From an optimization exercise on the open Yosys and OpenROAD flow, aimed at small area and a short achievable clock period; shortcuts taken in it are not production practice. RTL that was checked went through simulation tests only; none was proved equivalent to the original. Not every run is shown, and edits may drop behaviour that the tests do not exercise. Function not checked in runs 4 to 9 and 13: the RTL went through the layout flow alone.

## run.sh

```bash
#!/bin/bash
# synth_recipe.tcl (not shown) runs the flow's synth.tcl, then flattens the netlist and writes it again
# the make line also repeats each setting of config.mk as NAME=value (left out here)
make -C /OpenROAD-flow-scripts/flow DESIGN_CONFIG=/design/flow/config.mk WORK_HOME=/design/flow/orfs CLKGATE_MAP_FILE= SYNTH_SCRIPT=/design/flow/synth_recipe.tcl finish
```

## config.mk

```make
export PLATFORM = sky130hd
export DESIGN_NAME = mac
export DESIGN_NICKNAME = mac
export VERILOG_FILES = /design/flow/design.v
export SDC_FILE = /design/flow/constraint.sdc
export NUM_CORES = 4
export LEC_CHECK = 0
export ABC_CLOCK_PERIOD_IN_PS = 1000
export CAP_MARGIN = 20
export CORE_MARGIN = 5
export CORE_UTILIZATION = 40
export SETUP_SLACK_MARGIN = 2.0
export SLEW_MARGIN = 20
export SYNTH_HIERARCHICAL = 1
export SYNTH_MINIMUM_KEEP_SIZE = 0
```

## constraint.sdc

```tcl
create_clock -name core_clock -period 5.5 [get_ports {i_clk}]
set_input_delay 1.1000 -clock core_clock [delete_from_list [all_inputs] [get_ports {i_clk}]]
set_output_delay 1.1000 -clock core_clock [all_outputs]
set_load 0.01 [all_outputs]
```

## design.v

```verilog
module mac (
    input  logic               i_nrst,
    input  logic               i_clk,
    input  logic signed  [7:0] i_a0, i_a1, i_a2, i_a3, i_a4, i_a5, i_a6, i_a7,
    input  logic signed  [7:0] i_b0, i_b1, i_b2, i_b3, i_b4, i_b5, i_b6, i_b7,
    output logic signed [18:0] o_res
);
    logic [7:0] ra0, rb0;
    logic [7:0] ra1, rb1;
    logic [7:0] ra2, rb2;
    logic [7:0] ra3, rb3;
    logic [7:0] ra4, rb4;
    logic [7:0] ra5, rb5;
    logic [7:0] ra6, rb6;
    logic [7:0] ra7, rb7;
    always_ff @(posedge i_clk) begin
        ra0 <= i_a0;
        rb0 <= i_b0;
        ra1 <= i_a1;
        rb1 <= i_b1;
        ra2 <= i_a2;
        rb2 <= i_b2;
        ra3 <= i_a3;
        rb3 <= i_b3;
        ra4 <= i_a4;
        rb4 <= i_b4;
        ra5 <= i_a5;
        rb5 <= i_b5;
        ra6 <= i_a6;
        rb6 <= i_b6;
        ra7 <= i_a7;
        rb7 <= i_b7;
    end
    logic p1;
    logic p2;
    logic p3;
    logic p4;
    logic p5;
    logic p6;
    logic p7;
    logic p8;
    logic p9;
    logic p10;
    logic p11;
    logic p12;
    logic p13;
    logic p14;
    logic p15;
    logic p16;
    logic p17;
    logic p18;
    logic p19;
    logic p20;
    logic p21;
    logic p22;
    logic p23;
    logic p24;
    logic p25;
    logic p26;
    logic p27;
    logic p28;
    logic p29;
    logic p30;
    logic p31;
    logic p32;
    logic p33;
    logic p34;
    logic p35;
    logic p36;
    logic p37;
    logic p38;
    logic p39;
    logic p40;
    logic p41;
    logic p42;
    logic p43;
    logic p44;
    logic p45;
    logic p46;
    logic p47;
    logic p48;
    logic p49;
    logic p50;
    logic p51;
    logic p52;
    logic p53;
    logic p54;
    logic p55;
    logic p56;
    logic p57;
    logic p58;
    logic p59;
    logic p60;
    logic p61;
    logic p62;
    logic p63;
    logic p64;
    logic p65;
    logic p66;
    logic p67;
    logic p68;
    logic p69;
    logic p70;
    logic p71;
    logic p72;
    logic p73;
    logic p74;
    logic p75;
    logic p76;
    logic p77;
    logic p78;
    logic p79;
    logic p80;
    logic p81;
    logic p82;
    logic p83;
    logic p84;
    logic p85;
    logic p86;
    logic p87;
    logic p88;
    logic p89;
    logic p90;
    logic p91;
    logic p92;
    logic p93;
    logic p94;
    logic p95;
    logic p96;
    logic p97;
    logic p98;
    logic p99;
    logic p100;
    logic p101;
    logic p102;
    logic p103;
    logic p104;
    logic p105;
    logic p106;
    logic p107;
    logic p108;
    logic p109;
    logic p110;
    logic p111;
    logic p112;
    logic p113;
    logic p114;
    logic p115;
    logic p116;
    logic p117;
    logic p118;
    logic p119;
    logic p120;
    logic p121;
    logic p122;
    logic p123;
    logic p124;
    logic p125;
    logic p126;
    logic p127;
    logic p128;
    logic p129;
    logic p130;
    logic p131;
    logic p132;
    logic p133;
    logic p134;
    logic p135;
    logic p136;
    logic p137;
    logic p138;
    logic p139;
    logic p140;
    logic p141;
    logic p142;
    logic p143;
    logic p144;
    logic p145;
    logic p146;
    logic p147;
    logic p148;
    logic p149;
    logic p150;
    logic p151;
    logic p152;
    logic p153;
    logic p154;
    logic p155;
    logic p156;
    logic p157;
    logic p158;
    logic p159;
    logic p160;
    logic p161;
    logic p162;
    logic p163;
    logic p164;
    logic p165;
    logic p166;
    logic p167;
    logic p168;
    logic p169;
    logic p170;
    logic p171;
    logic p172;
    logic p173;
    logic p174;
    logic p175;
    logic p176;
    logic p177;
    logic p178;
    logic p179;
    logic p180;
    logic p181;
    logic p182;
    logic p183;
    logic p184;
    logic p185;
    logic p186;
    logic p187;
    logic p188;
    logic p189;
    logic p190;
    logic p191;
    logic p192;
    logic p193;
    logic p194;
    logic p195;
    logic p196;
    logic p197;
    logic p198;
    logic p199;
    logic p200;
    logic p201;
    logic p202;
    logic p203;
    logic p204;
    logic p205;
    logic p206;
    logic p207;
    logic p208;
    logic p209;
    logic p210;
    logic p211;
    logic p212;
    logic p213;
    logic p214;
    logic p215;
    logic p216;
    logic p217;
    logic p218;
    logic p219;
    logic p220;
    logic p221;
    logic p222;
    logic p223;
    logic p224;
    logic p225;
    logic p226;
    logic p227;
    logic p228;
    logic p229;
    logic p230;
    logic p231;
    logic p232;
    logic p233;
    logic p234;
    logic p235;
    logic p236;
    logic p237;
    logic p238;
    logic p239;
    logic p240;
    logic p241;
    logic p242;
    logic p243;
    logic p244;
    logic p245;
    logic p246;
    logic p247;
    logic p248;
    logic p249;
    logic p250;
    logic p251;
    logic p252;
    logic p253;
    logic p254;
    logic p255;
    logic p256;
    logic p257;
    logic p258;
    logic p259;
    logic p260;
    logic p261;
    logic p262;
    logic p263;
    logic p264;
    logic p265;
    logic p266;
    logic p267;
    logic p268;
    logic p269;
    logic p270;
    logic p271;
    logic p272;
    logic p273;
    logic p274;
    logic p275;
    logic p276;
    logic p277;
    logic p278;
    logic p279;
    logic p280;
    logic p281;
    logic p282;
    logic p283;
    logic p284;
    logic p285;
    logic p286;
    logic p287;
    logic p288;
    logic p289;
    logic p290;
    logic p291;
    logic p292;
    logic p293;
    logic p294;
    logic p295;
    logic p296;
    logic p297;
    logic p298;
    logic p299;
    logic p300;
    logic p301;
    logic p302;
    logic p303;
    logic p304;
    logic p305;
    logic p306;
    logic p307;
    logic p308;
    logic p309;
    logic p310;
    logic p311;
    logic p312;
    logic p313;
    logic p314;
    logic p315;
    logic p316;
    logic p317;
    logic p318;
    logic p319;
    logic p320;
    logic p321;
    logic p322;
    logic p323;
    logic p324;
    logic p325;
    logic p326;
    logic p327;
    logic p328;
    logic p329;
    logic p330;
    logic p331;
    logic p332;
    logic p333;
    logic p334;
    logic p335;
    logic p336;
    logic p337;
    logic p338;
    logic p339;
    logic p340;
    logic p341;
    logic p342;
    logic p343;
    logic p344;
    logic p345;
    logic p346;
    logic p347;
    logic p348;
    logic p349;
    logic p350;
    logic p351;
    logic p352;
    logic p353;
    logic p354;
    logic p355;
    logic p356;
    logic p357;
    logic p358;
    logic p359;
    logic p360;
    logic p361;
    logic p362;
    logic p363;
    logic p364;
    logic p365;
    logic p366;
    logic p367;
    logic p368;
    logic p369;
    logic p370;
    logic p371;
    logic p372;
    logic p373;
    logic p374;
    logic p375;
    logic p376;
    logic p377;
    logic p378;
    logic p379;
    logic p380;
    logic p381;
    logic p382;
    logic p383;
    logic p384;
    logic p385;
    logic p386;
    logic p387;
    logic p388;
    logic p389;
    logic p390;
    logic p391;
    logic p392;
    logic p393;
    logic p394;
    logic p395;
    logic p396;
    logic p397;
    logic p398;
    logic p399;
    logic p400;
    logic p401;
    logic p402;
    logic p403;
    logic p404;
    logic p405;
    logic p406;
    logic p407;
    logic p408;
    logic p409;
    logic p410;
    logic p411;
    logic p412;
    logic p413;
    logic p414;
    logic p415;
    logic p416;
    logic p417;
    logic p418;
    logic p419;
    logic p420;
    logic p421;
    logic p422;
    logic p423;
    logic p424;
    logic p425;
    logic p426;
    logic p427;
    logic p428;
    logic p429;
    logic p430;
    logic p431;
    logic p432;
    logic p433;
    logic p434;
    logic p435;
    logic p436;
    logic p437;
    logic p438;
    logic p439;
    logic p440;
    logic p441;
    logic p442;
    logic p443;
    logic p444;
    logic p445;
    logic p446;
    logic p447;
    logic p448;
    logic p449;
    logic p450;
    logic p451;
    logic p452;
    logic p453;
    logic p454;
    logic p455;
    logic p456;
    logic p457;
    logic p458;
    logic p459;
    logic p460;
    logic p461;
    logic p462;
    logic p463;
    logic p464;
    logic p465;
    logic p466;
    logic p467;
    logic p468;
    logic p469;
    logic p470;
    logic p471;
    logic p472;
    logic p473;
    logic p474;
    logic p475;
    logic p476;
    logic p477;
    logic p478;
    logic p479;
    logic p480;
    logic p481;
    logic p482;
    logic p483;
    logic p484;
    logic p485;
    logic p486;
    logic p487;
    logic p488;
    logic p489;
    logic p490;
    logic p491;
    logic p492;
    logic p493;
    logic p494;
    logic p495;
    logic p496;
    logic p497;
    logic p498;
    logic p499;
    logic p500;
    logic p501;
    logic p502;
    logic p503;
    logic p504;
    logic p505;
    logic p506;
    logic p507;
    logic p508;
    logic p509;
    logic p510;
    logic p511;
    logic p512;
    logic s513;
    logic c514;
    logic s515;
    logic c516;
    logic s517;
    logic c518;
    logic s519;
    logic c520;
    logic s521;
    logic c522;
    logic s523;
    logic c524;
    logic s525;
    logic c526;
    logic s527;
    logic c528;
    logic s529;
    logic c530;
    logic s531;
    logic c532;
    logic s533;
    logic c534;
    logic s535;
    logic c536;
    logic s537;
    logic c538;
    logic s539;
    logic c540;
    logic s541;
    logic c542;
    logic s543;
    logic c544;
    logic s545;
    logic c546;
    logic s547;
    logic c548;
    logic s549;
    logic c550;
    logic s551;
    logic c552;
    logic s553;
    logic c554;
    logic s555;
    logic c556;
    logic s557;
    logic c558;
    logic s559;
    logic c560;
    logic s561;
    logic c562;
    logic s563;
    logic c564;
    logic s565;
    logic c566;
    logic s567;
    logic c568;
    logic s569;
    logic c570;
    logic s571;
    logic c572;
    logic s573;
    logic c574;
    logic s575;
    logic c576;
    logic s577;
    logic c578;
    logic s579;
    logic c580;
    logic s581;
    logic c582;
    logic s583;
    logic c584;
    logic s585;
    logic c586;
    logic s587;
    logic c588;
    logic s589;
    logic c590;
    logic s591;
    logic c592;
    logic s593;
    logic c594;
    logic s595;
    logic c596;
    logic s597;
    logic c598;
    logic s599;
    logic c600;
    logic s601;
    logic c602;
    logic s603;
    logic c604;
    logic s605;
    logic c606;
    logic s607;
    logic c608;
    logic s609;
    logic c610;
    logic s611;
    logic c612;
    logic s613;
    logic c614;
    logic s615;
    logic c616;
    logic s617;
    logic c618;
    logic s619;
    logic c620;
    logic s621;
    logic c622;
    logic s623;
    logic c624;
    logic s625;
    logic c626;
    logic s627;
    logic c628;
    logic s629;
    logic c630;
    logic s631;
    logic c632;
    logic s633;
    logic c634;
    logic s635;
    logic c636;
    logic s637;
    logic c638;
    logic s639;
    logic c640;
    logic s641;
    logic c642;
    logic s643;
    logic c644;
    logic s645;
    logic c646;
    logic s647;
    logic c648;
    logic s649;
    logic c650;
    logic s651;
    logic c652;
    logic s653;
    logic c654;
    logic s655;
    logic c656;
    logic s657;
    logic c658;
    logic s659;
    logic c660;
    logic s661;
    logic c662;
    logic s663;
    logic c664;
    logic s665;
    logic c666;
    logic s667;
    logic c668;
    logic s669;
    logic c670;
    logic s671;
    logic c672;
    logic s673;
    logic c674;
    logic s675;
    logic c676;
    logic s677;
    logic c678;
    logic s679;
    logic c680;
    logic s681;
    logic c682;
    logic s683;
    logic c684;
    logic s685;
    logic c686;
    logic s687;
    logic c688;
    logic s689;
    logic c690;
    logic s691;
    logic c692;
    logic s693;
    logic c694;
    logic s695;
    logic c696;
    logic s697;
    logic c698;
    logic s699;
    logic c700;
    logic s701;
    logic c702;
    logic s703;
    logic c704;
    logic s705;
    logic c706;
    logic s707;
    logic c708;
    logic s709;
    logic c710;
    logic s711;
    logic c712;
    logic s713;
    logic c714;
    logic s715;
    logic c716;
    logic s717;
    logic c718;
    logic s719;
    logic c720;
    logic s721;
    logic c722;
    logic s723;
    logic c724;
    logic s725;
    logic c726;
    logic s727;
    logic c728;
    logic s729;
    logic c730;
    logic s731;
    logic c732;
    logic s733;
    logic c734;
    logic s735;
    logic c736;
    logic s737;
    logic c738;
    logic s739;
    logic c740;
    logic s741;
    logic c742;
    logic s743;
    logic c744;
    logic s745;
    logic c746;
    logic s747;
    logic c748;
    logic s749;
    logic c750;
    logic s751;
    logic c752;
    logic s753;
    logic c754;
    logic s755;
    logic c756;
    logic s757;
    logic c758;
    logic s759;
    logic c760;
    logic s761;
    logic c762;
    logic s763;
    logic c764;
    logic s765;
    logic c766;
    logic s767;
    logic c768;
    logic s769;
    logic c770;
    logic s771;
    logic c772;
    logic s773;
    logic c774;
    logic s775;
    logic c776;
    logic s777;
    logic c778;
    logic s779;
    logic c780;
    logic s781;
    logic c782;
    logic s783;
    logic c784;
    logic s785;
    logic c786;
    logic s787;
    logic c788;
    logic s789;
    logic c790;
    logic s791;
    logic c792;
    logic s793;
    logic c794;
    logic s795;
    logic c796;
    logic s797;
    logic c798;
    logic s799;
    logic c800;
    logic s801;
    logic c802;
    logic s803;
    logic c804;
    logic s805;
    logic c806;
    logic s807;
    logic c808;
    logic s809;
    logic c810;
    logic s811;
    logic c812;
    logic s813;
    logic c814;
    logic s815;
    logic c816;
    logic s817;
    logic c818;
    logic s819;
    logic c820;
    logic s821;
    logic c822;
    logic s823;
    logic c824;
    logic s825;
    logic c826;
    logic s827;
    logic c828;
    logic s829;
    logic c830;
    logic s831;
    logic c832;
    logic s833;
    logic c834;
    logic s835;
    logic c836;
    logic s837;
    logic c838;
    logic s839;
    logic c840;
    logic s841;
    logic c842;
    logic s843;
    logic c844;
    logic s845;
    logic c846;
    logic s847;
    logic c848;
    logic s849;
    logic c850;
    logic s851;
    logic c852;
    logic s853;
    logic c854;
    logic s855;
    logic c856;
    logic s857;
    logic c858;
    logic s859;
    logic c860;
    logic s861;
    logic c862;
    logic s863;
    logic c864;
    logic s865;
    logic c866;
    logic s867;
    logic c868;
    logic s869;
    logic c870;
    logic s871;
    logic c872;
    logic s873;
    logic c874;
    logic s875;
    logic c876;
    logic s877;
    logic c878;
    logic s879;
    logic c880;
    logic s881;
    logic c882;
    logic s883;
    logic c884;
    logic s885;
    logic c886;
    logic s887;
    logic c888;
    logic s889;
    logic c890;
    logic s891;
    logic c892;
    logic s893;
    logic c894;
    logic s895;
    logic c896;
    logic s897;
    logic c898;
    logic s899;
    logic c900;
    logic s901;
    logic c902;
    logic s903;
    logic c904;
    logic s905;
    logic c906;
    logic s907;
    logic c908;
    logic s909;
    logic c910;
    logic s911;
    logic c912;
    logic s913;
    logic c914;
    logic s915;
    logic c916;
    logic s917;
    logic c918;
    logic s919;
    logic c920;
    logic s921;
    logic c922;
    logic s923;
    logic c924;
    logic s925;
    logic c926;
    logic s927;
    logic c928;
    logic s929;
    logic c930;
    logic s931;
    logic c932;
    logic s933;
    logic c934;
    logic s935;
    logic c936;
    logic s937;
    logic c938;
    logic s939;
    logic c940;
    logic s941;
    logic c942;
    logic s943;
    logic c944;
    logic s945;
    logic c946;
    logic s947;
    logic c948;
    logic s949;
    logic c950;
    logic s951;
    logic c952;
    logic s953;
    logic c954;
    logic s955;
    logic c956;
    logic s957;
    logic c958;
    logic s959;
    logic c960;
    logic s961;
    logic c962;
    logic s963;
    logic c964;
    logic s965;
    logic c966;
    logic s967;
    logic c968;
    logic s969;
    logic c970;
    logic s971;
    logic c972;
    logic s973;
    logic c974;
    logic s975;
    logic c976;
    logic s977;
    logic c978;
    logic s979;
    logic c980;
    logic s981;
    logic c982;
    logic s983;
    logic c984;
    logic s985;
    logic c986;
    logic s987;
    logic c988;
    logic s989;
    logic c990;
    logic s991;
    logic c992;
    logic s993;
    logic c994;
    logic s995;
    logic c996;
    logic s997;
    logic c998;
    logic s999;
    logic c1000;
    logic s1001;
    logic c1002;
    logic s1003;
    logic c1004;
    logic s1005;
    logic c1006;
    logic s1007;
    logic c1008;
    logic s1009;
    logic c1010;
    logic s1011;
    logic c1012;
    logic s1013;
    logic c1014;
    logic s1015;
    logic c1016;
    logic s1017;
    logic c1018;
    logic s1019;
    logic c1020;
    logic s1021;
    logic c1022;
    logic s1023;
    logic c1024;
    logic s1025;
    logic c1026;
    logic s1027;
    logic c1028;
    logic s1029;
    logic c1030;
    logic s1031;
    logic c1032;
    logic s1033;
    logic c1034;
    logic s1035;
    logic c1036;
    logic s1037;
    logic c1038;
    logic s1039;
    logic c1040;
    logic s1041;
    logic c1042;
    logic s1043;
    logic c1044;
    logic s1045;
    logic c1046;
    logic s1047;
    logic c1048;
    logic s1049;
    logic c1050;
    logic s1051;
    logic c1052;
    logic s1053;
    logic c1054;
    logic s1055;
    logic c1056;
    logic s1057;
    logic c1058;
    logic s1059;
    logic c1060;
    logic s1061;
    logic c1062;
    logic s1063;
    logic c1064;
    logic s1065;
    logic c1066;
    logic s1067;
    logic c1068;
    logic s1069;
    logic c1070;
    logic s1071;
    logic c1072;
    logic s1073;
    logic c1074;
    logic s1075;
    logic c1076;
    logic s1077;
    logic c1078;
    logic s1079;
    logic c1080;
    logic s1081;
    logic c1082;
    logic s1083;
    logic c1084;
    logic s1085;
    logic c1086;
    logic s1087;
    logic c1088;
    logic s1089;
    logic c1090;
    logic s1091;
    logic c1092;
    logic s1093;
    logic c1094;
    logic s1095;
    logic c1096;
    logic s1097;
    logic c1098;
    logic s1099;
    logic c1100;
    logic s1101;
    logic c1102;
    logic s1103;
    logic c1104;
    logic s1105;
    logic c1106;
    logic s1107;
    logic c1108;
    logic s1109;
    logic c1110;
    logic s1111;
    logic c1112;
    logic s1113;
    logic c1114;
    logic s1115;
    logic c1116;
    logic s1117;
    logic c1118;
    logic s1119;
    logic c1120;
    logic s1121;
    logic c1122;
    logic s1123;
    logic c1124;
    logic s1125;
    logic c1126;
    logic s1127;
    logic c1128;
    logic s1129;
    logic c1130;
    logic s1131;
    logic c1132;
    logic s1133;
    logic c1134;
    logic s1135;
    logic c1136;
    logic s1137;
    logic c1138;
    logic s1139;
    logic c1140;
    logic s1141;
    logic c1142;
    logic s1143;
    logic c1144;
    logic s1145;
    logic c1146;
    logic s1147;
    logic c1148;
    logic s1149;
    logic c1150;
    logic s1151;
    logic c1152;
    logic s1153;
    logic c1154;
    logic s1155;
    logic c1156;
    logic s1157;
    logic c1158;
    logic s1159;
    logic c1160;
    logic s1161;
    logic c1162;
    logic s1163;
    logic c1164;
    logic s1165;
    logic c1166;
    logic s1167;
    logic c1168;
    logic s1169;
    logic c1170;
    logic s1171;
    logic c1172;
    logic s1173;
    logic c1174;
    logic s1175;
    logic c1176;
    logic s1177;
    logic c1178;
    logic s1179;
    logic c1180;
    logic s1181;
    logic c1182;
    logic s1183;
    logic c1184;
    logic s1185;
    logic c1186;
    logic s1187;
    logic c1188;
    logic s1189;
    logic c1190;
    logic s1191;
    logic c1192;
    logic s1193;
    logic c1194;
    logic s1195;
    logic c1196;
    logic s1197;
    logic c1198;
    logic s1199;
    logic c1200;
    logic s1201;
    logic c1202;
    logic s1203;
    logic c1204;
    logic s1205;
    logic c1206;
    logic s1207;
    logic c1208;
    logic s1209;
    logic c1210;
    logic s1211;
    logic c1212;
    logic s1213;
    logic c1214;
    logic s1215;
    logic c1216;
    logic s1217;
    logic c1218;
    logic s1219;
    logic c1220;
    logic s1221;
    logic c1222;
    logic s1223;
    logic c1224;
    logic s1225;
    logic c1226;
    logic s1227;
    logic c1228;
    logic s1229;
    logic c1230;
    logic s1231;
    logic c1232;
    logic s1233;
    logic c1234;
    logic s1235;
    logic c1236;
    logic s1237;
    logic c1238;
    logic s1239;
    logic c1240;
    logic s1241;
    logic c1242;
    logic s1243;
    logic c1244;
    logic s1245;
    logic c1246;
    logic s1247;
    logic c1248;
    logic s1249;
    logic c1250;
    logic s1251;
    logic c1252;
    logic s1253;
    logic c1254;
    logic s1255;
    logic c1256;
    logic s1257;
    logic c1258;
    logic s1259;
    logic c1260;
    logic s1261;
    logic c1262;
    logic s1263;
    logic c1264;
    logic s1265;
    logic c1266;
    logic s1267;
    logic c1268;
    logic s1269;
    logic c1270;
    logic s1271;
    logic c1272;
    logic s1273;
    logic c1274;
    logic s1275;
    logic c1276;
    logic s1277;
    logic c1278;
    logic s1279;
    logic c1280;
    logic s1281;
    logic c1282;
    logic s1283;
    logic c1284;
    logic s1285;
    logic c1286;
    logic s1287;
    logic c1288;
    logic s1289;
    logic c1290;
    logic s1291;
    logic c1292;
    logic s1293;
    logic c1294;
    logic s1295;
    logic c1296;
    logic s1297;
    logic c1298;
    logic s1299;
    logic c1300;
    logic s1301;
    logic c1302;
    logic s1303;
    logic c1304;
    logic s1305;
    logic c1306;
    logic s1307;
    logic c1308;
    logic s1309;
    logic c1310;
    logic s1311;
    logic c1312;
    logic s1313;
    logic c1314;
    logic s1315;
    logic c1316;
    logic s1317;
    logic c1318;
    logic s1319;
    logic c1320;
    logic s1321;
    logic c1322;
    logic s1323;
    logic c1324;
    logic s1325;
    logic c1326;
    logic s1327;
    logic c1328;
    logic s1329;
    logic c1330;
    logic s1331;
    logic c1332;
    logic s1333;
    logic c1334;
    logic s1335;
    logic c1336;
    logic s1337;
    logic c1338;
    logic s1339;
    logic c1340;
    logic s1341;
    logic c1342;
    logic s1343;
    logic c1344;
    logic s1345;
    logic c1346;
    logic s1347;
    logic c1348;
    logic s1349;
    logic c1350;
    logic s1351;
    logic c1352;
    logic s1353;
    logic c1354;
    logic s1355;
    logic c1356;
    logic s1357;
    logic c1358;
    logic s1359;
    logic c1360;
    logic s1361;
    logic c1362;
    logic s1363;
    logic c1364;
    logic s1365;
    logic c1366;
    logic [84:0] r2;
    logic s1367;
    logic c1368;
    logic s1369;
    logic c1370;
    logic s1371;
    logic c1372;
    logic s1373;
    logic c1374;
    logic s1375;
    logic c1376;
    logic s1377;
    logic c1378;
    logic s1379;
    logic c1380;
    logic s1381;
    logic c1382;
    logic s1383;
    logic c1384;
    logic s1385;
    logic c1386;
    logic s1387;
    logic c1388;
    logic s1389;
    logic c1390;
    logic s1391;
    logic c1392;
    logic s1393;
    logic c1394;
    logic s1395;
    logic c1396;
    logic s1397;
    logic c1398;
    logic s1399;
    logic c1400;
    logic s1401;
    logic c1402;
    logic s1403;
    logic c1404;
    logic s1405;
    logic c1406;
    logic s1407;
    logic c1408;
    logic s1409;
    logic c1410;
    logic s1411;
    logic c1412;
    logic s1413;
    logic c1414;
    logic s1415;
    logic c1416;
    logic s1417;
    logic c1418;
    logic s1419;
    logic c1420;
    logic s1421;
    logic c1422;
    logic s1423;
    logic c1424;
    logic s1425;
    logic c1426;
    logic s1427;
    logic c1428;
    logic s1429;
    logic c1430;
    logic s1431;
    logic c1432;
    logic s1433;
    logic c1434;
    logic s1435;
    logic c1436;
    logic s1437;
    logic c1438;
    logic s1439;
    logic c1440;
    logic s1441;
    logic c1442;
    logic s1443;
    logic c1444;
    logic s1445;
    logic c1446;
    logic s1447;
    logic c1448;
    logic s1449;
    logic c1450;
    logic s1451;
    logic c1452;
    logic s1453;
    logic c1454;
    logic s1455;
    logic c1456;
    logic s1457;
    logic c1458;
    logic s1459;
    logic c1460;
    logic s1461;
    logic c1462;
    logic s1463;
    logic c1464;
    logic s1465;
    logic c1466;
    logic s1467;
    logic c1468;
    logic s1469;
    logic c1470;
    logic s1471;
    logic c1472;
    logic s1473;
    logic c1474;
    logic s1475;
    logic c1476;
    logic s1477;
    logic c1478;
    logic s1479;
    logic c1480;
    logic s1481;
    logic c1482;
    logic s1483;
    logic c1484;
    logic [18:0] nx, ny, sum;
    assign p1 = ~(ra0[0] & rb0[0]);
    assign p2 = ~(ra0[0] & rb0[1]);
    assign p3 = ~(ra0[0] & rb0[2]);
    assign p4 = ~(ra0[0] & rb0[3]);
    assign p5 = ~(ra0[0] & rb0[4]);
    assign p6 = ~(ra0[0] & rb0[5]);
    assign p7 = ~(ra0[0] & rb0[6]);
    assign p8 = ra0[0] & rb0[7];
    assign p9 = ~(ra0[1] & rb0[0]);
    assign p10 = ~(ra0[1] & rb0[1]);
    assign p11 = ~(ra0[1] & rb0[2]);
    assign p12 = ~(ra0[1] & rb0[3]);
    assign p13 = ~(ra0[1] & rb0[4]);
    assign p14 = ~(ra0[1] & rb0[5]);
    assign p15 = ~(ra0[1] & rb0[6]);
    assign p16 = ra0[1] & rb0[7];
    assign p17 = ~(ra0[2] & rb0[0]);
    assign p18 = ~(ra0[2] & rb0[1]);
    assign p19 = ~(ra0[2] & rb0[2]);
    assign p20 = ~(ra0[2] & rb0[3]);
    assign p21 = ~(ra0[2] & rb0[4]);
    assign p22 = ~(ra0[2] & rb0[5]);
    assign p23 = ~(ra0[2] & rb0[6]);
    assign p24 = ra0[2] & rb0[7];
    assign p25 = ~(ra0[3] & rb0[0]);
    assign p26 = ~(ra0[3] & rb0[1]);
    assign p27 = ~(ra0[3] & rb0[2]);
    assign p28 = ~(ra0[3] & rb0[3]);
    assign p29 = ~(ra0[3] & rb0[4]);
    assign p30 = ~(ra0[3] & rb0[5]);
    assign p31 = ~(ra0[3] & rb0[6]);
    assign p32 = ra0[3] & rb0[7];
    assign p33 = ~(ra0[4] & rb0[0]);
    assign p34 = ~(ra0[4] & rb0[1]);
    assign p35 = ~(ra0[4] & rb0[2]);
    assign p36 = ~(ra0[4] & rb0[3]);
    assign p37 = ~(ra0[4] & rb0[4]);
    assign p38 = ~(ra0[4] & rb0[5]);
    assign p39 = ~(ra0[4] & rb0[6]);
    assign p40 = ra0[4] & rb0[7];
    assign p41 = ~(ra0[5] & rb0[0]);
    assign p42 = ~(ra0[5] & rb0[1]);
    assign p43 = ~(ra0[5] & rb0[2]);
    assign p44 = ~(ra0[5] & rb0[3]);
    assign p45 = ~(ra0[5] & rb0[4]);
    assign p46 = ~(ra0[5] & rb0[5]);
    assign p47 = ~(ra0[5] & rb0[6]);
    assign p48 = ra0[5] & rb0[7];
    assign p49 = ~(ra0[6] & rb0[0]);
    assign p50 = ~(ra0[6] & rb0[1]);
    assign p51 = ~(ra0[6] & rb0[2]);
    assign p52 = ~(ra0[6] & rb0[3]);
    assign p53 = ~(ra0[6] & rb0[4]);
    assign p54 = ~(ra0[6] & rb0[5]);
    assign p55 = ~(ra0[6] & rb0[6]);
    assign p56 = ra0[6] & rb0[7];
    assign p57 = ra0[7] & rb0[0];
    assign p58 = ra0[7] & rb0[1];
    assign p59 = ra0[7] & rb0[2];
    assign p60 = ra0[7] & rb0[3];
    assign p61 = ra0[7] & rb0[4];
    assign p62 = ra0[7] & rb0[5];
    assign p63 = ra0[7] & rb0[6];
    assign p64 = ~(ra0[7] & rb0[7]);
    assign p65 = ~(ra1[0] & rb1[0]);
    assign p66 = ~(ra1[0] & rb1[1]);
    assign p67 = ~(ra1[0] & rb1[2]);
    assign p68 = ~(ra1[0] & rb1[3]);
    assign p69 = ~(ra1[0] & rb1[4]);
    assign p70 = ~(ra1[0] & rb1[5]);
    assign p71 = ~(ra1[0] & rb1[6]);
    assign p72 = ra1[0] & rb1[7];
    assign p73 = ~(ra1[1] & rb1[0]);
    assign p74 = ~(ra1[1] & rb1[1]);
    assign p75 = ~(ra1[1] & rb1[2]);
    assign p76 = ~(ra1[1] & rb1[3]);
    assign p77 = ~(ra1[1] & rb1[4]);
    assign p78 = ~(ra1[1] & rb1[5]);
    assign p79 = ~(ra1[1] & rb1[6]);
    assign p80 = ra1[1] & rb1[7];
    assign p81 = ~(ra1[2] & rb1[0]);
    assign p82 = ~(ra1[2] & rb1[1]);
    assign p83 = ~(ra1[2] & rb1[2]);
    assign p84 = ~(ra1[2] & rb1[3]);
    assign p85 = ~(ra1[2] & rb1[4]);
    assign p86 = ~(ra1[2] & rb1[5]);
    assign p87 = ~(ra1[2] & rb1[6]);
    assign p88 = ra1[2] & rb1[7];
    assign p89 = ~(ra1[3] & rb1[0]);
    assign p90 = ~(ra1[3] & rb1[1]);
    assign p91 = ~(ra1[3] & rb1[2]);
    assign p92 = ~(ra1[3] & rb1[3]);
    assign p93 = ~(ra1[3] & rb1[4]);
    assign p94 = ~(ra1[3] & rb1[5]);
    assign p95 = ~(ra1[3] & rb1[6]);
    assign p96 = ra1[3] & rb1[7];
    assign p97 = ~(ra1[4] & rb1[0]);
    assign p98 = ~(ra1[4] & rb1[1]);
    assign p99 = ~(ra1[4] & rb1[2]);
    assign p100 = ~(ra1[4] & rb1[3]);
    assign p101 = ~(ra1[4] & rb1[4]);
    assign p102 = ~(ra1[4] & rb1[5]);
    assign p103 = ~(ra1[4] & rb1[6]);
    assign p104 = ra1[4] & rb1[7];
    assign p105 = ~(ra1[5] & rb1[0]);
    assign p106 = ~(ra1[5] & rb1[1]);
    assign p107 = ~(ra1[5] & rb1[2]);
    assign p108 = ~(ra1[5] & rb1[3]);
    assign p109 = ~(ra1[5] & rb1[4]);
    assign p110 = ~(ra1[5] & rb1[5]);
    assign p111 = ~(ra1[5] & rb1[6]);
    assign p112 = ra1[5] & rb1[7];
    assign p113 = ~(ra1[6] & rb1[0]);
    assign p114 = ~(ra1[6] & rb1[1]);
    assign p115 = ~(ra1[6] & rb1[2]);
    assign p116 = ~(ra1[6] & rb1[3]);
    assign p117 = ~(ra1[6] & rb1[4]);
    assign p118 = ~(ra1[6] & rb1[5]);
    assign p119 = ~(ra1[6] & rb1[6]);
    assign p120 = ra1[6] & rb1[7];
    assign p121 = ra1[7] & rb1[0];
    assign p122 = ra1[7] & rb1[1];
    assign p123 = ra1[7] & rb1[2];
    assign p124 = ra1[7] & rb1[3];
    assign p125 = ra1[7] & rb1[4];
    assign p126 = ra1[7] & rb1[5];
    assign p127 = ra1[7] & rb1[6];
    assign p128 = ~(ra1[7] & rb1[7]);
    assign p129 = ~(ra2[0] & rb2[0]);
    assign p130 = ~(ra2[0] & rb2[1]);
    assign p131 = ~(ra2[0] & rb2[2]);
    assign p132 = ~(ra2[0] & rb2[3]);
    assign p133 = ~(ra2[0] & rb2[4]);
    assign p134 = ~(ra2[0] & rb2[5]);
    assign p135 = ~(ra2[0] & rb2[6]);
    assign p136 = ra2[0] & rb2[7];
    assign p137 = ~(ra2[1] & rb2[0]);
    assign p138 = ~(ra2[1] & rb2[1]);
    assign p139 = ~(ra2[1] & rb2[2]);
    assign p140 = ~(ra2[1] & rb2[3]);
    assign p141 = ~(ra2[1] & rb2[4]);
    assign p142 = ~(ra2[1] & rb2[5]);
    assign p143 = ~(ra2[1] & rb2[6]);
    assign p144 = ra2[1] & rb2[7];
    assign p145 = ~(ra2[2] & rb2[0]);
    assign p146 = ~(ra2[2] & rb2[1]);
    assign p147 = ~(ra2[2] & rb2[2]);
    assign p148 = ~(ra2[2] & rb2[3]);
    assign p149 = ~(ra2[2] & rb2[4]);
    assign p150 = ~(ra2[2] & rb2[5]);
    assign p151 = ~(ra2[2] & rb2[6]);
    assign p152 = ra2[2] & rb2[7];
    assign p153 = ~(ra2[3] & rb2[0]);
    assign p154 = ~(ra2[3] & rb2[1]);
    assign p155 = ~(ra2[3] & rb2[2]);
    assign p156 = ~(ra2[3] & rb2[3]);
    assign p157 = ~(ra2[3] & rb2[4]);
    assign p158 = ~(ra2[3] & rb2[5]);
    assign p159 = ~(ra2[3] & rb2[6]);
    assign p160 = ra2[3] & rb2[7];
    assign p161 = ~(ra2[4] & rb2[0]);
    assign p162 = ~(ra2[4] & rb2[1]);
    assign p163 = ~(ra2[4] & rb2[2]);
    assign p164 = ~(ra2[4] & rb2[3]);
    assign p165 = ~(ra2[4] & rb2[4]);
    assign p166 = ~(ra2[4] & rb2[5]);
    assign p167 = ~(ra2[4] & rb2[6]);
    assign p168 = ra2[4] & rb2[7];
    assign p169 = ~(ra2[5] & rb2[0]);
    assign p170 = ~(ra2[5] & rb2[1]);
    assign p171 = ~(ra2[5] & rb2[2]);
    assign p172 = ~(ra2[5] & rb2[3]);
    assign p173 = ~(ra2[5] & rb2[4]);
    assign p174 = ~(ra2[5] & rb2[5]);
    assign p175 = ~(ra2[5] & rb2[6]);
    assign p176 = ra2[5] & rb2[7];
    assign p177 = ~(ra2[6] & rb2[0]);
    assign p178 = ~(ra2[6] & rb2[1]);
    assign p179 = ~(ra2[6] & rb2[2]);
    assign p180 = ~(ra2[6] & rb2[3]);
    assign p181 = ~(ra2[6] & rb2[4]);
    assign p182 = ~(ra2[6] & rb2[5]);
    assign p183 = ~(ra2[6] & rb2[6]);
    assign p184 = ra2[6] & rb2[7];
    assign p185 = ra2[7] & rb2[0];
    assign p186 = ra2[7] & rb2[1];
    assign p187 = ra2[7] & rb2[2];
    assign p188 = ra2[7] & rb2[3];
    assign p189 = ra2[7] & rb2[4];
    assign p190 = ra2[7] & rb2[5];
    assign p191 = ra2[7] & rb2[6];
    assign p192 = ~(ra2[7] & rb2[7]);
    assign p193 = ~(ra3[0] & rb3[0]);
    assign p194 = ~(ra3[0] & rb3[1]);
    assign p195 = ~(ra3[0] & rb3[2]);
    assign p196 = ~(ra3[0] & rb3[3]);
    assign p197 = ~(ra3[0] & rb3[4]);
    assign p198 = ~(ra3[0] & rb3[5]);
    assign p199 = ~(ra3[0] & rb3[6]);
    assign p200 = ra3[0] & rb3[7];
    assign p201 = ~(ra3[1] & rb3[0]);
    assign p202 = ~(ra3[1] & rb3[1]);
    assign p203 = ~(ra3[1] & rb3[2]);
    assign p204 = ~(ra3[1] & rb3[3]);
    assign p205 = ~(ra3[1] & rb3[4]);
    assign p206 = ~(ra3[1] & rb3[5]);
    assign p207 = ~(ra3[1] & rb3[6]);
    assign p208 = ra3[1] & rb3[7];
    assign p209 = ~(ra3[2] & rb3[0]);
    assign p210 = ~(ra3[2] & rb3[1]);
    assign p211 = ~(ra3[2] & rb3[2]);
    assign p212 = ~(ra3[2] & rb3[3]);
    assign p213 = ~(ra3[2] & rb3[4]);
    assign p214 = ~(ra3[2] & rb3[5]);
    assign p215 = ~(ra3[2] & rb3[6]);
    assign p216 = ra3[2] & rb3[7];
    assign p217 = ~(ra3[3] & rb3[0]);
    assign p218 = ~(ra3[3] & rb3[1]);
    assign p219 = ~(ra3[3] & rb3[2]);
    assign p220 = ~(ra3[3] & rb3[3]);
    assign p221 = ~(ra3[3] & rb3[4]);
    assign p222 = ~(ra3[3] & rb3[5]);
    assign p223 = ~(ra3[3] & rb3[6]);
    assign p224 = ra3[3] & rb3[7];
    assign p225 = ~(ra3[4] & rb3[0]);
    assign p226 = ~(ra3[4] & rb3[1]);
    assign p227 = ~(ra3[4] & rb3[2]);
    assign p228 = ~(ra3[4] & rb3[3]);
    assign p229 = ~(ra3[4] & rb3[4]);
    assign p230 = ~(ra3[4] & rb3[5]);
    assign p231 = ~(ra3[4] & rb3[6]);
    assign p232 = ra3[4] & rb3[7];
    assign p233 = ~(ra3[5] & rb3[0]);
    assign p234 = ~(ra3[5] & rb3[1]);
    assign p235 = ~(ra3[5] & rb3[2]);
    assign p236 = ~(ra3[5] & rb3[3]);
    assign p237 = ~(ra3[5] & rb3[4]);
    assign p238 = ~(ra3[5] & rb3[5]);
    assign p239 = ~(ra3[5] & rb3[6]);
    assign p240 = ra3[5] & rb3[7];
    assign p241 = ~(ra3[6] & rb3[0]);
    assign p242 = ~(ra3[6] & rb3[1]);
    assign p243 = ~(ra3[6] & rb3[2]);
    assign p244 = ~(ra3[6] & rb3[3]);
    assign p245 = ~(ra3[6] & rb3[4]);
    assign p246 = ~(ra3[6] & rb3[5]);
    assign p247 = ~(ra3[6] & rb3[6]);
    assign p248 = ra3[6] & rb3[7];
    assign p249 = ra3[7] & rb3[0];
    assign p250 = ra3[7] & rb3[1];
    assign p251 = ra3[7] & rb3[2];
    assign p252 = ra3[7] & rb3[3];
    assign p253 = ra3[7] & rb3[4];
    assign p254 = ra3[7] & rb3[5];
    assign p255 = ra3[7] & rb3[6];
    assign p256 = ~(ra3[7] & rb3[7]);
    assign p257 = ~(ra4[0] & rb4[0]);
    assign p258 = ~(ra4[0] & rb4[1]);
    assign p259 = ~(ra4[0] & rb4[2]);
    assign p260 = ~(ra4[0] & rb4[3]);
    assign p261 = ~(ra4[0] & rb4[4]);
    assign p262 = ~(ra4[0] & rb4[5]);
    assign p263 = ~(ra4[0] & rb4[6]);
    assign p264 = ra4[0] & rb4[7];
    assign p265 = ~(ra4[1] & rb4[0]);
    assign p266 = ~(ra4[1] & rb4[1]);
    assign p267 = ~(ra4[1] & rb4[2]);
    assign p268 = ~(ra4[1] & rb4[3]);
    assign p269 = ~(ra4[1] & rb4[4]);
    assign p270 = ~(ra4[1] & rb4[5]);
    assign p271 = ~(ra4[1] & rb4[6]);
    assign p272 = ra4[1] & rb4[7];
    assign p273 = ~(ra4[2] & rb4[0]);
    assign p274 = ~(ra4[2] & rb4[1]);
    assign p275 = ~(ra4[2] & rb4[2]);
    assign p276 = ~(ra4[2] & rb4[3]);
    assign p277 = ~(ra4[2] & rb4[4]);
    assign p278 = ~(ra4[2] & rb4[5]);
    assign p279 = ~(ra4[2] & rb4[6]);
    assign p280 = ra4[2] & rb4[7];
    assign p281 = ~(ra4[3] & rb4[0]);
    assign p282 = ~(ra4[3] & rb4[1]);
    assign p283 = ~(ra4[3] & rb4[2]);
    assign p284 = ~(ra4[3] & rb4[3]);
    assign p285 = ~(ra4[3] & rb4[4]);
    assign p286 = ~(ra4[3] & rb4[5]);
    assign p287 = ~(ra4[3] & rb4[6]);
    assign p288 = ra4[3] & rb4[7];
    assign p289 = ~(ra4[4] & rb4[0]);
    assign p290 = ~(ra4[4] & rb4[1]);
    assign p291 = ~(ra4[4] & rb4[2]);
    assign p292 = ~(ra4[4] & rb4[3]);
    assign p293 = ~(ra4[4] & rb4[4]);
    assign p294 = ~(ra4[4] & rb4[5]);
    assign p295 = ~(ra4[4] & rb4[6]);
    assign p296 = ra4[4] & rb4[7];
    assign p297 = ~(ra4[5] & rb4[0]);
    assign p298 = ~(ra4[5] & rb4[1]);
    assign p299 = ~(ra4[5] & rb4[2]);
    assign p300 = ~(ra4[5] & rb4[3]);
    assign p301 = ~(ra4[5] & rb4[4]);
    assign p302 = ~(ra4[5] & rb4[5]);
    assign p303 = ~(ra4[5] & rb4[6]);
    assign p304 = ra4[5] & rb4[7];
    assign p305 = ~(ra4[6] & rb4[0]);
    assign p306 = ~(ra4[6] & rb4[1]);
    assign p307 = ~(ra4[6] & rb4[2]);
    assign p308 = ~(ra4[6] & rb4[3]);
    assign p309 = ~(ra4[6] & rb4[4]);
    assign p310 = ~(ra4[6] & rb4[5]);
    assign p311 = ~(ra4[6] & rb4[6]);
    assign p312 = ra4[6] & rb4[7];
    assign p313 = ra4[7] & rb4[0];
    assign p314 = ra4[7] & rb4[1];
    assign p315 = ra4[7] & rb4[2];
    assign p316 = ra4[7] & rb4[3];
    assign p317 = ra4[7] & rb4[4];
    assign p318 = ra4[7] & rb4[5];
    assign p319 = ra4[7] & rb4[6];
    assign p320 = ~(ra4[7] & rb4[7]);
    assign p321 = ~(ra5[0] & rb5[0]);
    assign p322 = ~(ra5[0] & rb5[1]);
    assign p323 = ~(ra5[0] & rb5[2]);
    assign p324 = ~(ra5[0] & rb5[3]);
    assign p325 = ~(ra5[0] & rb5[4]);
    assign p326 = ~(ra5[0] & rb5[5]);
    assign p327 = ~(ra5[0] & rb5[6]);
    assign p328 = ra5[0] & rb5[7];
    assign p329 = ~(ra5[1] & rb5[0]);
    assign p330 = ~(ra5[1] & rb5[1]);
    assign p331 = ~(ra5[1] & rb5[2]);
    assign p332 = ~(ra5[1] & rb5[3]);
    assign p333 = ~(ra5[1] & rb5[4]);
    assign p334 = ~(ra5[1] & rb5[5]);
    assign p335 = ~(ra5[1] & rb5[6]);
    assign p336 = ra5[1] & rb5[7];
    assign p337 = ~(ra5[2] & rb5[0]);
    assign p338 = ~(ra5[2] & rb5[1]);
    assign p339 = ~(ra5[2] & rb5[2]);
    assign p340 = ~(ra5[2] & rb5[3]);
    assign p341 = ~(ra5[2] & rb5[4]);
    assign p342 = ~(ra5[2] & rb5[5]);
    assign p343 = ~(ra5[2] & rb5[6]);
    assign p344 = ra5[2] & rb5[7];
    assign p345 = ~(ra5[3] & rb5[0]);
    assign p346 = ~(ra5[3] & rb5[1]);
    assign p347 = ~(ra5[3] & rb5[2]);
    assign p348 = ~(ra5[3] & rb5[3]);
    assign p349 = ~(ra5[3] & rb5[4]);
    assign p350 = ~(ra5[3] & rb5[5]);
    assign p351 = ~(ra5[3] & rb5[6]);
    assign p352 = ra5[3] & rb5[7];
    assign p353 = ~(ra5[4] & rb5[0]);
    assign p354 = ~(ra5[4] & rb5[1]);
    assign p355 = ~(ra5[4] & rb5[2]);
    assign p356 = ~(ra5[4] & rb5[3]);
    assign p357 = ~(ra5[4] & rb5[4]);
    assign p358 = ~(ra5[4] & rb5[5]);
    assign p359 = ~(ra5[4] & rb5[6]);
    assign p360 = ra5[4] & rb5[7];
    assign p361 = ~(ra5[5] & rb5[0]);
    assign p362 = ~(ra5[5] & rb5[1]);
    assign p363 = ~(ra5[5] & rb5[2]);
    assign p364 = ~(ra5[5] & rb5[3]);
    assign p365 = ~(ra5[5] & rb5[4]);
    assign p366 = ~(ra5[5] & rb5[5]);
    assign p367 = ~(ra5[5] & rb5[6]);
    assign p368 = ra5[5] & rb5[7];
    assign p369 = ~(ra5[6] & rb5[0]);
    assign p370 = ~(ra5[6] & rb5[1]);
    assign p371 = ~(ra5[6] & rb5[2]);
    assign p372 = ~(ra5[6] & rb5[3]);
    assign p373 = ~(ra5[6] & rb5[4]);
    assign p374 = ~(ra5[6] & rb5[5]);
    assign p375 = ~(ra5[6] & rb5[6]);
    assign p376 = ra5[6] & rb5[7];
    assign p377 = ra5[7] & rb5[0];
    assign p378 = ra5[7] & rb5[1];
    assign p379 = ra5[7] & rb5[2];
    assign p380 = ra5[7] & rb5[3];
    assign p381 = ra5[7] & rb5[4];
    assign p382 = ra5[7] & rb5[5];
    assign p383 = ra5[7] & rb5[6];
    assign p384 = ~(ra5[7] & rb5[7]);
    assign p385 = ~(ra6[0] & rb6[0]);
    assign p386 = ~(ra6[0] & rb6[1]);
    assign p387 = ~(ra6[0] & rb6[2]);
    assign p388 = ~(ra6[0] & rb6[3]);
    assign p389 = ~(ra6[0] & rb6[4]);
    assign p390 = ~(ra6[0] & rb6[5]);
    assign p391 = ~(ra6[0] & rb6[6]);
    assign p392 = ra6[0] & rb6[7];
    assign p393 = ~(ra6[1] & rb6[0]);
    assign p394 = ~(ra6[1] & rb6[1]);
    assign p395 = ~(ra6[1] & rb6[2]);
    assign p396 = ~(ra6[1] & rb6[3]);
    assign p397 = ~(ra6[1] & rb6[4]);
    assign p398 = ~(ra6[1] & rb6[5]);
    assign p399 = ~(ra6[1] & rb6[6]);
    assign p400 = ra6[1] & rb6[7];
    assign p401 = ~(ra6[2] & rb6[0]);
    assign p402 = ~(ra6[2] & rb6[1]);
    assign p403 = ~(ra6[2] & rb6[2]);
    assign p404 = ~(ra6[2] & rb6[3]);
    assign p405 = ~(ra6[2] & rb6[4]);
    assign p406 = ~(ra6[2] & rb6[5]);
    assign p407 = ~(ra6[2] & rb6[6]);
    assign p408 = ra6[2] & rb6[7];
    assign p409 = ~(ra6[3] & rb6[0]);
    assign p410 = ~(ra6[3] & rb6[1]);
    assign p411 = ~(ra6[3] & rb6[2]);
    assign p412 = ~(ra6[3] & rb6[3]);
    assign p413 = ~(ra6[3] & rb6[4]);
    assign p414 = ~(ra6[3] & rb6[5]);
    assign p415 = ~(ra6[3] & rb6[6]);
    assign p416 = ra6[3] & rb6[7];
    assign p417 = ~(ra6[4] & rb6[0]);
    assign p418 = ~(ra6[4] & rb6[1]);
    assign p419 = ~(ra6[4] & rb6[2]);
    assign p420 = ~(ra6[4] & rb6[3]);
    assign p421 = ~(ra6[4] & rb6[4]);
    assign p422 = ~(ra6[4] & rb6[5]);
    assign p423 = ~(ra6[4] & rb6[6]);
    assign p424 = ra6[4] & rb6[7];
    assign p425 = ~(ra6[5] & rb6[0]);
    assign p426 = ~(ra6[5] & rb6[1]);
    assign p427 = ~(ra6[5] & rb6[2]);
    assign p428 = ~(ra6[5] & rb6[3]);
    assign p429 = ~(ra6[5] & rb6[4]);
    assign p430 = ~(ra6[5] & rb6[5]);
    assign p431 = ~(ra6[5] & rb6[6]);
    assign p432 = ra6[5] & rb6[7];
    assign p433 = ~(ra6[6] & rb6[0]);
    assign p434 = ~(ra6[6] & rb6[1]);
    assign p435 = ~(ra6[6] & rb6[2]);
    assign p436 = ~(ra6[6] & rb6[3]);
    assign p437 = ~(ra6[6] & rb6[4]);
    assign p438 = ~(ra6[6] & rb6[5]);
    assign p439 = ~(ra6[6] & rb6[6]);
    assign p440 = ra6[6] & rb6[7];
    assign p441 = ra6[7] & rb6[0];
    assign p442 = ra6[7] & rb6[1];
    assign p443 = ra6[7] & rb6[2];
    assign p444 = ra6[7] & rb6[3];
    assign p445 = ra6[7] & rb6[4];
    assign p446 = ra6[7] & rb6[5];
    assign p447 = ra6[7] & rb6[6];
    assign p448 = ~(ra6[7] & rb6[7]);
    assign p449 = ~(ra7[0] & rb7[0]);
    assign p450 = ~(ra7[0] & rb7[1]);
    assign p451 = ~(ra7[0] & rb7[2]);
    assign p452 = ~(ra7[0] & rb7[3]);
    assign p453 = ~(ra7[0] & rb7[4]);
    assign p454 = ~(ra7[0] & rb7[5]);
    assign p455 = ~(ra7[0] & rb7[6]);
    assign p456 = ra7[0] & rb7[7];
    assign p457 = ~(ra7[1] & rb7[0]);
    assign p458 = ~(ra7[1] & rb7[1]);
    assign p459 = ~(ra7[1] & rb7[2]);
    assign p460 = ~(ra7[1] & rb7[3]);
    assign p461 = ~(ra7[1] & rb7[4]);
    assign p462 = ~(ra7[1] & rb7[5]);
    assign p463 = ~(ra7[1] & rb7[6]);
    assign p464 = ra7[1] & rb7[7];
    assign p465 = ~(ra7[2] & rb7[0]);
    assign p466 = ~(ra7[2] & rb7[1]);
    assign p467 = ~(ra7[2] & rb7[2]);
    assign p468 = ~(ra7[2] & rb7[3]);
    assign p469 = ~(ra7[2] & rb7[4]);
    assign p470 = ~(ra7[2] & rb7[5]);
    assign p471 = ~(ra7[2] & rb7[6]);
    assign p472 = ra7[2] & rb7[7];
    assign p473 = ~(ra7[3] & rb7[0]);
    assign p474 = ~(ra7[3] & rb7[1]);
    assign p475 = ~(ra7[3] & rb7[2]);
    assign p476 = ~(ra7[3] & rb7[3]);
    assign p477 = ~(ra7[3] & rb7[4]);
    assign p478 = ~(ra7[3] & rb7[5]);
    assign p479 = ~(ra7[3] & rb7[6]);
    assign p480 = ra7[3] & rb7[7];
    assign p481 = ~(ra7[4] & rb7[0]);
    assign p482 = ~(ra7[4] & rb7[1]);
    assign p483 = ~(ra7[4] & rb7[2]);
    assign p484 = ~(ra7[4] & rb7[3]);
    assign p485 = ~(ra7[4] & rb7[4]);
    assign p486 = ~(ra7[4] & rb7[5]);
    assign p487 = ~(ra7[4] & rb7[6]);
    assign p488 = ra7[4] & rb7[7];
    assign p489 = ~(ra7[5] & rb7[0]);
    assign p490 = ~(ra7[5] & rb7[1]);
    assign p491 = ~(ra7[5] & rb7[2]);
    assign p492 = ~(ra7[5] & rb7[3]);
    assign p493 = ~(ra7[5] & rb7[4]);
    assign p494 = ~(ra7[5] & rb7[5]);
    assign p495 = ~(ra7[5] & rb7[6]);
    assign p496 = ra7[5] & rb7[7];
    assign p497 = ~(ra7[6] & rb7[0]);
    assign p498 = ~(ra7[6] & rb7[1]);
    assign p499 = ~(ra7[6] & rb7[2]);
    assign p500 = ~(ra7[6] & rb7[3]);
    assign p501 = ~(ra7[6] & rb7[4]);
    assign p502 = ~(ra7[6] & rb7[5]);
    assign p503 = ~(ra7[6] & rb7[6]);
    assign p504 = ra7[6] & rb7[7];
    assign p505 = ra7[7] & rb7[0];
    assign p506 = ra7[7] & rb7[1];
    assign p507 = ra7[7] & rb7[2];
    assign p508 = ra7[7] & rb7[3];
    assign p509 = ra7[7] & rb7[4];
    assign p510 = ra7[7] & rb7[5];
    assign p511 = ra7[7] & rb7[6];
    assign p512 = ~(ra7[7] & rb7[7]);
    mac_fa us513 (.a(p1), .b(p65), .ci(p129), .s(s513), .co(c514));
    mac_fa us515 (.a(p193), .b(p257), .ci(p321), .s(s515), .co(c516));
    mac_fa us517 (.a(p2), .b(p9), .ci(p66), .s(s517), .co(c518));
    mac_fa us519 (.a(p73), .b(p130), .ci(p137), .s(s519), .co(c520));
    mac_fa us521 (.a(p194), .b(p201), .ci(p258), .s(s521), .co(c522));
    mac_fa us523 (.a(p265), .b(p322), .ci(p329), .s(s523), .co(c524));
    mac_fa us525 (.a(p386), .b(p393), .ci(p450), .s(s525), .co(c526));
    mac_fa us527 (.a(p3), .b(p10), .ci(p17), .s(s527), .co(c528));
    mac_fa us529 (.a(p67), .b(p74), .ci(p81), .s(s529), .co(c530));
    mac_fa us531 (.a(p131), .b(p138), .ci(p145), .s(s531), .co(c532));
    mac_fa us533 (.a(p195), .b(p202), .ci(p209), .s(s533), .co(c534));
    mac_fa us535 (.a(p259), .b(p266), .ci(p273), .s(s535), .co(c536));
    mac_fa us537 (.a(p323), .b(p330), .ci(p337), .s(s537), .co(c538));
    mac_fa us539 (.a(p387), .b(p394), .ci(p401), .s(s539), .co(c540));
    mac_fa us541 (.a(p451), .b(p458), .ci(p465), .s(s541), .co(c542));
    mac_fa us543 (.a(p4), .b(p11), .ci(p18), .s(s543), .co(c544));
    mac_fa us545 (.a(p25), .b(p68), .ci(p75), .s(s545), .co(c546));
    mac_fa us547 (.a(p82), .b(p89), .ci(p132), .s(s547), .co(c548));
    mac_fa us549 (.a(p139), .b(p146), .ci(p153), .s(s549), .co(c550));
    mac_fa us551 (.a(p196), .b(p203), .ci(p210), .s(s551), .co(c552));
    mac_fa us553 (.a(p217), .b(p260), .ci(p267), .s(s553), .co(c554));
    mac_fa us555 (.a(p274), .b(p281), .ci(p324), .s(s555), .co(c556));
    mac_fa us557 (.a(p331), .b(p338), .ci(p345), .s(s557), .co(c558));
    mac_fa us559 (.a(p388), .b(p395), .ci(p402), .s(s559), .co(c560));
    mac_fa us561 (.a(p409), .b(p452), .ci(p459), .s(s561), .co(c562));
    mac_fa us563 (.a(p5), .b(p12), .ci(p19), .s(s563), .co(c564));
    mac_fa us565 (.a(p26), .b(p33), .ci(p69), .s(s565), .co(c566));
    mac_fa us567 (.a(p76), .b(p83), .ci(p90), .s(s567), .co(c568));
    mac_fa us569 (.a(p97), .b(p133), .ci(p140), .s(s569), .co(c570));
    mac_fa us571 (.a(p147), .b(p154), .ci(p161), .s(s571), .co(c572));
    mac_fa us573 (.a(p197), .b(p204), .ci(p211), .s(s573), .co(c574));
    mac_fa us575 (.a(p218), .b(p225), .ci(p261), .s(s575), .co(c576));
    mac_fa us577 (.a(p268), .b(p275), .ci(p282), .s(s577), .co(c578));
    mac_fa us579 (.a(p289), .b(p325), .ci(p332), .s(s579), .co(c580));
    mac_fa us581 (.a(p339), .b(p346), .ci(p353), .s(s581), .co(c582));
    mac_fa us583 (.a(p389), .b(p396), .ci(p403), .s(s583), .co(c584));
    mac_fa us585 (.a(p410), .b(p417), .ci(p453), .s(s585), .co(c586));
    mac_fa us587 (.a(p460), .b(p467), .ci(p474), .s(s587), .co(c588));
    mac_fa us589 (.a(p6), .b(p13), .ci(p20), .s(s589), .co(c590));
    mac_fa us591 (.a(p27), .b(p34), .ci(p41), .s(s591), .co(c592));
    mac_fa us593 (.a(p70), .b(p77), .ci(p84), .s(s593), .co(c594));
    mac_fa us595 (.a(p91), .b(p98), .ci(p105), .s(s595), .co(c596));
    mac_fa us597 (.a(p134), .b(p141), .ci(p148), .s(s597), .co(c598));
    mac_fa us599 (.a(p155), .b(p162), .ci(p169), .s(s599), .co(c600));
    mac_fa us601 (.a(p198), .b(p205), .ci(p212), .s(s601), .co(c602));
    mac_fa us603 (.a(p219), .b(p226), .ci(p233), .s(s603), .co(c604));
    mac_fa us605 (.a(p262), .b(p269), .ci(p276), .s(s605), .co(c606));
    mac_fa us607 (.a(p283), .b(p290), .ci(p297), .s(s607), .co(c608));
    mac_fa us609 (.a(p326), .b(p333), .ci(p340), .s(s609), .co(c610));
    mac_fa us611 (.a(p347), .b(p354), .ci(p361), .s(s611), .co(c612));
    mac_fa us613 (.a(p390), .b(p397), .ci(p404), .s(s613), .co(c614));
    mac_fa us615 (.a(p411), .b(p418), .ci(p425), .s(s615), .co(c616));
    mac_fa us617 (.a(p454), .b(p461), .ci(p468), .s(s617), .co(c618));
    mac_fa us619 (.a(p475), .b(p482), .ci(p489), .s(s619), .co(c620));
    mac_fa us621 (.a(p7), .b(p14), .ci(p21), .s(s621), .co(c622));
    mac_fa us623 (.a(p28), .b(p35), .ci(p42), .s(s623), .co(c624));
    mac_fa us625 (.a(p49), .b(p71), .ci(p78), .s(s625), .co(c626));
    mac_fa us627 (.a(p85), .b(p92), .ci(p99), .s(s627), .co(c628));
    mac_fa us629 (.a(p106), .b(p113), .ci(p135), .s(s629), .co(c630));
    mac_fa us631 (.a(p142), .b(p149), .ci(p156), .s(s631), .co(c632));
    mac_fa us633 (.a(p163), .b(p170), .ci(p177), .s(s633), .co(c634));
    mac_fa us635 (.a(p199), .b(p206), .ci(p213), .s(s635), .co(c636));
    mac_fa us637 (.a(p220), .b(p227), .ci(p234), .s(s637), .co(c638));
    mac_fa us639 (.a(p241), .b(p263), .ci(p270), .s(s639), .co(c640));
    mac_fa us641 (.a(p277), .b(p284), .ci(p291), .s(s641), .co(c642));
    mac_fa us643 (.a(p298), .b(p305), .ci(p327), .s(s643), .co(c644));
    mac_fa us645 (.a(p334), .b(p341), .ci(p348), .s(s645), .co(c646));
    mac_fa us647 (.a(p355), .b(p362), .ci(p369), .s(s647), .co(c648));
    mac_fa us649 (.a(p391), .b(p398), .ci(p405), .s(s649), .co(c650));
    mac_fa us651 (.a(p412), .b(p419), .ci(p426), .s(s651), .co(c652));
    mac_fa us653 (.a(p433), .b(p455), .ci(p462), .s(s653), .co(c654));
    mac_fa us655 (.a(p469), .b(p476), .ci(p483), .s(s655), .co(c656));
    mac_fa us657 (.a(p8), .b(p15), .ci(p22), .s(s657), .co(c658));
    mac_fa us659 (.a(p29), .b(p36), .ci(p43), .s(s659), .co(c660));
    mac_fa us661 (.a(p50), .b(p57), .ci(p72), .s(s661), .co(c662));
    mac_fa us663 (.a(p79), .b(p86), .ci(p93), .s(s663), .co(c664));
    mac_fa us665 (.a(p100), .b(p107), .ci(p114), .s(s665), .co(c666));
    mac_fa us667 (.a(p121), .b(p136), .ci(p143), .s(s667), .co(c668));
    mac_fa us669 (.a(p150), .b(p157), .ci(p164), .s(s669), .co(c670));
    mac_fa us671 (.a(p171), .b(p178), .ci(p185), .s(s671), .co(c672));
    mac_fa us673 (.a(p200), .b(p207), .ci(p214), .s(s673), .co(c674));
    mac_fa us675 (.a(p221), .b(p228), .ci(p235), .s(s675), .co(c676));
    mac_fa us677 (.a(p242), .b(p249), .ci(p264), .s(s677), .co(c678));
    mac_fa us679 (.a(p271), .b(p278), .ci(p285), .s(s679), .co(c680));
    mac_fa us681 (.a(p292), .b(p299), .ci(p306), .s(s681), .co(c682));
    mac_fa us683 (.a(p313), .b(p328), .ci(p335), .s(s683), .co(c684));
    mac_fa us685 (.a(p342), .b(p349), .ci(p356), .s(s685), .co(c686));
    mac_fa us687 (.a(p363), .b(p370), .ci(p377), .s(s687), .co(c688));
    mac_fa us689 (.a(p392), .b(p399), .ci(p406), .s(s689), .co(c690));
    mac_fa us691 (.a(p413), .b(p420), .ci(p427), .s(s691), .co(c692));
    mac_fa us693 (.a(p434), .b(p441), .ci(p456), .s(s693), .co(c694));
    mac_fa us695 (.a(p463), .b(p470), .ci(p477), .s(s695), .co(c696));
    mac_fa us697 (.a(p484), .b(p491), .ci(p498), .s(s697), .co(c698));
    mac_fa us699 (.a(p16), .b(p23), .ci(p30), .s(s699), .co(c700));
    mac_fa us701 (.a(p37), .b(p44), .ci(p51), .s(s701), .co(c702));
    mac_fa us703 (.a(p58), .b(p80), .ci(p87), .s(s703), .co(c704));
    mac_fa us705 (.a(p94), .b(p101), .ci(p108), .s(s705), .co(c706));
    mac_fa us707 (.a(p115), .b(p122), .ci(p144), .s(s707), .co(c708));
    mac_fa us709 (.a(p151), .b(p158), .ci(p165), .s(s709), .co(c710));
    mac_fa us711 (.a(p172), .b(p179), .ci(p186), .s(s711), .co(c712));
    mac_fa us713 (.a(p208), .b(p215), .ci(p222), .s(s713), .co(c714));
    mac_fa us715 (.a(p229), .b(p236), .ci(p243), .s(s715), .co(c716));
    mac_fa us717 (.a(p250), .b(p272), .ci(p279), .s(s717), .co(c718));
    mac_fa us719 (.a(p286), .b(p293), .ci(p300), .s(s719), .co(c720));
    mac_fa us721 (.a(p307), .b(p314), .ci(p336), .s(s721), .co(c722));
    mac_fa us723 (.a(p343), .b(p350), .ci(p357), .s(s723), .co(c724));
    mac_fa us725 (.a(p364), .b(p371), .ci(p378), .s(s725), .co(c726));
    mac_fa us727 (.a(p400), .b(p407), .ci(p414), .s(s727), .co(c728));
    mac_fa us729 (.a(p421), .b(p428), .ci(p435), .s(s729), .co(c730));
    mac_fa us731 (.a(p442), .b(p464), .ci(p471), .s(s731), .co(c732));
    mac_fa us733 (.a(p478), .b(p485), .ci(p492), .s(s733), .co(c734));
    mac_fa us735 (.a(p24), .b(p31), .ci(p38), .s(s735), .co(c736));
    mac_fa us737 (.a(p45), .b(p52), .ci(p59), .s(s737), .co(c738));
    mac_fa us739 (.a(p88), .b(p95), .ci(p102), .s(s739), .co(c740));
    mac_fa us741 (.a(p109), .b(p116), .ci(p123), .s(s741), .co(c742));
    mac_fa us743 (.a(p152), .b(p159), .ci(p166), .s(s743), .co(c744));
    mac_fa us745 (.a(p173), .b(p180), .ci(p187), .s(s745), .co(c746));
    mac_fa us747 (.a(p216), .b(p223), .ci(p230), .s(s747), .co(c748));
    mac_fa us749 (.a(p237), .b(p244), .ci(p251), .s(s749), .co(c750));
    mac_fa us751 (.a(p280), .b(p287), .ci(p294), .s(s751), .co(c752));
    mac_fa us753 (.a(p301), .b(p308), .ci(p315), .s(s753), .co(c754));
    mac_fa us755 (.a(p344), .b(p351), .ci(p358), .s(s755), .co(c756));
    mac_fa us757 (.a(p365), .b(p372), .ci(p379), .s(s757), .co(c758));
    mac_fa us759 (.a(p408), .b(p415), .ci(p422), .s(s759), .co(c760));
    mac_fa us761 (.a(p429), .b(p436), .ci(p443), .s(s761), .co(c762));
    mac_fa us763 (.a(p472), .b(p479), .ci(p486), .s(s763), .co(c764));
    mac_fa us765 (.a(p493), .b(p500), .ci(p507), .s(s765), .co(c766));
    mac_fa us767 (.a(p32), .b(p39), .ci(p46), .s(s767), .co(c768));
    mac_fa us769 (.a(p53), .b(p60), .ci(p96), .s(s769), .co(c770));
    mac_fa us771 (.a(p103), .b(p110), .ci(p117), .s(s771), .co(c772));
    mac_fa us773 (.a(p124), .b(p160), .ci(p167), .s(s773), .co(c774));
    mac_fa us775 (.a(p174), .b(p181), .ci(p188), .s(s775), .co(c776));
    mac_fa us777 (.a(p224), .b(p231), .ci(p238), .s(s777), .co(c778));
    mac_fa us779 (.a(p245), .b(p252), .ci(p288), .s(s779), .co(c780));
    mac_fa us781 (.a(p295), .b(p302), .ci(p309), .s(s781), .co(c782));
    mac_fa us783 (.a(p316), .b(p352), .ci(p359), .s(s783), .co(c784));
    mac_fa us785 (.a(p366), .b(p373), .ci(p380), .s(s785), .co(c786));
    mac_fa us787 (.a(p416), .b(p423), .ci(p430), .s(s787), .co(c788));
    mac_fa us789 (.a(p437), .b(p444), .ci(p480), .s(s789), .co(c790));
    mac_fa us791 (.a(p487), .b(p494), .ci(p501), .s(s791), .co(c792));
    mac_fa us793 (.a(p40), .b(p47), .ci(p54), .s(s793), .co(c794));
    mac_fa us795 (.a(p61), .b(p104), .ci(p111), .s(s795), .co(c796));
    mac_fa us797 (.a(p118), .b(p125), .ci(p168), .s(s797), .co(c798));
    mac_fa us799 (.a(p175), .b(p182), .ci(p189), .s(s799), .co(c800));
    mac_fa us801 (.a(p232), .b(p239), .ci(p246), .s(s801), .co(c802));
    mac_fa us803 (.a(p253), .b(p296), .ci(p303), .s(s803), .co(c804));
    mac_fa us805 (.a(p310), .b(p317), .ci(p360), .s(s805), .co(c806));
    mac_fa us807 (.a(p367), .b(p374), .ci(p381), .s(s807), .co(c808));
    mac_fa us809 (.a(p424), .b(p431), .ci(p438), .s(s809), .co(c810));
    mac_fa us811 (.a(p445), .b(p488), .ci(p495), .s(s811), .co(c812));
    mac_fa us813 (.a(p48), .b(p55), .ci(p62), .s(s813), .co(c814));
    mac_fa us815 (.a(p112), .b(p119), .ci(p126), .s(s815), .co(c816));
    mac_fa us817 (.a(p176), .b(p183), .ci(p190), .s(s817), .co(c818));
    mac_fa us819 (.a(p240), .b(p247), .ci(p254), .s(s819), .co(c820));
    mac_fa us821 (.a(p304), .b(p311), .ci(p318), .s(s821), .co(c822));
    mac_fa us823 (.a(p368), .b(p375), .ci(p382), .s(s823), .co(c824));
    mac_fa us825 (.a(p432), .b(p439), .ci(p446), .s(s825), .co(c826));
    mac_fa us827 (.a(p496), .b(p503), .ci(p510), .s(s827), .co(c828));
    mac_fa us829 (.a(p56), .b(p63), .ci(p120), .s(s829), .co(c830));
    mac_fa us831 (.a(p127), .b(p184), .ci(p191), .s(s831), .co(c832));
    mac_fa us833 (.a(p248), .b(p255), .ci(p312), .s(s833), .co(c834));
    mac_fa us835 (.a(p319), .b(p376), .ci(p383), .s(s835), .co(c836));
    mac_fa us837 (.a(p440), .b(p447), .ci(p504), .s(s837), .co(c838));
    mac_fa us839 (.a(p64), .b(p128), .ci(p192), .s(s839), .co(c840));
    mac_fa us841 (.a(p256), .b(p320), .ci(p384), .s(s841), .co(c842));
    mac_fa us843 (.a(s513), .b(s515), .ci(p385), .s(s843), .co(c844));
    mac_fa us845 (.a(c514), .b(c516), .ci(s517), .s(s845), .co(c846));
    mac_fa us847 (.a(s519), .b(s521), .ci(s523), .s(s847), .co(c848));
    mac_fa us849 (.a(c518), .b(c520), .ci(c522), .s(s849), .co(c850));
    mac_fa us851 (.a(c524), .b(c526), .ci(s527), .s(s851), .co(c852));
    mac_fa us853 (.a(s529), .b(s531), .ci(s533), .s(s853), .co(c854));
    mac_fa us855 (.a(s535), .b(s537), .ci(s539), .s(s855), .co(c856));
    mac_fa us857 (.a(c528), .b(c530), .ci(c532), .s(s857), .co(c858));
    mac_fa us859 (.a(c534), .b(c536), .ci(c538), .s(s859), .co(c860));
    mac_fa us861 (.a(c540), .b(c542), .ci(s543), .s(s861), .co(c862));
    mac_fa us863 (.a(s545), .b(s547), .ci(s549), .s(s863), .co(c864));
    mac_fa us865 (.a(s551), .b(s553), .ci(s555), .s(s865), .co(c866));
    mac_fa us867 (.a(s557), .b(s559), .ci(s561), .s(s867), .co(c868));
    mac_fa us869 (.a(c544), .b(c546), .ci(c548), .s(s869), .co(c870));
    mac_fa us871 (.a(c550), .b(c552), .ci(c554), .s(s871), .co(c872));
    mac_fa us873 (.a(c556), .b(c558), .ci(c560), .s(s873), .co(c874));
    mac_fa us875 (.a(c562), .b(s563), .ci(s565), .s(s875), .co(c876));
    mac_fa us877 (.a(s567), .b(s569), .ci(s571), .s(s877), .co(c878));
    mac_fa us879 (.a(s573), .b(s575), .ci(s577), .s(s879), .co(c880));
    mac_fa us881 (.a(s579), .b(s581), .ci(s583), .s(s881), .co(c882));
    mac_fa us883 (.a(s585), .b(s587), .ci(p481), .s(s883), .co(c884));
    mac_fa us885 (.a(c564), .b(c566), .ci(c568), .s(s885), .co(c886));
    mac_fa us887 (.a(c570), .b(c572), .ci(c574), .s(s887), .co(c888));
    mac_fa us889 (.a(c576), .b(c578), .ci(c580), .s(s889), .co(c890));
    mac_fa us891 (.a(c582), .b(c584), .ci(c586), .s(s891), .co(c892));
    mac_fa us893 (.a(c588), .b(s589), .ci(s591), .s(s893), .co(c894));
    mac_fa us895 (.a(s593), .b(s595), .ci(s597), .s(s895), .co(c896));
    mac_fa us897 (.a(s599), .b(s601), .ci(s603), .s(s897), .co(c898));
    mac_fa us899 (.a(s605), .b(s607), .ci(s609), .s(s899), .co(c900));
    mac_fa us901 (.a(s611), .b(s613), .ci(s615), .s(s901), .co(c902));
    mac_fa us903 (.a(c590), .b(c592), .ci(c594), .s(s903), .co(c904));
    mac_fa us905 (.a(c596), .b(c598), .ci(c600), .s(s905), .co(c906));
    mac_fa us907 (.a(c602), .b(c604), .ci(c606), .s(s907), .co(c908));
    mac_fa us909 (.a(c608), .b(c610), .ci(c612), .s(s909), .co(c910));
    mac_fa us911 (.a(c614), .b(c616), .ci(c618), .s(s911), .co(c912));
    mac_fa us913 (.a(c620), .b(s621), .ci(s623), .s(s913), .co(c914));
    mac_fa us915 (.a(s625), .b(s627), .ci(s629), .s(s915), .co(c916));
    mac_fa us917 (.a(s631), .b(s633), .ci(s635), .s(s917), .co(c918));
    mac_fa us919 (.a(s637), .b(s639), .ci(s641), .s(s919), .co(c920));
    mac_fa us921 (.a(s643), .b(s645), .ci(s647), .s(s921), .co(c922));
    mac_fa us923 (.a(s649), .b(s651), .ci(s653), .s(s923), .co(c924));
    mac_fa us925 (.a(s655), .b(p490), .ci(p497), .s(s925), .co(c926));
    mac_fa us927 (.a(c622), .b(c624), .ci(c626), .s(s927), .co(c928));
    mac_fa us929 (.a(c628), .b(c630), .ci(c632), .s(s929), .co(c930));
    mac_fa us931 (.a(c634), .b(c636), .ci(c638), .s(s931), .co(c932));
    mac_fa us933 (.a(c640), .b(c642), .ci(c644), .s(s933), .co(c934));
    mac_fa us935 (.a(c646), .b(c648), .ci(c650), .s(s935), .co(c936));
    mac_fa us937 (.a(c652), .b(c654), .ci(c656), .s(s937), .co(c938));
    mac_fa us939 (.a(s657), .b(s659), .ci(s661), .s(s939), .co(c940));
    mac_fa us941 (.a(s663), .b(s665), .ci(s667), .s(s941), .co(c942));
    mac_fa us943 (.a(s669), .b(s671), .ci(s673), .s(s943), .co(c944));
    mac_fa us945 (.a(s675), .b(s677), .ci(s679), .s(s945), .co(c946));
    mac_fa us947 (.a(s681), .b(s683), .ci(s685), .s(s947), .co(c948));
    mac_fa us949 (.a(s687), .b(s689), .ci(s691), .s(s949), .co(c950));
    mac_fa us951 (.a(s693), .b(s695), .ci(s697), .s(s951), .co(c952));
    mac_fa us953 (.a(c658), .b(c660), .ci(c662), .s(s953), .co(c954));
    mac_fa us955 (.a(c664), .b(c666), .ci(c668), .s(s955), .co(c956));
    mac_fa us957 (.a(c670), .b(c672), .ci(c674), .s(s957), .co(c958));
    mac_fa us959 (.a(c676), .b(c678), .ci(c680), .s(s959), .co(c960));
    mac_fa us961 (.a(c682), .b(c684), .ci(c686), .s(s961), .co(c962));
    mac_fa us963 (.a(c688), .b(c690), .ci(c692), .s(s963), .co(c964));
    mac_fa us965 (.a(c694), .b(c696), .ci(c698), .s(s965), .co(c966));
    mac_fa us967 (.a(s699), .b(s701), .ci(s703), .s(s967), .co(c968));
    mac_fa us969 (.a(s705), .b(s707), .ci(s709), .s(s969), .co(c970));
    mac_fa us971 (.a(s711), .b(s713), .ci(s715), .s(s971), .co(c972));
    mac_fa us973 (.a(s717), .b(s719), .ci(s721), .s(s973), .co(c974));
    mac_fa us975 (.a(s723), .b(s725), .ci(s727), .s(s975), .co(c976));
    mac_fa us977 (.a(s729), .b(s731), .ci(s733), .s(s977), .co(c978));
    mac_fa us979 (.a(c700), .b(c702), .ci(c704), .s(s979), .co(c980));
    mac_fa us981 (.a(c706), .b(c708), .ci(c710), .s(s981), .co(c982));
    mac_fa us983 (.a(c712), .b(c714), .ci(c716), .s(s983), .co(c984));
    mac_fa us985 (.a(c718), .b(c720), .ci(c722), .s(s985), .co(c986));
    mac_fa us987 (.a(c724), .b(c726), .ci(c728), .s(s987), .co(c988));
    mac_fa us989 (.a(c730), .b(c732), .ci(c734), .s(s989), .co(c990));
    mac_fa us991 (.a(s735), .b(s737), .ci(s739), .s(s991), .co(c992));
    mac_fa us993 (.a(s741), .b(s743), .ci(s745), .s(s993), .co(c994));
    mac_fa us995 (.a(s747), .b(s749), .ci(s751), .s(s995), .co(c996));
    mac_fa us997 (.a(s753), .b(s755), .ci(s757), .s(s997), .co(c998));
    mac_fa us999 (.a(s759), .b(s761), .ci(s763), .s(s999), .co(c1000));
    mac_fa us1001 (.a(c736), .b(c738), .ci(c740), .s(s1001), .co(c1002));
    mac_fa us1003 (.a(c742), .b(c744), .ci(c746), .s(s1003), .co(c1004));
    mac_fa us1005 (.a(c748), .b(c750), .ci(c752), .s(s1005), .co(c1006));
    mac_fa us1007 (.a(c754), .b(c756), .ci(c758), .s(s1007), .co(c1008));
    mac_fa us1009 (.a(c760), .b(c762), .ci(c764), .s(s1009), .co(c1010));
    mac_fa us1011 (.a(c766), .b(s767), .ci(s769), .s(s1011), .co(c1012));
    mac_fa us1013 (.a(s771), .b(s773), .ci(s775), .s(s1013), .co(c1014));
    mac_fa us1015 (.a(s777), .b(s779), .ci(s781), .s(s1015), .co(c1016));
    mac_fa us1017 (.a(s783), .b(s785), .ci(s787), .s(s1017), .co(c1018));
    mac_fa us1019 (.a(s789), .b(s791), .ci(p508), .s(s1019), .co(c1020));
    mac_fa us1021 (.a(c768), .b(c770), .ci(c772), .s(s1021), .co(c1022));
    mac_fa us1023 (.a(c774), .b(c776), .ci(c778), .s(s1023), .co(c1024));
    mac_fa us1025 (.a(c780), .b(c782), .ci(c784), .s(s1025), .co(c1026));
    mac_fa us1027 (.a(c786), .b(c788), .ci(c790), .s(s1027), .co(c1028));
    mac_fa us1029 (.a(c792), .b(s793), .ci(s795), .s(s1029), .co(c1030));
    mac_fa us1031 (.a(s797), .b(s799), .ci(s801), .s(s1031), .co(c1032));
    mac_fa us1033 (.a(s803), .b(s805), .ci(s807), .s(s1033), .co(c1034));
    mac_fa us1035 (.a(s809), .b(s811), .ci(p502), .s(s1035), .co(c1036));
    mac_fa us1037 (.a(c794), .b(c796), .ci(c798), .s(s1037), .co(c1038));
    mac_fa us1039 (.a(c800), .b(c802), .ci(c804), .s(s1039), .co(c1040));
    mac_fa us1041 (.a(c806), .b(c808), .ci(c810), .s(s1041), .co(c1042));
    mac_fa us1043 (.a(c812), .b(s813), .ci(s815), .s(s1043), .co(c1044));
    mac_fa us1045 (.a(s817), .b(s819), .ci(s821), .s(s1045), .co(c1046));
    mac_fa us1047 (.a(s823), .b(s825), .ci(s827), .s(s1047), .co(c1048));
    mac_fa us1049 (.a(c814), .b(c816), .ci(c818), .s(s1049), .co(c1050));
    mac_fa us1051 (.a(c820), .b(c822), .ci(c824), .s(s1051), .co(c1052));
    mac_fa us1053 (.a(c826), .b(c828), .ci(s829), .s(s1053), .co(c1054));
    mac_fa us1055 (.a(s831), .b(s833), .ci(s835), .s(s1055), .co(c1056));
    mac_fa us1057 (.a(c830), .b(c832), .ci(c834), .s(s1057), .co(c1058));
    mac_fa us1059 (.a(c836), .b(c838), .ci(s839), .s(s1059), .co(c1060));
    mac_fa us1061 (.a(s841), .b(p448), .ci(p512), .s(s1061), .co(c1062));
    mac_fa us1063 (.a(c844), .b(s845), .ci(s847), .s(s1063), .co(c1064));
    mac_fa us1065 (.a(c846), .b(c848), .ci(s849), .s(s1065), .co(c1066));
    mac_fa us1067 (.a(s851), .b(s853), .ci(s855), .s(s1067), .co(c1068));
    mac_fa us1069 (.a(c850), .b(c852), .ci(c854), .s(s1069), .co(c1070));
    mac_fa us1071 (.a(c856), .b(s857), .ci(s859), .s(s1071), .co(c1072));
    mac_fa us1073 (.a(s861), .b(s863), .ci(s865), .s(s1073), .co(c1074));
    mac_fa us1075 (.a(s867), .b(p466), .ci(p473), .s(s1075), .co(c1076));
    mac_fa us1077 (.a(c858), .b(c860), .ci(c862), .s(s1077), .co(c1078));
    mac_fa us1079 (.a(c864), .b(c866), .ci(c868), .s(s1079), .co(c1080));
    mac_fa us1081 (.a(s869), .b(s871), .ci(s873), .s(s1081), .co(c1082));
    mac_fa us1083 (.a(s875), .b(s877), .ci(s879), .s(s1083), .co(c1084));
    mac_fa us1085 (.a(c870), .b(c872), .ci(c874), .s(s1085), .co(c1086));
    mac_fa us1087 (.a(c876), .b(c878), .ci(c880), .s(s1087), .co(c1088));
    mac_fa us1089 (.a(c882), .b(c884), .ci(s885), .s(s1089), .co(c1090));
    mac_fa us1091 (.a(s887), .b(s889), .ci(s891), .s(s1091), .co(c1092));
    mac_fa us1093 (.a(s893), .b(s895), .ci(s897), .s(s1093), .co(c1094));
    mac_fa us1095 (.a(s899), .b(s901), .ci(s617), .s(s1095), .co(c1096));
    mac_fa us1097 (.a(c886), .b(c888), .ci(c890), .s(s1097), .co(c1098));
    mac_fa us1099 (.a(c892), .b(c894), .ci(c896), .s(s1099), .co(c1100));
    mac_fa us1101 (.a(c898), .b(c900), .ci(c902), .s(s1101), .co(c1102));
    mac_fa us1103 (.a(s903), .b(s905), .ci(s907), .s(s1103), .co(c1104));
    mac_fa us1105 (.a(s909), .b(s911), .ci(s913), .s(s1105), .co(c1106));
    mac_fa us1107 (.a(s915), .b(s917), .ci(s919), .s(s1107), .co(c1108));
    mac_fa us1109 (.a(s921), .b(s923), .ci(s925), .s(s1109), .co(c1110));
    mac_fa us1111 (.a(c904), .b(c906), .ci(c908), .s(s1111), .co(c1112));
    mac_fa us1113 (.a(c910), .b(c912), .ci(c914), .s(s1113), .co(c1114));
    mac_fa us1115 (.a(c916), .b(c918), .ci(c920), .s(s1115), .co(c1116));
    mac_fa us1117 (.a(c922), .b(c924), .ci(c926), .s(s1117), .co(c1118));
    mac_fa us1119 (.a(s927), .b(s929), .ci(s931), .s(s1119), .co(c1120));
    mac_fa us1121 (.a(s933), .b(s935), .ci(s937), .s(s1121), .co(c1122));
    mac_fa us1123 (.a(s939), .b(s941), .ci(s943), .s(s1123), .co(c1124));
    mac_fa us1125 (.a(s945), .b(s947), .ci(s949), .s(s1125), .co(c1126));
    mac_fa us1127 (.a(c928), .b(c930), .ci(c932), .s(s1127), .co(c1128));
    mac_fa us1129 (.a(c934), .b(c936), .ci(c938), .s(s1129), .co(c1130));
    mac_fa us1131 (.a(c940), .b(c942), .ci(c944), .s(s1131), .co(c1132));
    mac_fa us1133 (.a(c946), .b(c948), .ci(c950), .s(s1133), .co(c1134));
    mac_fa us1135 (.a(c952), .b(s953), .ci(s955), .s(s1135), .co(c1136));
    mac_fa us1137 (.a(s957), .b(s959), .ci(s961), .s(s1137), .co(c1138));
    mac_fa us1139 (.a(s963), .b(s965), .ci(s967), .s(s1139), .co(c1140));
    mac_fa us1141 (.a(s969), .b(s971), .ci(s973), .s(s1141), .co(c1142));
    mac_fa us1143 (.a(s975), .b(s977), .ci(p499), .s(s1143), .co(c1144));
    mac_fa us1145 (.a(c954), .b(c956), .ci(c958), .s(s1145), .co(c1146));
    mac_fa us1147 (.a(c960), .b(c962), .ci(c964), .s(s1147), .co(c1148));
    mac_fa us1149 (.a(c966), .b(c968), .ci(c970), .s(s1149), .co(c1150));
    mac_fa us1151 (.a(c972), .b(c974), .ci(c976), .s(s1151), .co(c1152));
    mac_fa us1153 (.a(c978), .b(s979), .ci(s981), .s(s1153), .co(c1154));
    mac_fa us1155 (.a(s983), .b(s985), .ci(s987), .s(s1155), .co(c1156));
    mac_fa us1157 (.a(s989), .b(s991), .ci(s993), .s(s1157), .co(c1158));
    mac_fa us1159 (.a(s995), .b(s997), .ci(s999), .s(s1159), .co(c1160));
    mac_fa us1161 (.a(c980), .b(c982), .ci(c984), .s(s1161), .co(c1162));
    mac_fa us1163 (.a(c986), .b(c988), .ci(c990), .s(s1163), .co(c1164));
    mac_fa us1165 (.a(c992), .b(c994), .ci(c996), .s(s1165), .co(c1166));
    mac_fa us1167 (.a(c998), .b(c1000), .ci(s1001), .s(s1167), .co(c1168));
    mac_fa us1169 (.a(s1003), .b(s1005), .ci(s1007), .s(s1169), .co(c1170));
    mac_fa us1171 (.a(s1009), .b(s1011), .ci(s1013), .s(s1171), .co(c1172));
    mac_fa us1173 (.a(s1015), .b(s1017), .ci(s1019), .s(s1173), .co(c1174));
    mac_fa us1175 (.a(c1002), .b(c1004), .ci(c1006), .s(s1175), .co(c1176));
    mac_fa us1177 (.a(c1008), .b(c1010), .ci(c1012), .s(s1177), .co(c1178));
    mac_fa us1179 (.a(c1014), .b(c1016), .ci(c1018), .s(s1179), .co(c1180));
    mac_fa us1181 (.a(c1020), .b(s1021), .ci(s1023), .s(s1181), .co(c1182));
    mac_fa us1183 (.a(s1025), .b(s1027), .ci(s1029), .s(s1183), .co(c1184));
    mac_fa us1185 (.a(s1031), .b(s1033), .ci(s1035), .s(s1185), .co(c1186));
    mac_fa us1187 (.a(c1022), .b(c1024), .ci(c1026), .s(s1187), .co(c1188));
    mac_fa us1189 (.a(c1028), .b(c1030), .ci(c1032), .s(s1189), .co(c1190));
    mac_fa us1191 (.a(c1034), .b(c1036), .ci(s1037), .s(s1191), .co(c1192));
    mac_fa us1193 (.a(s1039), .b(s1041), .ci(s1043), .s(s1193), .co(c1194));
    mac_fa us1195 (.a(c1038), .b(c1040), .ci(c1042), .s(s1195), .co(c1196));
    mac_fa us1197 (.a(c1044), .b(c1046), .ci(c1048), .s(s1197), .co(c1198));
    mac_fa us1199 (.a(s1049), .b(s1051), .ci(s1053), .s(s1199), .co(c1200));
    mac_fa us1201 (.a(s1055), .b(s837), .ci(p511), .s(s1201), .co(c1202));
    mac_fa us1203 (.a(c1050), .b(c1052), .ci(c1054), .s(s1203), .co(c1204));
    mac_fa us1205 (.a(c1056), .b(s1057), .ci(s1059), .s(s1205), .co(c1206));
    mac_fa us1207 (.a(c1058), .b(c1060), .ci(c1062), .s(s1207), .co(c1208));
    mac_fa us1209 (.a(s1063), .b(s525), .ci(p457), .s(s1209), .co(c1210));
    mac_fa us1211 (.a(c1064), .b(s1065), .ci(s1067), .s(s1211), .co(c1212));
    mac_fa us1213 (.a(c1066), .b(c1068), .ci(s1069), .s(s1213), .co(c1214));
    mac_fa us1215 (.a(s1071), .b(s1073), .ci(s1075), .s(s1215), .co(c1216));
    mac_fa us1217 (.a(c1070), .b(c1072), .ci(c1074), .s(s1217), .co(c1218));
    mac_fa us1219 (.a(c1076), .b(s1077), .ci(s1079), .s(s1219), .co(c1220));
    mac_fa us1221 (.a(s1081), .b(s1083), .ci(s881), .s(s1221), .co(c1222));
    mac_fa us1223 (.a(c1078), .b(c1080), .ci(c1082), .s(s1223), .co(c1224));
    mac_fa us1225 (.a(c1084), .b(s1085), .ci(s1087), .s(s1225), .co(c1226));
    mac_fa us1227 (.a(s1089), .b(s1091), .ci(s1093), .s(s1227), .co(c1228));
    mac_fa us1229 (.a(c1086), .b(c1088), .ci(c1090), .s(s1229), .co(c1230));
    mac_fa us1231 (.a(c1092), .b(c1094), .ci(c1096), .s(s1231), .co(c1232));
    mac_fa us1233 (.a(s1097), .b(s1099), .ci(s1101), .s(s1233), .co(c1234));
    mac_fa us1235 (.a(s1103), .b(s1105), .ci(s1107), .s(s1235), .co(c1236));
    mac_fa us1237 (.a(c1098), .b(c1100), .ci(c1102), .s(s1237), .co(c1238));
    mac_fa us1239 (.a(c1104), .b(c1106), .ci(c1108), .s(s1239), .co(c1240));
    mac_fa us1241 (.a(c1110), .b(s1111), .ci(s1113), .s(s1241), .co(c1242));
    mac_fa us1243 (.a(s1115), .b(s1117), .ci(s1119), .s(s1243), .co(c1244));
    mac_fa us1245 (.a(s1121), .b(s1123), .ci(s1125), .s(s1245), .co(c1246));
    mac_fa us1247 (.a(c1112), .b(c1114), .ci(c1116), .s(s1247), .co(c1248));
    mac_fa us1249 (.a(c1118), .b(c1120), .ci(c1122), .s(s1249), .co(c1250));
    mac_fa us1251 (.a(c1124), .b(c1126), .ci(s1127), .s(s1251), .co(c1252));
    mac_fa us1253 (.a(s1129), .b(s1131), .ci(s1133), .s(s1253), .co(c1254));
    mac_fa us1255 (.a(s1135), .b(s1137), .ci(s1139), .s(s1255), .co(c1256));
    mac_fa us1257 (.a(s1141), .b(s1143), .ci(p506), .s(s1257), .co(c1258));
    mac_fa us1259 (.a(c1128), .b(c1130), .ci(c1132), .s(s1259), .co(c1260));
    mac_fa us1261 (.a(c1134), .b(c1136), .ci(c1138), .s(s1261), .co(c1262));
    mac_fa us1263 (.a(c1140), .b(c1142), .ci(c1144), .s(s1263), .co(c1264));
    mac_fa us1265 (.a(s1145), .b(s1147), .ci(s1149), .s(s1265), .co(c1266));
    mac_fa us1267 (.a(s1151), .b(s1153), .ci(s1155), .s(s1267), .co(c1268));
    mac_fa us1269 (.a(s1157), .b(s1159), .ci(s765), .s(s1269), .co(c1270));
    mac_fa us1271 (.a(c1146), .b(c1148), .ci(c1150), .s(s1271), .co(c1272));
    mac_fa us1273 (.a(c1152), .b(c1154), .ci(c1156), .s(s1273), .co(c1274));
    mac_fa us1275 (.a(c1158), .b(c1160), .ci(s1161), .s(s1275), .co(c1276));
    mac_fa us1277 (.a(s1163), .b(s1165), .ci(s1167), .s(s1277), .co(c1278));
    mac_fa us1279 (.a(s1169), .b(s1171), .ci(s1173), .s(s1279), .co(c1280));
    mac_fa us1281 (.a(c1162), .b(c1164), .ci(c1166), .s(s1281), .co(c1282));
    mac_fa us1283 (.a(c1168), .b(c1170), .ci(c1172), .s(s1283), .co(c1284));
    mac_fa us1285 (.a(c1174), .b(s1175), .ci(s1177), .s(s1285), .co(c1286));
    mac_fa us1287 (.a(s1179), .b(s1181), .ci(s1183), .s(s1287), .co(c1288));
    mac_fa us1289 (.a(c1176), .b(c1178), .ci(c1180), .s(s1289), .co(c1290));
    mac_fa us1291 (.a(c1182), .b(c1184), .ci(c1186), .s(s1291), .co(c1292));
    mac_fa us1293 (.a(s1187), .b(s1189), .ci(s1191), .s(s1293), .co(c1294));
    mac_fa us1295 (.a(s1193), .b(s1045), .ci(s1047), .s(s1295), .co(c1296));
    mac_fa us1297 (.a(c1188), .b(c1190), .ci(c1192), .s(s1297), .co(c1298));
    mac_fa us1299 (.a(c1194), .b(s1195), .ci(s1197), .s(s1299), .co(c1300));
    mac_fa us1301 (.a(c1196), .b(c1198), .ci(c1200), .s(s1301), .co(c1302));
    mac_fa us1303 (.a(c1202), .b(s1203), .ci(s1205), .s(s1303), .co(c1304));
    mac_fa us1305 (.a(c1204), .b(c1206), .ci(s1207), .s(s1305), .co(c1306));
    mac_fa us1307 (.a(c1210), .b(s1211), .ci(s541), .s(s1307), .co(c1308));
    mac_fa us1309 (.a(c1212), .b(s1213), .ci(s1215), .s(s1309), .co(c1310));
    mac_fa us1311 (.a(c1214), .b(c1216), .ci(s1217), .s(s1311), .co(c1312));
    mac_fa us1313 (.a(s1219), .b(s1221), .ci(s883), .s(s1313), .co(c1314));
    mac_fa us1315 (.a(c1218), .b(c1220), .ci(c1222), .s(s1315), .co(c1316));
    mac_fa us1317 (.a(s1223), .b(s1225), .ci(s1227), .s(s1317), .co(c1318));
    mac_fa us1319 (.a(c1224), .b(c1226), .ci(c1228), .s(s1319), .co(c1320));
    mac_fa us1321 (.a(s1229), .b(s1231), .ci(s1233), .s(s1321), .co(c1322));
    mac_fa us1323 (.a(c1230), .b(c1232), .ci(c1234), .s(s1323), .co(c1324));
    mac_fa us1325 (.a(c1236), .b(s1237), .ci(s1239), .s(s1325), .co(c1326));
    mac_fa us1327 (.a(s1241), .b(s1243), .ci(s1245), .s(s1327), .co(c1328));
    mac_fa us1329 (.a(c1238), .b(c1240), .ci(c1242), .s(s1329), .co(c1330));
    mac_fa us1331 (.a(c1244), .b(c1246), .ci(s1247), .s(s1331), .co(c1332));
    mac_fa us1333 (.a(s1249), .b(s1251), .ci(s1253), .s(s1333), .co(c1334));
    mac_fa us1335 (.a(c1248), .b(c1250), .ci(c1252), .s(s1335), .co(c1336));
    mac_fa us1337 (.a(c1254), .b(c1256), .ci(c1258), .s(s1337), .co(c1338));
    mac_fa us1339 (.a(s1259), .b(s1261), .ci(s1263), .s(s1339), .co(c1340));
    mac_fa us1341 (.a(s1265), .b(s1267), .ci(s1269), .s(s1341), .co(c1342));
    mac_fa us1343 (.a(c1260), .b(c1262), .ci(c1264), .s(s1343), .co(c1344));
    mac_fa us1345 (.a(c1266), .b(c1268), .ci(c1270), .s(s1345), .co(c1346));
    mac_fa us1347 (.a(s1271), .b(s1273), .ci(s1275), .s(s1347), .co(c1348));
    mac_fa us1349 (.a(c1272), .b(c1274), .ci(c1276), .s(s1349), .co(c1350));
    mac_fa us1351 (.a(c1278), .b(c1280), .ci(s1281), .s(s1351), .co(c1352));
    mac_fa us1353 (.a(s1283), .b(s1285), .ci(s1287), .s(s1353), .co(c1354));
    mac_fa us1355 (.a(c1282), .b(c1284), .ci(c1286), .s(s1355), .co(c1356));
    mac_fa us1357 (.a(c1288), .b(s1289), .ci(s1291), .s(s1357), .co(c1358));
    mac_fa us1359 (.a(c1290), .b(c1292), .ci(c1294), .s(s1359), .co(c1360));
    mac_fa us1361 (.a(c1296), .b(s1297), .ci(s1299), .s(s1361), .co(c1362));
    mac_fa us1363 (.a(c1298), .b(c1300), .ci(s1301), .s(s1363), .co(c1364));
    mac_fa us1365 (.a(c1302), .b(c1304), .ci(s1305), .s(s1365), .co(c1366));
    always_ff @(posedge i_clk) begin
        r2[0] <= s843;
        r2[1] <= p449;
        r2[2] <= s1209;
        r2[3] <= s1307;
        r2[4] <= c1308;
        r2[5] <= s1309;
        r2[6] <= c1310;
        r2[7] <= s1311;
        r2[8] <= s1313;
        r2[9] <= c1312;
        r2[10] <= c1314;
        r2[11] <= s1315;
        r2[12] <= s1317;
        r2[13] <= s1095;
        r2[14] <= s619;
        r2[15] <= c1316;
        r2[16] <= c1318;
        r2[17] <= s1319;
        r2[18] <= s1321;
        r2[19] <= s1235;
        r2[20] <= s1109;
        r2[21] <= c1320;
        r2[22] <= c1322;
        r2[23] <= s1323;
        r2[24] <= s1325;
        r2[25] <= s1327;
        r2[26] <= s951;
        r2[27] <= p505;
        r2[28] <= c1324;
        r2[29] <= c1326;
        r2[30] <= c1328;
        r2[31] <= s1329;
        r2[32] <= s1331;
        r2[33] <= s1333;
        r2[34] <= s1255;
        r2[35] <= s1257;
        r2[36] <= c1330;
        r2[37] <= c1332;
        r2[38] <= c1334;
        r2[39] <= s1335;
        r2[40] <= s1337;
        r2[41] <= s1339;
        r2[42] <= s1341;
        r2[43] <= c1336;
        r2[44] <= c1338;
        r2[45] <= c1340;
        r2[46] <= c1342;
        r2[47] <= s1343;
        r2[48] <= s1345;
        r2[49] <= s1347;
        r2[50] <= s1277;
        r2[51] <= s1279;
        r2[52] <= c1344;
        r2[53] <= c1346;
        r2[54] <= c1348;
        r2[55] <= s1349;
        r2[56] <= s1351;
        r2[57] <= s1353;
        r2[58] <= s1185;
        r2[59] <= p509;
        r2[60] <= c1350;
        r2[61] <= c1352;
        r2[62] <= c1354;
        r2[63] <= s1355;
        r2[64] <= s1357;
        r2[65] <= s1293;
        r2[66] <= s1295;
        r2[67] <= c1356;
        r2[68] <= c1358;
        r2[69] <= s1359;
        r2[70] <= s1361;
        r2[71] <= s1199;
        r2[72] <= s1201;
        r2[73] <= c1360;
        r2[74] <= c1362;
        r2[75] <= s1363;
        r2[76] <= s1303;
        r2[77] <= s1061;
        r2[78] <= c1364;
        r2[79] <= s1365;
        r2[80] <= c840;
        r2[81] <= c842;
        r2[82] <= c1366;
        r2[83] <= c1306;
        r2[84] <= c1208;
    end
    mac_ha us1367 (.a(r2[21]), .b(r2[22]), .s(s1367), .co(c1368));
    mac_fa us1369 (.a(r2[28]), .b(r2[29]), .ci(r2[30]), .s(s1369), .co(c1370));
    mac_ha us1371 (.a(r2[31]), .b(r2[32]), .s(s1371), .co(c1372));
    mac_fa us1373 (.a(r2[36]), .b(r2[37]), .ci(r2[38]), .s(s1373), .co(c1374));
    mac_ha us1375 (.a(r2[39]), .b(r2[40]), .s(s1375), .co(c1376));
    mac_fa us1377 (.a(r2[43]), .b(r2[44]), .ci(r2[45]), .s(s1377), .co(c1378));
    mac_fa us1379 (.a(r2[46]), .b(r2[47]), .ci(r2[48]), .s(s1379), .co(c1380));
    mac_ha us1381 (.a(r2[49]), .b(r2[50]), .s(s1381), .co(c1382));
    mac_fa us1383 (.a(r2[52]), .b(r2[53]), .ci(r2[54]), .s(s1383), .co(c1384));
    mac_fa us1385 (.a(r2[55]), .b(r2[56]), .ci(r2[57]), .s(s1385), .co(c1386));
    mac_ha us1387 (.a(r2[58]), .b(r2[59]), .s(s1387), .co(c1388));
    mac_fa us1389 (.a(r2[60]), .b(r2[61]), .ci(r2[62]), .s(s1389), .co(c1390));
    mac_fa us1391 (.a(r2[63]), .b(r2[64]), .ci(r2[65]), .s(s1391), .co(c1392));
    mac_fa us1393 (.a(r2[67]), .b(r2[68]), .ci(r2[69]), .s(s1393), .co(c1394));
    mac_fa us1395 (.a(r2[9]), .b(r2[10]), .ci(r2[11]), .s(s1395), .co(c1396));
    mac_fa us1397 (.a(r2[15]), .b(r2[16]), .ci(r2[17]), .s(s1397), .co(c1398));
    mac_ha us1399 (.a(r2[18]), .b(r2[19]), .s(s1399), .co(c1400));
    mac_fa us1401 (.a(s1367), .b(r2[23]), .ci(r2[24]), .s(s1401), .co(c1402));
    mac_fa us1403 (.a(r2[25]), .b(r2[26]), .ci(r2[27]), .s(s1403), .co(c1404));
    mac_fa us1405 (.a(c1368), .b(s1369), .ci(s1371), .s(s1405), .co(c1406));
    mac_fa us1407 (.a(r2[33]), .b(r2[34]), .ci(r2[35]), .s(s1407), .co(c1408));
    mac_fa us1409 (.a(c1370), .b(c1372), .ci(s1373), .s(s1409), .co(c1410));
    mac_fa us1411 (.a(s1375), .b(r2[41]), .ci(r2[42]), .s(s1411), .co(c1412));
    mac_fa us1413 (.a(c1374), .b(c1376), .ci(s1377), .s(s1413), .co(c1414));
    mac_fa us1415 (.a(s1379), .b(s1381), .ci(r2[51]), .s(s1415), .co(c1416));
    mac_fa us1417 (.a(c1378), .b(c1380), .ci(c1382), .s(s1417), .co(c1418));
    mac_fa us1419 (.a(s1383), .b(s1385), .ci(s1387), .s(s1419), .co(c1420));
    mac_fa us1421 (.a(c1384), .b(c1386), .ci(c1388), .s(s1421), .co(c1422));
    mac_fa us1423 (.a(s1389), .b(s1391), .ci(r2[66]), .s(s1423), .co(c1424));
    mac_fa us1425 (.a(c1390), .b(c1392), .ci(s1393), .s(s1425), .co(c1426));
    mac_fa us1427 (.a(r2[70]), .b(r2[71]), .ci(r2[72]), .s(s1427), .co(c1428));
    mac_fa us1429 (.a(c1394), .b(r2[73]), .ci(r2[74]), .s(s1429), .co(c1430));
    mac_fa us1431 (.a(r2[75]), .b(r2[76]), .ci(r2[77]), .s(s1431), .co(c1432));
    mac_fa us1433 (.a(r2[78]), .b(r2[79]), .ci(r2[80]), .s(s1433), .co(c1434));
    mac_ha us1435 (.a(s1395), .b(r2[12]), .s(s1435), .co(c1436));
    mac_fa us1437 (.a(c1396), .b(s1397), .ci(s1399), .s(s1437), .co(c1438));
    mac_fa us1439 (.a(c1398), .b(c1400), .ci(s1401), .s(s1439), .co(c1440));
    mac_fa us1441 (.a(c1402), .b(c1404), .ci(s1405), .s(s1441), .co(c1442));
    mac_fa us1443 (.a(c1406), .b(c1408), .ci(s1409), .s(s1443), .co(c1444));
    mac_fa us1445 (.a(c1410), .b(c1412), .ci(s1413), .s(s1445), .co(c1446));
    mac_fa us1447 (.a(c1414), .b(c1416), .ci(s1417), .s(s1447), .co(c1448));
    mac_fa us1449 (.a(c1418), .b(c1420), .ci(s1421), .s(s1449), .co(c1450));
    mac_fa us1451 (.a(c1422), .b(c1424), .ci(s1425), .s(s1451), .co(c1452));
    mac_fa us1453 (.a(c1426), .b(c1428), .ci(s1429), .s(s1453), .co(c1454));
    mac_fa us1455 (.a(c1430), .b(c1432), .ci(s1433), .s(s1455), .co(c1456));
    mac_fa us1457 (.a(c1434), .b(r2[82]), .ci(r2[83]), .s(s1457), .co(c1458));
    mac_ha us1459 (.a(r2[6]), .b(r2[7]), .s(s1459), .co(c1460));
    mac_fa us1461 (.a(s1435), .b(r2[13]), .ci(r2[14]), .s(s1461), .co(c1462));
    mac_fa us1463 (.a(c1436), .b(s1437), .ci(r2[20]), .s(s1463), .co(c1464));
    mac_fa us1465 (.a(c1438), .b(s1439), .ci(s1403), .s(s1465), .co(c1466));
    mac_fa us1467 (.a(c1440), .b(s1441), .ci(s1407), .s(s1467), .co(c1468));
    mac_fa us1469 (.a(c1442), .b(s1443), .ci(s1411), .s(s1469), .co(c1470));
    mac_fa us1471 (.a(c1444), .b(s1445), .ci(s1415), .s(s1471), .co(c1472));
    mac_fa us1473 (.a(c1446), .b(s1447), .ci(s1419), .s(s1473), .co(c1474));
    mac_fa us1475 (.a(c1448), .b(s1449), .ci(s1423), .s(s1475), .co(c1476));
    mac_fa us1477 (.a(c1450), .b(s1451), .ci(s1427), .s(s1477), .co(c1478));
    mac_fa us1479 (.a(c1452), .b(s1453), .ci(s1431), .s(s1479), .co(c1480));
    mac_fa us1481 (.a(c1454), .b(s1455), .ci(r2[81]), .s(s1481), .co(c1482));
    mac_fa us1483 (.a(c1456), .b(s1457), .ci(r2[84]), .s(s1483), .co(c1484));
    assign nx = {1'b1, c1484, c1482, c1480, c1478, c1476, c1474, c1472, c1470, c1468, c1466, c1464, c1462, c1460, s1459, r2[4], r2[3], r2[2], r2[0]};
    assign ny = {1'b1, c1458, s1483, s1481, s1479, s1477, s1475, s1473, s1471, s1469, s1467, s1465, s1463, s1461, r2[8], r2[5], 1'b1, 1'b1, r2[1]};
    logic nrst_d1, nrst_d2;
    assign sum = ~nx + ~ny + 19'd264192;
    logic [18:0] res;
    always_ff @(posedge i_clk) begin
        nrst_d1 <= i_nrst;
        nrst_d2 <= nrst_d1;
        if (!(i_nrst && nrst_d1 && nrst_d2)) res <= '0;
        else res <= sum;
    end
    assign o_res = res;
endmodule
module mac_fa (input logic a, b, ci, output logic s, co);
    assign s  = a ^ b ^ ci;
    assign co = (a & b) | (a & ci) | (b & ci);
endmodule
module mac_ha (input logic a, b, output logic s, co);
    assign s  = ~(a ^ b);
    assign co = a | b;
endmodule
```

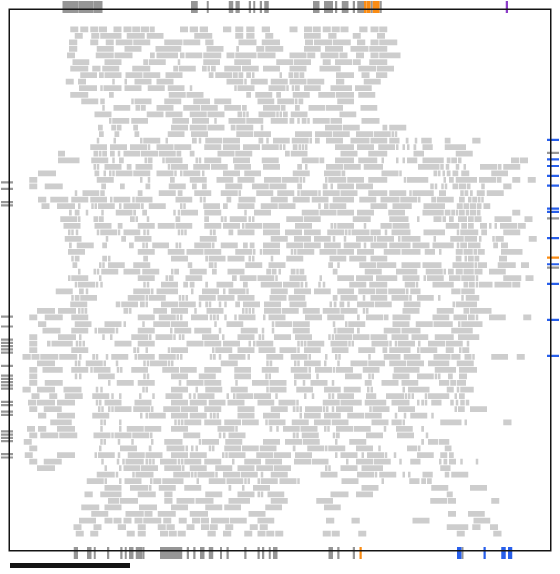
Fig. 1. Ports around the boundary (run 1).
Bar = 50 µm. Pins as bars across the die edge, other pins in gray.
Purple stands for i_clk, pins 1, direction input, edge north. Blue stands for o_res, pins 19, direction output, edge 12 east, 7 south. Orange stands for i_a7, pins 8, direction input, edge 6 north, 1 south, 1 east.
All pins by edge: 55 north, 51 south, 27 west, 16 east.

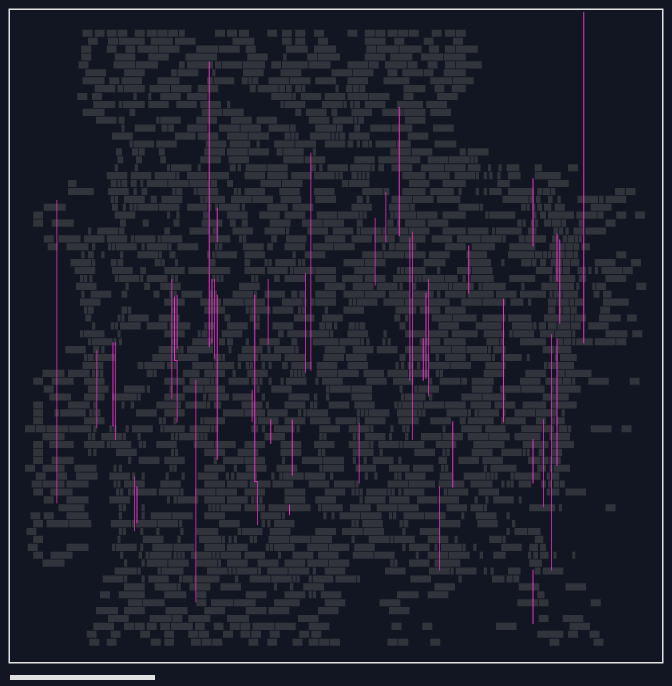
Fig. 2. M4 wires (run 1).
Bar = 50 µm.
The layer holds 3.2% of the routed length. 35 nets have wire on it.

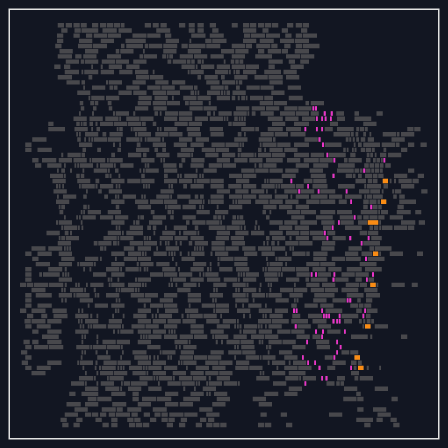
Fig. 3. Gate-type map (run 1).
Orange stands for XOR/XNOR gates, cells 8. Magenta stands for inverters, cells 72.

==> metrics.md, run 1 <==
| Metric | Value |
|---|---|
| Status | finished clean |
| Fillers | 4,070 |
| R2R Path End | res[13]$_SDFF_PN0_ |
| Initial core utilization | 0.405 |
| Fraction of layout cells with a size suffix above 1 | 0.131 |
| Hold WC Path Type | reg -> reg |
| Clock transition at the registers of the reported paths | 0.06 ns |
| Final worst path period share | 0.679 |
| Worst reg-to-reg path cell count | 12 |
| Critical Path RT | 5.91 ns |
| Inverter count | 72 |
| Commonest non-fill, non-tap cell in the layout | fa_1 |
| Crit path max-delay family | adder cells |
| Placed Cells | 2,199 |
| Slowest library cell on the worst path | fa_2 |
| Area grow syn2layout | 18.4% |
| Core box area | 0.0454 mm² |
| CP Cell Sequence | fa_2 -> fa_2 -> fa_2 -> fa_1 -> inv_2 -> ha_4 -> ha_4 -> a21oi_4 -> o21ai_4 -> a221oi_2 -> xor2_1 -> nor2_1 |
| Least-Margin Pin Slew | 0.656 ns |
| Final hold slack | 0.368 ns |
| Buffers plus inverters on the worst setup path | 1 |
| FFs w/ async S/R, synth | 0 |
| Leading cell kind | multi-input gates |
| Register area share after synthesis | 0.255 |
| Die Y | 224 µm |
| First-pass GRT wire length | 80,000 µm |
| Avg Synthesized Cell Area | 11.7 µm² |
| Post-Synth Adder-Cell Area | 0.548 |
| WL met3 | 3520 µm |
| Drt initial violations | 660 |
| Num sequential | 234 |
| Synthesized cell area | 0.0184 mm² |
| CP Depth | 12 |
| Simple-gate share of the synthesized area | 0.134 |
| GR Util met3 | 0.0479 |
| Largest net degree at the start of global routing | 15 |
| Setup crit end | res[13]$_SDFF_PN0_ |
| # H-tree levels | 1 |
| Die area | 0.0503 mm² |
| Worst setup path start | r2[45]$_DFF_P_ |
| Vias | 11,300 |
| Post-CTS setup buffers | 5 |
| Most used DFF post-synth | dfxtp_1 |
| Fmax | 268 MHz |
| CTS tree | yes |
| Fin. Hold Viols | 0 |
Fig. 4: run 1, top view of the die
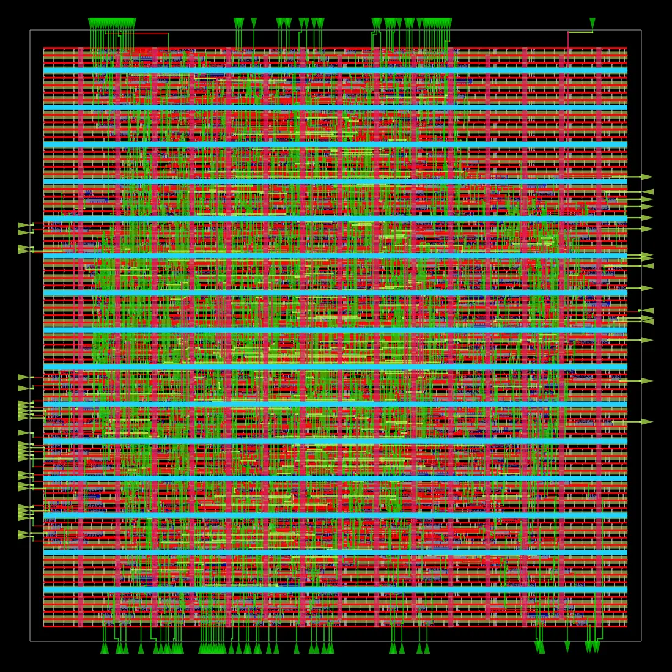

==> inputs of run 2 (changes only) <==
--- a/config.mk
+++ b/config.mk
@@ -9,7 +9,6 @@
 export CAP_MARGIN = 20
 export CORE_MARGIN = 5
 export CORE_UTILIZATION = 40
-export SETUP_SLACK_MARGIN = 2.0
 export SLEW_MARGIN = 20
 export SYNTH_HIERARCHICAL = 1
 export SYNTH_MINIMUM_KEEP_SIZE = 0
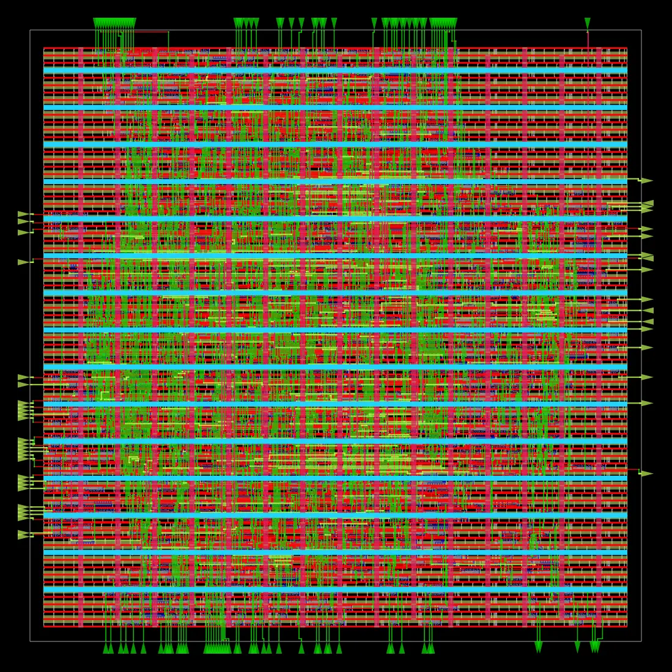
Fig. 5. Top view of the die (run 2).
Die Y: 224 µm
Die Span X: 224 µm
die area: 0.0503 mm²
Post-Route WL: 50,900 µm

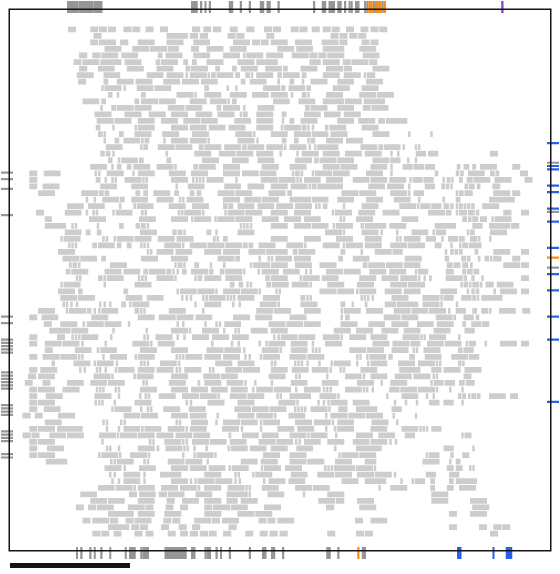
Fig. 6. Ports around the boundary (run 2).
Bar = 50 µm. Pins as bars across the die edge, other pins in gray.
count of input and output buffers: 148

==> run 2 against run 1 <==
Net effect:
- still clean
- global-route usage down 0.17 points
- register-to-register slack got worse by 0.52 ns
- core utilization fell by 1.3 points
- synthesized cell count unchanged
- count of clock-buffer cells in the layout grew 1
==> metrics.md, run 2 <==
| Metric | Value |
|---|---|
| Status | finished clean |
| Fillers | 4,086 |
| R2R Path End | res[14]$_SDFF_PN0_ |
| Final hold slack | 0.371 ns |
| CP Depth | 12 |
| CP Cell Sequence | fa_1 -> fa_1 -> fa_1 -> fa_1 -> inv_1 -> ha_1 -> ha_1 -> a21oi_1 -> nand2_1 -> o21ai_0 -> nand3_1 -> a21oi_1 |
| Drt initial violations | 629 |
| GR Util met3 | 0.0415 |
| Setup crit end | res[14]$_SDFF_PN0_ |
| Synthesized cell area | 0.0184 mm² |
| Inverter count | 72 |
| Least-Margin Pin Slew | 0.606 ns |
| Area grow syn2layout | 15.1% |
| Vias | 11,400 |
| Hold WC Path Type | reg -> reg |
| CTS tree | yes |
| Commonest non-fill, non-tap cell in the layout | fa_1 |
| Post-Synth Adder-Cell Area | 0.548 |
| Fmax | 235 MHz |
| Yosys warning count | 7 |
| FFs w/ async S/R, synth | 0 |
| Worst setup path start | r2[28]$_DFF_P_ |
| Simple-gate share of the synthesized area | 0.134 |
| Num sequential | 234 |
| Worst reg-to-reg path cell count | 12 |
| Final Util | 0.466 |
| Critical Path RT | 5.95 ns |
| Crit path launch type | register |
| Final worst path period share | 0.774 |
| Avg Synthesized Cell Area | 11.7 µm² |
| Top post-synthesis cells by area | fa_1 52%, dfxtp_1 26%, nand2_1 8.5%, and2_1 4.0%, ha_1 2.7% |
| Clock transition at the registers of the reported paths | 0.06 ns |
| Core box area | 0.0454 mm² |
| Worst Hold Endpoint | nrst_d2$_DFF_P_ |
| Initial core utilization | 0.405 |
| Fraction of layout cells with a size suffix above 1 | 0.0322 |
| Placed Cells | 2,199 |
| Crit path max-delay family | adder cells |
| WL met3 | 3550 µm |
| First-pass GRT wire length | 79,300 µm |
| Most used DFF post-synth | dfxtp_1 |
| Largest net degree at the start of global routing | 15 |
| Register area share after synthesis | 0.255 |
| Leading cell kind | multi-input gates |
| Maximum fanout along the worst path | 5 |
| Slowest library cell on the worst path | fa_1 |
| Worst setup margin | 1.24 ns |
==> inputs of run 3 (changes only) <==
--- a/config.mk
+++ b/config.mk
@@ -5,7 +5,6 @@
 export SDC_FILE = /design/flow/constraint.sdc
 export NUM_CORES = 4
 export LEC_CHECK = 0
-export ABC_CLOCK_PERIOD_IN_PS = 1000
 export CAP_MARGIN = 20
 export CORE_MARGIN = 5
 export CORE_UTILIZATION = 40
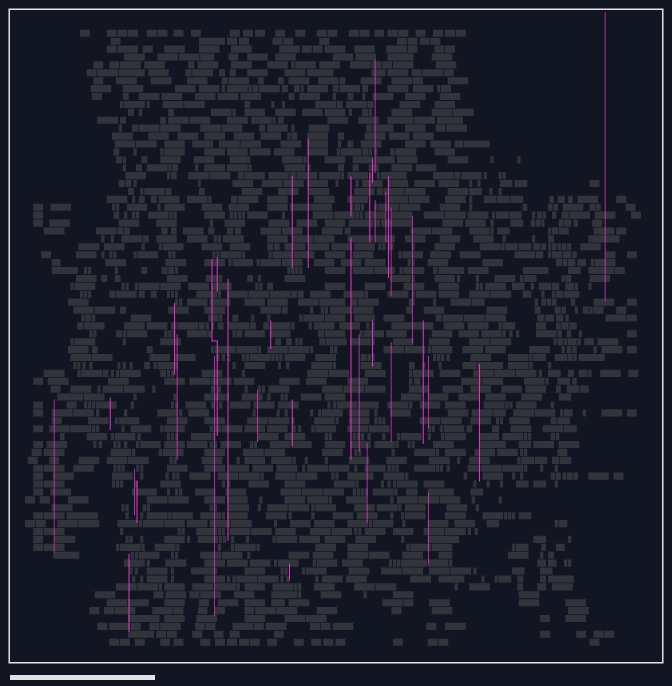
Fig. 7. M4 wires (run 3).
Bar = 50 µm.
Vias: 11,400

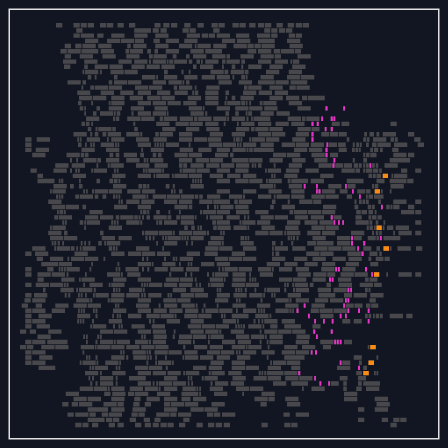
Fig. 8. Gate-type map (run 3).
Orange stands for XOR/XNOR gates, cells 8. Magenta stands for inverters, cells 72.
fin cells: 2,248
commonest non-fill, non-tap cell in the layout: fa_1
fraction of area in multi-input gates: 0.614

==> run 3 against run 2 <==
Net effect:
- fmax unchanged
- critical endpoint unchanged
- setup slack is the same
- critical path depth stayed put
- final cell count unchanged
- final area did not move
- still clean
- count of clock-buffer cells in the layout did not move
- clock skew stayed put
- routed wire length did not move
- worst hold slack stayed put
==> metrics.md, run 3 <==
| Metric | Value |
|---|---|
| Worst Hold Endpoint | nrst_d2$_DFF_P_ |
| Worst setup margin | 1.24 ns |
| WL met3 | 3550 µm |
| Maximum fanout along the worst path | 5 |
| Clock transition at the registers of the reported paths | 0.06 ns |
| Placed Cells | 2,199 |
| Setup crit end | res[14]$_SDFF_PN0_ |
| Simple-gate share of the synthesized area | 0.134 |
| Least-Margin Pin Slew | 0.606 ns |
| Crit path launch type | register |
| Status | finished clean |
| CP Cell Sequence | fa_1 -> fa_1 -> fa_1 -> fa_1 -> inv_1 -> ha_1 -> ha_1 -> a21oi_1 -> nand2_1 -> o21ai_0 -> nand3_1 -> a21oi_1 |
| Critical Path RT | 5.95 ns |
| Worst setup path start | r2[28]$_DFF_P_ |
| GR Util met3 | 0.0415 |
| CP Depth | 12 |
| First-pass GRT wire length | 79,300 µm |
| Die area | 0.0503 mm² |
| Final Util | 0.466 |
| Fin. Hold Viols | 0 |
| Inverter count | 72 |
| Avg Synthesized Cell Area | 11.7 µm² |
| Die Span X | 224 µm |
| Yosys warning count | 7 |
| Leading cell kind | multi-input gates |
| R2R Path End | res[14]$_SDFF_PN0_ |
| Fillers | 4,086 |
| Core box area | 0.0454 mm² |
| Initial core utilization | 0.405 |
| Slowest library cell on the worst path | fa_1 |
| Num sequential | 234 |
Fig. 9: run 3, cell density map
Bar = 50 µm. 22 x 22 tiles, from dark purple (low) to yellow (high), 0 to 100% covered.
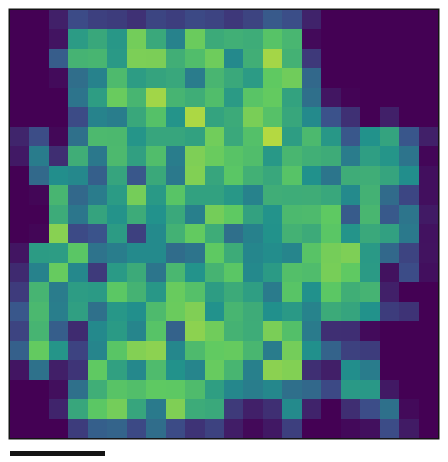

==> inputs of run 4 (changes only) <==
--- a/design.v
+++ b/design.v
@@ -2605,15 +2605,19 @@
     assign nx = {1'b1, c1484, c1482, c1480, c1478, c1476, c1474, c1472, c1470, c1468, c1466, c1464, c1462, c1460, s1459, r2[4], r2[3], r2[2], r2[0]};
     assign ny = {1'b1, c1458, s1483, s1481, s1479, s1477, s1475, s1473, s1471, s1469, s1467, s1465, s1463, s1461, r2[8], r2[5], 1'b1, 1'b1, r2[1]};
     logic nrst_d1, nrst_d2;
-    assign sum = ~nx + ~ny + 19'd264192;
-    logic [18:0] res;
+    logic [18:0] rx, ry;
     always_ff @(posedge i_clk) begin
         nrst_d1 <= i_nrst;
         nrst_d2 <= nrst_d1;
-        if (!(i_nrst && nrst_d1 && nrst_d2)) res <= '0;
-        else res <= sum;
+        if (!(i_nrst && nrst_d1 && nrst_d2)) begin
+            rx <= '0;
+            ry <= 19'd260096;
+        end else begin
+            rx <= ~nx;
+            ry <= ~ny;
+        end
     end
-    assign o_res = res;
+    assign o_res = rx + ry + 19'd264192;
 endmodule
 module mac_fa (input logic a, b, ci, output logic s, co);
     assign s  = a ^ b ^ ci;
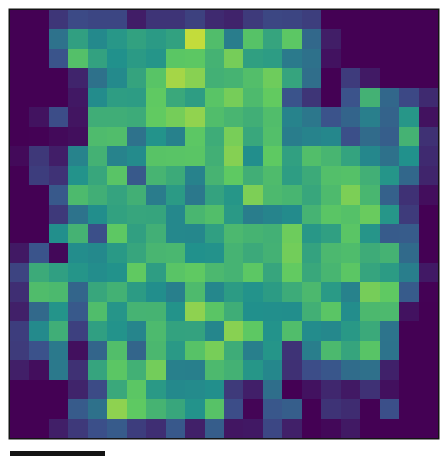
Fig. 10. Cell density map (run 4).
Bar = 50 µm. 22 x 22 tiles, from dark purple (low) to yellow (high), 0 to 100% covered.
The mean over all tiles is 40%. 6.0% of the tiles are over 75% full. The emptiest ninth of the die: north-east. 16% of the tiles are nearly empty.
initial core utilization: 0.405
Final Util: 0.464
core box area: 0.0456 mm²

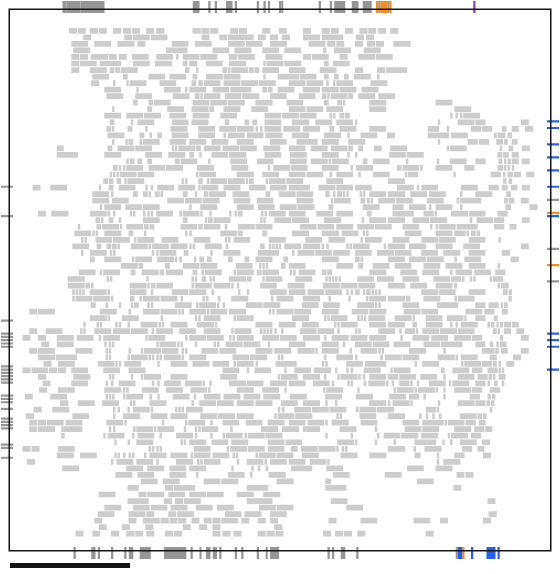
Fig. 11. Ports around the boundary (run 4).
Bar = 50 µm. Pins as bars across the die edge, other pins in gray.
Die Y: 225 µm
Die Span X: 225 µm

==> run 4 against run 3 <==
Net effect:
- non-clock buffer count is the same
- count of clock-buffer cells in the layout is the same
- fmax shrank 5.3%
==> metrics.md, run 4 <==
| Metric | Value |
|---|---|
| Status | finished clean |
| Num sequential | 249 |
| Buffers plus inverters on the worst setup path | 1 |
| Fin. Hold Viols | 0 |
| Count of input and output buffers | 148 |
| Top post-synthesis cells by area | fa_1 52%, dfxtp_1 27%, nand2_1 8.5%, and2_1 3.8%, ha_1 2.7% |
| Die area | 0.0506 mm² |
| Most used DFF post-synth | dfxtp_1 |
| Fmax | 222 MHz |
| Inverter count | 38 |
| Yosys warning count | 7 |
| Critical Path RT | 4.40 ns |
| CTS tree | yes |
| Least-Margin Pin Slew | 1.02 ns |
| Worst Hold Endpoint | nrst_d2$_DFF_P_ |
| Worst setup path start | rx[4]$_SDFF_PN0_ |
| Leading cell kind | multi-input gates |
| Fraction of layout cells with a size suffix above 1 | 0.0283 |
| CP Depth | 9 |
| Simple-gate share of the synthesized area | 0.135 |
| Post-CTS setup buffers | 0 |
| Crit path max-delay family | compound AO/OA/AOI/OAI gates |
| Post-Synth Adder-Cell Area | 0.545 |
| Commonest non-fill, non-tap cell in the layout | fa_1 |
| Synthesized cell area | 0.0185 mm² |
| Clock transition at the registers of the reported paths | 0.06 ns |
| Avg Synthesized Cell Area | 11.9 µm² |
| Hold WC Path Type | reg -> reg |
| R2R Path End | r2[42]$_DFF_P_ |
| Worst setup margin | 1.01 ns |
| Final hold slack | 0.371 ns |
| Slowest library cell on the worst path | clkdlybuf4s50_1 |
| Post-Route WL | 49,800 µm |
| Fillers | 4,102 |
| Worst reg-to-reg path cell count | 6 |
| Vias | 11,200 |
| Final worst path period share | 0.817 |
| First-pass GRT wire length | 78,000 µm |
| WL met3 | 3290 µm |
Fig. 12: run 4, M4 wires
Bar = 50 µm.
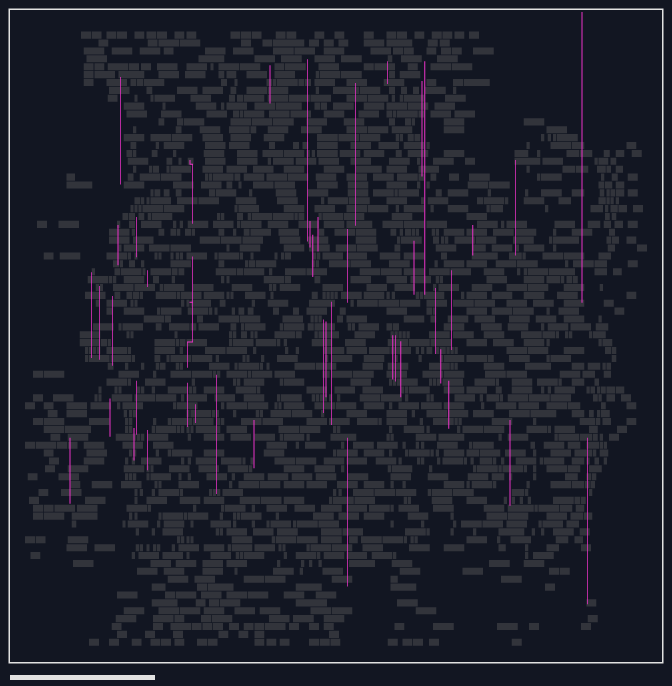

==> run 5: a larger rewrite; changed files in full <==
==> design.v <==
module mac (
        i_nrst,
        i_clk,
        i_a0,
        i_a1,
        i_a2,
        i_a3,
        i_a4,
        i_a5,
        i_a6,
        i_a7, 
        i_b0,
        i_b1,
        i_b2,
        i_b3,
        i_b4,
        i_b5,
        i_b6,
        i_b7,
        o_res
    );
    input                      i_nrst;
    input                      i_clk;
    input  logic signed  [7:0] i_a0, i_a1, i_a2, i_a3, i_a4, i_a5, i_a6, i_a7;  
    input  logic signed  [7:0] i_b0, i_b1, i_b2, i_b3, i_b4, i_b5, i_b6, i_b7;  
    output logic signed [18:0] o_res;                                           
    logic signed [15:0] mul2add_wire_0, mul2add_wire_1, mul2add_wire_2, mul2add_wire_3, mul2add_wire_4, mul2add_wire_5, mul2add_wire_6, mul2add_wire_7;
    logic signed [18:0] o_sum;
    multiplier_array mult_array
        (
            .i_nrst(i_nrst),
            .i_clk(i_clk),
            .i_a0(i_a0),
            .i_a1(i_a1),
            .i_a2(i_a2),
            .i_a3(i_a3),
            .i_a4(i_a4),
            .i_a5(i_a5),
            .i_a6(i_a6),
            .i_a7(i_a7), 
            .i_b0(i_b0),
            .i_b1(i_b1),
            .i_b2(i_b2),
            .i_b3(i_b3),
            .i_b4(i_b4),
            .i_b5(i_b5),
            .i_b6(i_b6),
            .i_b7(i_b7),
            .o_0(mul2add_wire_0),
            .o_1(mul2add_wire_1),
            .o_2(mul2add_wire_2),
            .o_3(mul2add_wire_3),
            .o_4(mul2add_wire_4),
            .o_5(mul2add_wire_5),
            .o_6(mul2add_wire_6),
            .o_7(mul2add_wire_7)
        );
    adder_tree adder_tree
        (
            .i_nrst(i_nrst),
            .i_clk(i_clk),
            .i_0(mul2add_wire_0),
            .i_1(mul2add_wire_1),
            .i_2(mul2add_wire_2),
            .i_3(mul2add_wire_3),
            .i_4(mul2add_wire_4),
            .i_5(mul2add_wire_5),
            .i_6(mul2add_wire_6),
            .i_7(mul2add_wire_7),
            .o_sum(o_sum)
        ); 
    assign o_res = o_sum;
endmodule
module adder_tree (
        i_nrst,
        i_clk,
        i_0,
        i_1,
        i_2,
        i_3,
        i_4,
        i_5,
        i_6,
        i_7,
        o_sum
    );
    input                      i_nrst;
    input                      i_clk;
    input  logic signed [15:0] i_0, i_1, i_2, i_3, i_4, i_5, i_6, i_7;
    output logic signed [18:0] o_sum;
    logic signed [16:0] sum_stage_0_0_wire, sum_stage_0_1_wire, sum_stage_0_2_wire, sum_stage_0_3_wire;  
    logic signed [17:0] sum_stage_1_0_wire, sum_stage_1_1_wire;                                          
    logic signed [18:0] sum_stage_2_0_wire;                                                              
    logic signed [16:0] sum_stage_0_0_reg, sum_stage_0_1_reg, sum_stage_0_2_reg, sum_stage_0_3_reg;  
    logic signed [18:0] sum_stage_2_0_reg;                                                           
    adder #(.BITWIDTH(16)) add_stage_0_0
        (
            .i_a(i_0),
            .i_b(i_1),
            .o_sum(sum_stage_0_0_wire)
        ); 
    adder #(.BITWIDTH(16)) add_stage_0_1
        (
            .i_a(i_2),
            .i_b(i_3),
            .o_sum(sum_stage_0_1_wire)
        ); 
    adder #(.BITWIDTH(16)) add_stage_0_2
        (
            .i_a(i_4),
            .i_b(i_5),
            .o_sum(sum_stage_0_2_wire)
        ); 
    adder #(.BITWIDTH(16)) add_stage_0_3
        (
            .i_a(i_6),
            .i_b(i_7),
            .o_sum(sum_stage_0_3_wire)
        ); 
    adder #(.BITWIDTH(17)) add_stage_1_0
        (
            .i_a(sum_stage_0_0_reg),
            .i_b(sum_stage_0_1_reg),
            .o_sum(sum_stage_1_0_wire)
        ); 
    adder #(.BITWIDTH(17)) add_stage_1_1
        (
            .i_a(sum_stage_0_2_reg),
            .i_b(sum_stage_0_3_reg),
            .o_sum(sum_stage_1_1_wire)
        ); 
    adder #(.BITWIDTH(18)) add_stage_2_0
        (
            .i_a(sum_stage_1_0_wire),
            .i_b(sum_stage_1_1_wire),
            .o_sum(sum_stage_2_0_wire)
        );
    always_ff @( posedge i_clk ) begin
        if ( !i_nrst ) begin
            sum_stage_0_0_reg <= 0;
            sum_stage_0_1_reg <= 0;
            sum_stage_0_2_reg <= 0;
            sum_stage_0_3_reg <= 0;
            sum_stage_2_0_reg <= 0;
        end else begin
            sum_stage_0_0_reg <= sum_stage_0_0_wire;
            sum_stage_0_1_reg <= sum_stage_0_1_wire;
            sum_stage_0_2_reg <= sum_stage_0_2_wire;
            sum_stage_0_3_reg <= sum_stage_0_3_wire;
            sum_stage_2_0_reg <= sum_stage_2_0_wire;
        end
    end
    assign o_sum = sum_stage_2_0_reg;
endmodule
module multiplier_array (
        i_nrst,
        i_clk,
        i_a0,
        i_a1,
        i_a2,
        i_a3,
        i_a4,
        i_a5,
        i_a6,
        i_a7, 
        i_b0,
        i_b1,
        i_b2,
        i_b3,
        i_b4,
        i_b5,
        i_b6,
        i_b7,
        o_0,
        o_1,
        o_2,
        o_3,
        o_4,
        o_5,
        o_6,
        o_7
    );
    input                      i_nrst;
    input                      i_clk;
    input  logic signed  [7:0] i_a0, i_a1, i_a2, i_a3, i_a4, i_a5, i_a6, i_a7;  
    input  logic signed  [7:0] i_b0, i_b1, i_b2, i_b3, i_b4, i_b5, i_b6, i_b7;  
    output logic signed [15:0] o_0, o_1, o_2, o_3, o_4, o_5, o_6, o_7;  
    logic signed [15:0] o_0_wire, o_1_wire, o_2_wire, o_3_wire, o_4_wire, o_5_wire, o_6_wire, o_7_wire;
    logic signed [15:0] o_0_reg, o_1_reg, o_2_reg, o_3_reg, o_4_reg, o_5_reg, o_6_reg, o_7_reg;
    multiplier mult_0
        (
            .i_a(i_a0),
            .i_b(i_b0),
            .o_p(o_0_wire)
        );
    multiplier mult_1
        (
            .i_a(i_a1),
            .i_b(i_b1),
            .o_p(o_1_wire)
        );
    multiplier mult_2
        (
            .i_a(i_a2),
            .i_b(i_b2),
            .o_p(o_2_wire)
        );
    multiplier mult_3
        (
            .i_a(i_a3),
            .i_b(i_b3),
            .o_p(o_3_wire)
        );
    multiplier mult_4
        (
            .i_a(i_a4),
            .i_b(i_b4),
            .o_p(o_4_wire)
        );
    multiplier mult_5
        (
            .i_a(i_a5),
            .i_b(i_b5),
            .o_p(o_5_wire)
        );
    multiplier mult_6
        (
            .i_a(i_a6),
            .i_b(i_b6),
            .o_p(o_6_wire)
        );
    multiplier mult_7
        (
            .i_a(i_a7),
            .i_b(i_b7),
            .o_p(o_7_wire)
        );
    always_ff @( posedge i_clk ) begin
        if ( !i_nrst ) begin
            o_0_reg <= 0;
            o_1_reg <= 0; 
            o_2_reg <= 0; 
            o_3_reg <= 0; 
            o_4_reg <= 0; 
            o_5_reg <= 0; 
            o_6_reg <= 0; 
            o_7_reg <= 0; 
        end else begin
            o_0_reg <= o_0_wire;
            o_1_reg <= o_1_wire; 
            o_2_reg <= o_2_wire; 
            o_3_reg <= o_3_wire; 
            o_4_reg <= o_4_wire; 
            o_5_reg <= o_5_wire; 
            o_6_reg <= o_6_wire; 
            o_7_reg <= o_7_wire; 
        end
    end
    assign o_0 = o_0_reg;
    assign o_1 = o_1_reg;
    assign o_2 = o_2_reg;
    assign o_3 = o_3_reg;
    assign o_4 = o_4_reg;
    assign o_5 = o_5_reg;
    assign o_6 = o_6_reg;
    assign o_7 = o_7_reg;
endmodule
module multiplier (
        i_a,
        i_b,
        o_p
    );
    input  logic signed  [7:0] i_a;
    input  logic signed  [7:0] i_b;
    output logic signed [15:0] o_p;
    assign o_p = $signed(i_a) * $signed(i_b);
endmodule
module adder #(parameter BITWIDTH = 8) (
        i_a,
        i_b,
        o_sum 
    );
    input  logic signed [BITWIDTH-1:0] i_a;
    input  logic signed [BITWIDTH-1:0] i_b;
    output logic signed   [BITWIDTH:0] o_sum;
    assign o_sum = $signed(i_a) + $signed(i_b);
endmodule
==> config.mk <==
export PLATFORM = sky130hd
export DESIGN_NAME = mac
export DESIGN_NICKNAME = mac
export VERILOG_FILES = /design/flow/design.v
export SDC_FILE = /design/flow/constraint.sdc
export NUM_CORES = 4
export LEC_CHECK = 0
export CAP_MARGIN = 20
export CORE_MARGIN = 5
export CORE_UTILIZATION = 40
export SLEW_MARGIN = 20
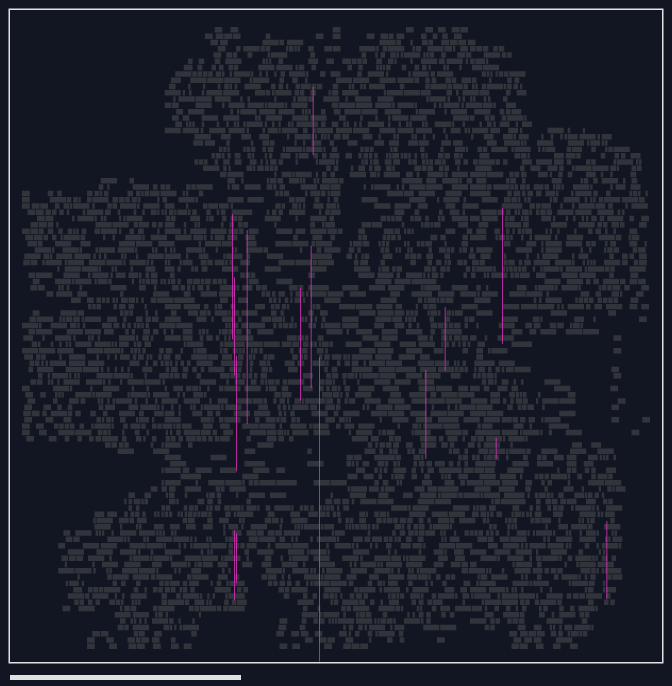
Fig. 13. M4 wires (run 5).
Bar = 100 µm.
The layer holds 1.2% of the routed length. 10 nets have wire on it. The wires run mostly vertical. The longest straight run is 131 µm. The layer carries 716 µm of wire.
Post-Route WL: 61,900 µm
Vias: 21,300

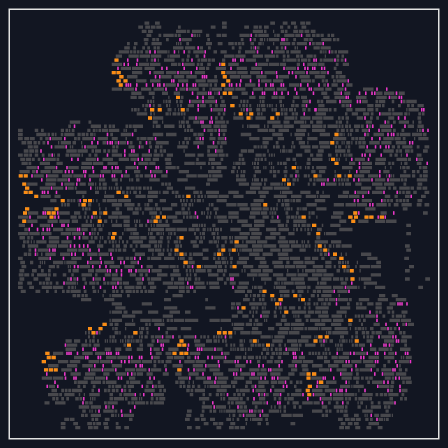
Fig. 14. Gate-type map (run 5).
Magenta stands for inverters, cells 658, where spread over the die. Orange stands for XOR/XNOR gates, cells 137, where spread over the die.

==> run 5 against run 4 <==
Net effect:
- count of clock-buffer cells in the layout fell by 2
- highest routed layer unchanged
- largest cell class unchanged
- synthesized cell count rose by 110%
- critical endpoint is now mult_array.o_4_reg[15]$_SDFF_PN0_
- global-route usage fell by 4.1 points
==> metrics.md, run 5 <==
| Metric | Value |
|---|---|
| Crit path launch type | primary input |
| Fraction of area in multi-input gates | 0.665 |
| WL met3 | 1410 µm |
| Die Span X | 282 µm |
| Fin cells | 4,499 |
| Count of input and output buffers | 148 |
| Buffers plus inverters on the worst setup path | 4 |
| CTS tree | yes |
| Fraction of layout cells with a size suffix above 1 | 0.0624 |
| Inverter count | 658 |
| Post-CTS setup buffers | 0 |
| CP Cell Sequence | clkdlybuf4s50_1 -> nand2_1 -> fa_1 -> inv_1 -> fa_1 -> fa_1 -> inv_1 -> fa_1 -> inv_1 -> ha_1 -> nor4_1 -> o21ai_0 -> nand4b_1 -> a21oi_1 -> or3_1 -> a21oi_1 |
| Drt initial violations | 719 |
| Fin. Hold Viols | 0 |
| Worst Hold Endpoint | adder_tree.sum_stage_0_1_reg[0]$_SDFF_PN0_ |
| Slowest library cell on the worst path | clkdlybuf4s50_1 |
| Worst setup margin | 0.502 ns |
| First-pass GRT wire length | 109,000 µm |
| Status | finished clean |
| Maximum fanout along the worst path | 8 |
| Initial core utilization | 0.404 |
| Commonest non-fill, non-tap cell in the layout | inv_1 |
| Num sequential | 215 |
| Register area share after synthesis | 0.145 |
Fig. 15: run 5, ports around the boundary
Bar = 100 µm. Pins as bars across the die edge, other pins in gray.
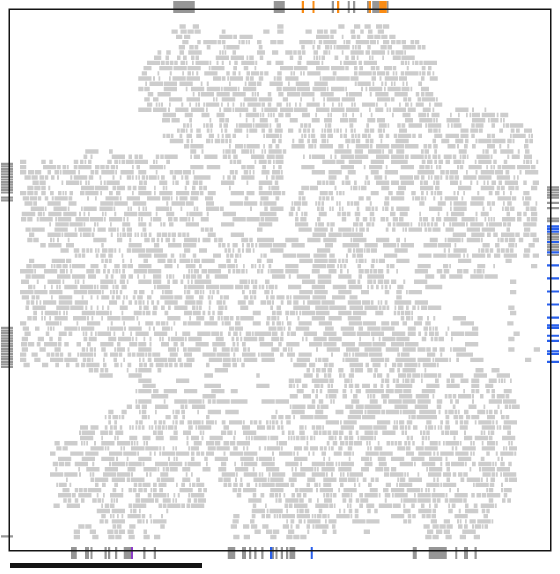

==> run 6: too many edits to list; what changed since run 5 <==
design.v: 287 -> 1789 lines; modules unchanged: 0
  mac: edited, 73 -> 1777 lines
  mac_fa: new, 4 lines
  mac_benc: new, 5 lines
  mac_bpp: new, 3 lines
  removed: adder_tree, multiplier_array, multiplier, adder
==> module mac_benc as of run 6 <==
module mac_benc (input logic b1, b0, bm, output logic one, two, nneg);
    assign one  = b0 ^ bm;
    assign two  = (b1 & ~b0 & ~bm) | (~b1 & b0 & bm);
    assign nneg = ~b1;
endmodule
==> module mac_bpp as of run 6 <==
module mac_bpp (input logic one, two, x, y, inv, output logic p);
    assign p = ((one & x) | (two & y)) ^ inv;
endmodule
==> module mac_fa as of run 6 <==
module mac_fa (input logic a, b, ci, output logic s, co);
    assign s  = a ^ b ^ ci;
    assign co = (a & b) | (a & ci) | (b & ci);
endmodule
==> flow/run.sh (new file) <==
#!/bin/bash
set -e
export BUFFER_PORTS_ARGS="-buffer_cell sky130_fd_sc_hd__buf_1"
bash standard.sh > standard.log 2>&1
==> standard.sh (new file) <==
#!/bin/bash
# synth_recipe.tcl (not shown) runs the flow's synth.tcl, then flattens the netlist and writes it again
# the make line also repeats each setting of config.mk as NAME=value (left out here)
make -C /OpenROAD-flow-scripts/flow DESIGN_CONFIG=/design/flow/config.mk WORK_HOME=/design/flow/orfs CLKGATE_MAP_FILE= SYNTH_SCRIPT=/design/flow/synth_recipe.tcl "${@:-finish}"
--- a/config.mk
+++ b/config.mk
@@ -9,3 +9,6 @@
 export CORE_MARGIN = 5
 export CORE_UTILIZATION = 40
+export SETUP_SLACK_MARGIN = 2.6
 export SLEW_MARGIN = 20
+export SYNTH_HIERARCHICAL = 1
+export SYNTH_MINIMUM_KEEP_SIZE = 0
removed: run.sh
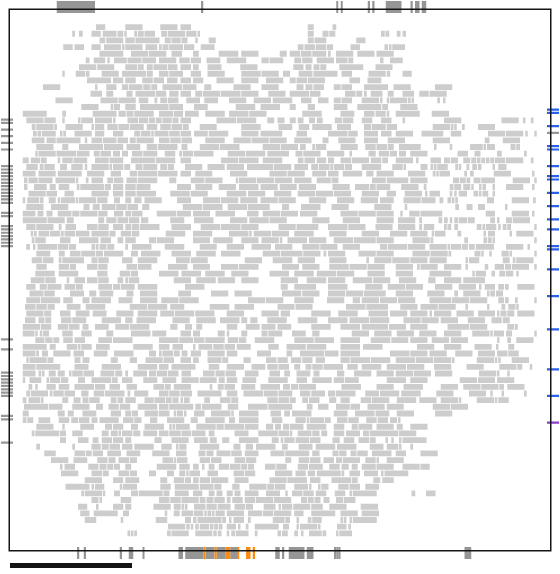
Fig. 16. Ports around the boundary (run 6).
Bar = 50 µm. Pins as bars across the die edge, other pins in gray.
Orange stands for i_a7, pins 8, direction input, edge south. Blue stands for o_res, pins 19, direction output, edge east. Purple stands for i_clk, pins 1, direction input, edge east.
All pins by edge: 54 south, 40 west, 34 north, 21 east.
Die Y: 221 µm
Die Span X: 221 µm

==> run 6 against run 5 <==
Net effect:
- die area down 39%
- critical path depth down 7
- global-route usage up 8.5 points
- first-iteration DRC count up 15%
- routed wire length down 4.2%
- highest routed layer unchanged
- largest cell class unchanged
- count of clock-buffer cells in the layout down 14
- critical path type unchanged
- final cell count down 45%
- still clean on timing, DRC and antenna
- core utilization up 12 points
==> metrics.md, run 6 <==
| Metric | Value |
|---|---|
| Status | finished clean |
| Vias | 12,900 |
| Avg Synthesized Cell Area | 12.9 µm² |
| Maximum fanout along the worst path | 3 |
| CP Cell Sequence | buf_2 -> nand2b_4 -> o22ai_4 -> buf_4 -> a22oi_2 -> xnor2_1 -> fa_1 -> fa_2 -> fa_1 |
| Fraction of layout cells with a size suffix above 1 | 0.598 |
| R2R Path End | r2[25]$_DFF_P_ |
| Post-Synth Adder-Cell Area | 0.354 |
| Inverter count | 70 |
| Placed Cells | 2,191 |
| Fin. Hold Viols | 0 |
| Simple-gate share of the synthesized area | 0.0325 |
| Die area | 0.0486 mm² |
| Area grow syn2layout | 46.3% |
| Worst reg-to-reg path cell count | 5 |
| Final hold slack | 0.329 ns |
| Core box area | 0.0440 mm² |
| Final Util | 0.589 |
| Register area share after synthesis | 0.185 |
| # H-tree levels | 4 |
| Crit path launch type | primary input |
| Initial core utilization | 0.403 |
| Critical Path RT | 5.81 ns |
| CTS tree | yes |
| Worst setup path start | i_b7[4] |
| Clock transition at the registers of the reported paths | 0.07 ns |
| First-pass GRT wire length | 89,400 µm |
| Most used DFF post-synth | dfxtp_1 |
| Synthesized cell area | 0.0177 mm² |
| Post-CTS setup buffers | 203 |
| Leading cell kind | multi-input gates |
| Num sequential | 164 |
| Buffers plus inverters on the worst setup path | 2 |
| Yosys warning count | 7 |
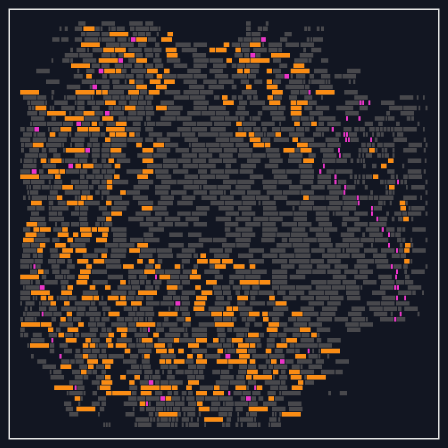
Fig. 17. Gate-type map (run 6).
fin cells: 2,461
commonest non-fill, non-tap cell in the layout: a22oi_2
fraction of area in multi-input gates: 0.662

Fig. 18: run 6, M4 wires
Bar = 50 µm.
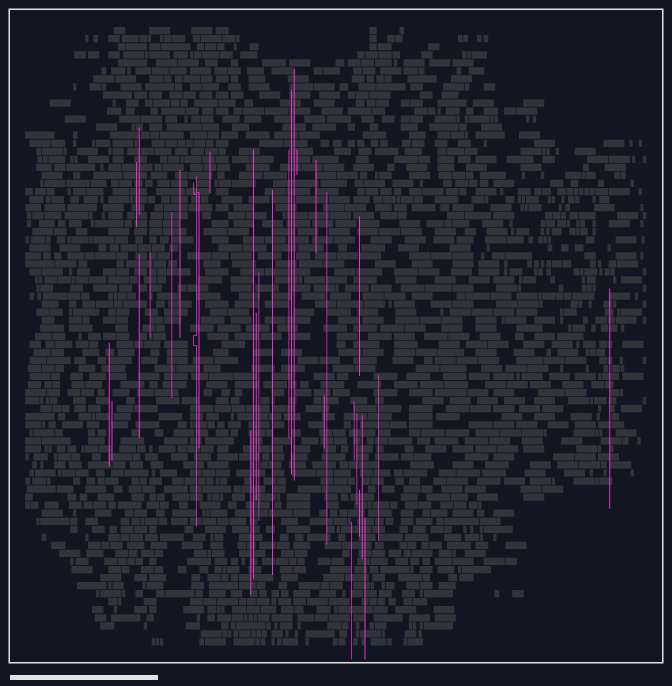

## Run 7: large edit since run 6, in outline
design.v: 1789 -> 2622 lines; modules unchanged: 1
  mac: edited, 1777 -> 2618 lines
  removed: mac_benc, mac_bpp
==> run.sh (new file) <==
#!/bin/bash
# synth_recipe.tcl (not shown) runs the flow's synth.tcl, then flattens the netlist and writes it again
# the make line also repeats each setting of config.mk as NAME=value (left out here)
make -C /OpenROAD-flow-scripts/flow DESIGN_CONFIG=/design/flow/config.mk WORK_HOME=/design/flow/orfs CLKGATE_MAP_FILE= SYNTH_SCRIPT=/design/flow/synth_recipe.tcl finish
--- a/config.mk
+++ b/config.mk
@@ -9,5 +9,5 @@
 export CORE_MARGIN = 5
 export CORE_UTILIZATION = 40
-export SETUP_SLACK_MARGIN = 2.6
+export SETUP_SLACK_MARGIN = 2.5
 export SLEW_MARGIN = 20
 export SYNTH_HIERARCHICAL = 1
removed: flow/run.sh
removed: standard.sh
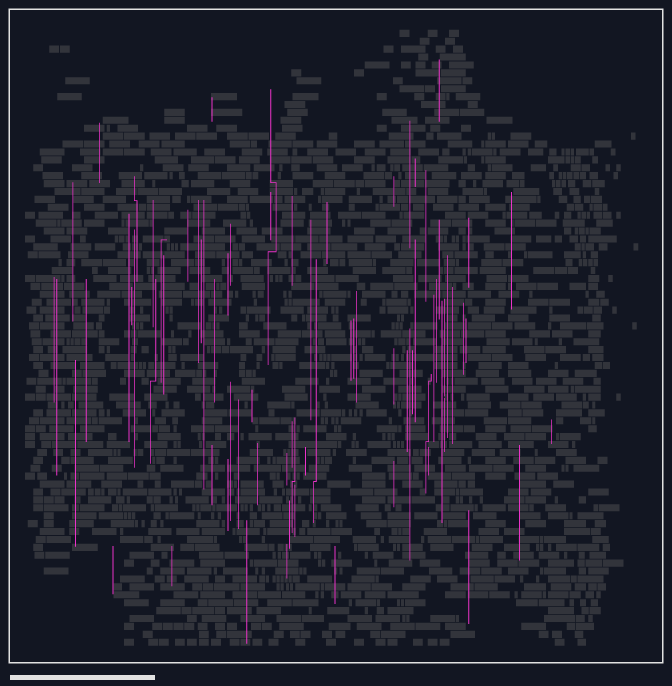
Fig. 19. M4 wires (run 7).
Bar = 50 µm.
The layer holds 4.6% of the routed length. The longest straight run is 99.3 µm.
Vias: 12,000
Post-Route WL: 60,800 µm

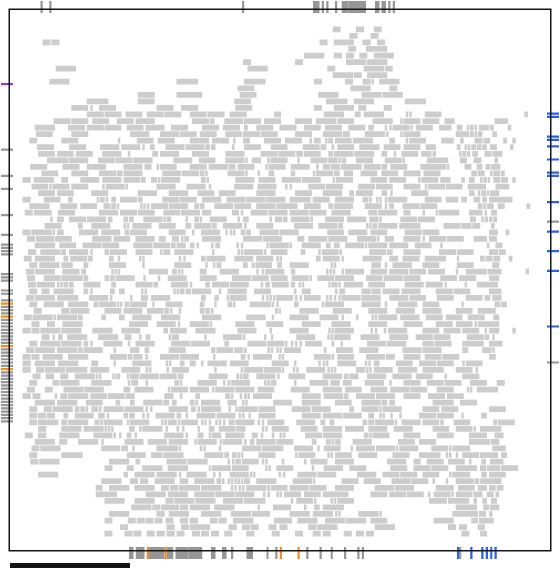
Fig. 20. Ports around the boundary (run 7).
Bar = 50 µm. Pins as bars across the die edge, other pins in gray.
Blue stands for o_res, pins 19, direction output, edge 13 east, 6 south. Purple stands for i_clk, pins 1, direction input, edge west. Orange stands for i_a7, pins 8, direction input, edge 4 south, 4 west.
All pins by edge: 55 south, 53 west, 26 north, 15 east.
Die Span X: 224 µm
Die Y: 224 µm

==> run 7 against run 6 <==
Net effect:
- first-iteration DRC count is 36% higher
- via count is 6.7% lower
- final area is 8.6% lower
- final cell count is 6.7% lower
- sequential share of layout area is 10 points higher
- fmax is 4.9% lower
- core utilization is 6.7 points lower
- global-route usage is 0.060 points lower
- clock skew is 0.011 ns lower
- critical path depth is 1 lower
- largest cell class unchanged
==> metrics.md, run 7 <==
| Metric | Value |
|---|---|
| First-pass GRT wire length | 90,800 µm |
| Fin cells | 2,297 |
| Simple-gate share of the synthesized area | 0.141 |
| Setup crit end | o_res[18] |
| GR Util met3 | 0.0611 |
| Final hold slack | 0.355 ns |
| Most used DFF post-synth | dfxtp_1 |
| FFs w/ async S/R, synth | 0 |
| Buffers plus inverters on the worst setup path | 2 |
| Worst setup margin | 1.96 ns |
| Fmax | 282 MHz |
| Fin. Hold Viols | 0 |
| # H-tree levels | 1 |
| Worst setup path start | rx[3]$_SDFF_PN0_ |
| Drt initial violations | 1,126 |
| CP Cell Sequence | ha_4 -> nand3_4 -> a211oi_4 -> buf_12 -> nand4_1 -> a311o_1 -> a31oi_1 -> buf_2 |
| Critical Path RT | 4.40 ns |
| Fraction of area in multi-input gates | 0.601 |
| Top post-synthesis cells by area | fa_1 53%, dfxtp_1 27%, nand2_1 8.4%, and2_1 3.8%, clkbuf_1 2.4% |
| Inverter count | 3 |
| Register area share after synthesis | 0.269 |
| Commonest non-fill, non-tap cell in the layout | nand2_1 |
| Final worst path period share | 0.644 |
| Fraction of layout cells with a size suffix above 1 | 0.398 |
| Crit path max-delay family | compound AO/OA/AOI/OAI gates |
| Leading cell kind | multi-input gates |
| Core box area | 0.0454 mm² |
| R2R Path End | r2[5]$_DFF_P_ |
| Post-CTS setup buffers | 51 |
| Final Util | 0.522 |
| Crit path launch type | register |
| Avg Synthesized Cell Area | 12.0 µm² |
| CP Depth | 8 |
| Status | finished clean |
| Num sequential | 247 |
| Synthesized cell area | 0.0184 mm² |
| Post-Synth Adder-Cell Area | 0.541 |
| Yosys warning count | 7 |
| Fillers | 3,841 |
| CTS tree | yes |
| Worst reg-to-reg path cell count | 7 |
| Slowest library cell on the worst path | dfxtp_2 |
Fig. 21: run 7, top view of the die
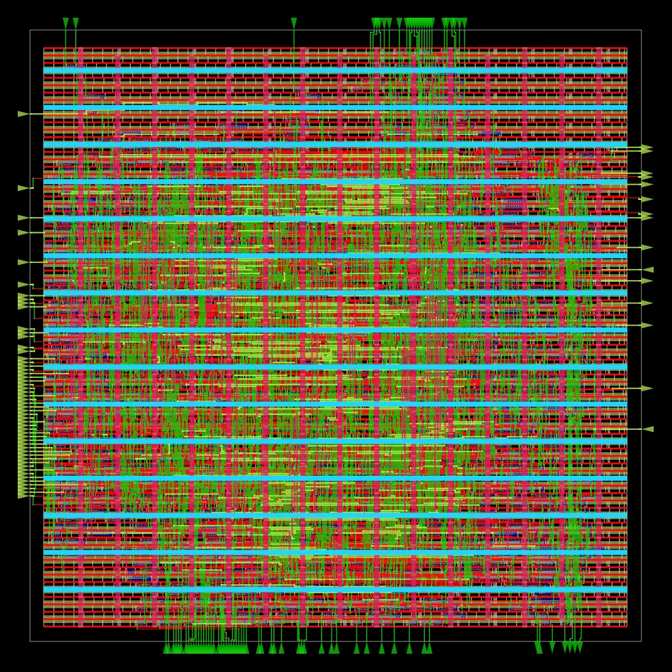

==> inputs of run 8 (changes only) <==
==> flow/run.sh (new file) <==
#!/bin/bash
set -e
export BUFFER_PORTS_ARGS="-buffer_cell sky130_fd_sc_hd__buf_1"
bash standard.sh > standard.log 2>&1
==> standard.sh (new file) <==
#!/bin/bash
# synth_recipe.tcl (not shown) runs the flow's synth.tcl, then flattens the netlist and writes it again
# the make line also repeats each setting of config.mk as NAME=value (left out here)
make -C /OpenROAD-flow-scripts/flow DESIGN_CONFIG=/design/flow/config.mk WORK_HOME=/design/flow/orfs CLKGATE_MAP_FILE= SYNTH_SCRIPT=/design/flow/synth_recipe.tcl "${@:-finish}"
--- a/config.mk
+++ b/config.mk
@@ -8,7 +8,7 @@
 export CAP_MARGIN = 20
 export CORE_MARGIN = 5
 export CORE_UTILIZATION = 40
-export SETUP_SLACK_MARGIN = 2.5
+export SETUP_SLACK_MARGIN = 2.0
 export SLEW_MARGIN = 20
 export SYNTH_HIERARCHICAL = 1
 export SYNTH_MINIMUM_KEEP_SIZE = 0
removed: run.sh
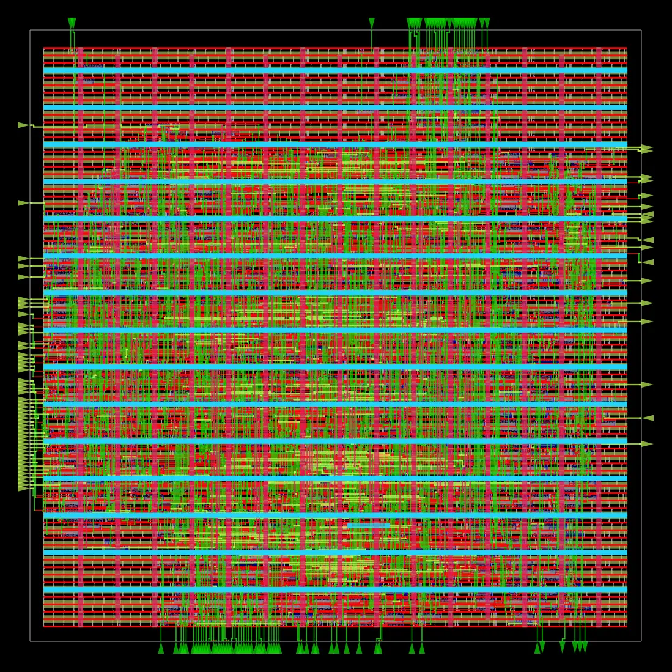
Fig. 22. Top view of the die (run 8).
Final Util: 0.453
fin cells: 2,219

==> run 8 against run 7 <==
Net effect:
- still clean on timing, DRC and antenna
- first-iteration DRC count shrank 20%
- die area is the same
- area after synthesis stayed put
- via count shrank 3.2%
- fmax up 1.0%
- setup slack improved by 0.035 ns
- count of clock-buffer cells in the layout is 1 higher
- critical path type unchanged
==> metrics.md, run 8 <==
| Metric | Value |
|---|---|
| Status | finished clean |
| Worst reg-to-reg path cell count | 6 |
| Count of input and output buffers | 148 |
| Commonest non-fill, non-tap cell in the layout | fa_1 |
| Crit path max-delay family | compound AO/OA/AOI/OAI gates |
| Final worst path period share | 0.637 |
| Hold WC Path Type | reg -> reg |
| Yosys warning count | 7 |
| Post-CTS setup buffers | 6 |
| Avg Synthesized Cell Area | 12.0 µm² |
| Inverter count | 3 |
| Slowest library cell on the worst path | dfxtp_2 |
| CP Depth | 8 |
| WL met3 | 4350 µm |
| Crit path launch type | register |
| Area grow syn2layout | 11.9% |
| Clock transition at the registers of the reported paths | 0.06 ns |
| Fmax | 285 MHz |
| Register area share after synthesis | 0.269 |
| Die Y | 224 µm |
| Worst setup margin | 1.99 ns |
| Setup crit end | o_res[18] |
| R2R Path End | r2[25]$_DFF_P_ |
| CP Cell Sequence | ha_4 -> ha_4 -> nand3_4 -> a211oi_4 -> nand4_1 -> a311o_1 -> a31oi_1 -> buf_2 |
| Most used DFF post-synth | dfxtp_1 |
| GR Util met3 | 0.0480 |
| First-pass GRT wire length | 89,500 µm |
| Top post-synthesis cells by area | fa_1 53%, dfxtp_1 27%, nand2_1 8.4%, and2_1 3.8%, clkbuf_1 2.4% |
| FFs w/ async S/R, synth | 0 |
| # H-tree levels | 1 |
| Fraction of layout cells with a size suffix above 1 | 0.0988 |
| Synthesized cell area | 0.0184 mm² |
| Buffers plus inverters on the worst setup path | 1 |
| Num sequential | 247 |
| Die Span X | 224 µm |
| Fraction of area in multi-input gates | 0.642 |
| Largest net degree at the start of global routing | 36 |
| Simple-gate share of the synthesized area | 0.141 |
| Maximum fanout along the worst path | 3 |
| Placed Cells | 2,162 |
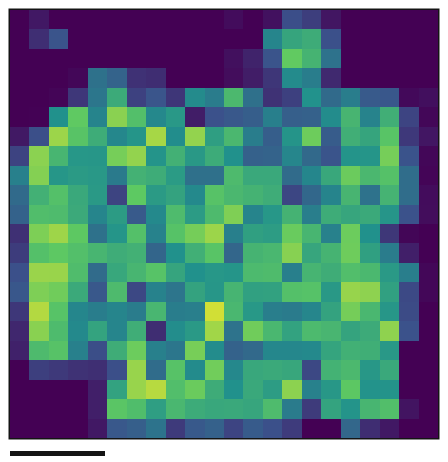
Fig. 23. Cell density map (run 8).
Bar = 50 µm. 22 x 22 tiles, from dark purple (low) to yellow (high), 0 to 100% covered.
initial core utilization: 0.405
core box area: 0.0454 mm²

Fig. 24: run 8, ports around the boundary
Bar = 50 µm. Pins as bars across the die edge, other pins in gray.
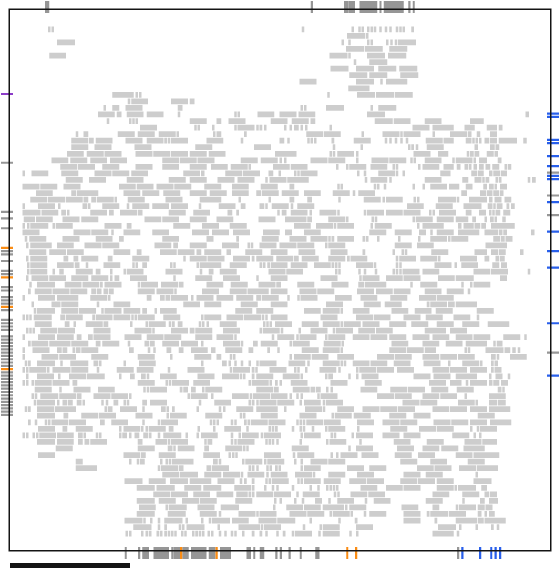

==> inputs of run 9 (changes only) <==
--- a/design.v
+++ b/design.v
@@ -1405,7 +1405,6 @@
     logic c1372;
     logic s1373;
     logic c1374;
-    logic [81:0] r2;
     logic s1375;
     logic c1376;
     logic s1377;
@@ -1450,6 +1449,7 @@
     logic c1416;
     logic s1417;
     logic c1418;
+    logic [59:0] r2;
     logic s1419;
     logic c1420;
     logic s1421;
@@ -2460,6 +2460,28 @@
     mac_fa us1369 (.a(s1209), .b(c1300), .ci(c1302), .s(s1369), .co(c1370));
     mac_fa us1371 (.a(s1305), .b(c1304), .ci(s1307), .s(s1371), .co(c1372));
     mac_fa us1373 (.a(c1210), .b(s1211), .ci(c1306), .s(s1373), .co(c1374));
+    mac_fa us1375 (.a(s1315), .b(c1314), .ci(s1317), .s(s1375), .co(c1376));
+    mac_fa us1377 (.a(s1229), .b(s1231), .ci(s1319), .s(s1377), .co(c1378));
+    mac_fa us1379 (.a(c1316), .b(c1318), .ci(s1321), .s(s1379), .co(c1380));
+    mac_fa us1381 (.a(s1237), .b(s1239), .ci(c1320), .s(s1381), .co(c1382));
+    mac_fa us1383 (.a(c1322), .b(s1323), .ci(s1325), .s(s1383), .co(c1384));
+    mac_fa us1385 (.a(s1247), .b(s1249), .ci(c1324), .s(s1385), .co(c1386));
+    mac_fa us1387 (.a(s1327), .b(c1326), .ci(s1329), .s(s1387), .co(c1388));
+    mac_fa us1389 (.a(s1259), .b(s1261), .ci(c1328), .s(s1389), .co(c1390));
+    mac_fa us1391 (.a(c1330), .b(s1333), .ci(c1332), .s(s1391), .co(c1392));
+    mac_fa us1393 (.a(c1334), .b(c1336), .ci(s1339), .s(s1393), .co(c1394));
+    mac_fa us1395 (.a(c1338), .b(s1341), .ci(s1343), .s(s1395), .co(c1396));
+    mac_fa us1397 (.a(s1281), .b(s1283), .ci(c1340), .s(s1397), .co(c1398));
+    mac_fa us1399 (.a(c1342), .b(s1347), .ci(c1344), .s(s1399), .co(c1400));
+    mac_fa us1401 (.a(s1349), .b(c1346), .ci(s1351), .s(s1401), .co(c1402));
+    mac_fa us1403 (.a(s1291), .b(c1348), .ci(c1350), .s(s1403), .co(c1404));
+    mac_fa us1405 (.a(s1353), .b(c1352), .ci(s1355), .s(s1405), .co(c1406));
+    mac_fa us1407 (.a(c1354), .b(c1356), .ci(s1359), .s(s1407), .co(c1408));
+    mac_fa us1409 (.a(c1358), .b(s1361), .ci(s1363), .s(s1409), .co(c1410));
+    mac_fa us1411 (.a(c1360), .b(c1362), .ci(c1364), .s(s1411), .co(c1412));
+    mac_fa us1413 (.a(c1366), .b(s1369), .ci(c1368), .s(s1413), .co(c1414));
+    mac_fa us1415 (.a(s1309), .b(c1308), .ci(c1370), .s(s1415), .co(c1416));
+    mac_fa us1417 (.a(c1212), .b(c1310), .ci(c1374), .s(s1417), .co(c1418));
     always_ff @(posedge i_clk) begin
         r2[0] <= s515;
         r2[1] <= s845;
@@ -2467,140 +2489,96 @@
         r2[3] <= s1311;
         r2[4] <= c1312;
         r2[5] <= s1313;
-        r2[6] <= c1314;
-        r2[7] <= s1315;
-        r2[8] <= s1317;
-        r2[9] <= c1316;
-        r2[10] <= c1318;
-        r2[11] <= s1319;
-        r2[12] <= s1321;
-        r2[13] <= s1229;
-        r2[14] <= s1231;
-        r2[15] <= c1320;
-        r2[16] <= c1322;
-        r2[17] <= s1323;
-        r2[18] <= s1325;
-        r2[19] <= s1237;
-        r2[20] <= s1239;
-        r2[21] <= c1324;
-        r2[22] <= c1326;
-        r2[23] <= s1327;
-        r2[24] <= s1329;
-        r2[25] <= s1331;
-        r2[26] <= s1247;
-        r2[27] <= s1249;
-        r2[28] <= c1328;
-        r2[29] <= c1330;
-        r2[30] <= c1332;
-        r2[31] <= s1333;
-        r2[32] <= s1335;
-        r2[33] <= s1337;
-        r2[34] <= s1259;
-        r2[35] <= s1261;
-        r2[36] <= c1334;
-        r2[37] <= c1336;
-        r2[38] <= c1338;
-        r2[39] <= s1339;
-        r2[40] <= s1341;
-        r2[41] <= s1343;
-        r2[42] <= s1345;
-        r2[43] <= c1340;
-        r2[44] <= c1342;
-        r2[45] <= c1344;
-        r2[46] <= c1346;
-        r2[47] <= s1347;
-        r2[48] <= s1349;
-        r2[49] <= s1351;
-        r2[50] <= s1281;
-        r2[51] <= s1283;
-        r2[52] <= c1348;
-        r2[53] <= c1350;
-        r2[54] <= c1352;
-        r2[55] <= s1353;
-        r2[56] <= s1355;
-        r2[57] <= s1357;
-        r2[58] <= s1291;
-        r2[59] <= c1354;
-        r2[60] <= c1356;
-        r2[61] <= c1358;
-        r2[62] <= s1359;
-        r2[63] <= s1361;
-        r2[64] <= s1363;
-        r2[65] <= c1360;
-        r2[66] <= c1362;
-        r2[67] <= c1364;
-        r2[68] <= s1365;
-        r2[69] <= s1367;
-        r2[70] <= c1366;
-        r2[71] <= c1368;
-        r2[72] <= s1369;
-        r2[73] <= s1371;
-        r2[74] <= c1370;
-        r2[75] <= c1372;
-        r2[76] <= s1373;
-        r2[77] <= s1309;
-        r2[78] <= c1308;
-        r2[79] <= c1374;
-        r2[80] <= c1212;
-        r2[81] <= c1310;
+        r2[6] <= s1375;
+        r2[7] <= c1376;
+        r2[8] <= s1377;
+        r2[9] <= s1379;
+        r2[10] <= c1378;
+        r2[11] <= c1380;
+        r2[12] <= s1381;
+        r2[13] <= s1383;
+        r2[14] <= c1382;
+        r2[15] <= c1384;
+        r2[16] <= s1385;
+        r2[17] <= s1387;
+        r2[18] <= s1331;
+        r2[19] <= c1386;
+        r2[20] <= c1388;
+        r2[21] <= s1389;
+        r2[22] <= s1391;
+        r2[23] <= s1335;
+        r2[24] <= s1337;
+        r2[25] <= c1390;
+        r2[26] <= c1392;
+        r2[27] <= s1393;
+        r2[28] <= s1395;
+        r2[29] <= s1345;
+        r2[30] <= c1394;
+        r2[31] <= c1396;
+        r2[32] <= s1397;
+        r2[33] <= s1399;
+        r2[34] <= s1401;
+        r2[35] <= c1398;
+        r2[36] <= c1400;
+        r2[37] <= c1402;
+        r2[38] <= s1403;
+        r2[39] <= s1405;
+        r2[40] <= s1357;
+        r2[41] <= c1404;
+        r2[42] <= c1406;
+        r2[43] <= s1407;
+        r2[44] <= s1409;
+        r2[45] <= c1408;
+        r2[46] <= c1410;
+        r2[47] <= s1411;
+        r2[48] <= s1365;
+        r2[49] <= s1367;
+        r2[50] <= c1412;
+        r2[51] <= s1413;
+        r2[52] <= s1371;
+        r2[53] <= c1414;
+        r2[54] <= s1415;
+        r2[55] <= s1373;
+        r2[56] <= c1372;
+        r2[57] <= c1416;
+        r2[58] <= s1417;
+        r2[59] <= c1418;
     end
-    mac_fa us1375 (.a(1'b1), .b(r2[21]), .ci(r2[22]), .s(s1375), .co(c1376));
-    mac_fa us1377 (.a(r2[28]), .b(r2[29]), .ci(r2[30]), .s(s1377), .co(c1378));
-    mac_fa us1379 (.a(1'b1), .b(r2[31]), .ci(r2[32]), .s(s1379), .co(c1380));
-    mac_fa us1381 (.a(r2[36]), .b(r2[37]), .ci(r2[38]), .s(s1381), .co(c1382));
-    mac_fa us1383 (.a(1'b1), .b(r2[39]), .ci(r2[40]), .s(s1383), .co(c1384));
-    mac_fa us1385 (.a(r2[43]), .b(r2[44]), .ci(r2[45]), .s(s1385), .co(c1386));
-    mac_fa us1387 (.a(r2[46]), .b(r2[47]), .ci(r2[48]), .s(s1387), .co(c1388));
-    mac_fa us1389 (.a(1'b1), .b(r2[49]), .ci(r2[50]), .s(s1389), .co(c1390));
-    mac_fa us1391 (.a(r2[52]), .b(r2[53]), .ci(r2[54]), .s(s1391), .co(c1392));
-    mac_fa us1393 (.a(r2[55]), .b(r2[56]), .ci(r2[57]), .s(s1393), .co(c1394));
-    mac_fa us1395 (.a(r2[59]), .b(r2[60]), .ci(r2[61]), .s(s1395), .co(c1396));
-    mac_fa us1397 (.a(r2[10]), .b(r2[11]), .ci(r2[12]), .s(s1397), .co(c1398));
-    mac_fa us1399 (.a(r2[15]), .b(r2[16]), .ci(r2[17]), .s(s1399), .co(c1400));
-    mac_fa us1401 (.a(1'b1), .b(r2[18]), .ci(r2[19]), .s(s1401), .co(c1402));
-    mac_fa us1403 (.a(r2[23]), .b(r2[24]), .ci(r2[25]), .s(s1403), .co(c1404));
-    mac_fa us1405 (.a(r2[26]), .b(r2[27]), .ci(s1375), .s(s1405), .co(c1406));
-    mac_fa us1407 (.a(r2[33]), .b(r2[34]), .ci(r2[35]), .s(s1407), .co(c1408));
-    mac_fa us1409 (.a(c1376), .b(s1377), .ci(s1379), .s(s1409), .co(c1410));
-    mac_fa us1411 (.a(r2[41]), .b(r2[42]), .ci(c1378), .s(s1411), .co(c1412));
-    mac_fa us1413 (.a(c1380), .b(s1381), .ci(s1383), .s(s1413), .co(c1414));
-    mac_fa us1415 (.a(r2[51]), .b(c1382), .ci(c1384), .s(s1415), .co(c1416));
-    mac_fa us1417 (.a(s1385), .b(s1387), .ci(s1389), .s(s1417), .co(c1418));
-    mac_fa us1419 (.a(r2[58]), .b(c1386), .ci(c1388), .s(s1419), .co(c1420));
-    mac_fa us1421 (.a(c1390), .b(s1391), .ci(s1393), .s(s1421), .co(c1422));
-    mac_fa us1423 (.a(r2[62]), .b(r2[63]), .ci(r2[64]), .s(s1423), .co(c1424));
-    mac_fa us1425 (.a(c1392), .b(c1394), .ci(s1395), .s(s1425), .co(c1426));
-    mac_fa us1427 (.a(r2[65]), .b(r2[66]), .ci(r2[67]), .s(s1427), .co(c1428));
-    mac_fa us1429 (.a(r2[68]), .b(r2[69]), .ci(c1396), .s(s1429), .co(c1430));
-    mac_fa us1431 (.a(r2[70]), .b(r2[71]), .ci(r2[72]), .s(s1431), .co(c1432));
-    mac_fa us1433 (.a(r2[74]), .b(r2[75]), .ci(r2[76]), .s(s1433), .co(c1434));
-    mac_fa us1435 (.a(1'b1), .b(r2[13]), .ci(r2[14]), .s(s1435), .co(c1436));
-    mac_fa us1437 (.a(r2[20]), .b(c1398), .ci(s1399), .s(s1437), .co(c1438));
-    mac_fa us1439 (.a(c1400), .b(c1402), .ci(s1403), .s(s1439), .co(c1440));
-    mac_fa us1441 (.a(c1404), .b(s1407), .ci(c1406), .s(s1441), .co(c1442));
-    mac_fa us1443 (.a(c1408), .b(c1410), .ci(s1411), .s(s1443), .co(c1444));
-    mac_fa us1445 (.a(c1412), .b(c1414), .ci(s1415), .s(s1445), .co(c1446));
-    mac_fa us1447 (.a(c1416), .b(c1418), .ci(s1419), .s(s1447), .co(c1448));
-    mac_fa us1449 (.a(s1423), .b(c1420), .ci(c1422), .s(s1449), .co(c1450));
-    mac_fa us1451 (.a(c1424), .b(s1427), .ci(c1426), .s(s1451), .co(c1452));
-    mac_fa us1453 (.a(r2[73]), .b(c1428), .ci(s1431), .s(s1453), .co(c1454));
-    mac_fa us1455 (.a(r2[77]), .b(r2[78]), .ci(c1432), .s(s1455), .co(c1456));
-    mac_fa us1457 (.a(r2[79]), .b(r2[80]), .ci(r2[81]), .s(s1457), .co(c1458));
-    mac_fa us1459 (.a(1'b1), .b(r2[6]), .ci(r2[7]), .s(s1459), .co(c1460));
-    mac_fa us1461 (.a(r2[9]), .b(s1397), .ci(s1435), .s(s1461), .co(c1462));
-    mac_fa us1463 (.a(c1436), .b(s1401), .ci(s1437), .s(s1463), .co(c1464));
-    mac_fa us1465 (.a(c1438), .b(s1405), .ci(s1439), .s(s1465), .co(c1466));
-    mac_fa us1467 (.a(c1440), .b(s1409), .ci(s1441), .s(s1467), .co(c1468));
-    mac_fa us1469 (.a(s1413), .b(c1442), .ci(s1443), .s(s1469), .co(c1470));
-    mac_fa us1471 (.a(s1417), .b(c1444), .ci(s1445), .s(s1471), .co(c1472));
-    mac_fa us1473 (.a(s1421), .b(c1446), .ci(s1447), .s(s1473), .co(c1474));
-    mac_fa us1475 (.a(s1425), .b(c1448), .ci(s1449), .s(s1475), .co(c1476));
-    mac_fa us1477 (.a(s1429), .b(c1450), .ci(s1451), .s(s1477), .co(c1478));
-    mac_fa us1479 (.a(c1430), .b(s1453), .ci(c1452), .s(s1479), .co(c1480));
-    mac_fa us1481 (.a(s1433), .b(c1454), .ci(s1455), .s(s1481), .co(c1482));
-    mac_fa us1483 (.a(c1434), .b(s1457), .ci(c1456), .s(s1483), .co(c1484));
-    assign nx = {1'b0, c1484, c1482, c1480, c1478, c1476, c1474, c1472, c1470, c1468, c1466, c1464, c1462, c1460, s1459, r2[4], r2[3], r2[2], r2[0]};
-    assign ny = {1'b1, c1458, s1483, s1481, s1479, s1477, s1475, s1473, s1471, s1469, s1467, s1465, s1463, s1461, r2[8], r2[5], 1'b1, 1'b1, r2[1]};
+    mac_fa us1419 (.a(1'b1), .b(r2[14]), .ci(r2[15]), .s(s1419), .co(c1420));
+    mac_fa us1421 (.a(r2[19]), .b(r2[20]), .ci(r2[21]), .s(s1421), .co(c1422));
+    mac_fa us1423 (.a(1'b1), .b(r2[22]), .ci(r2[23]), .s(s1423), .co(c1424));
+    mac_fa us1425 (.a(r2[25]), .b(r2[26]), .ci(r2[27]), .s(s1425), .co(c1426));
+    mac_fa us1427 (.a(1'b1), .b(r2[28]), .ci(r2[29]), .s(s1427), .co(c1428));
+    mac_fa us1429 (.a(r2[30]), .b(r2[31]), .ci(r2[32]), .s(s1429), .co(c1430));
+    mac_fa us1431 (.a(1'b1), .b(r2[33]), .ci(r2[34]), .s(s1431), .co(c1432));
+    mac_fa us1433 (.a(r2[35]), .b(r2[36]), .ci(r2[37]), .s(s1433), .co(c1434));
+    mac_fa us1435 (.a(r2[38]), .b(r2[39]), .ci(r2[40]), .s(s1435), .co(c1436));
+    mac_fa us1437 (.a(r2[41]), .b(r2[42]), .ci(r2[43]), .s(s1437), .co(c1438));
+    mac_fa us1439 (.a(r2[45]), .b(r2[46]), .ci(r2[47]), .s(s1439), .co(c1440));
+    mac_fa us1441 (.a(1'b1), .b(r2[10]), .ci(r2[11]), .s(s1441), .co(c1442));
+    mac_fa us1443 (.a(r2[16]), .b(r2[17]), .ci(r2[18]), .s(s1443), .co(c1444));
+    mac_fa us1445 (.a(r2[24]), .b(c1420), .ci(s1421), .s(s1445), .co(c1446));
+    mac_fa us1447 (.a(c1422), .b(c1424), .ci(s1425), .s(s1447), .co(c1448));
+    mac_fa us1449 (.a(c1426), .b(c1428), .ci(s1429), .s(s1449), .co(c1450));
+    mac_fa us1451 (.a(c1430), .b(c1432), .ci(s1433), .s(s1451), .co(c1452));
+    mac_fa us1453 (.a(r2[44]), .b(c1434), .ci(c1436), .s(s1453), .co(c1454));
+    mac_fa us1455 (.a(r2[48]), .b(r2[49]), .ci(c1438), .s(s1455), .co(c1456));
+    mac_fa us1457 (.a(r2[50]), .b(r2[51]), .ci(r2[52]), .s(s1457), .co(c1458));
+    mac_fa us1459 (.a(r2[53]), .b(r2[54]), .ci(r2[55]), .s(s1459), .co(c1460));
+    mac_fa us1461 (.a(1'b1), .b(r2[7]), .ci(r2[8]), .s(s1461), .co(c1462));
+    mac_fa us1463 (.a(r2[12]), .b(r2[13]), .ci(s1441), .s(s1463), .co(c1464));
+    mac_fa us1465 (.a(c1442), .b(s1419), .ci(s1443), .s(s1465), .co(c1466));
+    mac_fa us1467 (.a(c1444), .b(s1423), .ci(s1445), .s(s1467), .co(c1468));
+    mac_fa us1469 (.a(s1427), .b(c1446), .ci(s1447), .s(s1469), .co(c1470));
+    mac_fa us1471 (.a(s1431), .b(c1448), .ci(s1449), .s(s1471), .co(c1472));
+    mac_fa us1473 (.a(s1435), .b(c1450), .ci(s1451), .s(s1473), .co(c1474));
+    mac_fa us1475 (.a(s1437), .b(c1452), .ci(s1453), .s(s1475), .co(c1476));
+    mac_fa us1477 (.a(s1439), .b(c1454), .ci(s1455), .s(s1477), .co(c1478));
+    mac_fa us1479 (.a(c1440), .b(s1457), .ci(c1456), .s(s1479), .co(c1480));
+    mac_fa us1481 (.a(r2[56]), .b(c1458), .ci(s1459), .s(s1481), .co(c1482));
+    mac_fa us1483 (.a(r2[57]), .b(r2[58]), .ci(c1460), .s(s1483), .co(c1484));
+    assign nx = {1'b0, c1484, c1482, c1480, c1478, c1476, c1474, c1472, c1470, c1468, c1466, c1464, c1462, s1461, r2[6], r2[4], r2[3], r2[2], r2[0]};
+    assign ny = {1'b1, r2[59], s1483, s1481, s1479, s1477, s1475, s1473, s1471, s1469, s1467, s1465, s1463, r2[9], 1'b1, r2[5], 1'b1, 1'b1, r2[1]};
     logic nrst_d1, nrst_d2;
     logic [18:0] rx, ry;
     always_ff @(posedge i_clk) begin
==> run.sh (new file) <==
#!/bin/bash
# synth_recipe.tcl (not shown) runs the flow's synth.tcl, then flattens the netlist and writes it again
# the make line also repeats each setting of config.mk as NAME=value (left out here)
make -C /OpenROAD-flow-scripts/flow DESIGN_CONFIG=/design/flow/config.mk WORK_HOME=/design/flow/orfs CLKGATE_MAP_FILE= SYNTH_SCRIPT=/design/flow/synth_recipe.tcl finish
--- a/config.mk
+++ b/config.mk
@@ -8,7 +8,7 @@
 export CAP_MARGIN = 20
 export CORE_MARGIN = 5
 export CORE_UTILIZATION = 40
-export SETUP_SLACK_MARGIN = 2.0
+export SETUP_SLACK_MARGIN = 2.5
 export SLEW_MARGIN = 20
 export SYNTH_HIERARCHICAL = 1
 export SYNTH_MINIMUM_KEEP_SIZE = 0
removed: flow/run.sh
removed: standard.sh
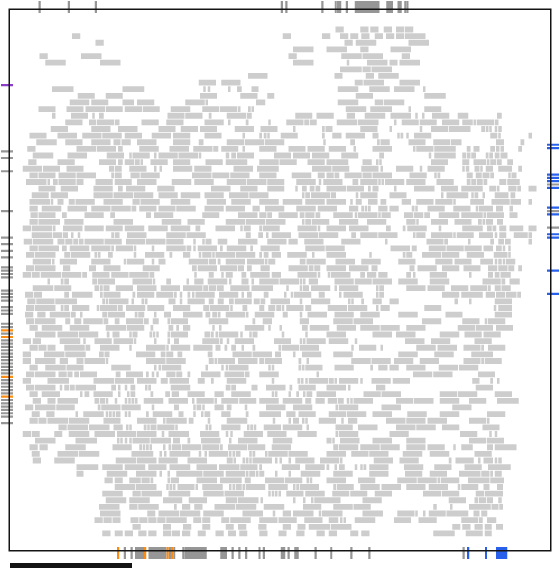
Fig. 25. Ports around the boundary (run 9).
Bar = 50 µm. Pins as bars across the die edge, other pins in gray.
Orange stands for i_a7, pins 8, direction input, edge 4 south, 4 west. Purple stands for i_clk, pins 1, direction input, edge west. Blue stands for o_res, pins 19, direction output, edge 12 east, 7 south.
All pins by edge: 56 south, 50 west, 28 north, 15 east.
Die Y: 222 µm
Die Span X: 222 µm

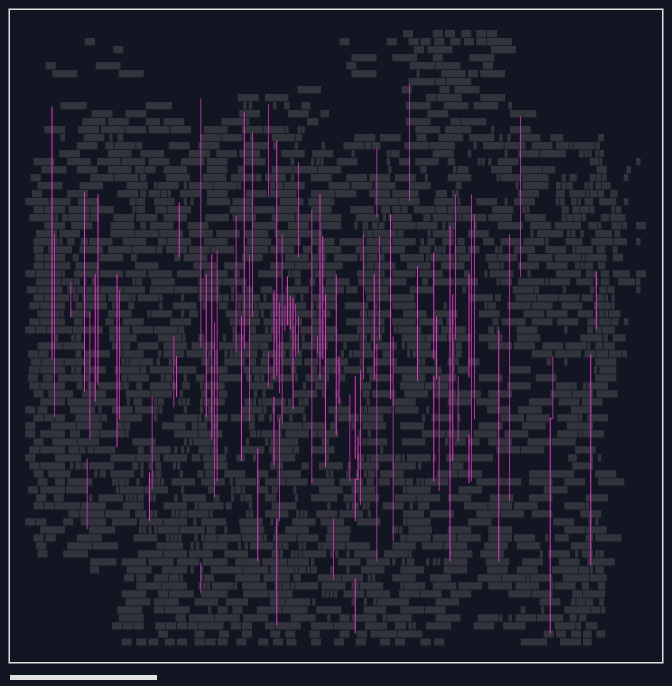
Fig. 26. M4 wires (run 9).
Bar = 50 µm.
Post-Route WL: 61,600 µm
Vias: 11,900

==> run 9 against run 8 <==
Net effect:
- clock skew rose by 0.0021 ns
- flip-flop and latch count shrank 23
- fmax down 4.0%
- register-to-register slack got worse by 0.19 ns
- critical endpoint is now o_res[10]
==> metrics.md, run 9 <==
| Metric | Value |
|---|---|
| GR Util met3 | 0.0596 |
| Post-Synth Adder-Cell Area | 0.555 |
| # H-tree levels | 1 |
| R2R Path End | r2[44]$_DFF_P_ |
| Initial core utilization | 0.405 |
| Final worst path period share | 0.664 |
| Status | finished clean |
| Most used DFF post-synth | dfxtp_1 |
| Leading cell kind | multi-input gates |
| Fin cells | 2,264 |
| WL met3 | 5540 µm |
| Final Util | 0.529 |
| Top post-synthesis cells by area | fa_1 54%, dfxtp_1 25%, nand2_1 8.6%, and2_1 3.9%, clkbuf_1 2.5% |
| Count of input and output buffers | 148 |
| Clock transition at the registers of the reported paths | 0.06 ns |
| Commonest non-fill, non-tap cell in the layout | fa_2 |
| First-pass GRT wire length | 90,800 µm |
| Fraction of layout cells with a size suffix above 1 | 0.460 |
| Worst setup path start | ry[0]$_SDFF_PN0_ |
| Register area share after synthesis | 0.251 |
| Slowest library cell on the worst path | or3_4 |
| Avg Synthesized Cell Area | 11.9 µm² |
Fig. 27: run 9, cell density map
Bar = 50 µm. 22 x 22 tiles, from dark purple (low) to yellow (high), 0 to 100% covered.
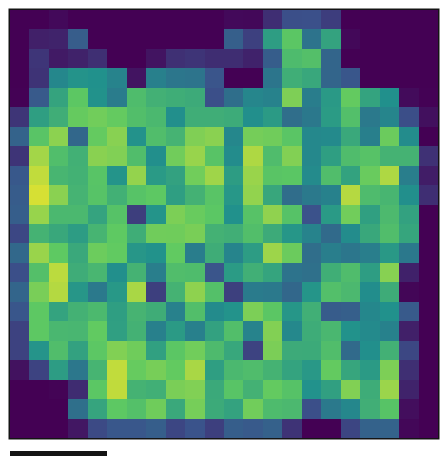

--- run 10: outline of the changes from run 9 ---
design.v: 2600 -> 2662 lines; modules unchanged: 1
  mac: edited, 2596 -> 2658 lines
==> flow/run.sh (new file) <==
#!/bin/bash
set -e
export BUFFER_PORTS_ARGS="-buffer_cell sky130_fd_sc_hd__buf_1"
bash standard.sh > standard.log 2>&1
==> standard.sh (new file) <==
#!/bin/bash
# synth_recipe.tcl (not shown) runs the flow's synth.tcl, then flattens the netlist and writes it again
# the make line also repeats each setting of config.mk as NAME=value (left out here)
make -C /OpenROAD-flow-scripts/flow DESIGN_CONFIG=/design/flow/config.mk WORK_HOME=/design/flow/orfs CLKGATE_MAP_FILE= SYNTH_SCRIPT=/design/flow/synth_recipe.tcl "${@:-finish}"
removed: run.sh
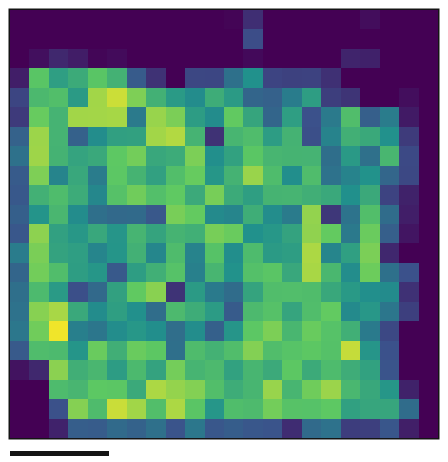
Fig. 28. Cell density map (run 10).
Bar = 50 µm. 22 x 22 tiles, from dark purple (low) to yellow (high), 0 to 100% covered.
initial core utilization: 0.405
Final Util: 0.499
core box area: 0.0421 mm²

==> run 10 against run 9 <==
Net effect:
- final area decreased by 10%
- first-iteration DRC count is 21% higher
- synthesized cell count down 0.93%
- core utilization decreased by 3.1 points
- critical path depth shrank 2
- global-route usage up 0.51 points
- via count is 3.5% lower
- setup slack better by 0.52 ns
- worst hold slack lost 0.021 ns
==> metrics.md, run 10 <==
| Metric | Value |
|---|---|
| Status | finished clean |
| Area grow syn2layout | 23.0% |
| Commonest non-fill, non-tap cell in the layout | nand2_1 |
| Drt initial violations | 1,044 |
| Final worst path period share | 0.569 |
| Most used DFF post-synth | dfxtp_1 |
| Worst setup margin | 2.37 ns |
| Least-Margin Pin Slew | 0.869 ns |
| Buffers plus inverters on the worst setup path | 1 |
| WL met3 | 5990 µm |
| Count of input and output buffers | 148 |
| Fraction of layout cells with a size suffix above 1 | 0.418 |
| Crit path max-delay family | adder cells |
| Post-CTS setup buffers | 6 |
| Inverter count | 42 |
| Synthesized cell area | 0.0171 mm² |
| FFs w/ async S/R, synth | 0 |
| Maximum fanout along the worst path | 4 |
| # H-tree levels | 4 |
| First-pass GRT wire length | 87,400 µm |
| Fin. Hold Viols | 0 |
| Die Y | 217 µm |
| Post-Synth Adder-Cell Area | 0.583 |
| CP Cell Sequence | buf_8 -> and2_4 -> fa_2 -> fa_1 -> fa_2 -> fa_2 |
| Num sequential | 170 |
| Setup crit end | r1[100]$_DFF_P_ |
| Leading cell kind | multi-input gates |
| Avg Synthesized Cell Area | 11.5 µm² |
| Final hold slack | 0.333 ns |
| CTS tree | yes |
| Fmax | 320 MHz |
| Critical Path RT | 5.83 ns |
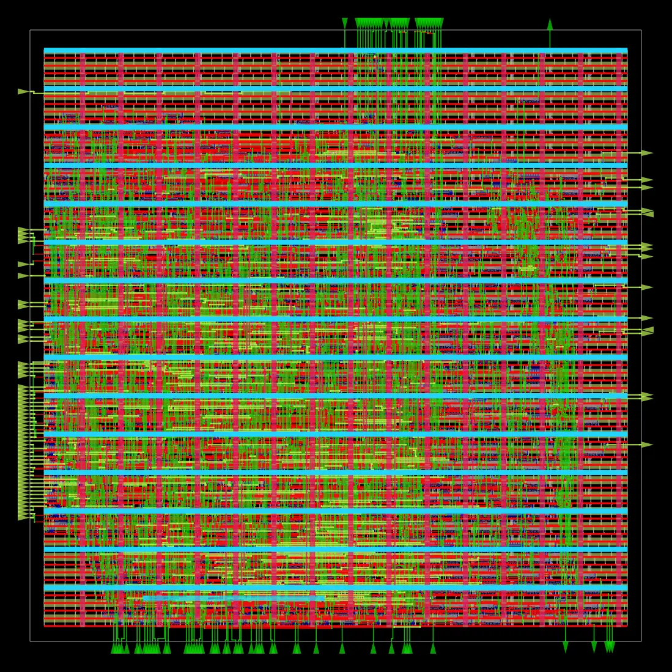
Fig. 29. Top view of the die (run 10).
fin cells: 2,103
die area: 0.0469 mm²
Post-Route WL: 58,800 µm

Fig. 30: run 10, M4 wires
Bar = 50 µm.
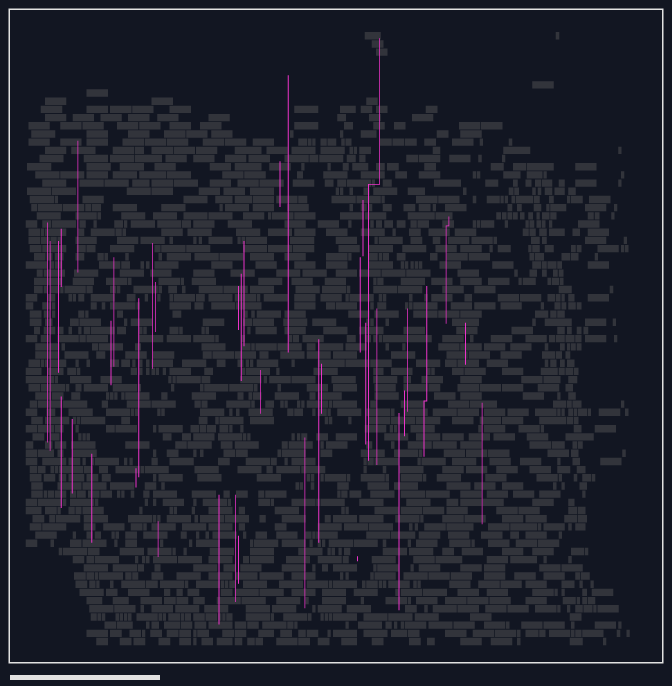

==> inputs of run 11 (changes only) <==
--- a/config.mk
+++ b/config.mk
@@ -8,7 +8,7 @@
 export CAP_MARGIN = 20
 export CORE_MARGIN = 5
 export CORE_UTILIZATION = 40
-export SETUP_SLACK_MARGIN = 2.5
+export SETUP_SLACK_MARGIN = 2.0
 export SLEW_MARGIN = 20
 export SYNTH_HIERARCHICAL = 1
 export SYNTH_MINIMUM_KEEP_SIZE = 0
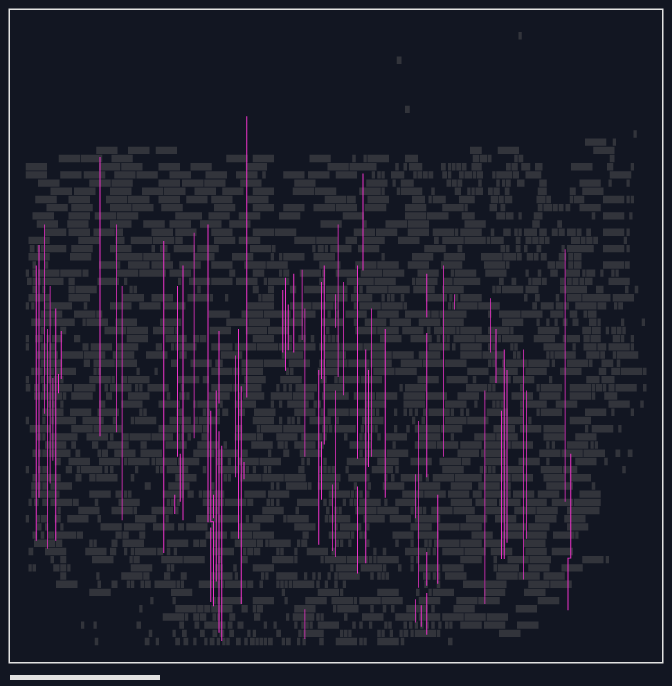
Fig. 31. M4 wires (run 11).
Bar = 50 µm.
Post-Route WL: 57,100 µm
Vias: 11,500

==> run 11 against run 10 <==
Net effect:
- core utilization shrank 5.8 points
- final cell count decreased by 0.38%
- worst hold slack worse by 0.0047 ns
- routed wire length fell by 3.0%
- fmax shrank 11%
- non-clock buffer count is 9 lower
- setup slack worse by 0.37 ns
- largest cell class unchanged
- clock skew down 0.00052 ns
- die area stayed put
- flip-flop and latch count stayed put
- via count grew 0.29%
==> metrics.md, run 11 <==
| Metric | Value |
|---|---|
| FFs w/ async S/R, synth | 0 |
| Fmax | 286 MHz |
| Synthesized cell area | 0.0171 mm² |
| First-pass GRT wire length | 84,900 µm |
| Least-Margin Pin Slew | 0.893 ns |
| CP Depth | 6 |
| Clock transition at the registers of the reported paths | 0.07 ns |
| Maximum fanout along the worst path | 8 |
| Largest net degree at the start of global routing | 22 |
| Worst Hold Endpoint | r2[4]$_DFF_P_ |
| Crit path max-delay family | adder cells |
| Final worst path period share | 0.637 |
| Status | finished clean |
| Critical Path RT | 5.81 ns |
| R2R Path End | r2[20]$_DFF_P_ |
| Placed Cells | 2,062 |
| WL met3 | 5140 µm |
| Slowest library cell on the worst path | fa_1 |
| # H-tree levels | 4 |
| Fraction of layout cells with a size suffix above 1 | 0.0624 |
| Worst reg-to-reg path cell count | 5 |
| Crit path launch type | primary input |
| Post-Synth Adder-Cell Area | 0.583 |
| Register area share after synthesis | 0.199 |
| Drt initial violations | 928 |
| Inverter count | 42 |
| Num sequential | 170 |
| Fin cells | 2,095 |
| Hold WC Path Type | reg -> reg |
| Avg Synthesized Cell Area | 11.5 µm² |
| Post-CTS setup buffers | 0 |
| Top post-synthesis cells by area | fa_1 57%, dfxtp_1 20%, nand2_1 9.0%, and2_1 4.2%, clkbuf_1 2.5% |
| Simple-gate share of the synthesized area | 0.148 |
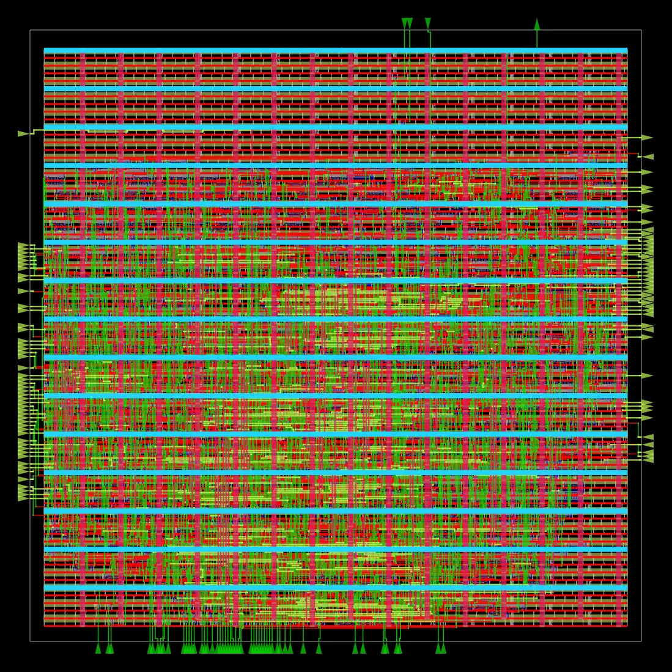
Fig. 32. Top view of the die (run 11).
Final Util: 0.440
Die Span X: 217 µm

Fig. 33: run 11, gate-type map
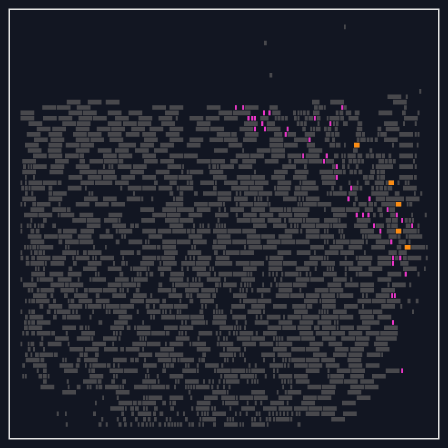

==> inputs of run 12 (changes only) <==
--- a/config.mk
+++ b/config.mk
@@ -8,7 +8,7 @@
 export CAP_MARGIN = 20
 export CORE_MARGIN = 5
 export CORE_UTILIZATION = 40
-export SETUP_SLACK_MARGIN = 2.0
+export SETUP_SLACK_MARGIN = 2.3
 export SLEW_MARGIN = 20
 export SYNTH_HIERARCHICAL = 1
 export SYNTH_MINIMUM_KEEP_SIZE = 0
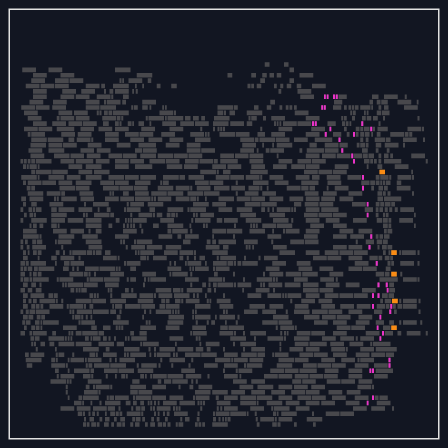
Fig. 34. Gate-type map (run 12).
Magenta stands for inverters, cells 42, where a vertical strip on the right. Orange stands for XOR/XNOR gates, cells 5.
fin cells: 2,095
fraction of area in multi-input gates: 0.709
commonest non-fill, non-tap cell in the layout: nand2_1

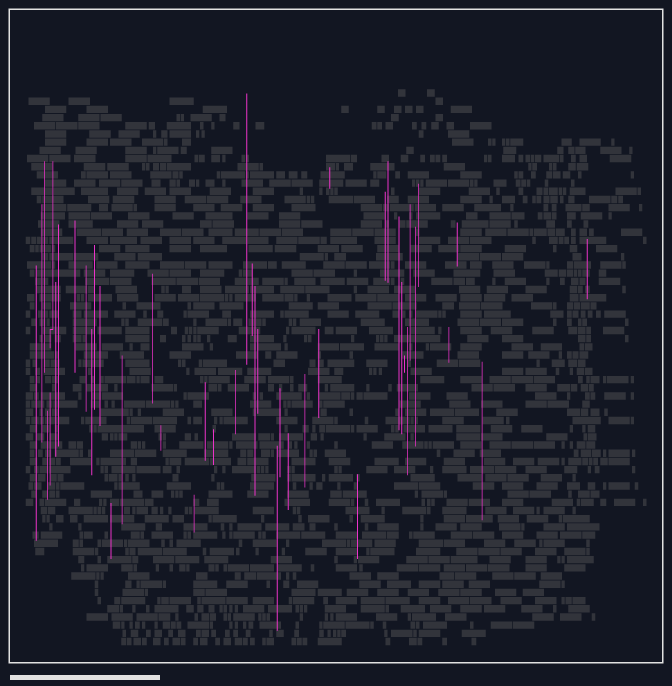
Fig. 35. M4 wires (run 12).
Bar = 50 µm.
37 nets have wire on it. The wires run mostly vertical. The layer carries 1,870 µm of wire. The longest straight run is 91.1 µm.
Vias: 11,400
Post-Route WL: 58,200 µm

==> run 12 against run 11 <==
Net effect:
- highest routed layer unchanged
- fmax rose by 8.9%
- clock skew fell by 0.0028 ns
- largest cell class unchanged
- still clean on timing, DRC and antenna
- critical endpoint is now r1[29]$_DFF_P_
==> metrics.md, run 12 <==
| Metric | Value |
|---|---|
| Clock skew | 0.00962 ns |
| CP Depth | 6 |
| Clock transition at the registers of the reported paths | 0.07 ns |
| Status | finished clean |
| R2R Path End | r2[24]$_DFF_P_ |
| Top post-synthesis cells by area | fa_1 57%, dfxtp_1 20%, nand2_1 9.0%, and2_1 4.2%, clkbuf_1 2.5% |
| Crit path max-delay family | adder cells |
| Worst Hold Endpoint | r2[1]$_DFF_P_ |
| Fraction of layout cells with a size suffix above 1 | 0.285 |
| Final worst path period share | 0.585 |
| Simple-gate share of the synthesized area | 0.148 |
| Die area | 0.0469 mm² |
| Final Util | 0.464 |
| CTS tree | yes |
| Hold WC Path Type | reg -> reg |
| Highest routing layer actually used | met4 |
| Worst reg-to-reg path cell count | 5 |
| # H-tree levels | 4 |
| Yosys warning count | 7 |
| Placed Cells | 2,063 |
| Die Y | 217 µm |
| Final hold slack | 0.329 ns |
| FFs w/ async S/R, synth | 0 |
| Leading cell kind | multi-input gates |
| Least-Margin Pin Slew | 0.853 ns |
| Area grow syn2layout | 14.5% |
| Avg Synthesized Cell Area | 11.5 µm² |
| CP Class | in -> reg |
| Num sequential | 170 |
| Fillers | 3,845 |
| CP Cell Sequence | buf_2 -> nand2_1 -> fa_2 -> fa_2 -> fa_2 -> fa_2 |
| Largest net degree at the start of global routing | 22 |
| Register area share after synthesis | 0.199 |
| MaxCap Viol Count | 0 |
| Fmax | 311 MHz |
| Post-Synth Adder-Cell Area | 0.583 |
| GR Util met3 | 0.0572 |
| Maximum fanout along the worst path | 8 |
| Worst setup path start | i_a4[1] |
| WL met3 | 4830 µm |
| Initial core utilization | 0.405 |
| Count of input and output buffers | 148 |
| Fin. Hold Viols | 0 |
| Most used DFF post-synth | dfxtp_1 |
| Synthesized cell area | 0.0171 mm² |
| Slowest library cell on the worst path | fa_2 |
| Drt initial violations | 866 |
Fig. 36: run 12, cell density map
Bar = 50 µm. 22 x 22 tiles, from dark purple (low) to yellow (high), 0 to 100% covered.
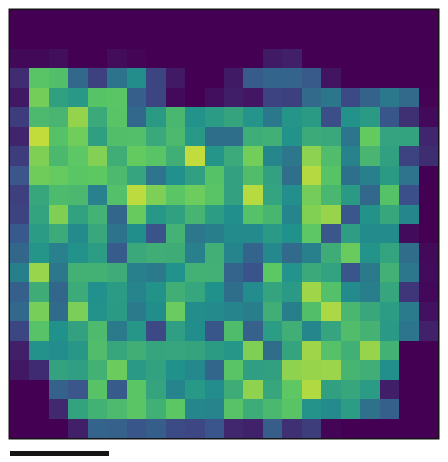

==> inputs of run 13 (changes only) <==
--- a/design.v
+++ b/design.v
@@ -1460,6 +1460,7 @@
     logic c1452;
     logic s1453;
     logic c1454;
+    logic [48:0] r2;
     logic s1455;
     logic c1456;
     logic s1457;
@@ -1490,7 +1491,6 @@
     logic c1482;
     logic s1483;
     logic c1484;
-    logic [34:0] r2;
     logic [18:0] nx, ny, sum;
     assign p1 = ~(i_a0[0] & i_b0[0]);
     assign p2 = ~(i_a0[0] & i_b0[1]);
@@ -2591,60 +2591,74 @@
     mac_fa us1449 (.a(s1421), .b(c1418), .ci(s1423), .s(s1449), .co(c1450));
     mac_fa us1451 (.a(c1422), .b(s1425), .ci(c1424), .s(s1451), .co(c1452));
     mac_fa us1453 (.a(r1[112]), .b(r1[113]), .ci(c1426), .s(s1453), .co(c1454));
-    mac_fa us1455 (.a(1'b1), .b(r1[3]), .ci(r1[4]), .s(s1455), .co(c1456));
-    mac_fa us1457 (.a(r1[6]), .b(r1[7]), .ci(r1[8]), .s(s1457), .co(c1458));
-    mac_fa us1459 (.a(r1[9]), .b(s1383), .ci(s1429), .s(s1459), .co(c1460));
-    mac_fa us1461 (.a(c1430), .b(s1387), .ci(s1431), .s(s1461), .co(c1462));
-    mac_fa us1463 (.a(c1432), .b(s1391), .ci(s1433), .s(s1463), .co(c1464));
-    mac_fa us1465 (.a(c1434), .b(s1395), .ci(s1435), .s(s1465), .co(c1466));
-    mac_fa us1467 (.a(c1436), .b(s1437), .ci(s1399), .s(s1467), .co(c1468));
-    mac_fa us1469 (.a(c1438), .b(s1403), .ci(s1439), .s(s1469), .co(c1470));
-    mac_fa us1471 (.a(s1407), .b(c1440), .ci(s1441), .s(s1471), .co(c1472));
-    mac_fa us1473 (.a(s1411), .b(c1442), .ci(s1443), .s(s1473), .co(c1474));
-    mac_fa us1475 (.a(s1415), .b(c1444), .ci(s1445), .s(s1475), .co(c1476));
-    mac_fa us1477 (.a(s1419), .b(c1446), .ci(s1447), .s(s1477), .co(c1478));
-    mac_fa us1479 (.a(c1420), .b(s1449), .ci(c1448), .s(s1479), .co(c1480));
-    mac_fa us1481 (.a(s1427), .b(c1450), .ci(s1451), .s(s1481), .co(c1482));
-    mac_fa us1483 (.a(c1428), .b(s1453), .ci(c1452), .s(s1483), .co(c1484));
     always_ff @(posedge i_clk) begin
         r2[0] <= r1[0];
         r2[1] <= r1[1];
         r2[2] <= r1[2];
-        r2[3] <= s1455;
-        r2[4] <= r1[5];
-        r2[5] <= c1456;
-        r2[6] <= s1457;
-        r2[7] <= c1458;
-        r2[8] <= s1459;
-        r2[9] <= c1460;
-        r2[10] <= s1461;
-        r2[11] <= c1462;
-        r2[12] <= s1463;
-        r2[13] <= c1464;
-        r2[14] <= s1465;
-        r2[15] <= c1466;
-        r2[16] <= s1467;
-        r2[17] <= c1468;
-        r2[18] <= s1469;
-        r2[19] <= c1470;
-        r2[20] <= s1471;
-        r2[21] <= c1472;
-        r2[22] <= s1473;
-        r2[23] <= c1474;
-        r2[24] <= s1475;
-        r2[25] <= c1476;
-        r2[26] <= s1477;
-        r2[27] <= c1478;
-        r2[28] <= s1479;
-        r2[29] <= c1480;
-        r2[30] <= s1481;
-        r2[31] <= c1482;
-        r2[32] <= s1483;
-        r2[33] <= c1484;
-        r2[34] <= c1454;
+        r2[3] <= r1[3];
+        r2[4] <= r1[4];
+        r2[5] <= r1[5];
+        r2[6] <= r1[6];
+        r2[7] <= r1[7];
+        r2[8] <= r1[8];
+        r2[9] <= s1429;
+        r2[10] <= r1[9];
+        r2[11] <= s1383;
+        r2[12] <= c1430;
+        r2[13] <= s1431;
+        r2[14] <= s1387;
+        r2[15] <= c1432;
+        r2[16] <= s1433;
+        r2[17] <= s1391;
+        r2[18] <= c1434;
+        r2[19] <= s1435;
+        r2[20] <= s1395;
+        r2[21] <= c1436;
+        r2[22] <= s1437;
+        r2[23] <= s1399;
+        r2[24] <= c1438;
+        r2[25] <= s1439;
+        r2[26] <= s1403;
+        r2[27] <= c1440;
+        r2[28] <= s1441;
+        r2[29] <= s1407;
+        r2[30] <= c1442;
+        r2[31] <= s1443;
+        r2[32] <= s1411;
+        r2[33] <= c1444;
+        r2[34] <= s1445;
+        r2[35] <= s1415;
+        r2[36] <= c1446;
+        r2[37] <= s1447;
+        r2[38] <= s1419;
+        r2[39] <= c1448;
+        r2[40] <= s1449;
+        r2[41] <= c1420;
+        r2[42] <= c1450;
+        r2[43] <= s1451;
+        r2[44] <= s1427;
+        r2[45] <= c1452;
+        r2[46] <= s1453;
+        r2[47] <= c1428;
+        r2[48] <= c1454;
     end
-    assign nx = {1'b0, r2[33], r2[31], r2[29], r2[27], r2[25], r2[23], r2[21], r2[19], r2[17], r2[15], r2[13], r2[11], r2[9], r2[7], r2[5], r2[3], r2[2], r2[0]};
-    assign ny = {1'b1, r2[34], r2[32], r2[30], r2[28], r2[26], r2[24], r2[22], r2[20], r2[18], r2[16], r2[14], r2[12], r2[10], r2[8], r2[6], r2[4], 1'b1, r2[1]};
+    mac_fa us1455 (.a(1'b1), .b(r2[3]), .ci(r2[4]), .s(s1455), .co(c1456));
+    mac_fa us1457 (.a(r2[6]), .b(r2[7]), .ci(r2[8]), .s(s1457), .co(c1458));
+    mac_fa us1459 (.a(r2[10]), .b(r2[11]), .ci(r2[9]), .s(s1459), .co(c1460));
+    mac_fa us1461 (.a(r2[12]), .b(r2[13]), .ci(r2[14]), .s(s1461), .co(c1462));
+    mac_fa us1463 (.a(r2[15]), .b(r2[16]), .ci(r2[17]), .s(s1463), .co(c1464));
+    mac_fa us1465 (.a(r2[18]), .b(r2[19]), .ci(r2[20]), .s(s1465), .co(c1466));
+    mac_fa us1467 (.a(r2[21]), .b(r2[22]), .ci(r2[23]), .s(s1467), .co(c1468));
+    mac_fa us1469 (.a(r2[24]), .b(r2[25]), .ci(r2[26]), .s(s1469), .co(c1470));
+    mac_fa us1471 (.a(r2[27]), .b(r2[28]), .ci(r2[29]), .s(s1471), .co(c1472));
+    mac_fa us1473 (.a(r2[30]), .b(r2[31]), .ci(r2[32]), .s(s1473), .co(c1474));
+    mac_fa us1475 (.a(r2[33]), .b(r2[34]), .ci(r2[35]), .s(s1475), .co(c1476));
+    mac_fa us1477 (.a(r2[36]), .b(r2[37]), .ci(r2[38]), .s(s1477), .co(c1478));
+    mac_fa us1479 (.a(r2[39]), .b(r2[40]), .ci(r2[41]), .s(s1479), .co(c1480));
+    mac_fa us1481 (.a(r2[42]), .b(r2[43]), .ci(r2[44]), .s(s1481), .co(c1482));
+    mac_fa us1483 (.a(r2[45]), .b(r2[46]), .ci(r2[47]), .s(s1483), .co(c1484));
+    assign nx = {1'b0, c1484, c1482, c1480, c1478, c1476, c1474, c1472, c1470, c1468, c1466, c1464, c1462, c1460, c1458, c1456, s1455, r2[2], r2[0]};
+    assign ny = {1'b1, r2[48], s1483, s1481, s1479, s1477, s1475, s1473, s1471, s1469, s1467, s1465, s1463, s1461, s1459, s1457, r2[5], 1'b1, r2[1]};
     assign sum = ~nx + ~ny;
     logic nrst_d1, nrst_d2;
     logic [18:0] res;
--- a/config.mk
+++ b/config.mk
@@ -8,7 +8,7 @@
 export CAP_MARGIN = 20
 export CORE_MARGIN = 5
 export CORE_UTILIZATION = 40
-export SETUP_SLACK_MARGIN = 2.3
+export SETUP_SLACK_MARGIN = 2.5
 export SLEW_MARGIN = 20
 export SYNTH_HIERARCHICAL = 1
 export SYNTH_MINIMUM_KEEP_SIZE = 0
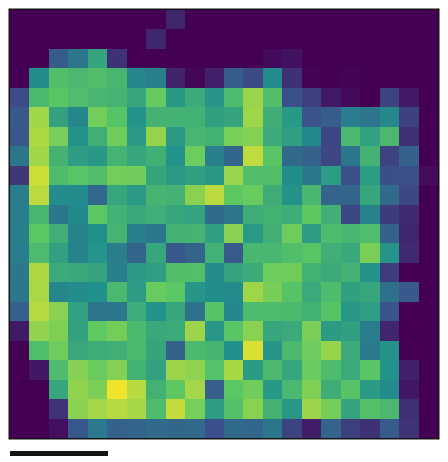
Fig. 37. Cell density map (run 13).
Bar = 50 µm. 22 x 22 tiles, from dark purple (low) to yellow (high), 0 to 100% covered.
Final Util: 0.504
initial core utilization: 0.404
core box area: 0.0430 mm²

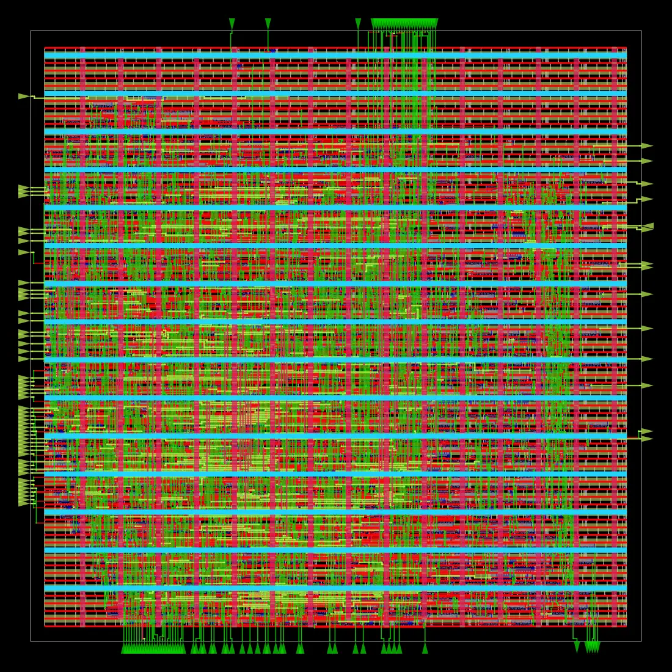
Fig. 38. Top view of the die (run 13).
FP Rows: 76
I/O Pins: 149

==> run 13 against run 12 <==
Net effect:
- flip-flop and latch count increased by 14
- worst hold slack improved by 0.0043 ns
- critical endpoint is now r1[64]$_DFF_P_
- sequential share of layout area decreased by 0.39 points
- via count increased by 2.7%
- core utilization increased by 4.0 points
- count of clock-buffer cells in the layout decreased by 2
- still clean on timing, DRC and antenna
==> metrics.md, run 13 <==
| Metric | Value |
|---|---|
| Die area | 0.0477 mm² |
| Drt initial violations | 899 |
| Slowest library cell on the worst path | fa_2 |
| Maximum fanout along the worst path | 8 |
| Clock transition at the registers of the reported paths | 0.08 ns |
| FFs w/ async S/R, synth | 0 |
| R2R Path End | res[18]$_SDFF_PN0_ |
| Buffers plus inverters on the worst setup path | 1 |
| Highest routing layer actually used | met4 |
| Crit path max-delay family | adder cells |
| Clock skew | 0.0145 ns |
| Worst reg-to-reg path cell count | 8 |
| Area grow syn2layout | 24.8% |
| Post-Synth Adder-Cell Area | 0.573 |
| Fmax | 320 MHz |
| GR Util met3 | 0.0647 |
| Fillers | 3,724 |
| MaxCap Viol Count | 0 |
| Count of input and output buffers | 148 |
| Final hold slack | 0.333 ns |
| Simple-gate share of the synthesized area | 0.146 |
| Largest net degree at the start of global routing | 23 |
| Placed Cells | 2,123 |
| Synthesized cell area | 0.0174 mm² |
| Crit path launch type | primary input |
| Worst setup path start | i_a3[7] |
| Most used DFF post-synth | dfxtp_1 |
| CP Depth | 6 |
| Register area share after synthesis | 0.212 |
| Fraction of area in multi-input gates | 0.669 |
| Vias | 11,700 |
| Top post-synthesis cells by area | fa_1 56%, dfxtp_1 21%, nand2_1 8.8%, and2_1 4.2%, clkbuf_1 2.5% |
| Critical Path RT | 5.83 ns |
| Final GP Congestion | 1.00 |
| Worst setup margin | 2.37 ns |
| # H-tree levels | 4 |
| Yosys warning count | 7 |
| Avg Synthesized Cell Area | 11.6 µm² |
| CTS tree | yes |
| Worst Hold Endpoint | r2[1]$_DFF_P_ |
| Fraction of layout cells with a size suffix above 1 | 0.416 |
| Post-Route WL | 60,100 µm |
| WL met3 | 5560 µm |
| Fin. Hold Viols | 0 |
| CP Class | in -> reg |
| Commonest non-fill, non-tap cell in the layout | nand2_1 |
| Final worst path period share | 0.569 |
| Status | finished clean |
| Die Span X | 218 µm |
| Inverter count | 42 |
Fig. 39: run 13, M4 wires
Bar = 50 µm.
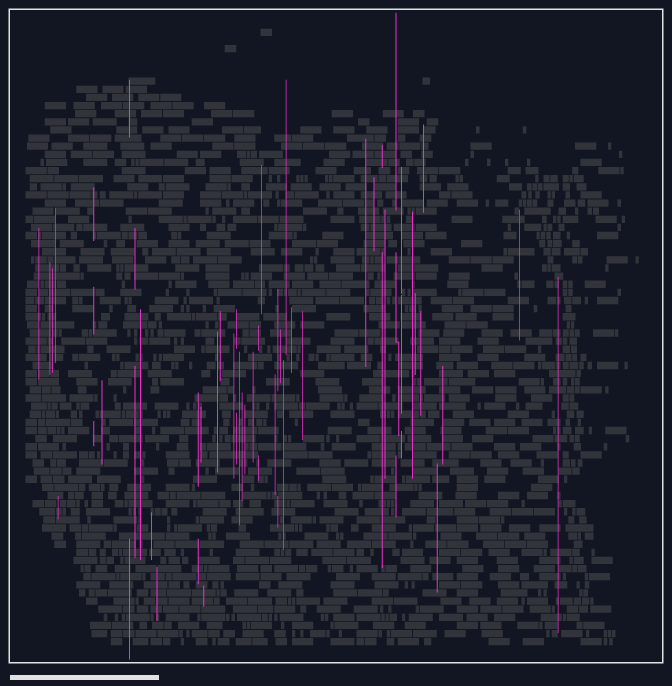

--- run 14: outline of the changes from run 13 ---
design.v: 2676 -> 2725 lines; modules unchanged: 1
  mac: edited, 2672 -> 2721 lines
--- a/config.mk
+++ b/config.mk
@@ -9,5 +9,5 @@
 export CORE_MARGIN = 5
 export CORE_UTILIZATION = 40
-export SETUP_SLACK_MARGIN = 2.5
+export SETUP_SLACK_MARGIN = 2.6
 export SLEW_MARGIN = 20
 export SYNTH_HIERARCHICAL = 1
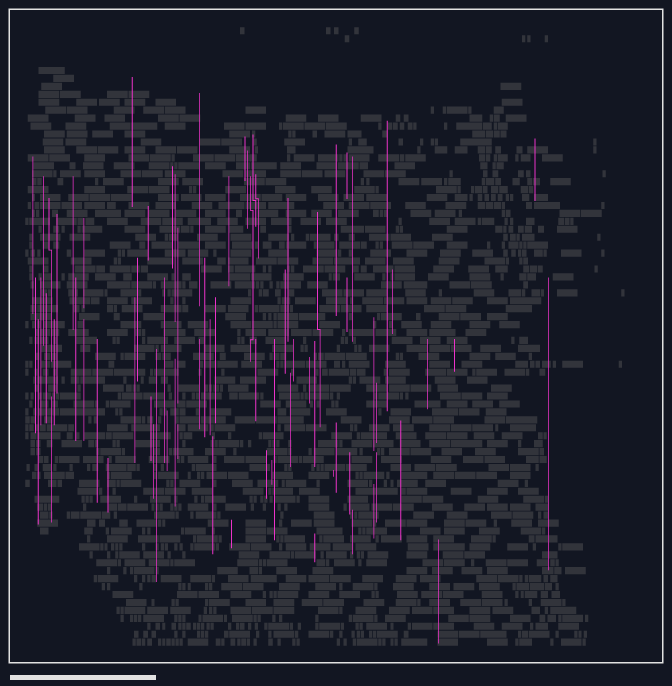
Fig. 40. M4 wires (run 14).
Bar = 50 µm.
The layer holds 5.0% of the routed length. The longest straight run is 100 µm. The layer carries 2,930 µm of wire.

==> run 14 against run 13 <==
Net effect:
- still clean
- sequential share of layout area is 6.0 points higher
- register-to-register slack worse by 0.14 ns
- first-iteration DRC count grew 4.0%
- setup slack gained 0.21 ns
- non-clock buffer count down 19
- critical path type unchanged
==> metrics.md, run 14 <==
| Metric | Value |
|---|---|
| Yosys warning count | 7 |
| Synthesized cell area | 0.0182 mm² |
| Fraction of area in multi-input gates | 0.648 |
| I/O Pins | 149 |
| CP Class | in -> reg |
| Final hold slack | 0.330 ns |
| GR Util met3 | 0.0642 |
| Post-Synth Adder-Cell Area | 0.547 |
| Slowest library cell on the worst path | fa_1 |
| WL met3 | 5390 µm |
| Simple-gate share of the synthesized area | 0.139 |
| MaxCap Viol Count | 0 |
| Initial core utilization | 0.403 |
| Hold WC Path Type | reg -> reg |
| Fraction of layout cells with a size suffix above 1 | 0.0984 |
| Crit path max-delay family | adder cells |
| Fin. Hold Viols | 0 |
| Maximum fanout along the worst path | 8 |
| Worst setup margin | 2.58 ns |
| Status | finished clean |
| Commonest non-fill, non-tap cell in the layout | fa_1 |
| First-pass GRT wire length | 87,700 µm |
| Buffers plus inverters on the worst setup path | 1 |
| Inverter count | 38 |
| Drt initial violations | 935 |
| Worst reg-to-reg path cell count | 5 |
| Most used DFF post-synth | dfxtp_1 |
| Fin cells | 2,216 |
| FP Rows | 78 |
| Area grow syn2layout | 11.2% |
| CP Cell Sequence | buf_1 -> nand2_1 -> fa_1 -> fa_1 -> fa_1 |
| Post-CTS setup buffers | 0 |
| Final Util | 0.448 |
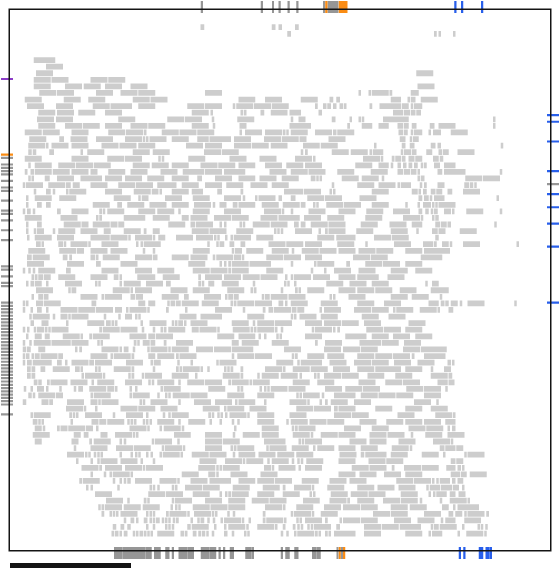
Fig. 41. Ports around the boundary (run 14).
Bar = 50 µm. Pins as bars across the die edge, other pins in gray.
Blue stands for o_res, pins 19, direction output, edge 9 east, 7 south, 3 north. Purple stands for i_clk, pins 1, direction input, edge west. Orange stands for i_a7, pins 8, direction input, edge 5 north, 2 south, 1 west.
All pins by edge: 65 south, 54 west, 20 north, 10 east.
Die Y: 223 µm
Die Span X: 223 µm

Fig. 42: run 14, gate-type map
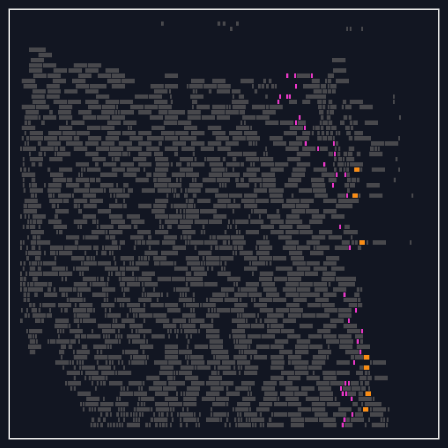

==> inputs of run 15 (changes only) <==
--- a/config.mk
+++ b/config.mk
@@ -8,7 +8,7 @@
 export CAP_MARGIN = 20
 export CORE_MARGIN = 5
 export CORE_UTILIZATION = 40
-export SETUP_SLACK_MARGIN = 2.6
+export SETUP_SLACK_MARGIN = 2.8
 export SLEW_MARGIN = 20
 export SYNTH_HIERARCHICAL = 1
 export SYNTH_MINIMUM_KEEP_SIZE = 0
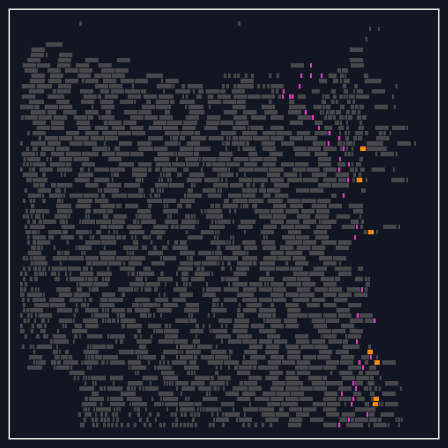
Fig. 43. Gate-type map (run 15).
Orange stands for XOR/XNOR gates, cells 7. Magenta stands for inverters, cells 38, where a vertical strip on the right.
fin cells: 2,220
fraction of area in multi-input gates: 0.660

==> run 15 against run 14 <==
Net effect:
- still clean
- non-clock buffer count is 2 higher
- fmax is 7.6% higher
- critical path depth stayed put
- core utilization is 2.5 points higher
- critical path type is now reg -> reg
- critical endpoint is now r2[28]$_DFF_P_
==> metrics.md, run 15 <==
| Metric | Value |
|---|---|
| Die Y | 223 µm |
| WL met3 | 5020 µm |
| Slowest library cell on the worst path | fa_1 |
| I/O Pins | 149 |
| Drt initial violations | 766 |
| Critical Path RT | 5.93 ns |
| Avg Synthesized Cell Area | 11.9 µm² |
| Fillers | 4,059 |
| FP Rows | 78 |
| Status | finished clean |
| Fraction of layout cells with a size suffix above 1 | 0.355 |
| Worst reg-to-reg path cell count | 5 |
| CP Cell Sequence | fa_2 -> fa_1 -> fa_2 -> fa_2 -> fa_1 |
| Area grow syn2layout | 17.4% |
| Final GP Congestion | 0.972 |
| Leading cell kind | multi-input gates |
| Buffers plus inverters on the worst setup path | 0 |
| Placed Cells | 2,168 |
| Crit path launch type | register |
| Num sequential | 233 |
| Crit path max-delay family | adder cells |
| Top post-synthesis cells by area | fa_1 53%, dfxtp_1 26%, nand2_1 8.6%, and2_1 4.0%, clkbuf_1 2.4% |
| CP Class | reg -> reg |
| Register area share after synthesis | 0.256 |
| Worst Hold Endpoint | r2[0]$_DFF_P_ |
| Maximum fanout along the worst path | 1 |
| Initial core utilization | 0.403 |
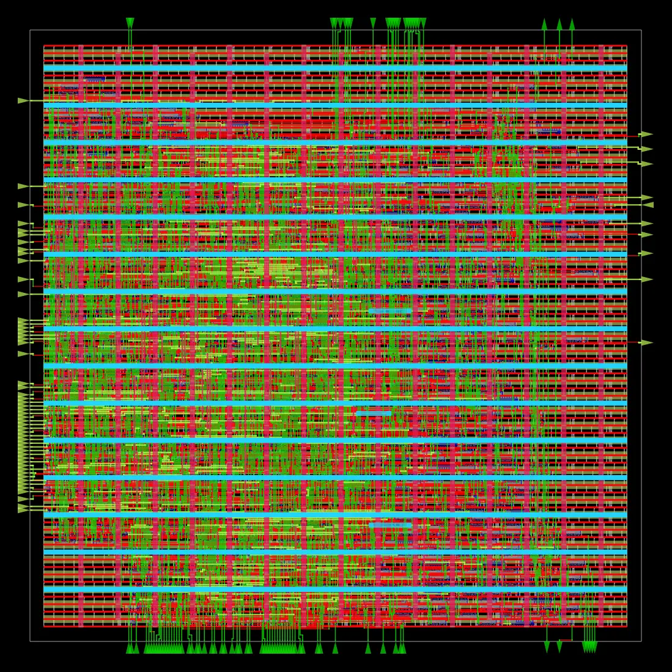
Fig. 44. Top view of the die (run 15).
die area: 0.0499 mm²
fin area: 0.0214 mm²
Final Util: 0.473

Fig. 45: run 15, M4 wires
Bar = 50 µm.
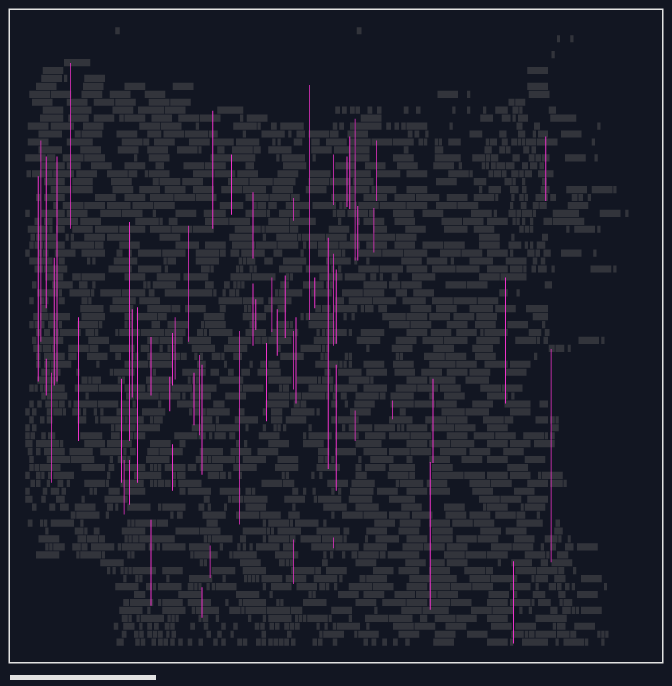

==> inputs of run 16 (changes only) <==
--- a/config.mk
+++ b/config.mk
@@ -8,6 +8,7 @@
 export CAP_MARGIN = 20
 export CORE_MARGIN = 5
 export CORE_UTILIZATION = 40
+export CTS_BUF_LIST = sky130_fd_sc_hd__clkbuf_8
 export SETUP_SLACK_MARGIN = 2.8
 export SLEW_MARGIN = 20
 export SYNTH_HIERARCHICAL = 1
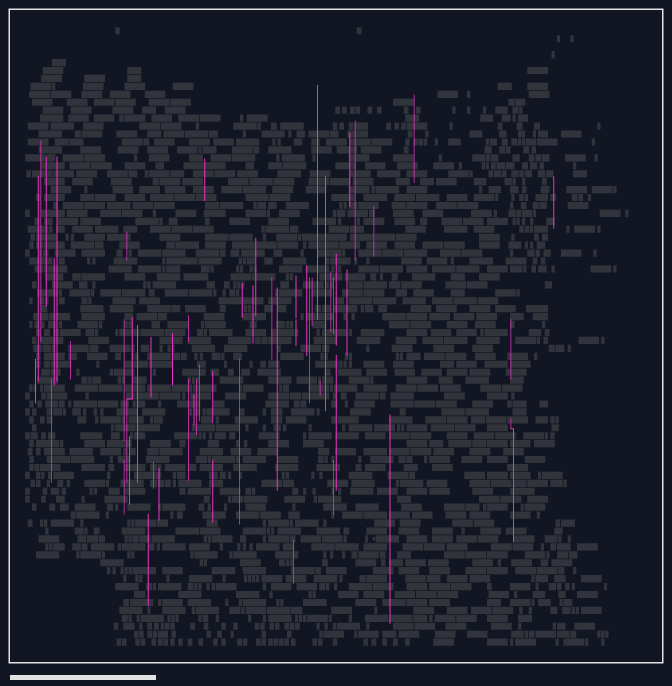
Fig. 46. M4 wires (run 16).
Bar = 50 µm.
46 nets have wire on it. The layer carries 1,760 µm of wire. The wires run mostly vertical. The layer holds 2.9% of the routed length. The longest straight run is 80.2 µm.
Vias: 11,600
Post-Route WL: 60,600 µm

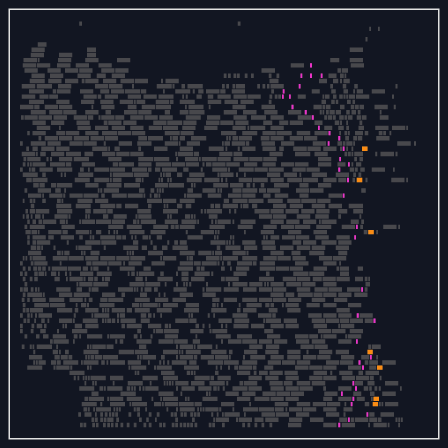
Fig. 47. Gate-type map (run 16).
fin cells: 2,244
fraction of area in multi-input gates: 0.663

==> run 16 against run 15 <==
Net effect:
- via count decreased by 0.39%
- sequential share of layout area is 0.12 points higher
- register-to-register slack is essentially flat
- still clean
- area after synthesis unchanged
- final cell count grew 1.1%
- die area is the same
- clock skew is 0.035 ns higher
- worst hold slack lost 0.0058 ns
- core utilization shrank 0.26 points
==> metrics.md, run 16 <==
| Metric | Value |
|---|---|
| R2R Path End | r2[31]$_DFF_P_ |
| Worst Hold Endpoint | r2[0]$_DFF_P_ |
| Yosys warning count | 7 |
| Leading cell kind | multi-input gates |
| FP Rows | 78 |
| Inverter count | 38 |
| FFs w/ async S/R, synth | 0 |
| Final hold slack | 0.322 ns |
| Commonest non-fill, non-tap cell in the layout | nand2_1 |
| Slowest library cell on the worst path | fa_1 |
| WL met3 | 4960 µm |
| Synthesized cell area | 0.0182 mm² |
| Final GP Congestion | 0.972 |
| Highest routing layer actually used | met5 |
| Fin. Hold Viols | 0 |
| Clock transition at the registers of the reported paths | 0.07 ns |
| Count of input and output buffers | 148 |
| Placed Cells | 2,168 |
| Crit path launch type | register |
| Die area | 0.0499 mm² |
| GR Util met3 | 0.0641 |
| CTS tree | yes |
| I/O Pins | 149 |
| Top post-synthesis cells by area | fa_1 53%, dfxtp_1 26%, nand2_1 8.6%, and2_1 4.0%, clkbuf_1 2.4% |
| Status | finished clean |
Fig. 48: run 16, top view of the die
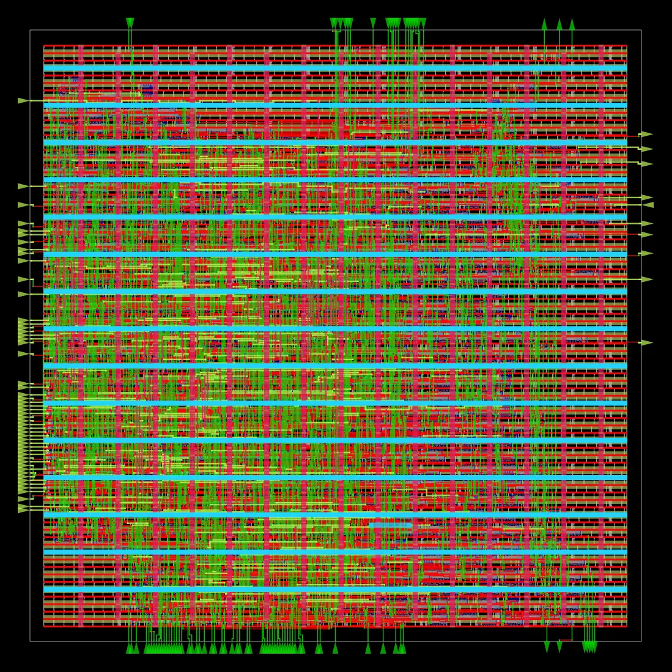

==> inputs of run 17 (changes only) <==
--- a/config.mk
+++ b/config.mk
@@ -7,8 +7,7 @@
 export LEC_CHECK = 0
 export CAP_MARGIN = 20
 export CORE_MARGIN = 5
-export CORE_UTILIZATION = 40
-export CTS_BUF_LIST = sky130_fd_sc_hd__clkbuf_8
+export CORE_UTILIZATION = 60
 export SETUP_SLACK_MARGIN = 2.8
 export SLEW_MARGIN = 20
 export SYNTH_HIERARCHICAL = 1
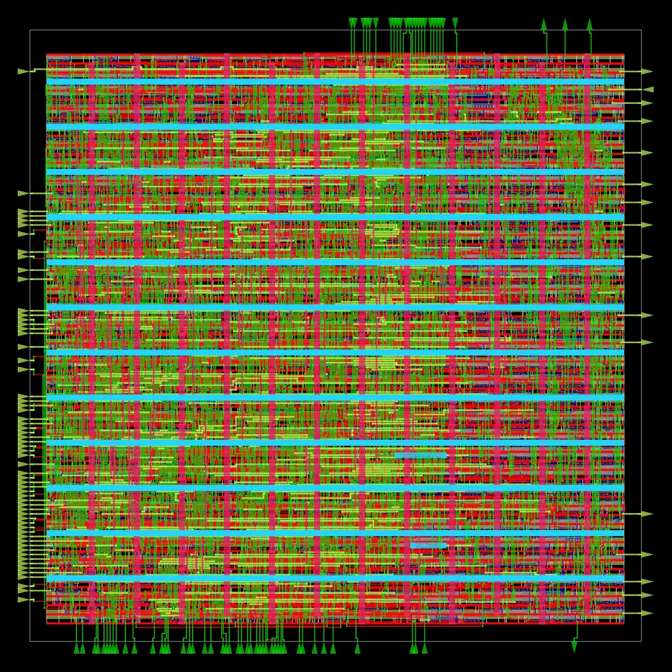
Fig. 49. Top view of the die (run 17).
Die Y: 184 µm
Final Util: 0.706

==> run 17 against run 16 <==
Net effect:
- via count grew 3.1%
- critical path type unchanged
- clock skew shrank 0.031 ns
- critical path depth is the same
- final area shrank 1.1%
- global-route usage grew 12 points
==> metrics.md, run 17 <==
| Metric | Value |
|---|---|
| Fin. Hold Viols | 0 |
| CTS tree | yes |
| Worst setup path start | r1[101]$_DFF_P_ |
| Yosys warning count | 7 |
| Worst reg-to-reg path cell count | 5 |
| Fillers | 2,128 |
| Critical Path RT | 5.90 ns |
| Placed Cells | 1,958 |
| First-pass GRT wire length | 88,400 µm |
| Hold WC Path Type | reg -> reg |
| Register area share after synthesis | 0.256 |
| GR Util met3 | 0.113 |
| R2R Path End | r2[28]$_DFF_P_ |
| Largest net degree at the start of global routing | 18 |
| Fin area | 0.0210 mm² |
| Drt initial violations | 940 |
| Fmax | 368 MHz |
| Leading cell kind | multi-input gates |
| Least-Margin Pin Slew | 0.721 ns |
| Commonest non-fill, non-tap cell in the layout | nand2_1 |
| CP Class | reg -> reg |
| # H-tree levels | 1 |
| Fin cells | 2,005 |
| CP Cell Sequence | fa_2 -> fa_1 -> fa_2 -> fa_2 -> fa_1 |
| Simple-gate share of the synthesized area | 0.139 |
| Die area | 0.0339 mm² |
| Avg Synthesized Cell Area | 11.9 µm² |
| Clock transition at the registers of the reported paths | 0.06 ns |
| Die Span X | 184 µm |
| Status | finished clean |
| Worst Hold Endpoint | r2[3]$_DFF_P_ |
| Buffers plus inverters on the worst setup path | 0 |
| Synthesized cell area | 0.0182 mm² |
| Crit path launch type | register |
| FFs w/ async S/R, synth | 0 |
| Final hold slack | 0.326 ns |
| Post-CTS setup buffers | 0 |
| Setup crit end | r2[28]$_DFF_P_ |
| Post-Route WL | 59,400 µm |
| Most used DFF post-synth | dfxtp_1 |
| Area grow syn2layout | 15.6% |
| Highest routing layer actually used | met5 |
| Post-Synth Adder-Cell Area | 0.547 |
| Vias | 12,000 |
| CP Depth | 5 |
| Inverter count | 38 |
| Top post-synthesis cells by area | fa_1 53%, dfxtp_1 26%, nand2_1 8.6%, and2_1 4.0%, clkbuf_1 2.4% |
| MaxCap Viol Count | 0 |
| Count of input and output buffers | 148 |
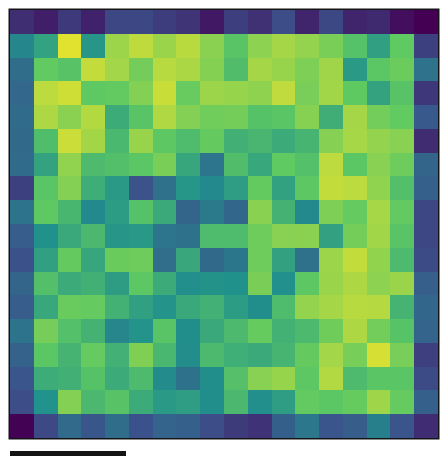
Fig. 50. Cell density map (run 17).
Bar = 50 µm. 18 x 18 tiles, from dark purple (low) to yellow (high), 0 to 100% covered.
The mean over all tiles is 61%. 35% of the tiles are over 75% full. 0.60% of the tiles are nearly empty. The fullest tile reaches 96%.
core box area: 0.0298 mm²
initial core utilization: 0.611

Fig. 51: run 17, ports around the boundary
Bar = 50 µm. Pins as bars across the die edge, other pins in gray.
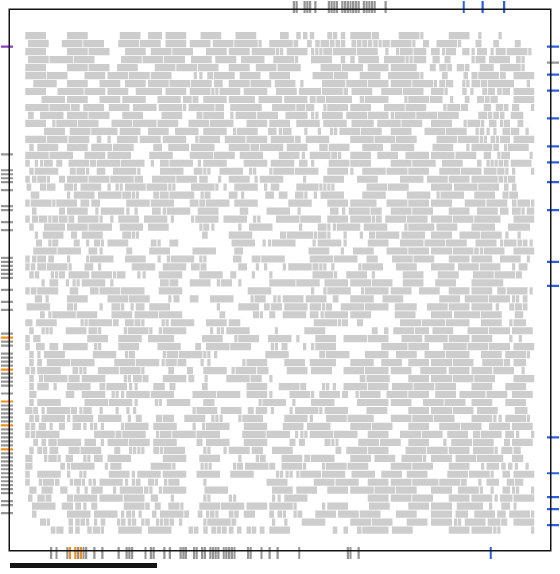

==> inputs of run 18 (changes only) <==
==> flow/run.sh (replaced) <==
#!/bin/bash
set -e
export BUFFER_PORTS_ARGS="-buffer_cell sky130_fd_sc_hd__buf_1"
sed -E 's/SETUP_SLACK_MARGIN=[-0-9.]+/SETUP_SLACK_MARGIN=0/' standard.sh > standard_fp.sh
bash standard_fp.sh synth floorplan > standard_fp.log 2>&1
bash standard.sh > standard.log 2>&1
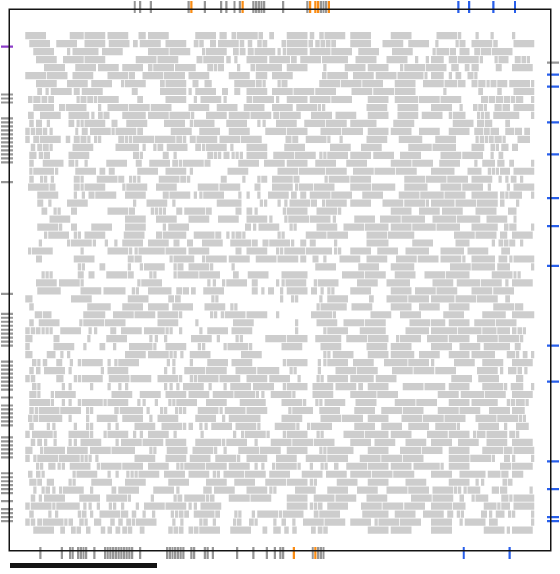
Fig. 52. Ports around the boundary (run 18).
Bar = 50 µm. Pins as bars across the die edge, other pins in gray.
Blue stands for o_res, pins 19, direction output, edge 13 east, 4 north, 2 south. Orange stands for i_a7, pins 8, direction input, edge 6 north, 2 south. Purple stands for i_clk, pins 1, direction input, edge west.
All pins by edge: 59 west, 47 south, 29 north, 14 east.
Die Span X: 184 µm

==> run 18 against run 17 <==
Net effect:
- highest routed layer unchanged
- first-iteration DRC count shrank 9.5%
- die area unchanged
==> metrics.md, run 18 <==
| Metric | Value |
|---|---|
| Worst setup path start | r1[100]$_DFF_P_ |
| Least-Margin Pin Slew | 0.740 ns |
| MaxCap Viol Count | 0 |
| Num sequential | 233 |
| Worst setup margin | 2.75 ns |
| Initial core utilization | 0.611 |
| Final Util | 0.673 |
| Inverter count | 38 |
| Worst Hold Endpoint | r2[3]$_DFF_P_ |
| FFs w/ async S/R, synth | 0 |
| Placed Cells | 1,958 |
| Highest routing layer actually used | met5 |
| Avg Synthesized Cell Area | 11.9 µm² |
| FP Rows | 63 |
| Crit path launch type | register |
| Hold WC Path Type | reg -> reg |
| Final worst path period share | 0.500 |
| Core box area | 0.0298 mm² |
| Simple-gate share of the synthesized area | 0.139 |
| Setup crit end | r2[28]$_DFF_P_ |
| CP Cell Sequence | fa_1 -> fa_2 -> fa_2 -> fa_2 -> fa_1 |
| Yosys warning count | 7 |
| Top post-synthesis cells by area | fa_1 53%, dfxtp_1 26%, nand2_1 8.6%, and2_1 4.0%, clkbuf_1 2.4% |
| CP Class | reg -> reg |
| Buffers plus inverters on the worst setup path | 0 |
| Leading cell kind | multi-input gates |
| Count of input and output buffers | 148 |
| Fin cells | 2,006 |
| Final hold slack | 0.324 ns |
| Fin. Hold Viols | 0 |
| Status | finished clean |
| CP Depth | 5 |
| GR Util met3 | 0.134 |
| I/O Pins | 149 |
| # H-tree levels | 1 |
| Drt initial violations | 851 |
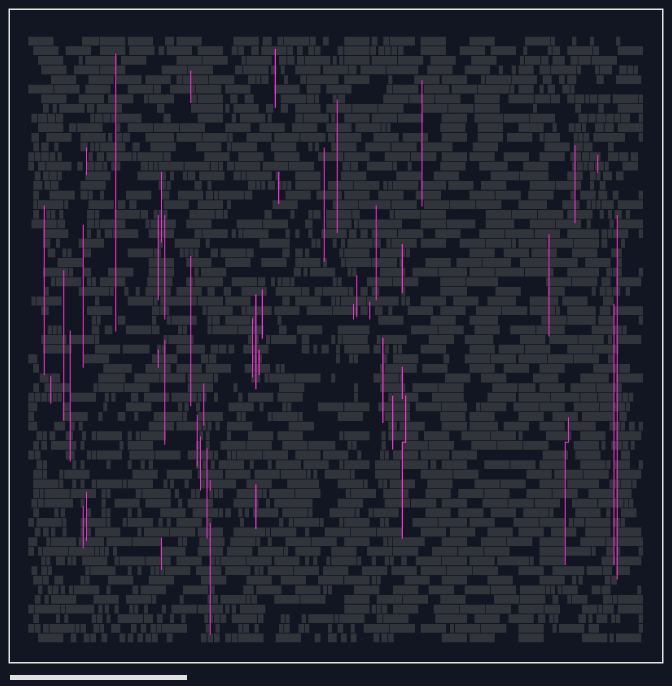
Fig. 53. M4 wires (run 18).
Bar = 50 µm.
Vias: 11,500
Post-Route WL: 54,500 µm

Fig. 54: run 18, cell density map
Bar = 50 µm. 18 x 18 tiles, from dark purple (low) to yellow (high), 0 to 100% covered.
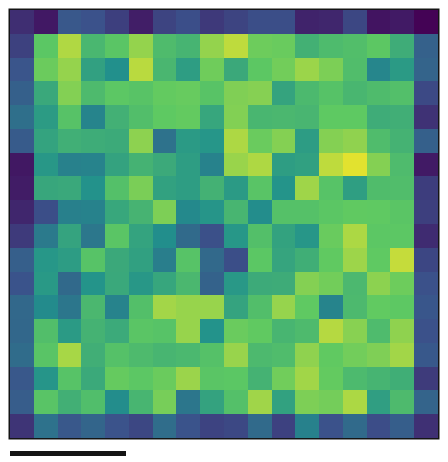

==> inputs of run 19 (changes only) <==
--- a/config.mk
+++ b/config.mk
@@ -8,7 +8,7 @@
 export CAP_MARGIN = 20
 export CORE_MARGIN = 5
 export CORE_UTILIZATION = 60
-export SETUP_SLACK_MARGIN = 2.8
+export SETUP_SLACK_MARGIN = 3.3
 export SLEW_MARGIN = 20
 export SYNTH_HIERARCHICAL = 1
 export SYNTH_MINIMUM_KEEP_SIZE = 0
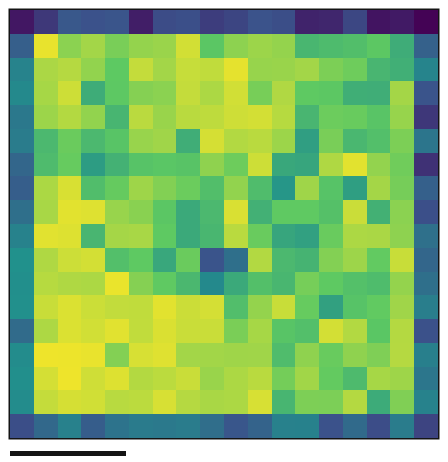
Fig. 55. Cell density map (run 19).
Bar = 50 µm. 18 x 18 tiles, from dark purple (low) to yellow (high), 0 to 100% covered.
The fullest tile reaches 98%. The emptiest ninth of the die: north-east. 0.30% of the tiles are nearly empty. The mean over all tiles is 70%. 56% of the tiles are over 75% full.
Final Util: 0.816

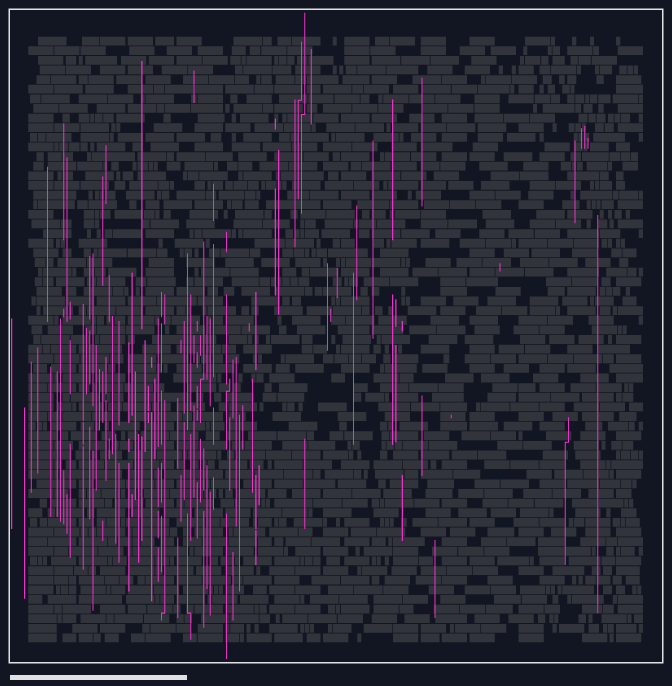
Fig. 56. M4 wires (run 19).
Bar = 50 µm.
The layer carries 3,490 µm of wire. The wires run mostly vertical. The layer holds 5.5% of the routed length. The longest straight run is 112 µm.
Vias: 12,500
Post-Route WL: 63,100 µm

==> run 19 against run 18 <==
Net effect:
- clock skew increased by 0.0024 ns
- final area increased by 21%
- via count is 8.7% higher
- fmax is 0.98% higher
- register-to-register slack gained 0.03 ns
- first-iteration DRC count increased by 39%
- synthesized cell count is the same
- count of clock-buffer cells in the layout unchanged
- critical endpoint unchanged
==> metrics.md, run 19 <==
| Metric | Value |
|---|---|
| Fraction of layout cells with a size suffix above 1 | 0.542 |
| Die area | 0.0339 mm² |
| Synthesized cell area | 0.0182 mm² |
| Inverter count | 38 |
| Fin cells | 2,052 |
| Clock skew | 0.0197 ns |
| Maximum fanout along the worst path | 1 |
| # H-tree levels | 1 |
| Fin. Hold Viols | 0 |
| FP Rows | 63 |
| Worst reg-to-reg path cell count | 5 |
| Final hold slack | 0.324 ns |
| Count of input and output buffers | 148 |
| CP Depth | 5 |
| GR Util met3 | 0.129 |
| Worst setup margin | 2.78 ns |
| Die Y | 184 µm |
| Placed Cells | 1,958 |
| MaxCap Viol Count | 0 |
| Status | finished clean |
| R2R Path End | r2[28]$_DFF_P_ |
| Setup crit end | r2[28]$_DFF_P_ |
| CTS tree | yes |
| Leading cell kind | multi-input gates |
| FFs w/ async S/R, synth | 0 |
| WL met3 | 8200 µm |
| Drt initial violations | 1,187 |
| Critical Path RT | 5.90 ns |
| Num sequential | 233 |
Fig. 57: run 19, top view of the die
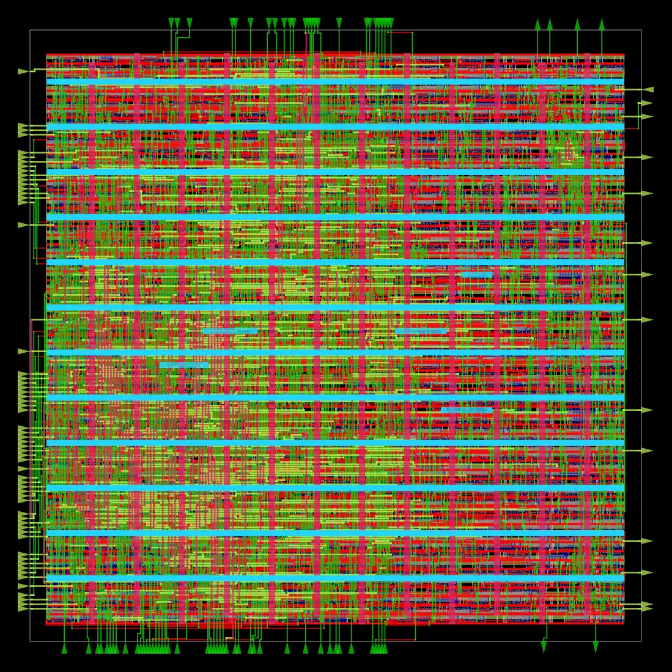

==> inputs of run 20 (changes only) <==
--- a/config.mk
+++ b/config.mk
@@ -8,7 +8,7 @@
 export CAP_MARGIN = 20
 export CORE_MARGIN = 5
 export CORE_UTILIZATION = 60
-export SETUP_SLACK_MARGIN = 3.3
+export SETUP_SLACK_MARGIN = 3.0
 export SLEW_MARGIN = 20
 export SYNTH_HIERARCHICAL = 1
 export SYNTH_MINIMUM_KEEP_SIZE = 0
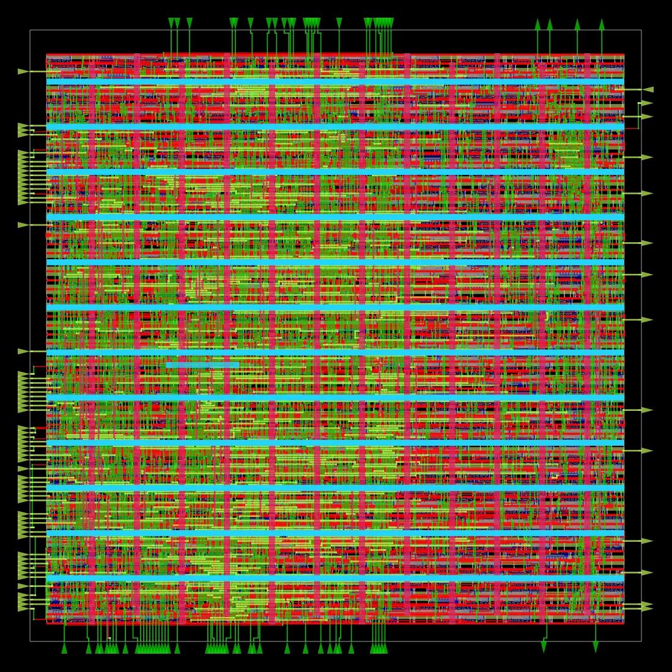
Fig. 58. Top view of the die (run 20).
die area: 0.0339 mm²
Post-Route WL: 55,700 µm
fin cells: 2,014
FP Rows: 63

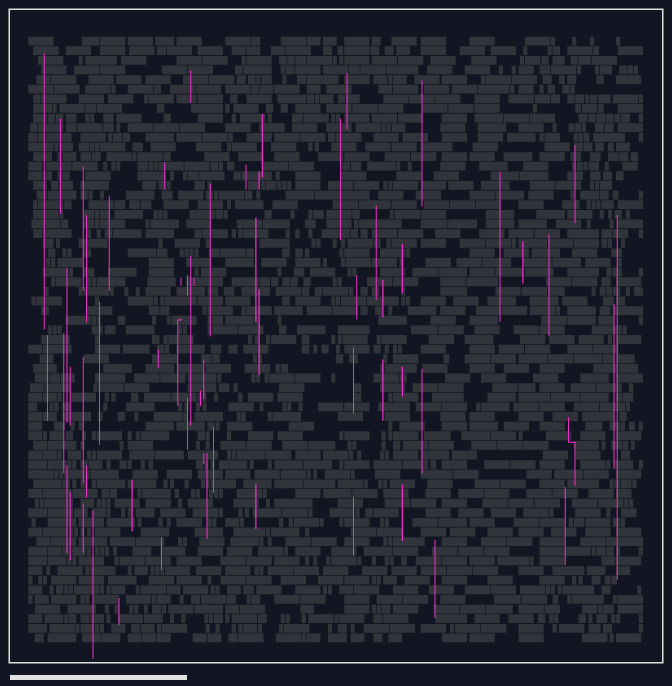
Fig. 59. M4 wires (run 20).
Bar = 50 µm.
Vias: 11,600

==> run 20 against run 19 <==
Net effect:
- area after synthesis stayed put
- final cell count shrank 1.9%
==> metrics.md, run 20 <==
| Metric | Value |
|---|---|
| Fin. Hold Viols | 0 |
| CP Class | reg -> reg |
| CP Cell Sequence | fa_2 -> fa_2 -> fa_2 -> fa_2 -> fa_2 |
| Worst setup path start | r1[94]$_DFF_P_ |
| Post-Synth Adder-Cell Area | 0.547 |
| Synthesized cell area | 0.0182 mm² |
| Drt initial violations | 881 |
| Post-CTS setup buffers | 6 |
| Most used DFF post-synth | dfxtp_1 |
| First-pass GRT wire length | 83,300 µm |
| Final Util | 0.717 |
| Worst setup margin | 2.79 ns |
| Num sequential | 233 |
| Buffers plus inverters on the worst setup path | 0 |
| Maximum fanout along the worst path | 1 |
| Slowest library cell on the worst path | fa_2 |
| Highest routing layer actually used | met5 |
| Setup crit end | r2[31]$_DFF_P_ |
| Die Span X | 184 µm |
| CP Depth | 5 |
| Critical Path RT | 5.97 ns |
| Status | finished clean |
| Fin area | 0.0214 mm² |
| Clock skew | 0.0229 ns |
| R2R Path End | r2[31]$_DFF_P_ |
| Count of input and output buffers | 148 |
| Avg Synthesized Cell Area | 11.9 µm² |
| Register area share after synthesis | 0.256 |
| Area grow syn2layout | 17.3% |
| Simple-gate share of the synthesized area | 0.139 |
| Fmax | 368 MHz |
| Top post-synthesis cells by area | fa_1 53%, dfxtp_1 26%, nand2_1 8.6%, and2_1 4.0%, clkbuf_1 2.4% |
| CTS tree | yes |
Fig. 60: run 20, gate-type map
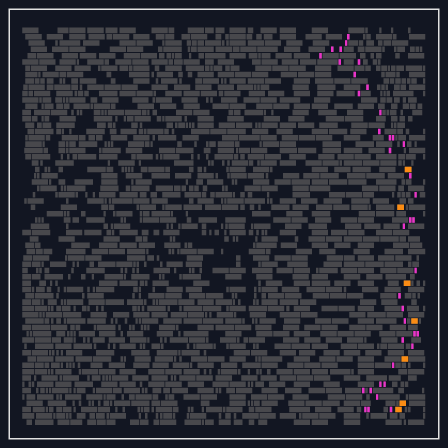

==> inputs of run 21 (changes only) <==
--- a/config.mk
+++ b/config.mk
@@ -8,7 +8,7 @@
 export CAP_MARGIN = 20
 export CORE_MARGIN = 5
 export CORE_UTILIZATION = 60
-export SETUP_SLACK_MARGIN = 3.0
+export SETUP_SLACK_MARGIN = 2.7
 export SLEW_MARGIN = 20
 export SYNTH_HIERARCHICAL = 1
 export SYNTH_MINIMUM_KEEP_SIZE = 0
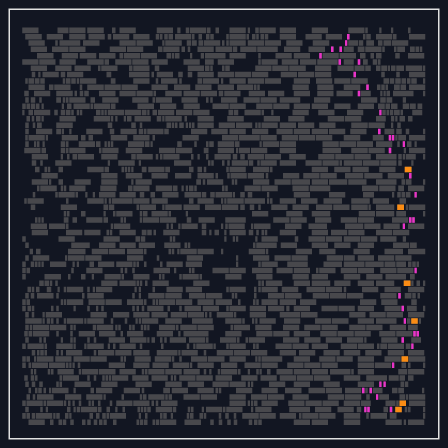
Fig. 61. Gate-type map (run 21).
fraction of area in multi-input gates: 0.655
fin cells: 2,007
commonest non-fill, non-tap cell in the layout: fa_1

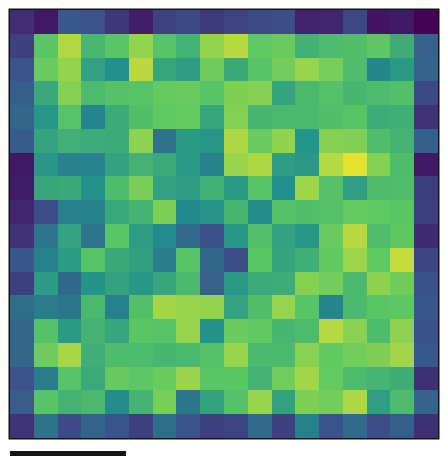
Fig. 62. Cell density map (run 21).
Bar = 50 µm. 18 x 18 tiles, from dark purple (low) to yellow (high), 0 to 100% covered.
Final Util: 0.668

==> run 21 against run 20 <==
Net effect:
- still clean on timing, DRC and antenna
- die area stayed put
- via count is 1.5% lower
- critical path type is now in -> reg
- setup slack worse by 0.089 ns
- clock skew rose by 0.0024 ns
- area after synthesis is the same
- register-to-register slack worse by 0.03 ns
- critical path depth stayed put
==> metrics.md, run 21 <==
| Metric | Value |
|---|---|
| Status | finished clean |
| Synthesized cell area | 0.0182 mm² |
| Fillers | 2,291 |
| Highest routing layer actually used | met5 |
| Die area | 0.0339 mm² |
| Maximum fanout along the worst path | 8 |
| Clock skew | 0.0252 ns |
| R2R Path End | r2[28]$_DFF_P_ |
| Inverter count | 38 |
| CP Depth | 5 |
| Num sequential | 233 |
| FP Rows | 63 |
| # H-tree levels | 1 |
| Critical Path RT | 5.88 ns |
| Fin. Hold Viols | 0 |
| Final GP Congestion | 0.971 |
| Least-Margin Pin Slew | 0.734 ns |
| Worst reg-to-reg path cell count | 5 |
| Most used DFF post-synth | dfxtp_1 |
| GR Util met3 | 0.132 |
| Fraction of layout cells with a size suffix above 1 | 0.114 |
| Drt initial violations | 973 |

==> notes/layouts.md <==
Pictures saved along the way, in no particular order.

Top view of the die.
image #1
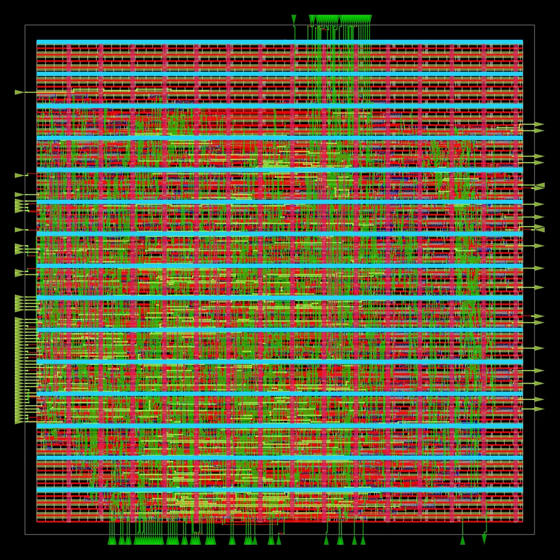
image #2
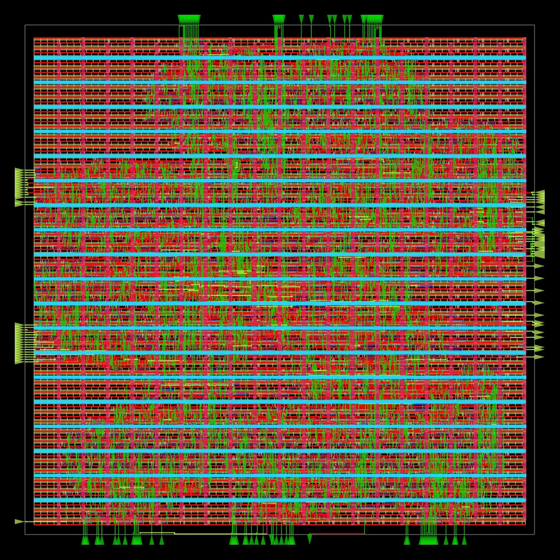
image #3
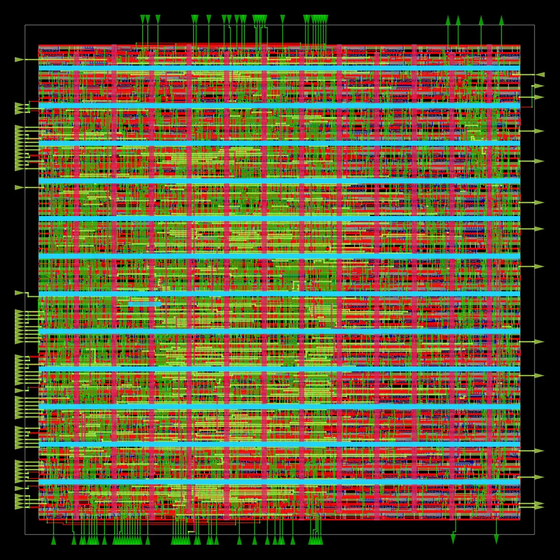
image #4
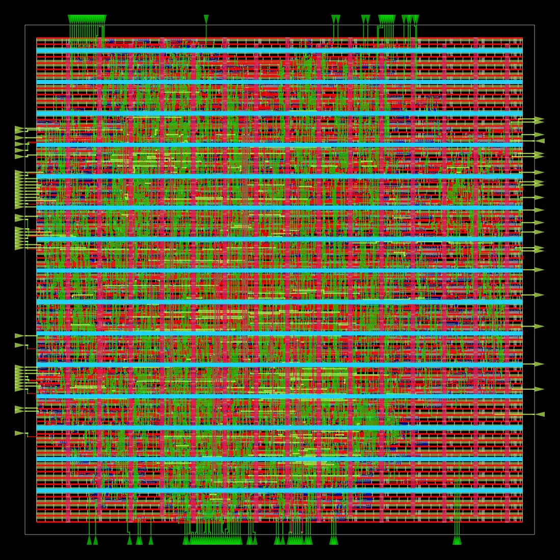
image #3 -> run 21
image #1 -> run 12
image #2 -> run 5
image #4 -> run 6
Of these, smallest die: image #3


==> notes/layouts.md <==
Pictures saved along the way, in no particular order.

Top view of the die.
picture 1
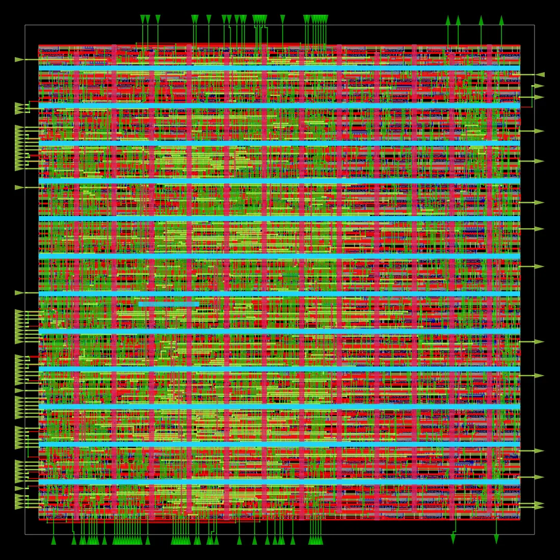
picture 2
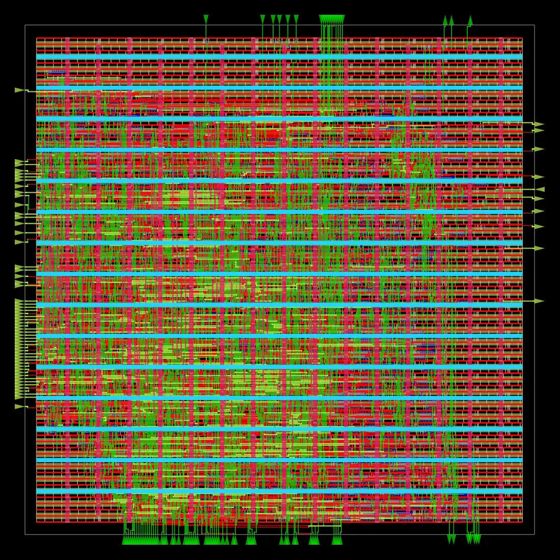
- largest die: picture 2
- highest utilization: picture 1
run 14 -> picture 2
run 18 -> picture 1

what the ideal ports hide:
Ports are ideal in the flow. The routed layouts listed here were re-timed in OpenROAD.
Step 1 (the two cells are an assumption about what drives the block):
set clk [get_ports {i_clk}]
set_driving_cell -lib_cell sky130_fd_sc_hd__clkbuf_16 $clk
set_driving_cell -lib_cell sky130_fd_sc_hd__buf_2 [delete_from_list [all_inputs] $clk]
Step 2 also shifts input and output timing later by t, the mid clock arrival at the registers, as if the neighbouring blocks saw the same clock.
Slacks: ideal ports / drivers / drivers and shift; pairs: ideal ports / drivers.
run	t, ns	setup WS [ns]	clock arrival spread, ns	cell pins on the clock port's net
run 1	0.613	1.763 / 1.763 / 1.763	0.025 / 0.025	1
run 2	0.586	1.244 / 1.244 / 1.244	0.014 / 0.014	1
run 3	0.586	1.244 / 1.244 / 1.244	0.014 / 0.014	1
run 4	0.583	1.005 / 0.950 / 1.534	0.013 / 0.013	1
run 5	0.594	0.502 / 0.530 / -0.064	0.020 / 0.020	1
run 6	0.467	2.134 / 2.158 / 1.691	0.024 / 0.024	1
run 7	0.601	1.959 / 1.904 / 2.262	0.013 / 0.013	1
run 8	0.615	1.995 / 1.943 / 2.080	0.009 / 0.009	1
run 9	0.579	1.848 / 1.794 / 1.891	0.010 / 0.009	1
run 10	0.495	2.371 / 2.371 / 1.876	0.014 / 0.014	1
run 11	0.497	1.998 / 2.029 / 1.532	0.014 / 0.014	1
run 12	0.493	2.283 / 2.286 / 1.793	0.010 / 0.010	1
run 13	0.504	2.373 / 2.375 / 1.871	0.015 / 0.015	1
run 14	0.598	2.585 / 2.608 / 2.010	0.010 / 0.010	1
run 15	0.606	2.790 / 2.790 / 2.227	0.010 / 0.010	1
run 16	0.635	2.778 / 2.778 / 2.170	0.048 / 0.047	1
run 17	0.572	2.781 / 2.781 / 2.249	0.020 / 0.021	1
run 18	0.573	2.749 / 2.749 / 2.231	0.023 / 0.022	1
run 19	0.573	2.776 / 2.776 / 2.297	0.025 / 0.024	1
run 20	0.575	2.786 / 2.786 / 2.275	0.028 / 0.029	1
run 21	0.574	2.697 / 2.720 / 2.146	0.030 / 0.030	1
Met with ideal ports but missed after step 2: setup timing in run 5. For run 16, which loses most, drivers alone change the setup slack by 0.000 ns; drivers and shift together by -0.608 ns.
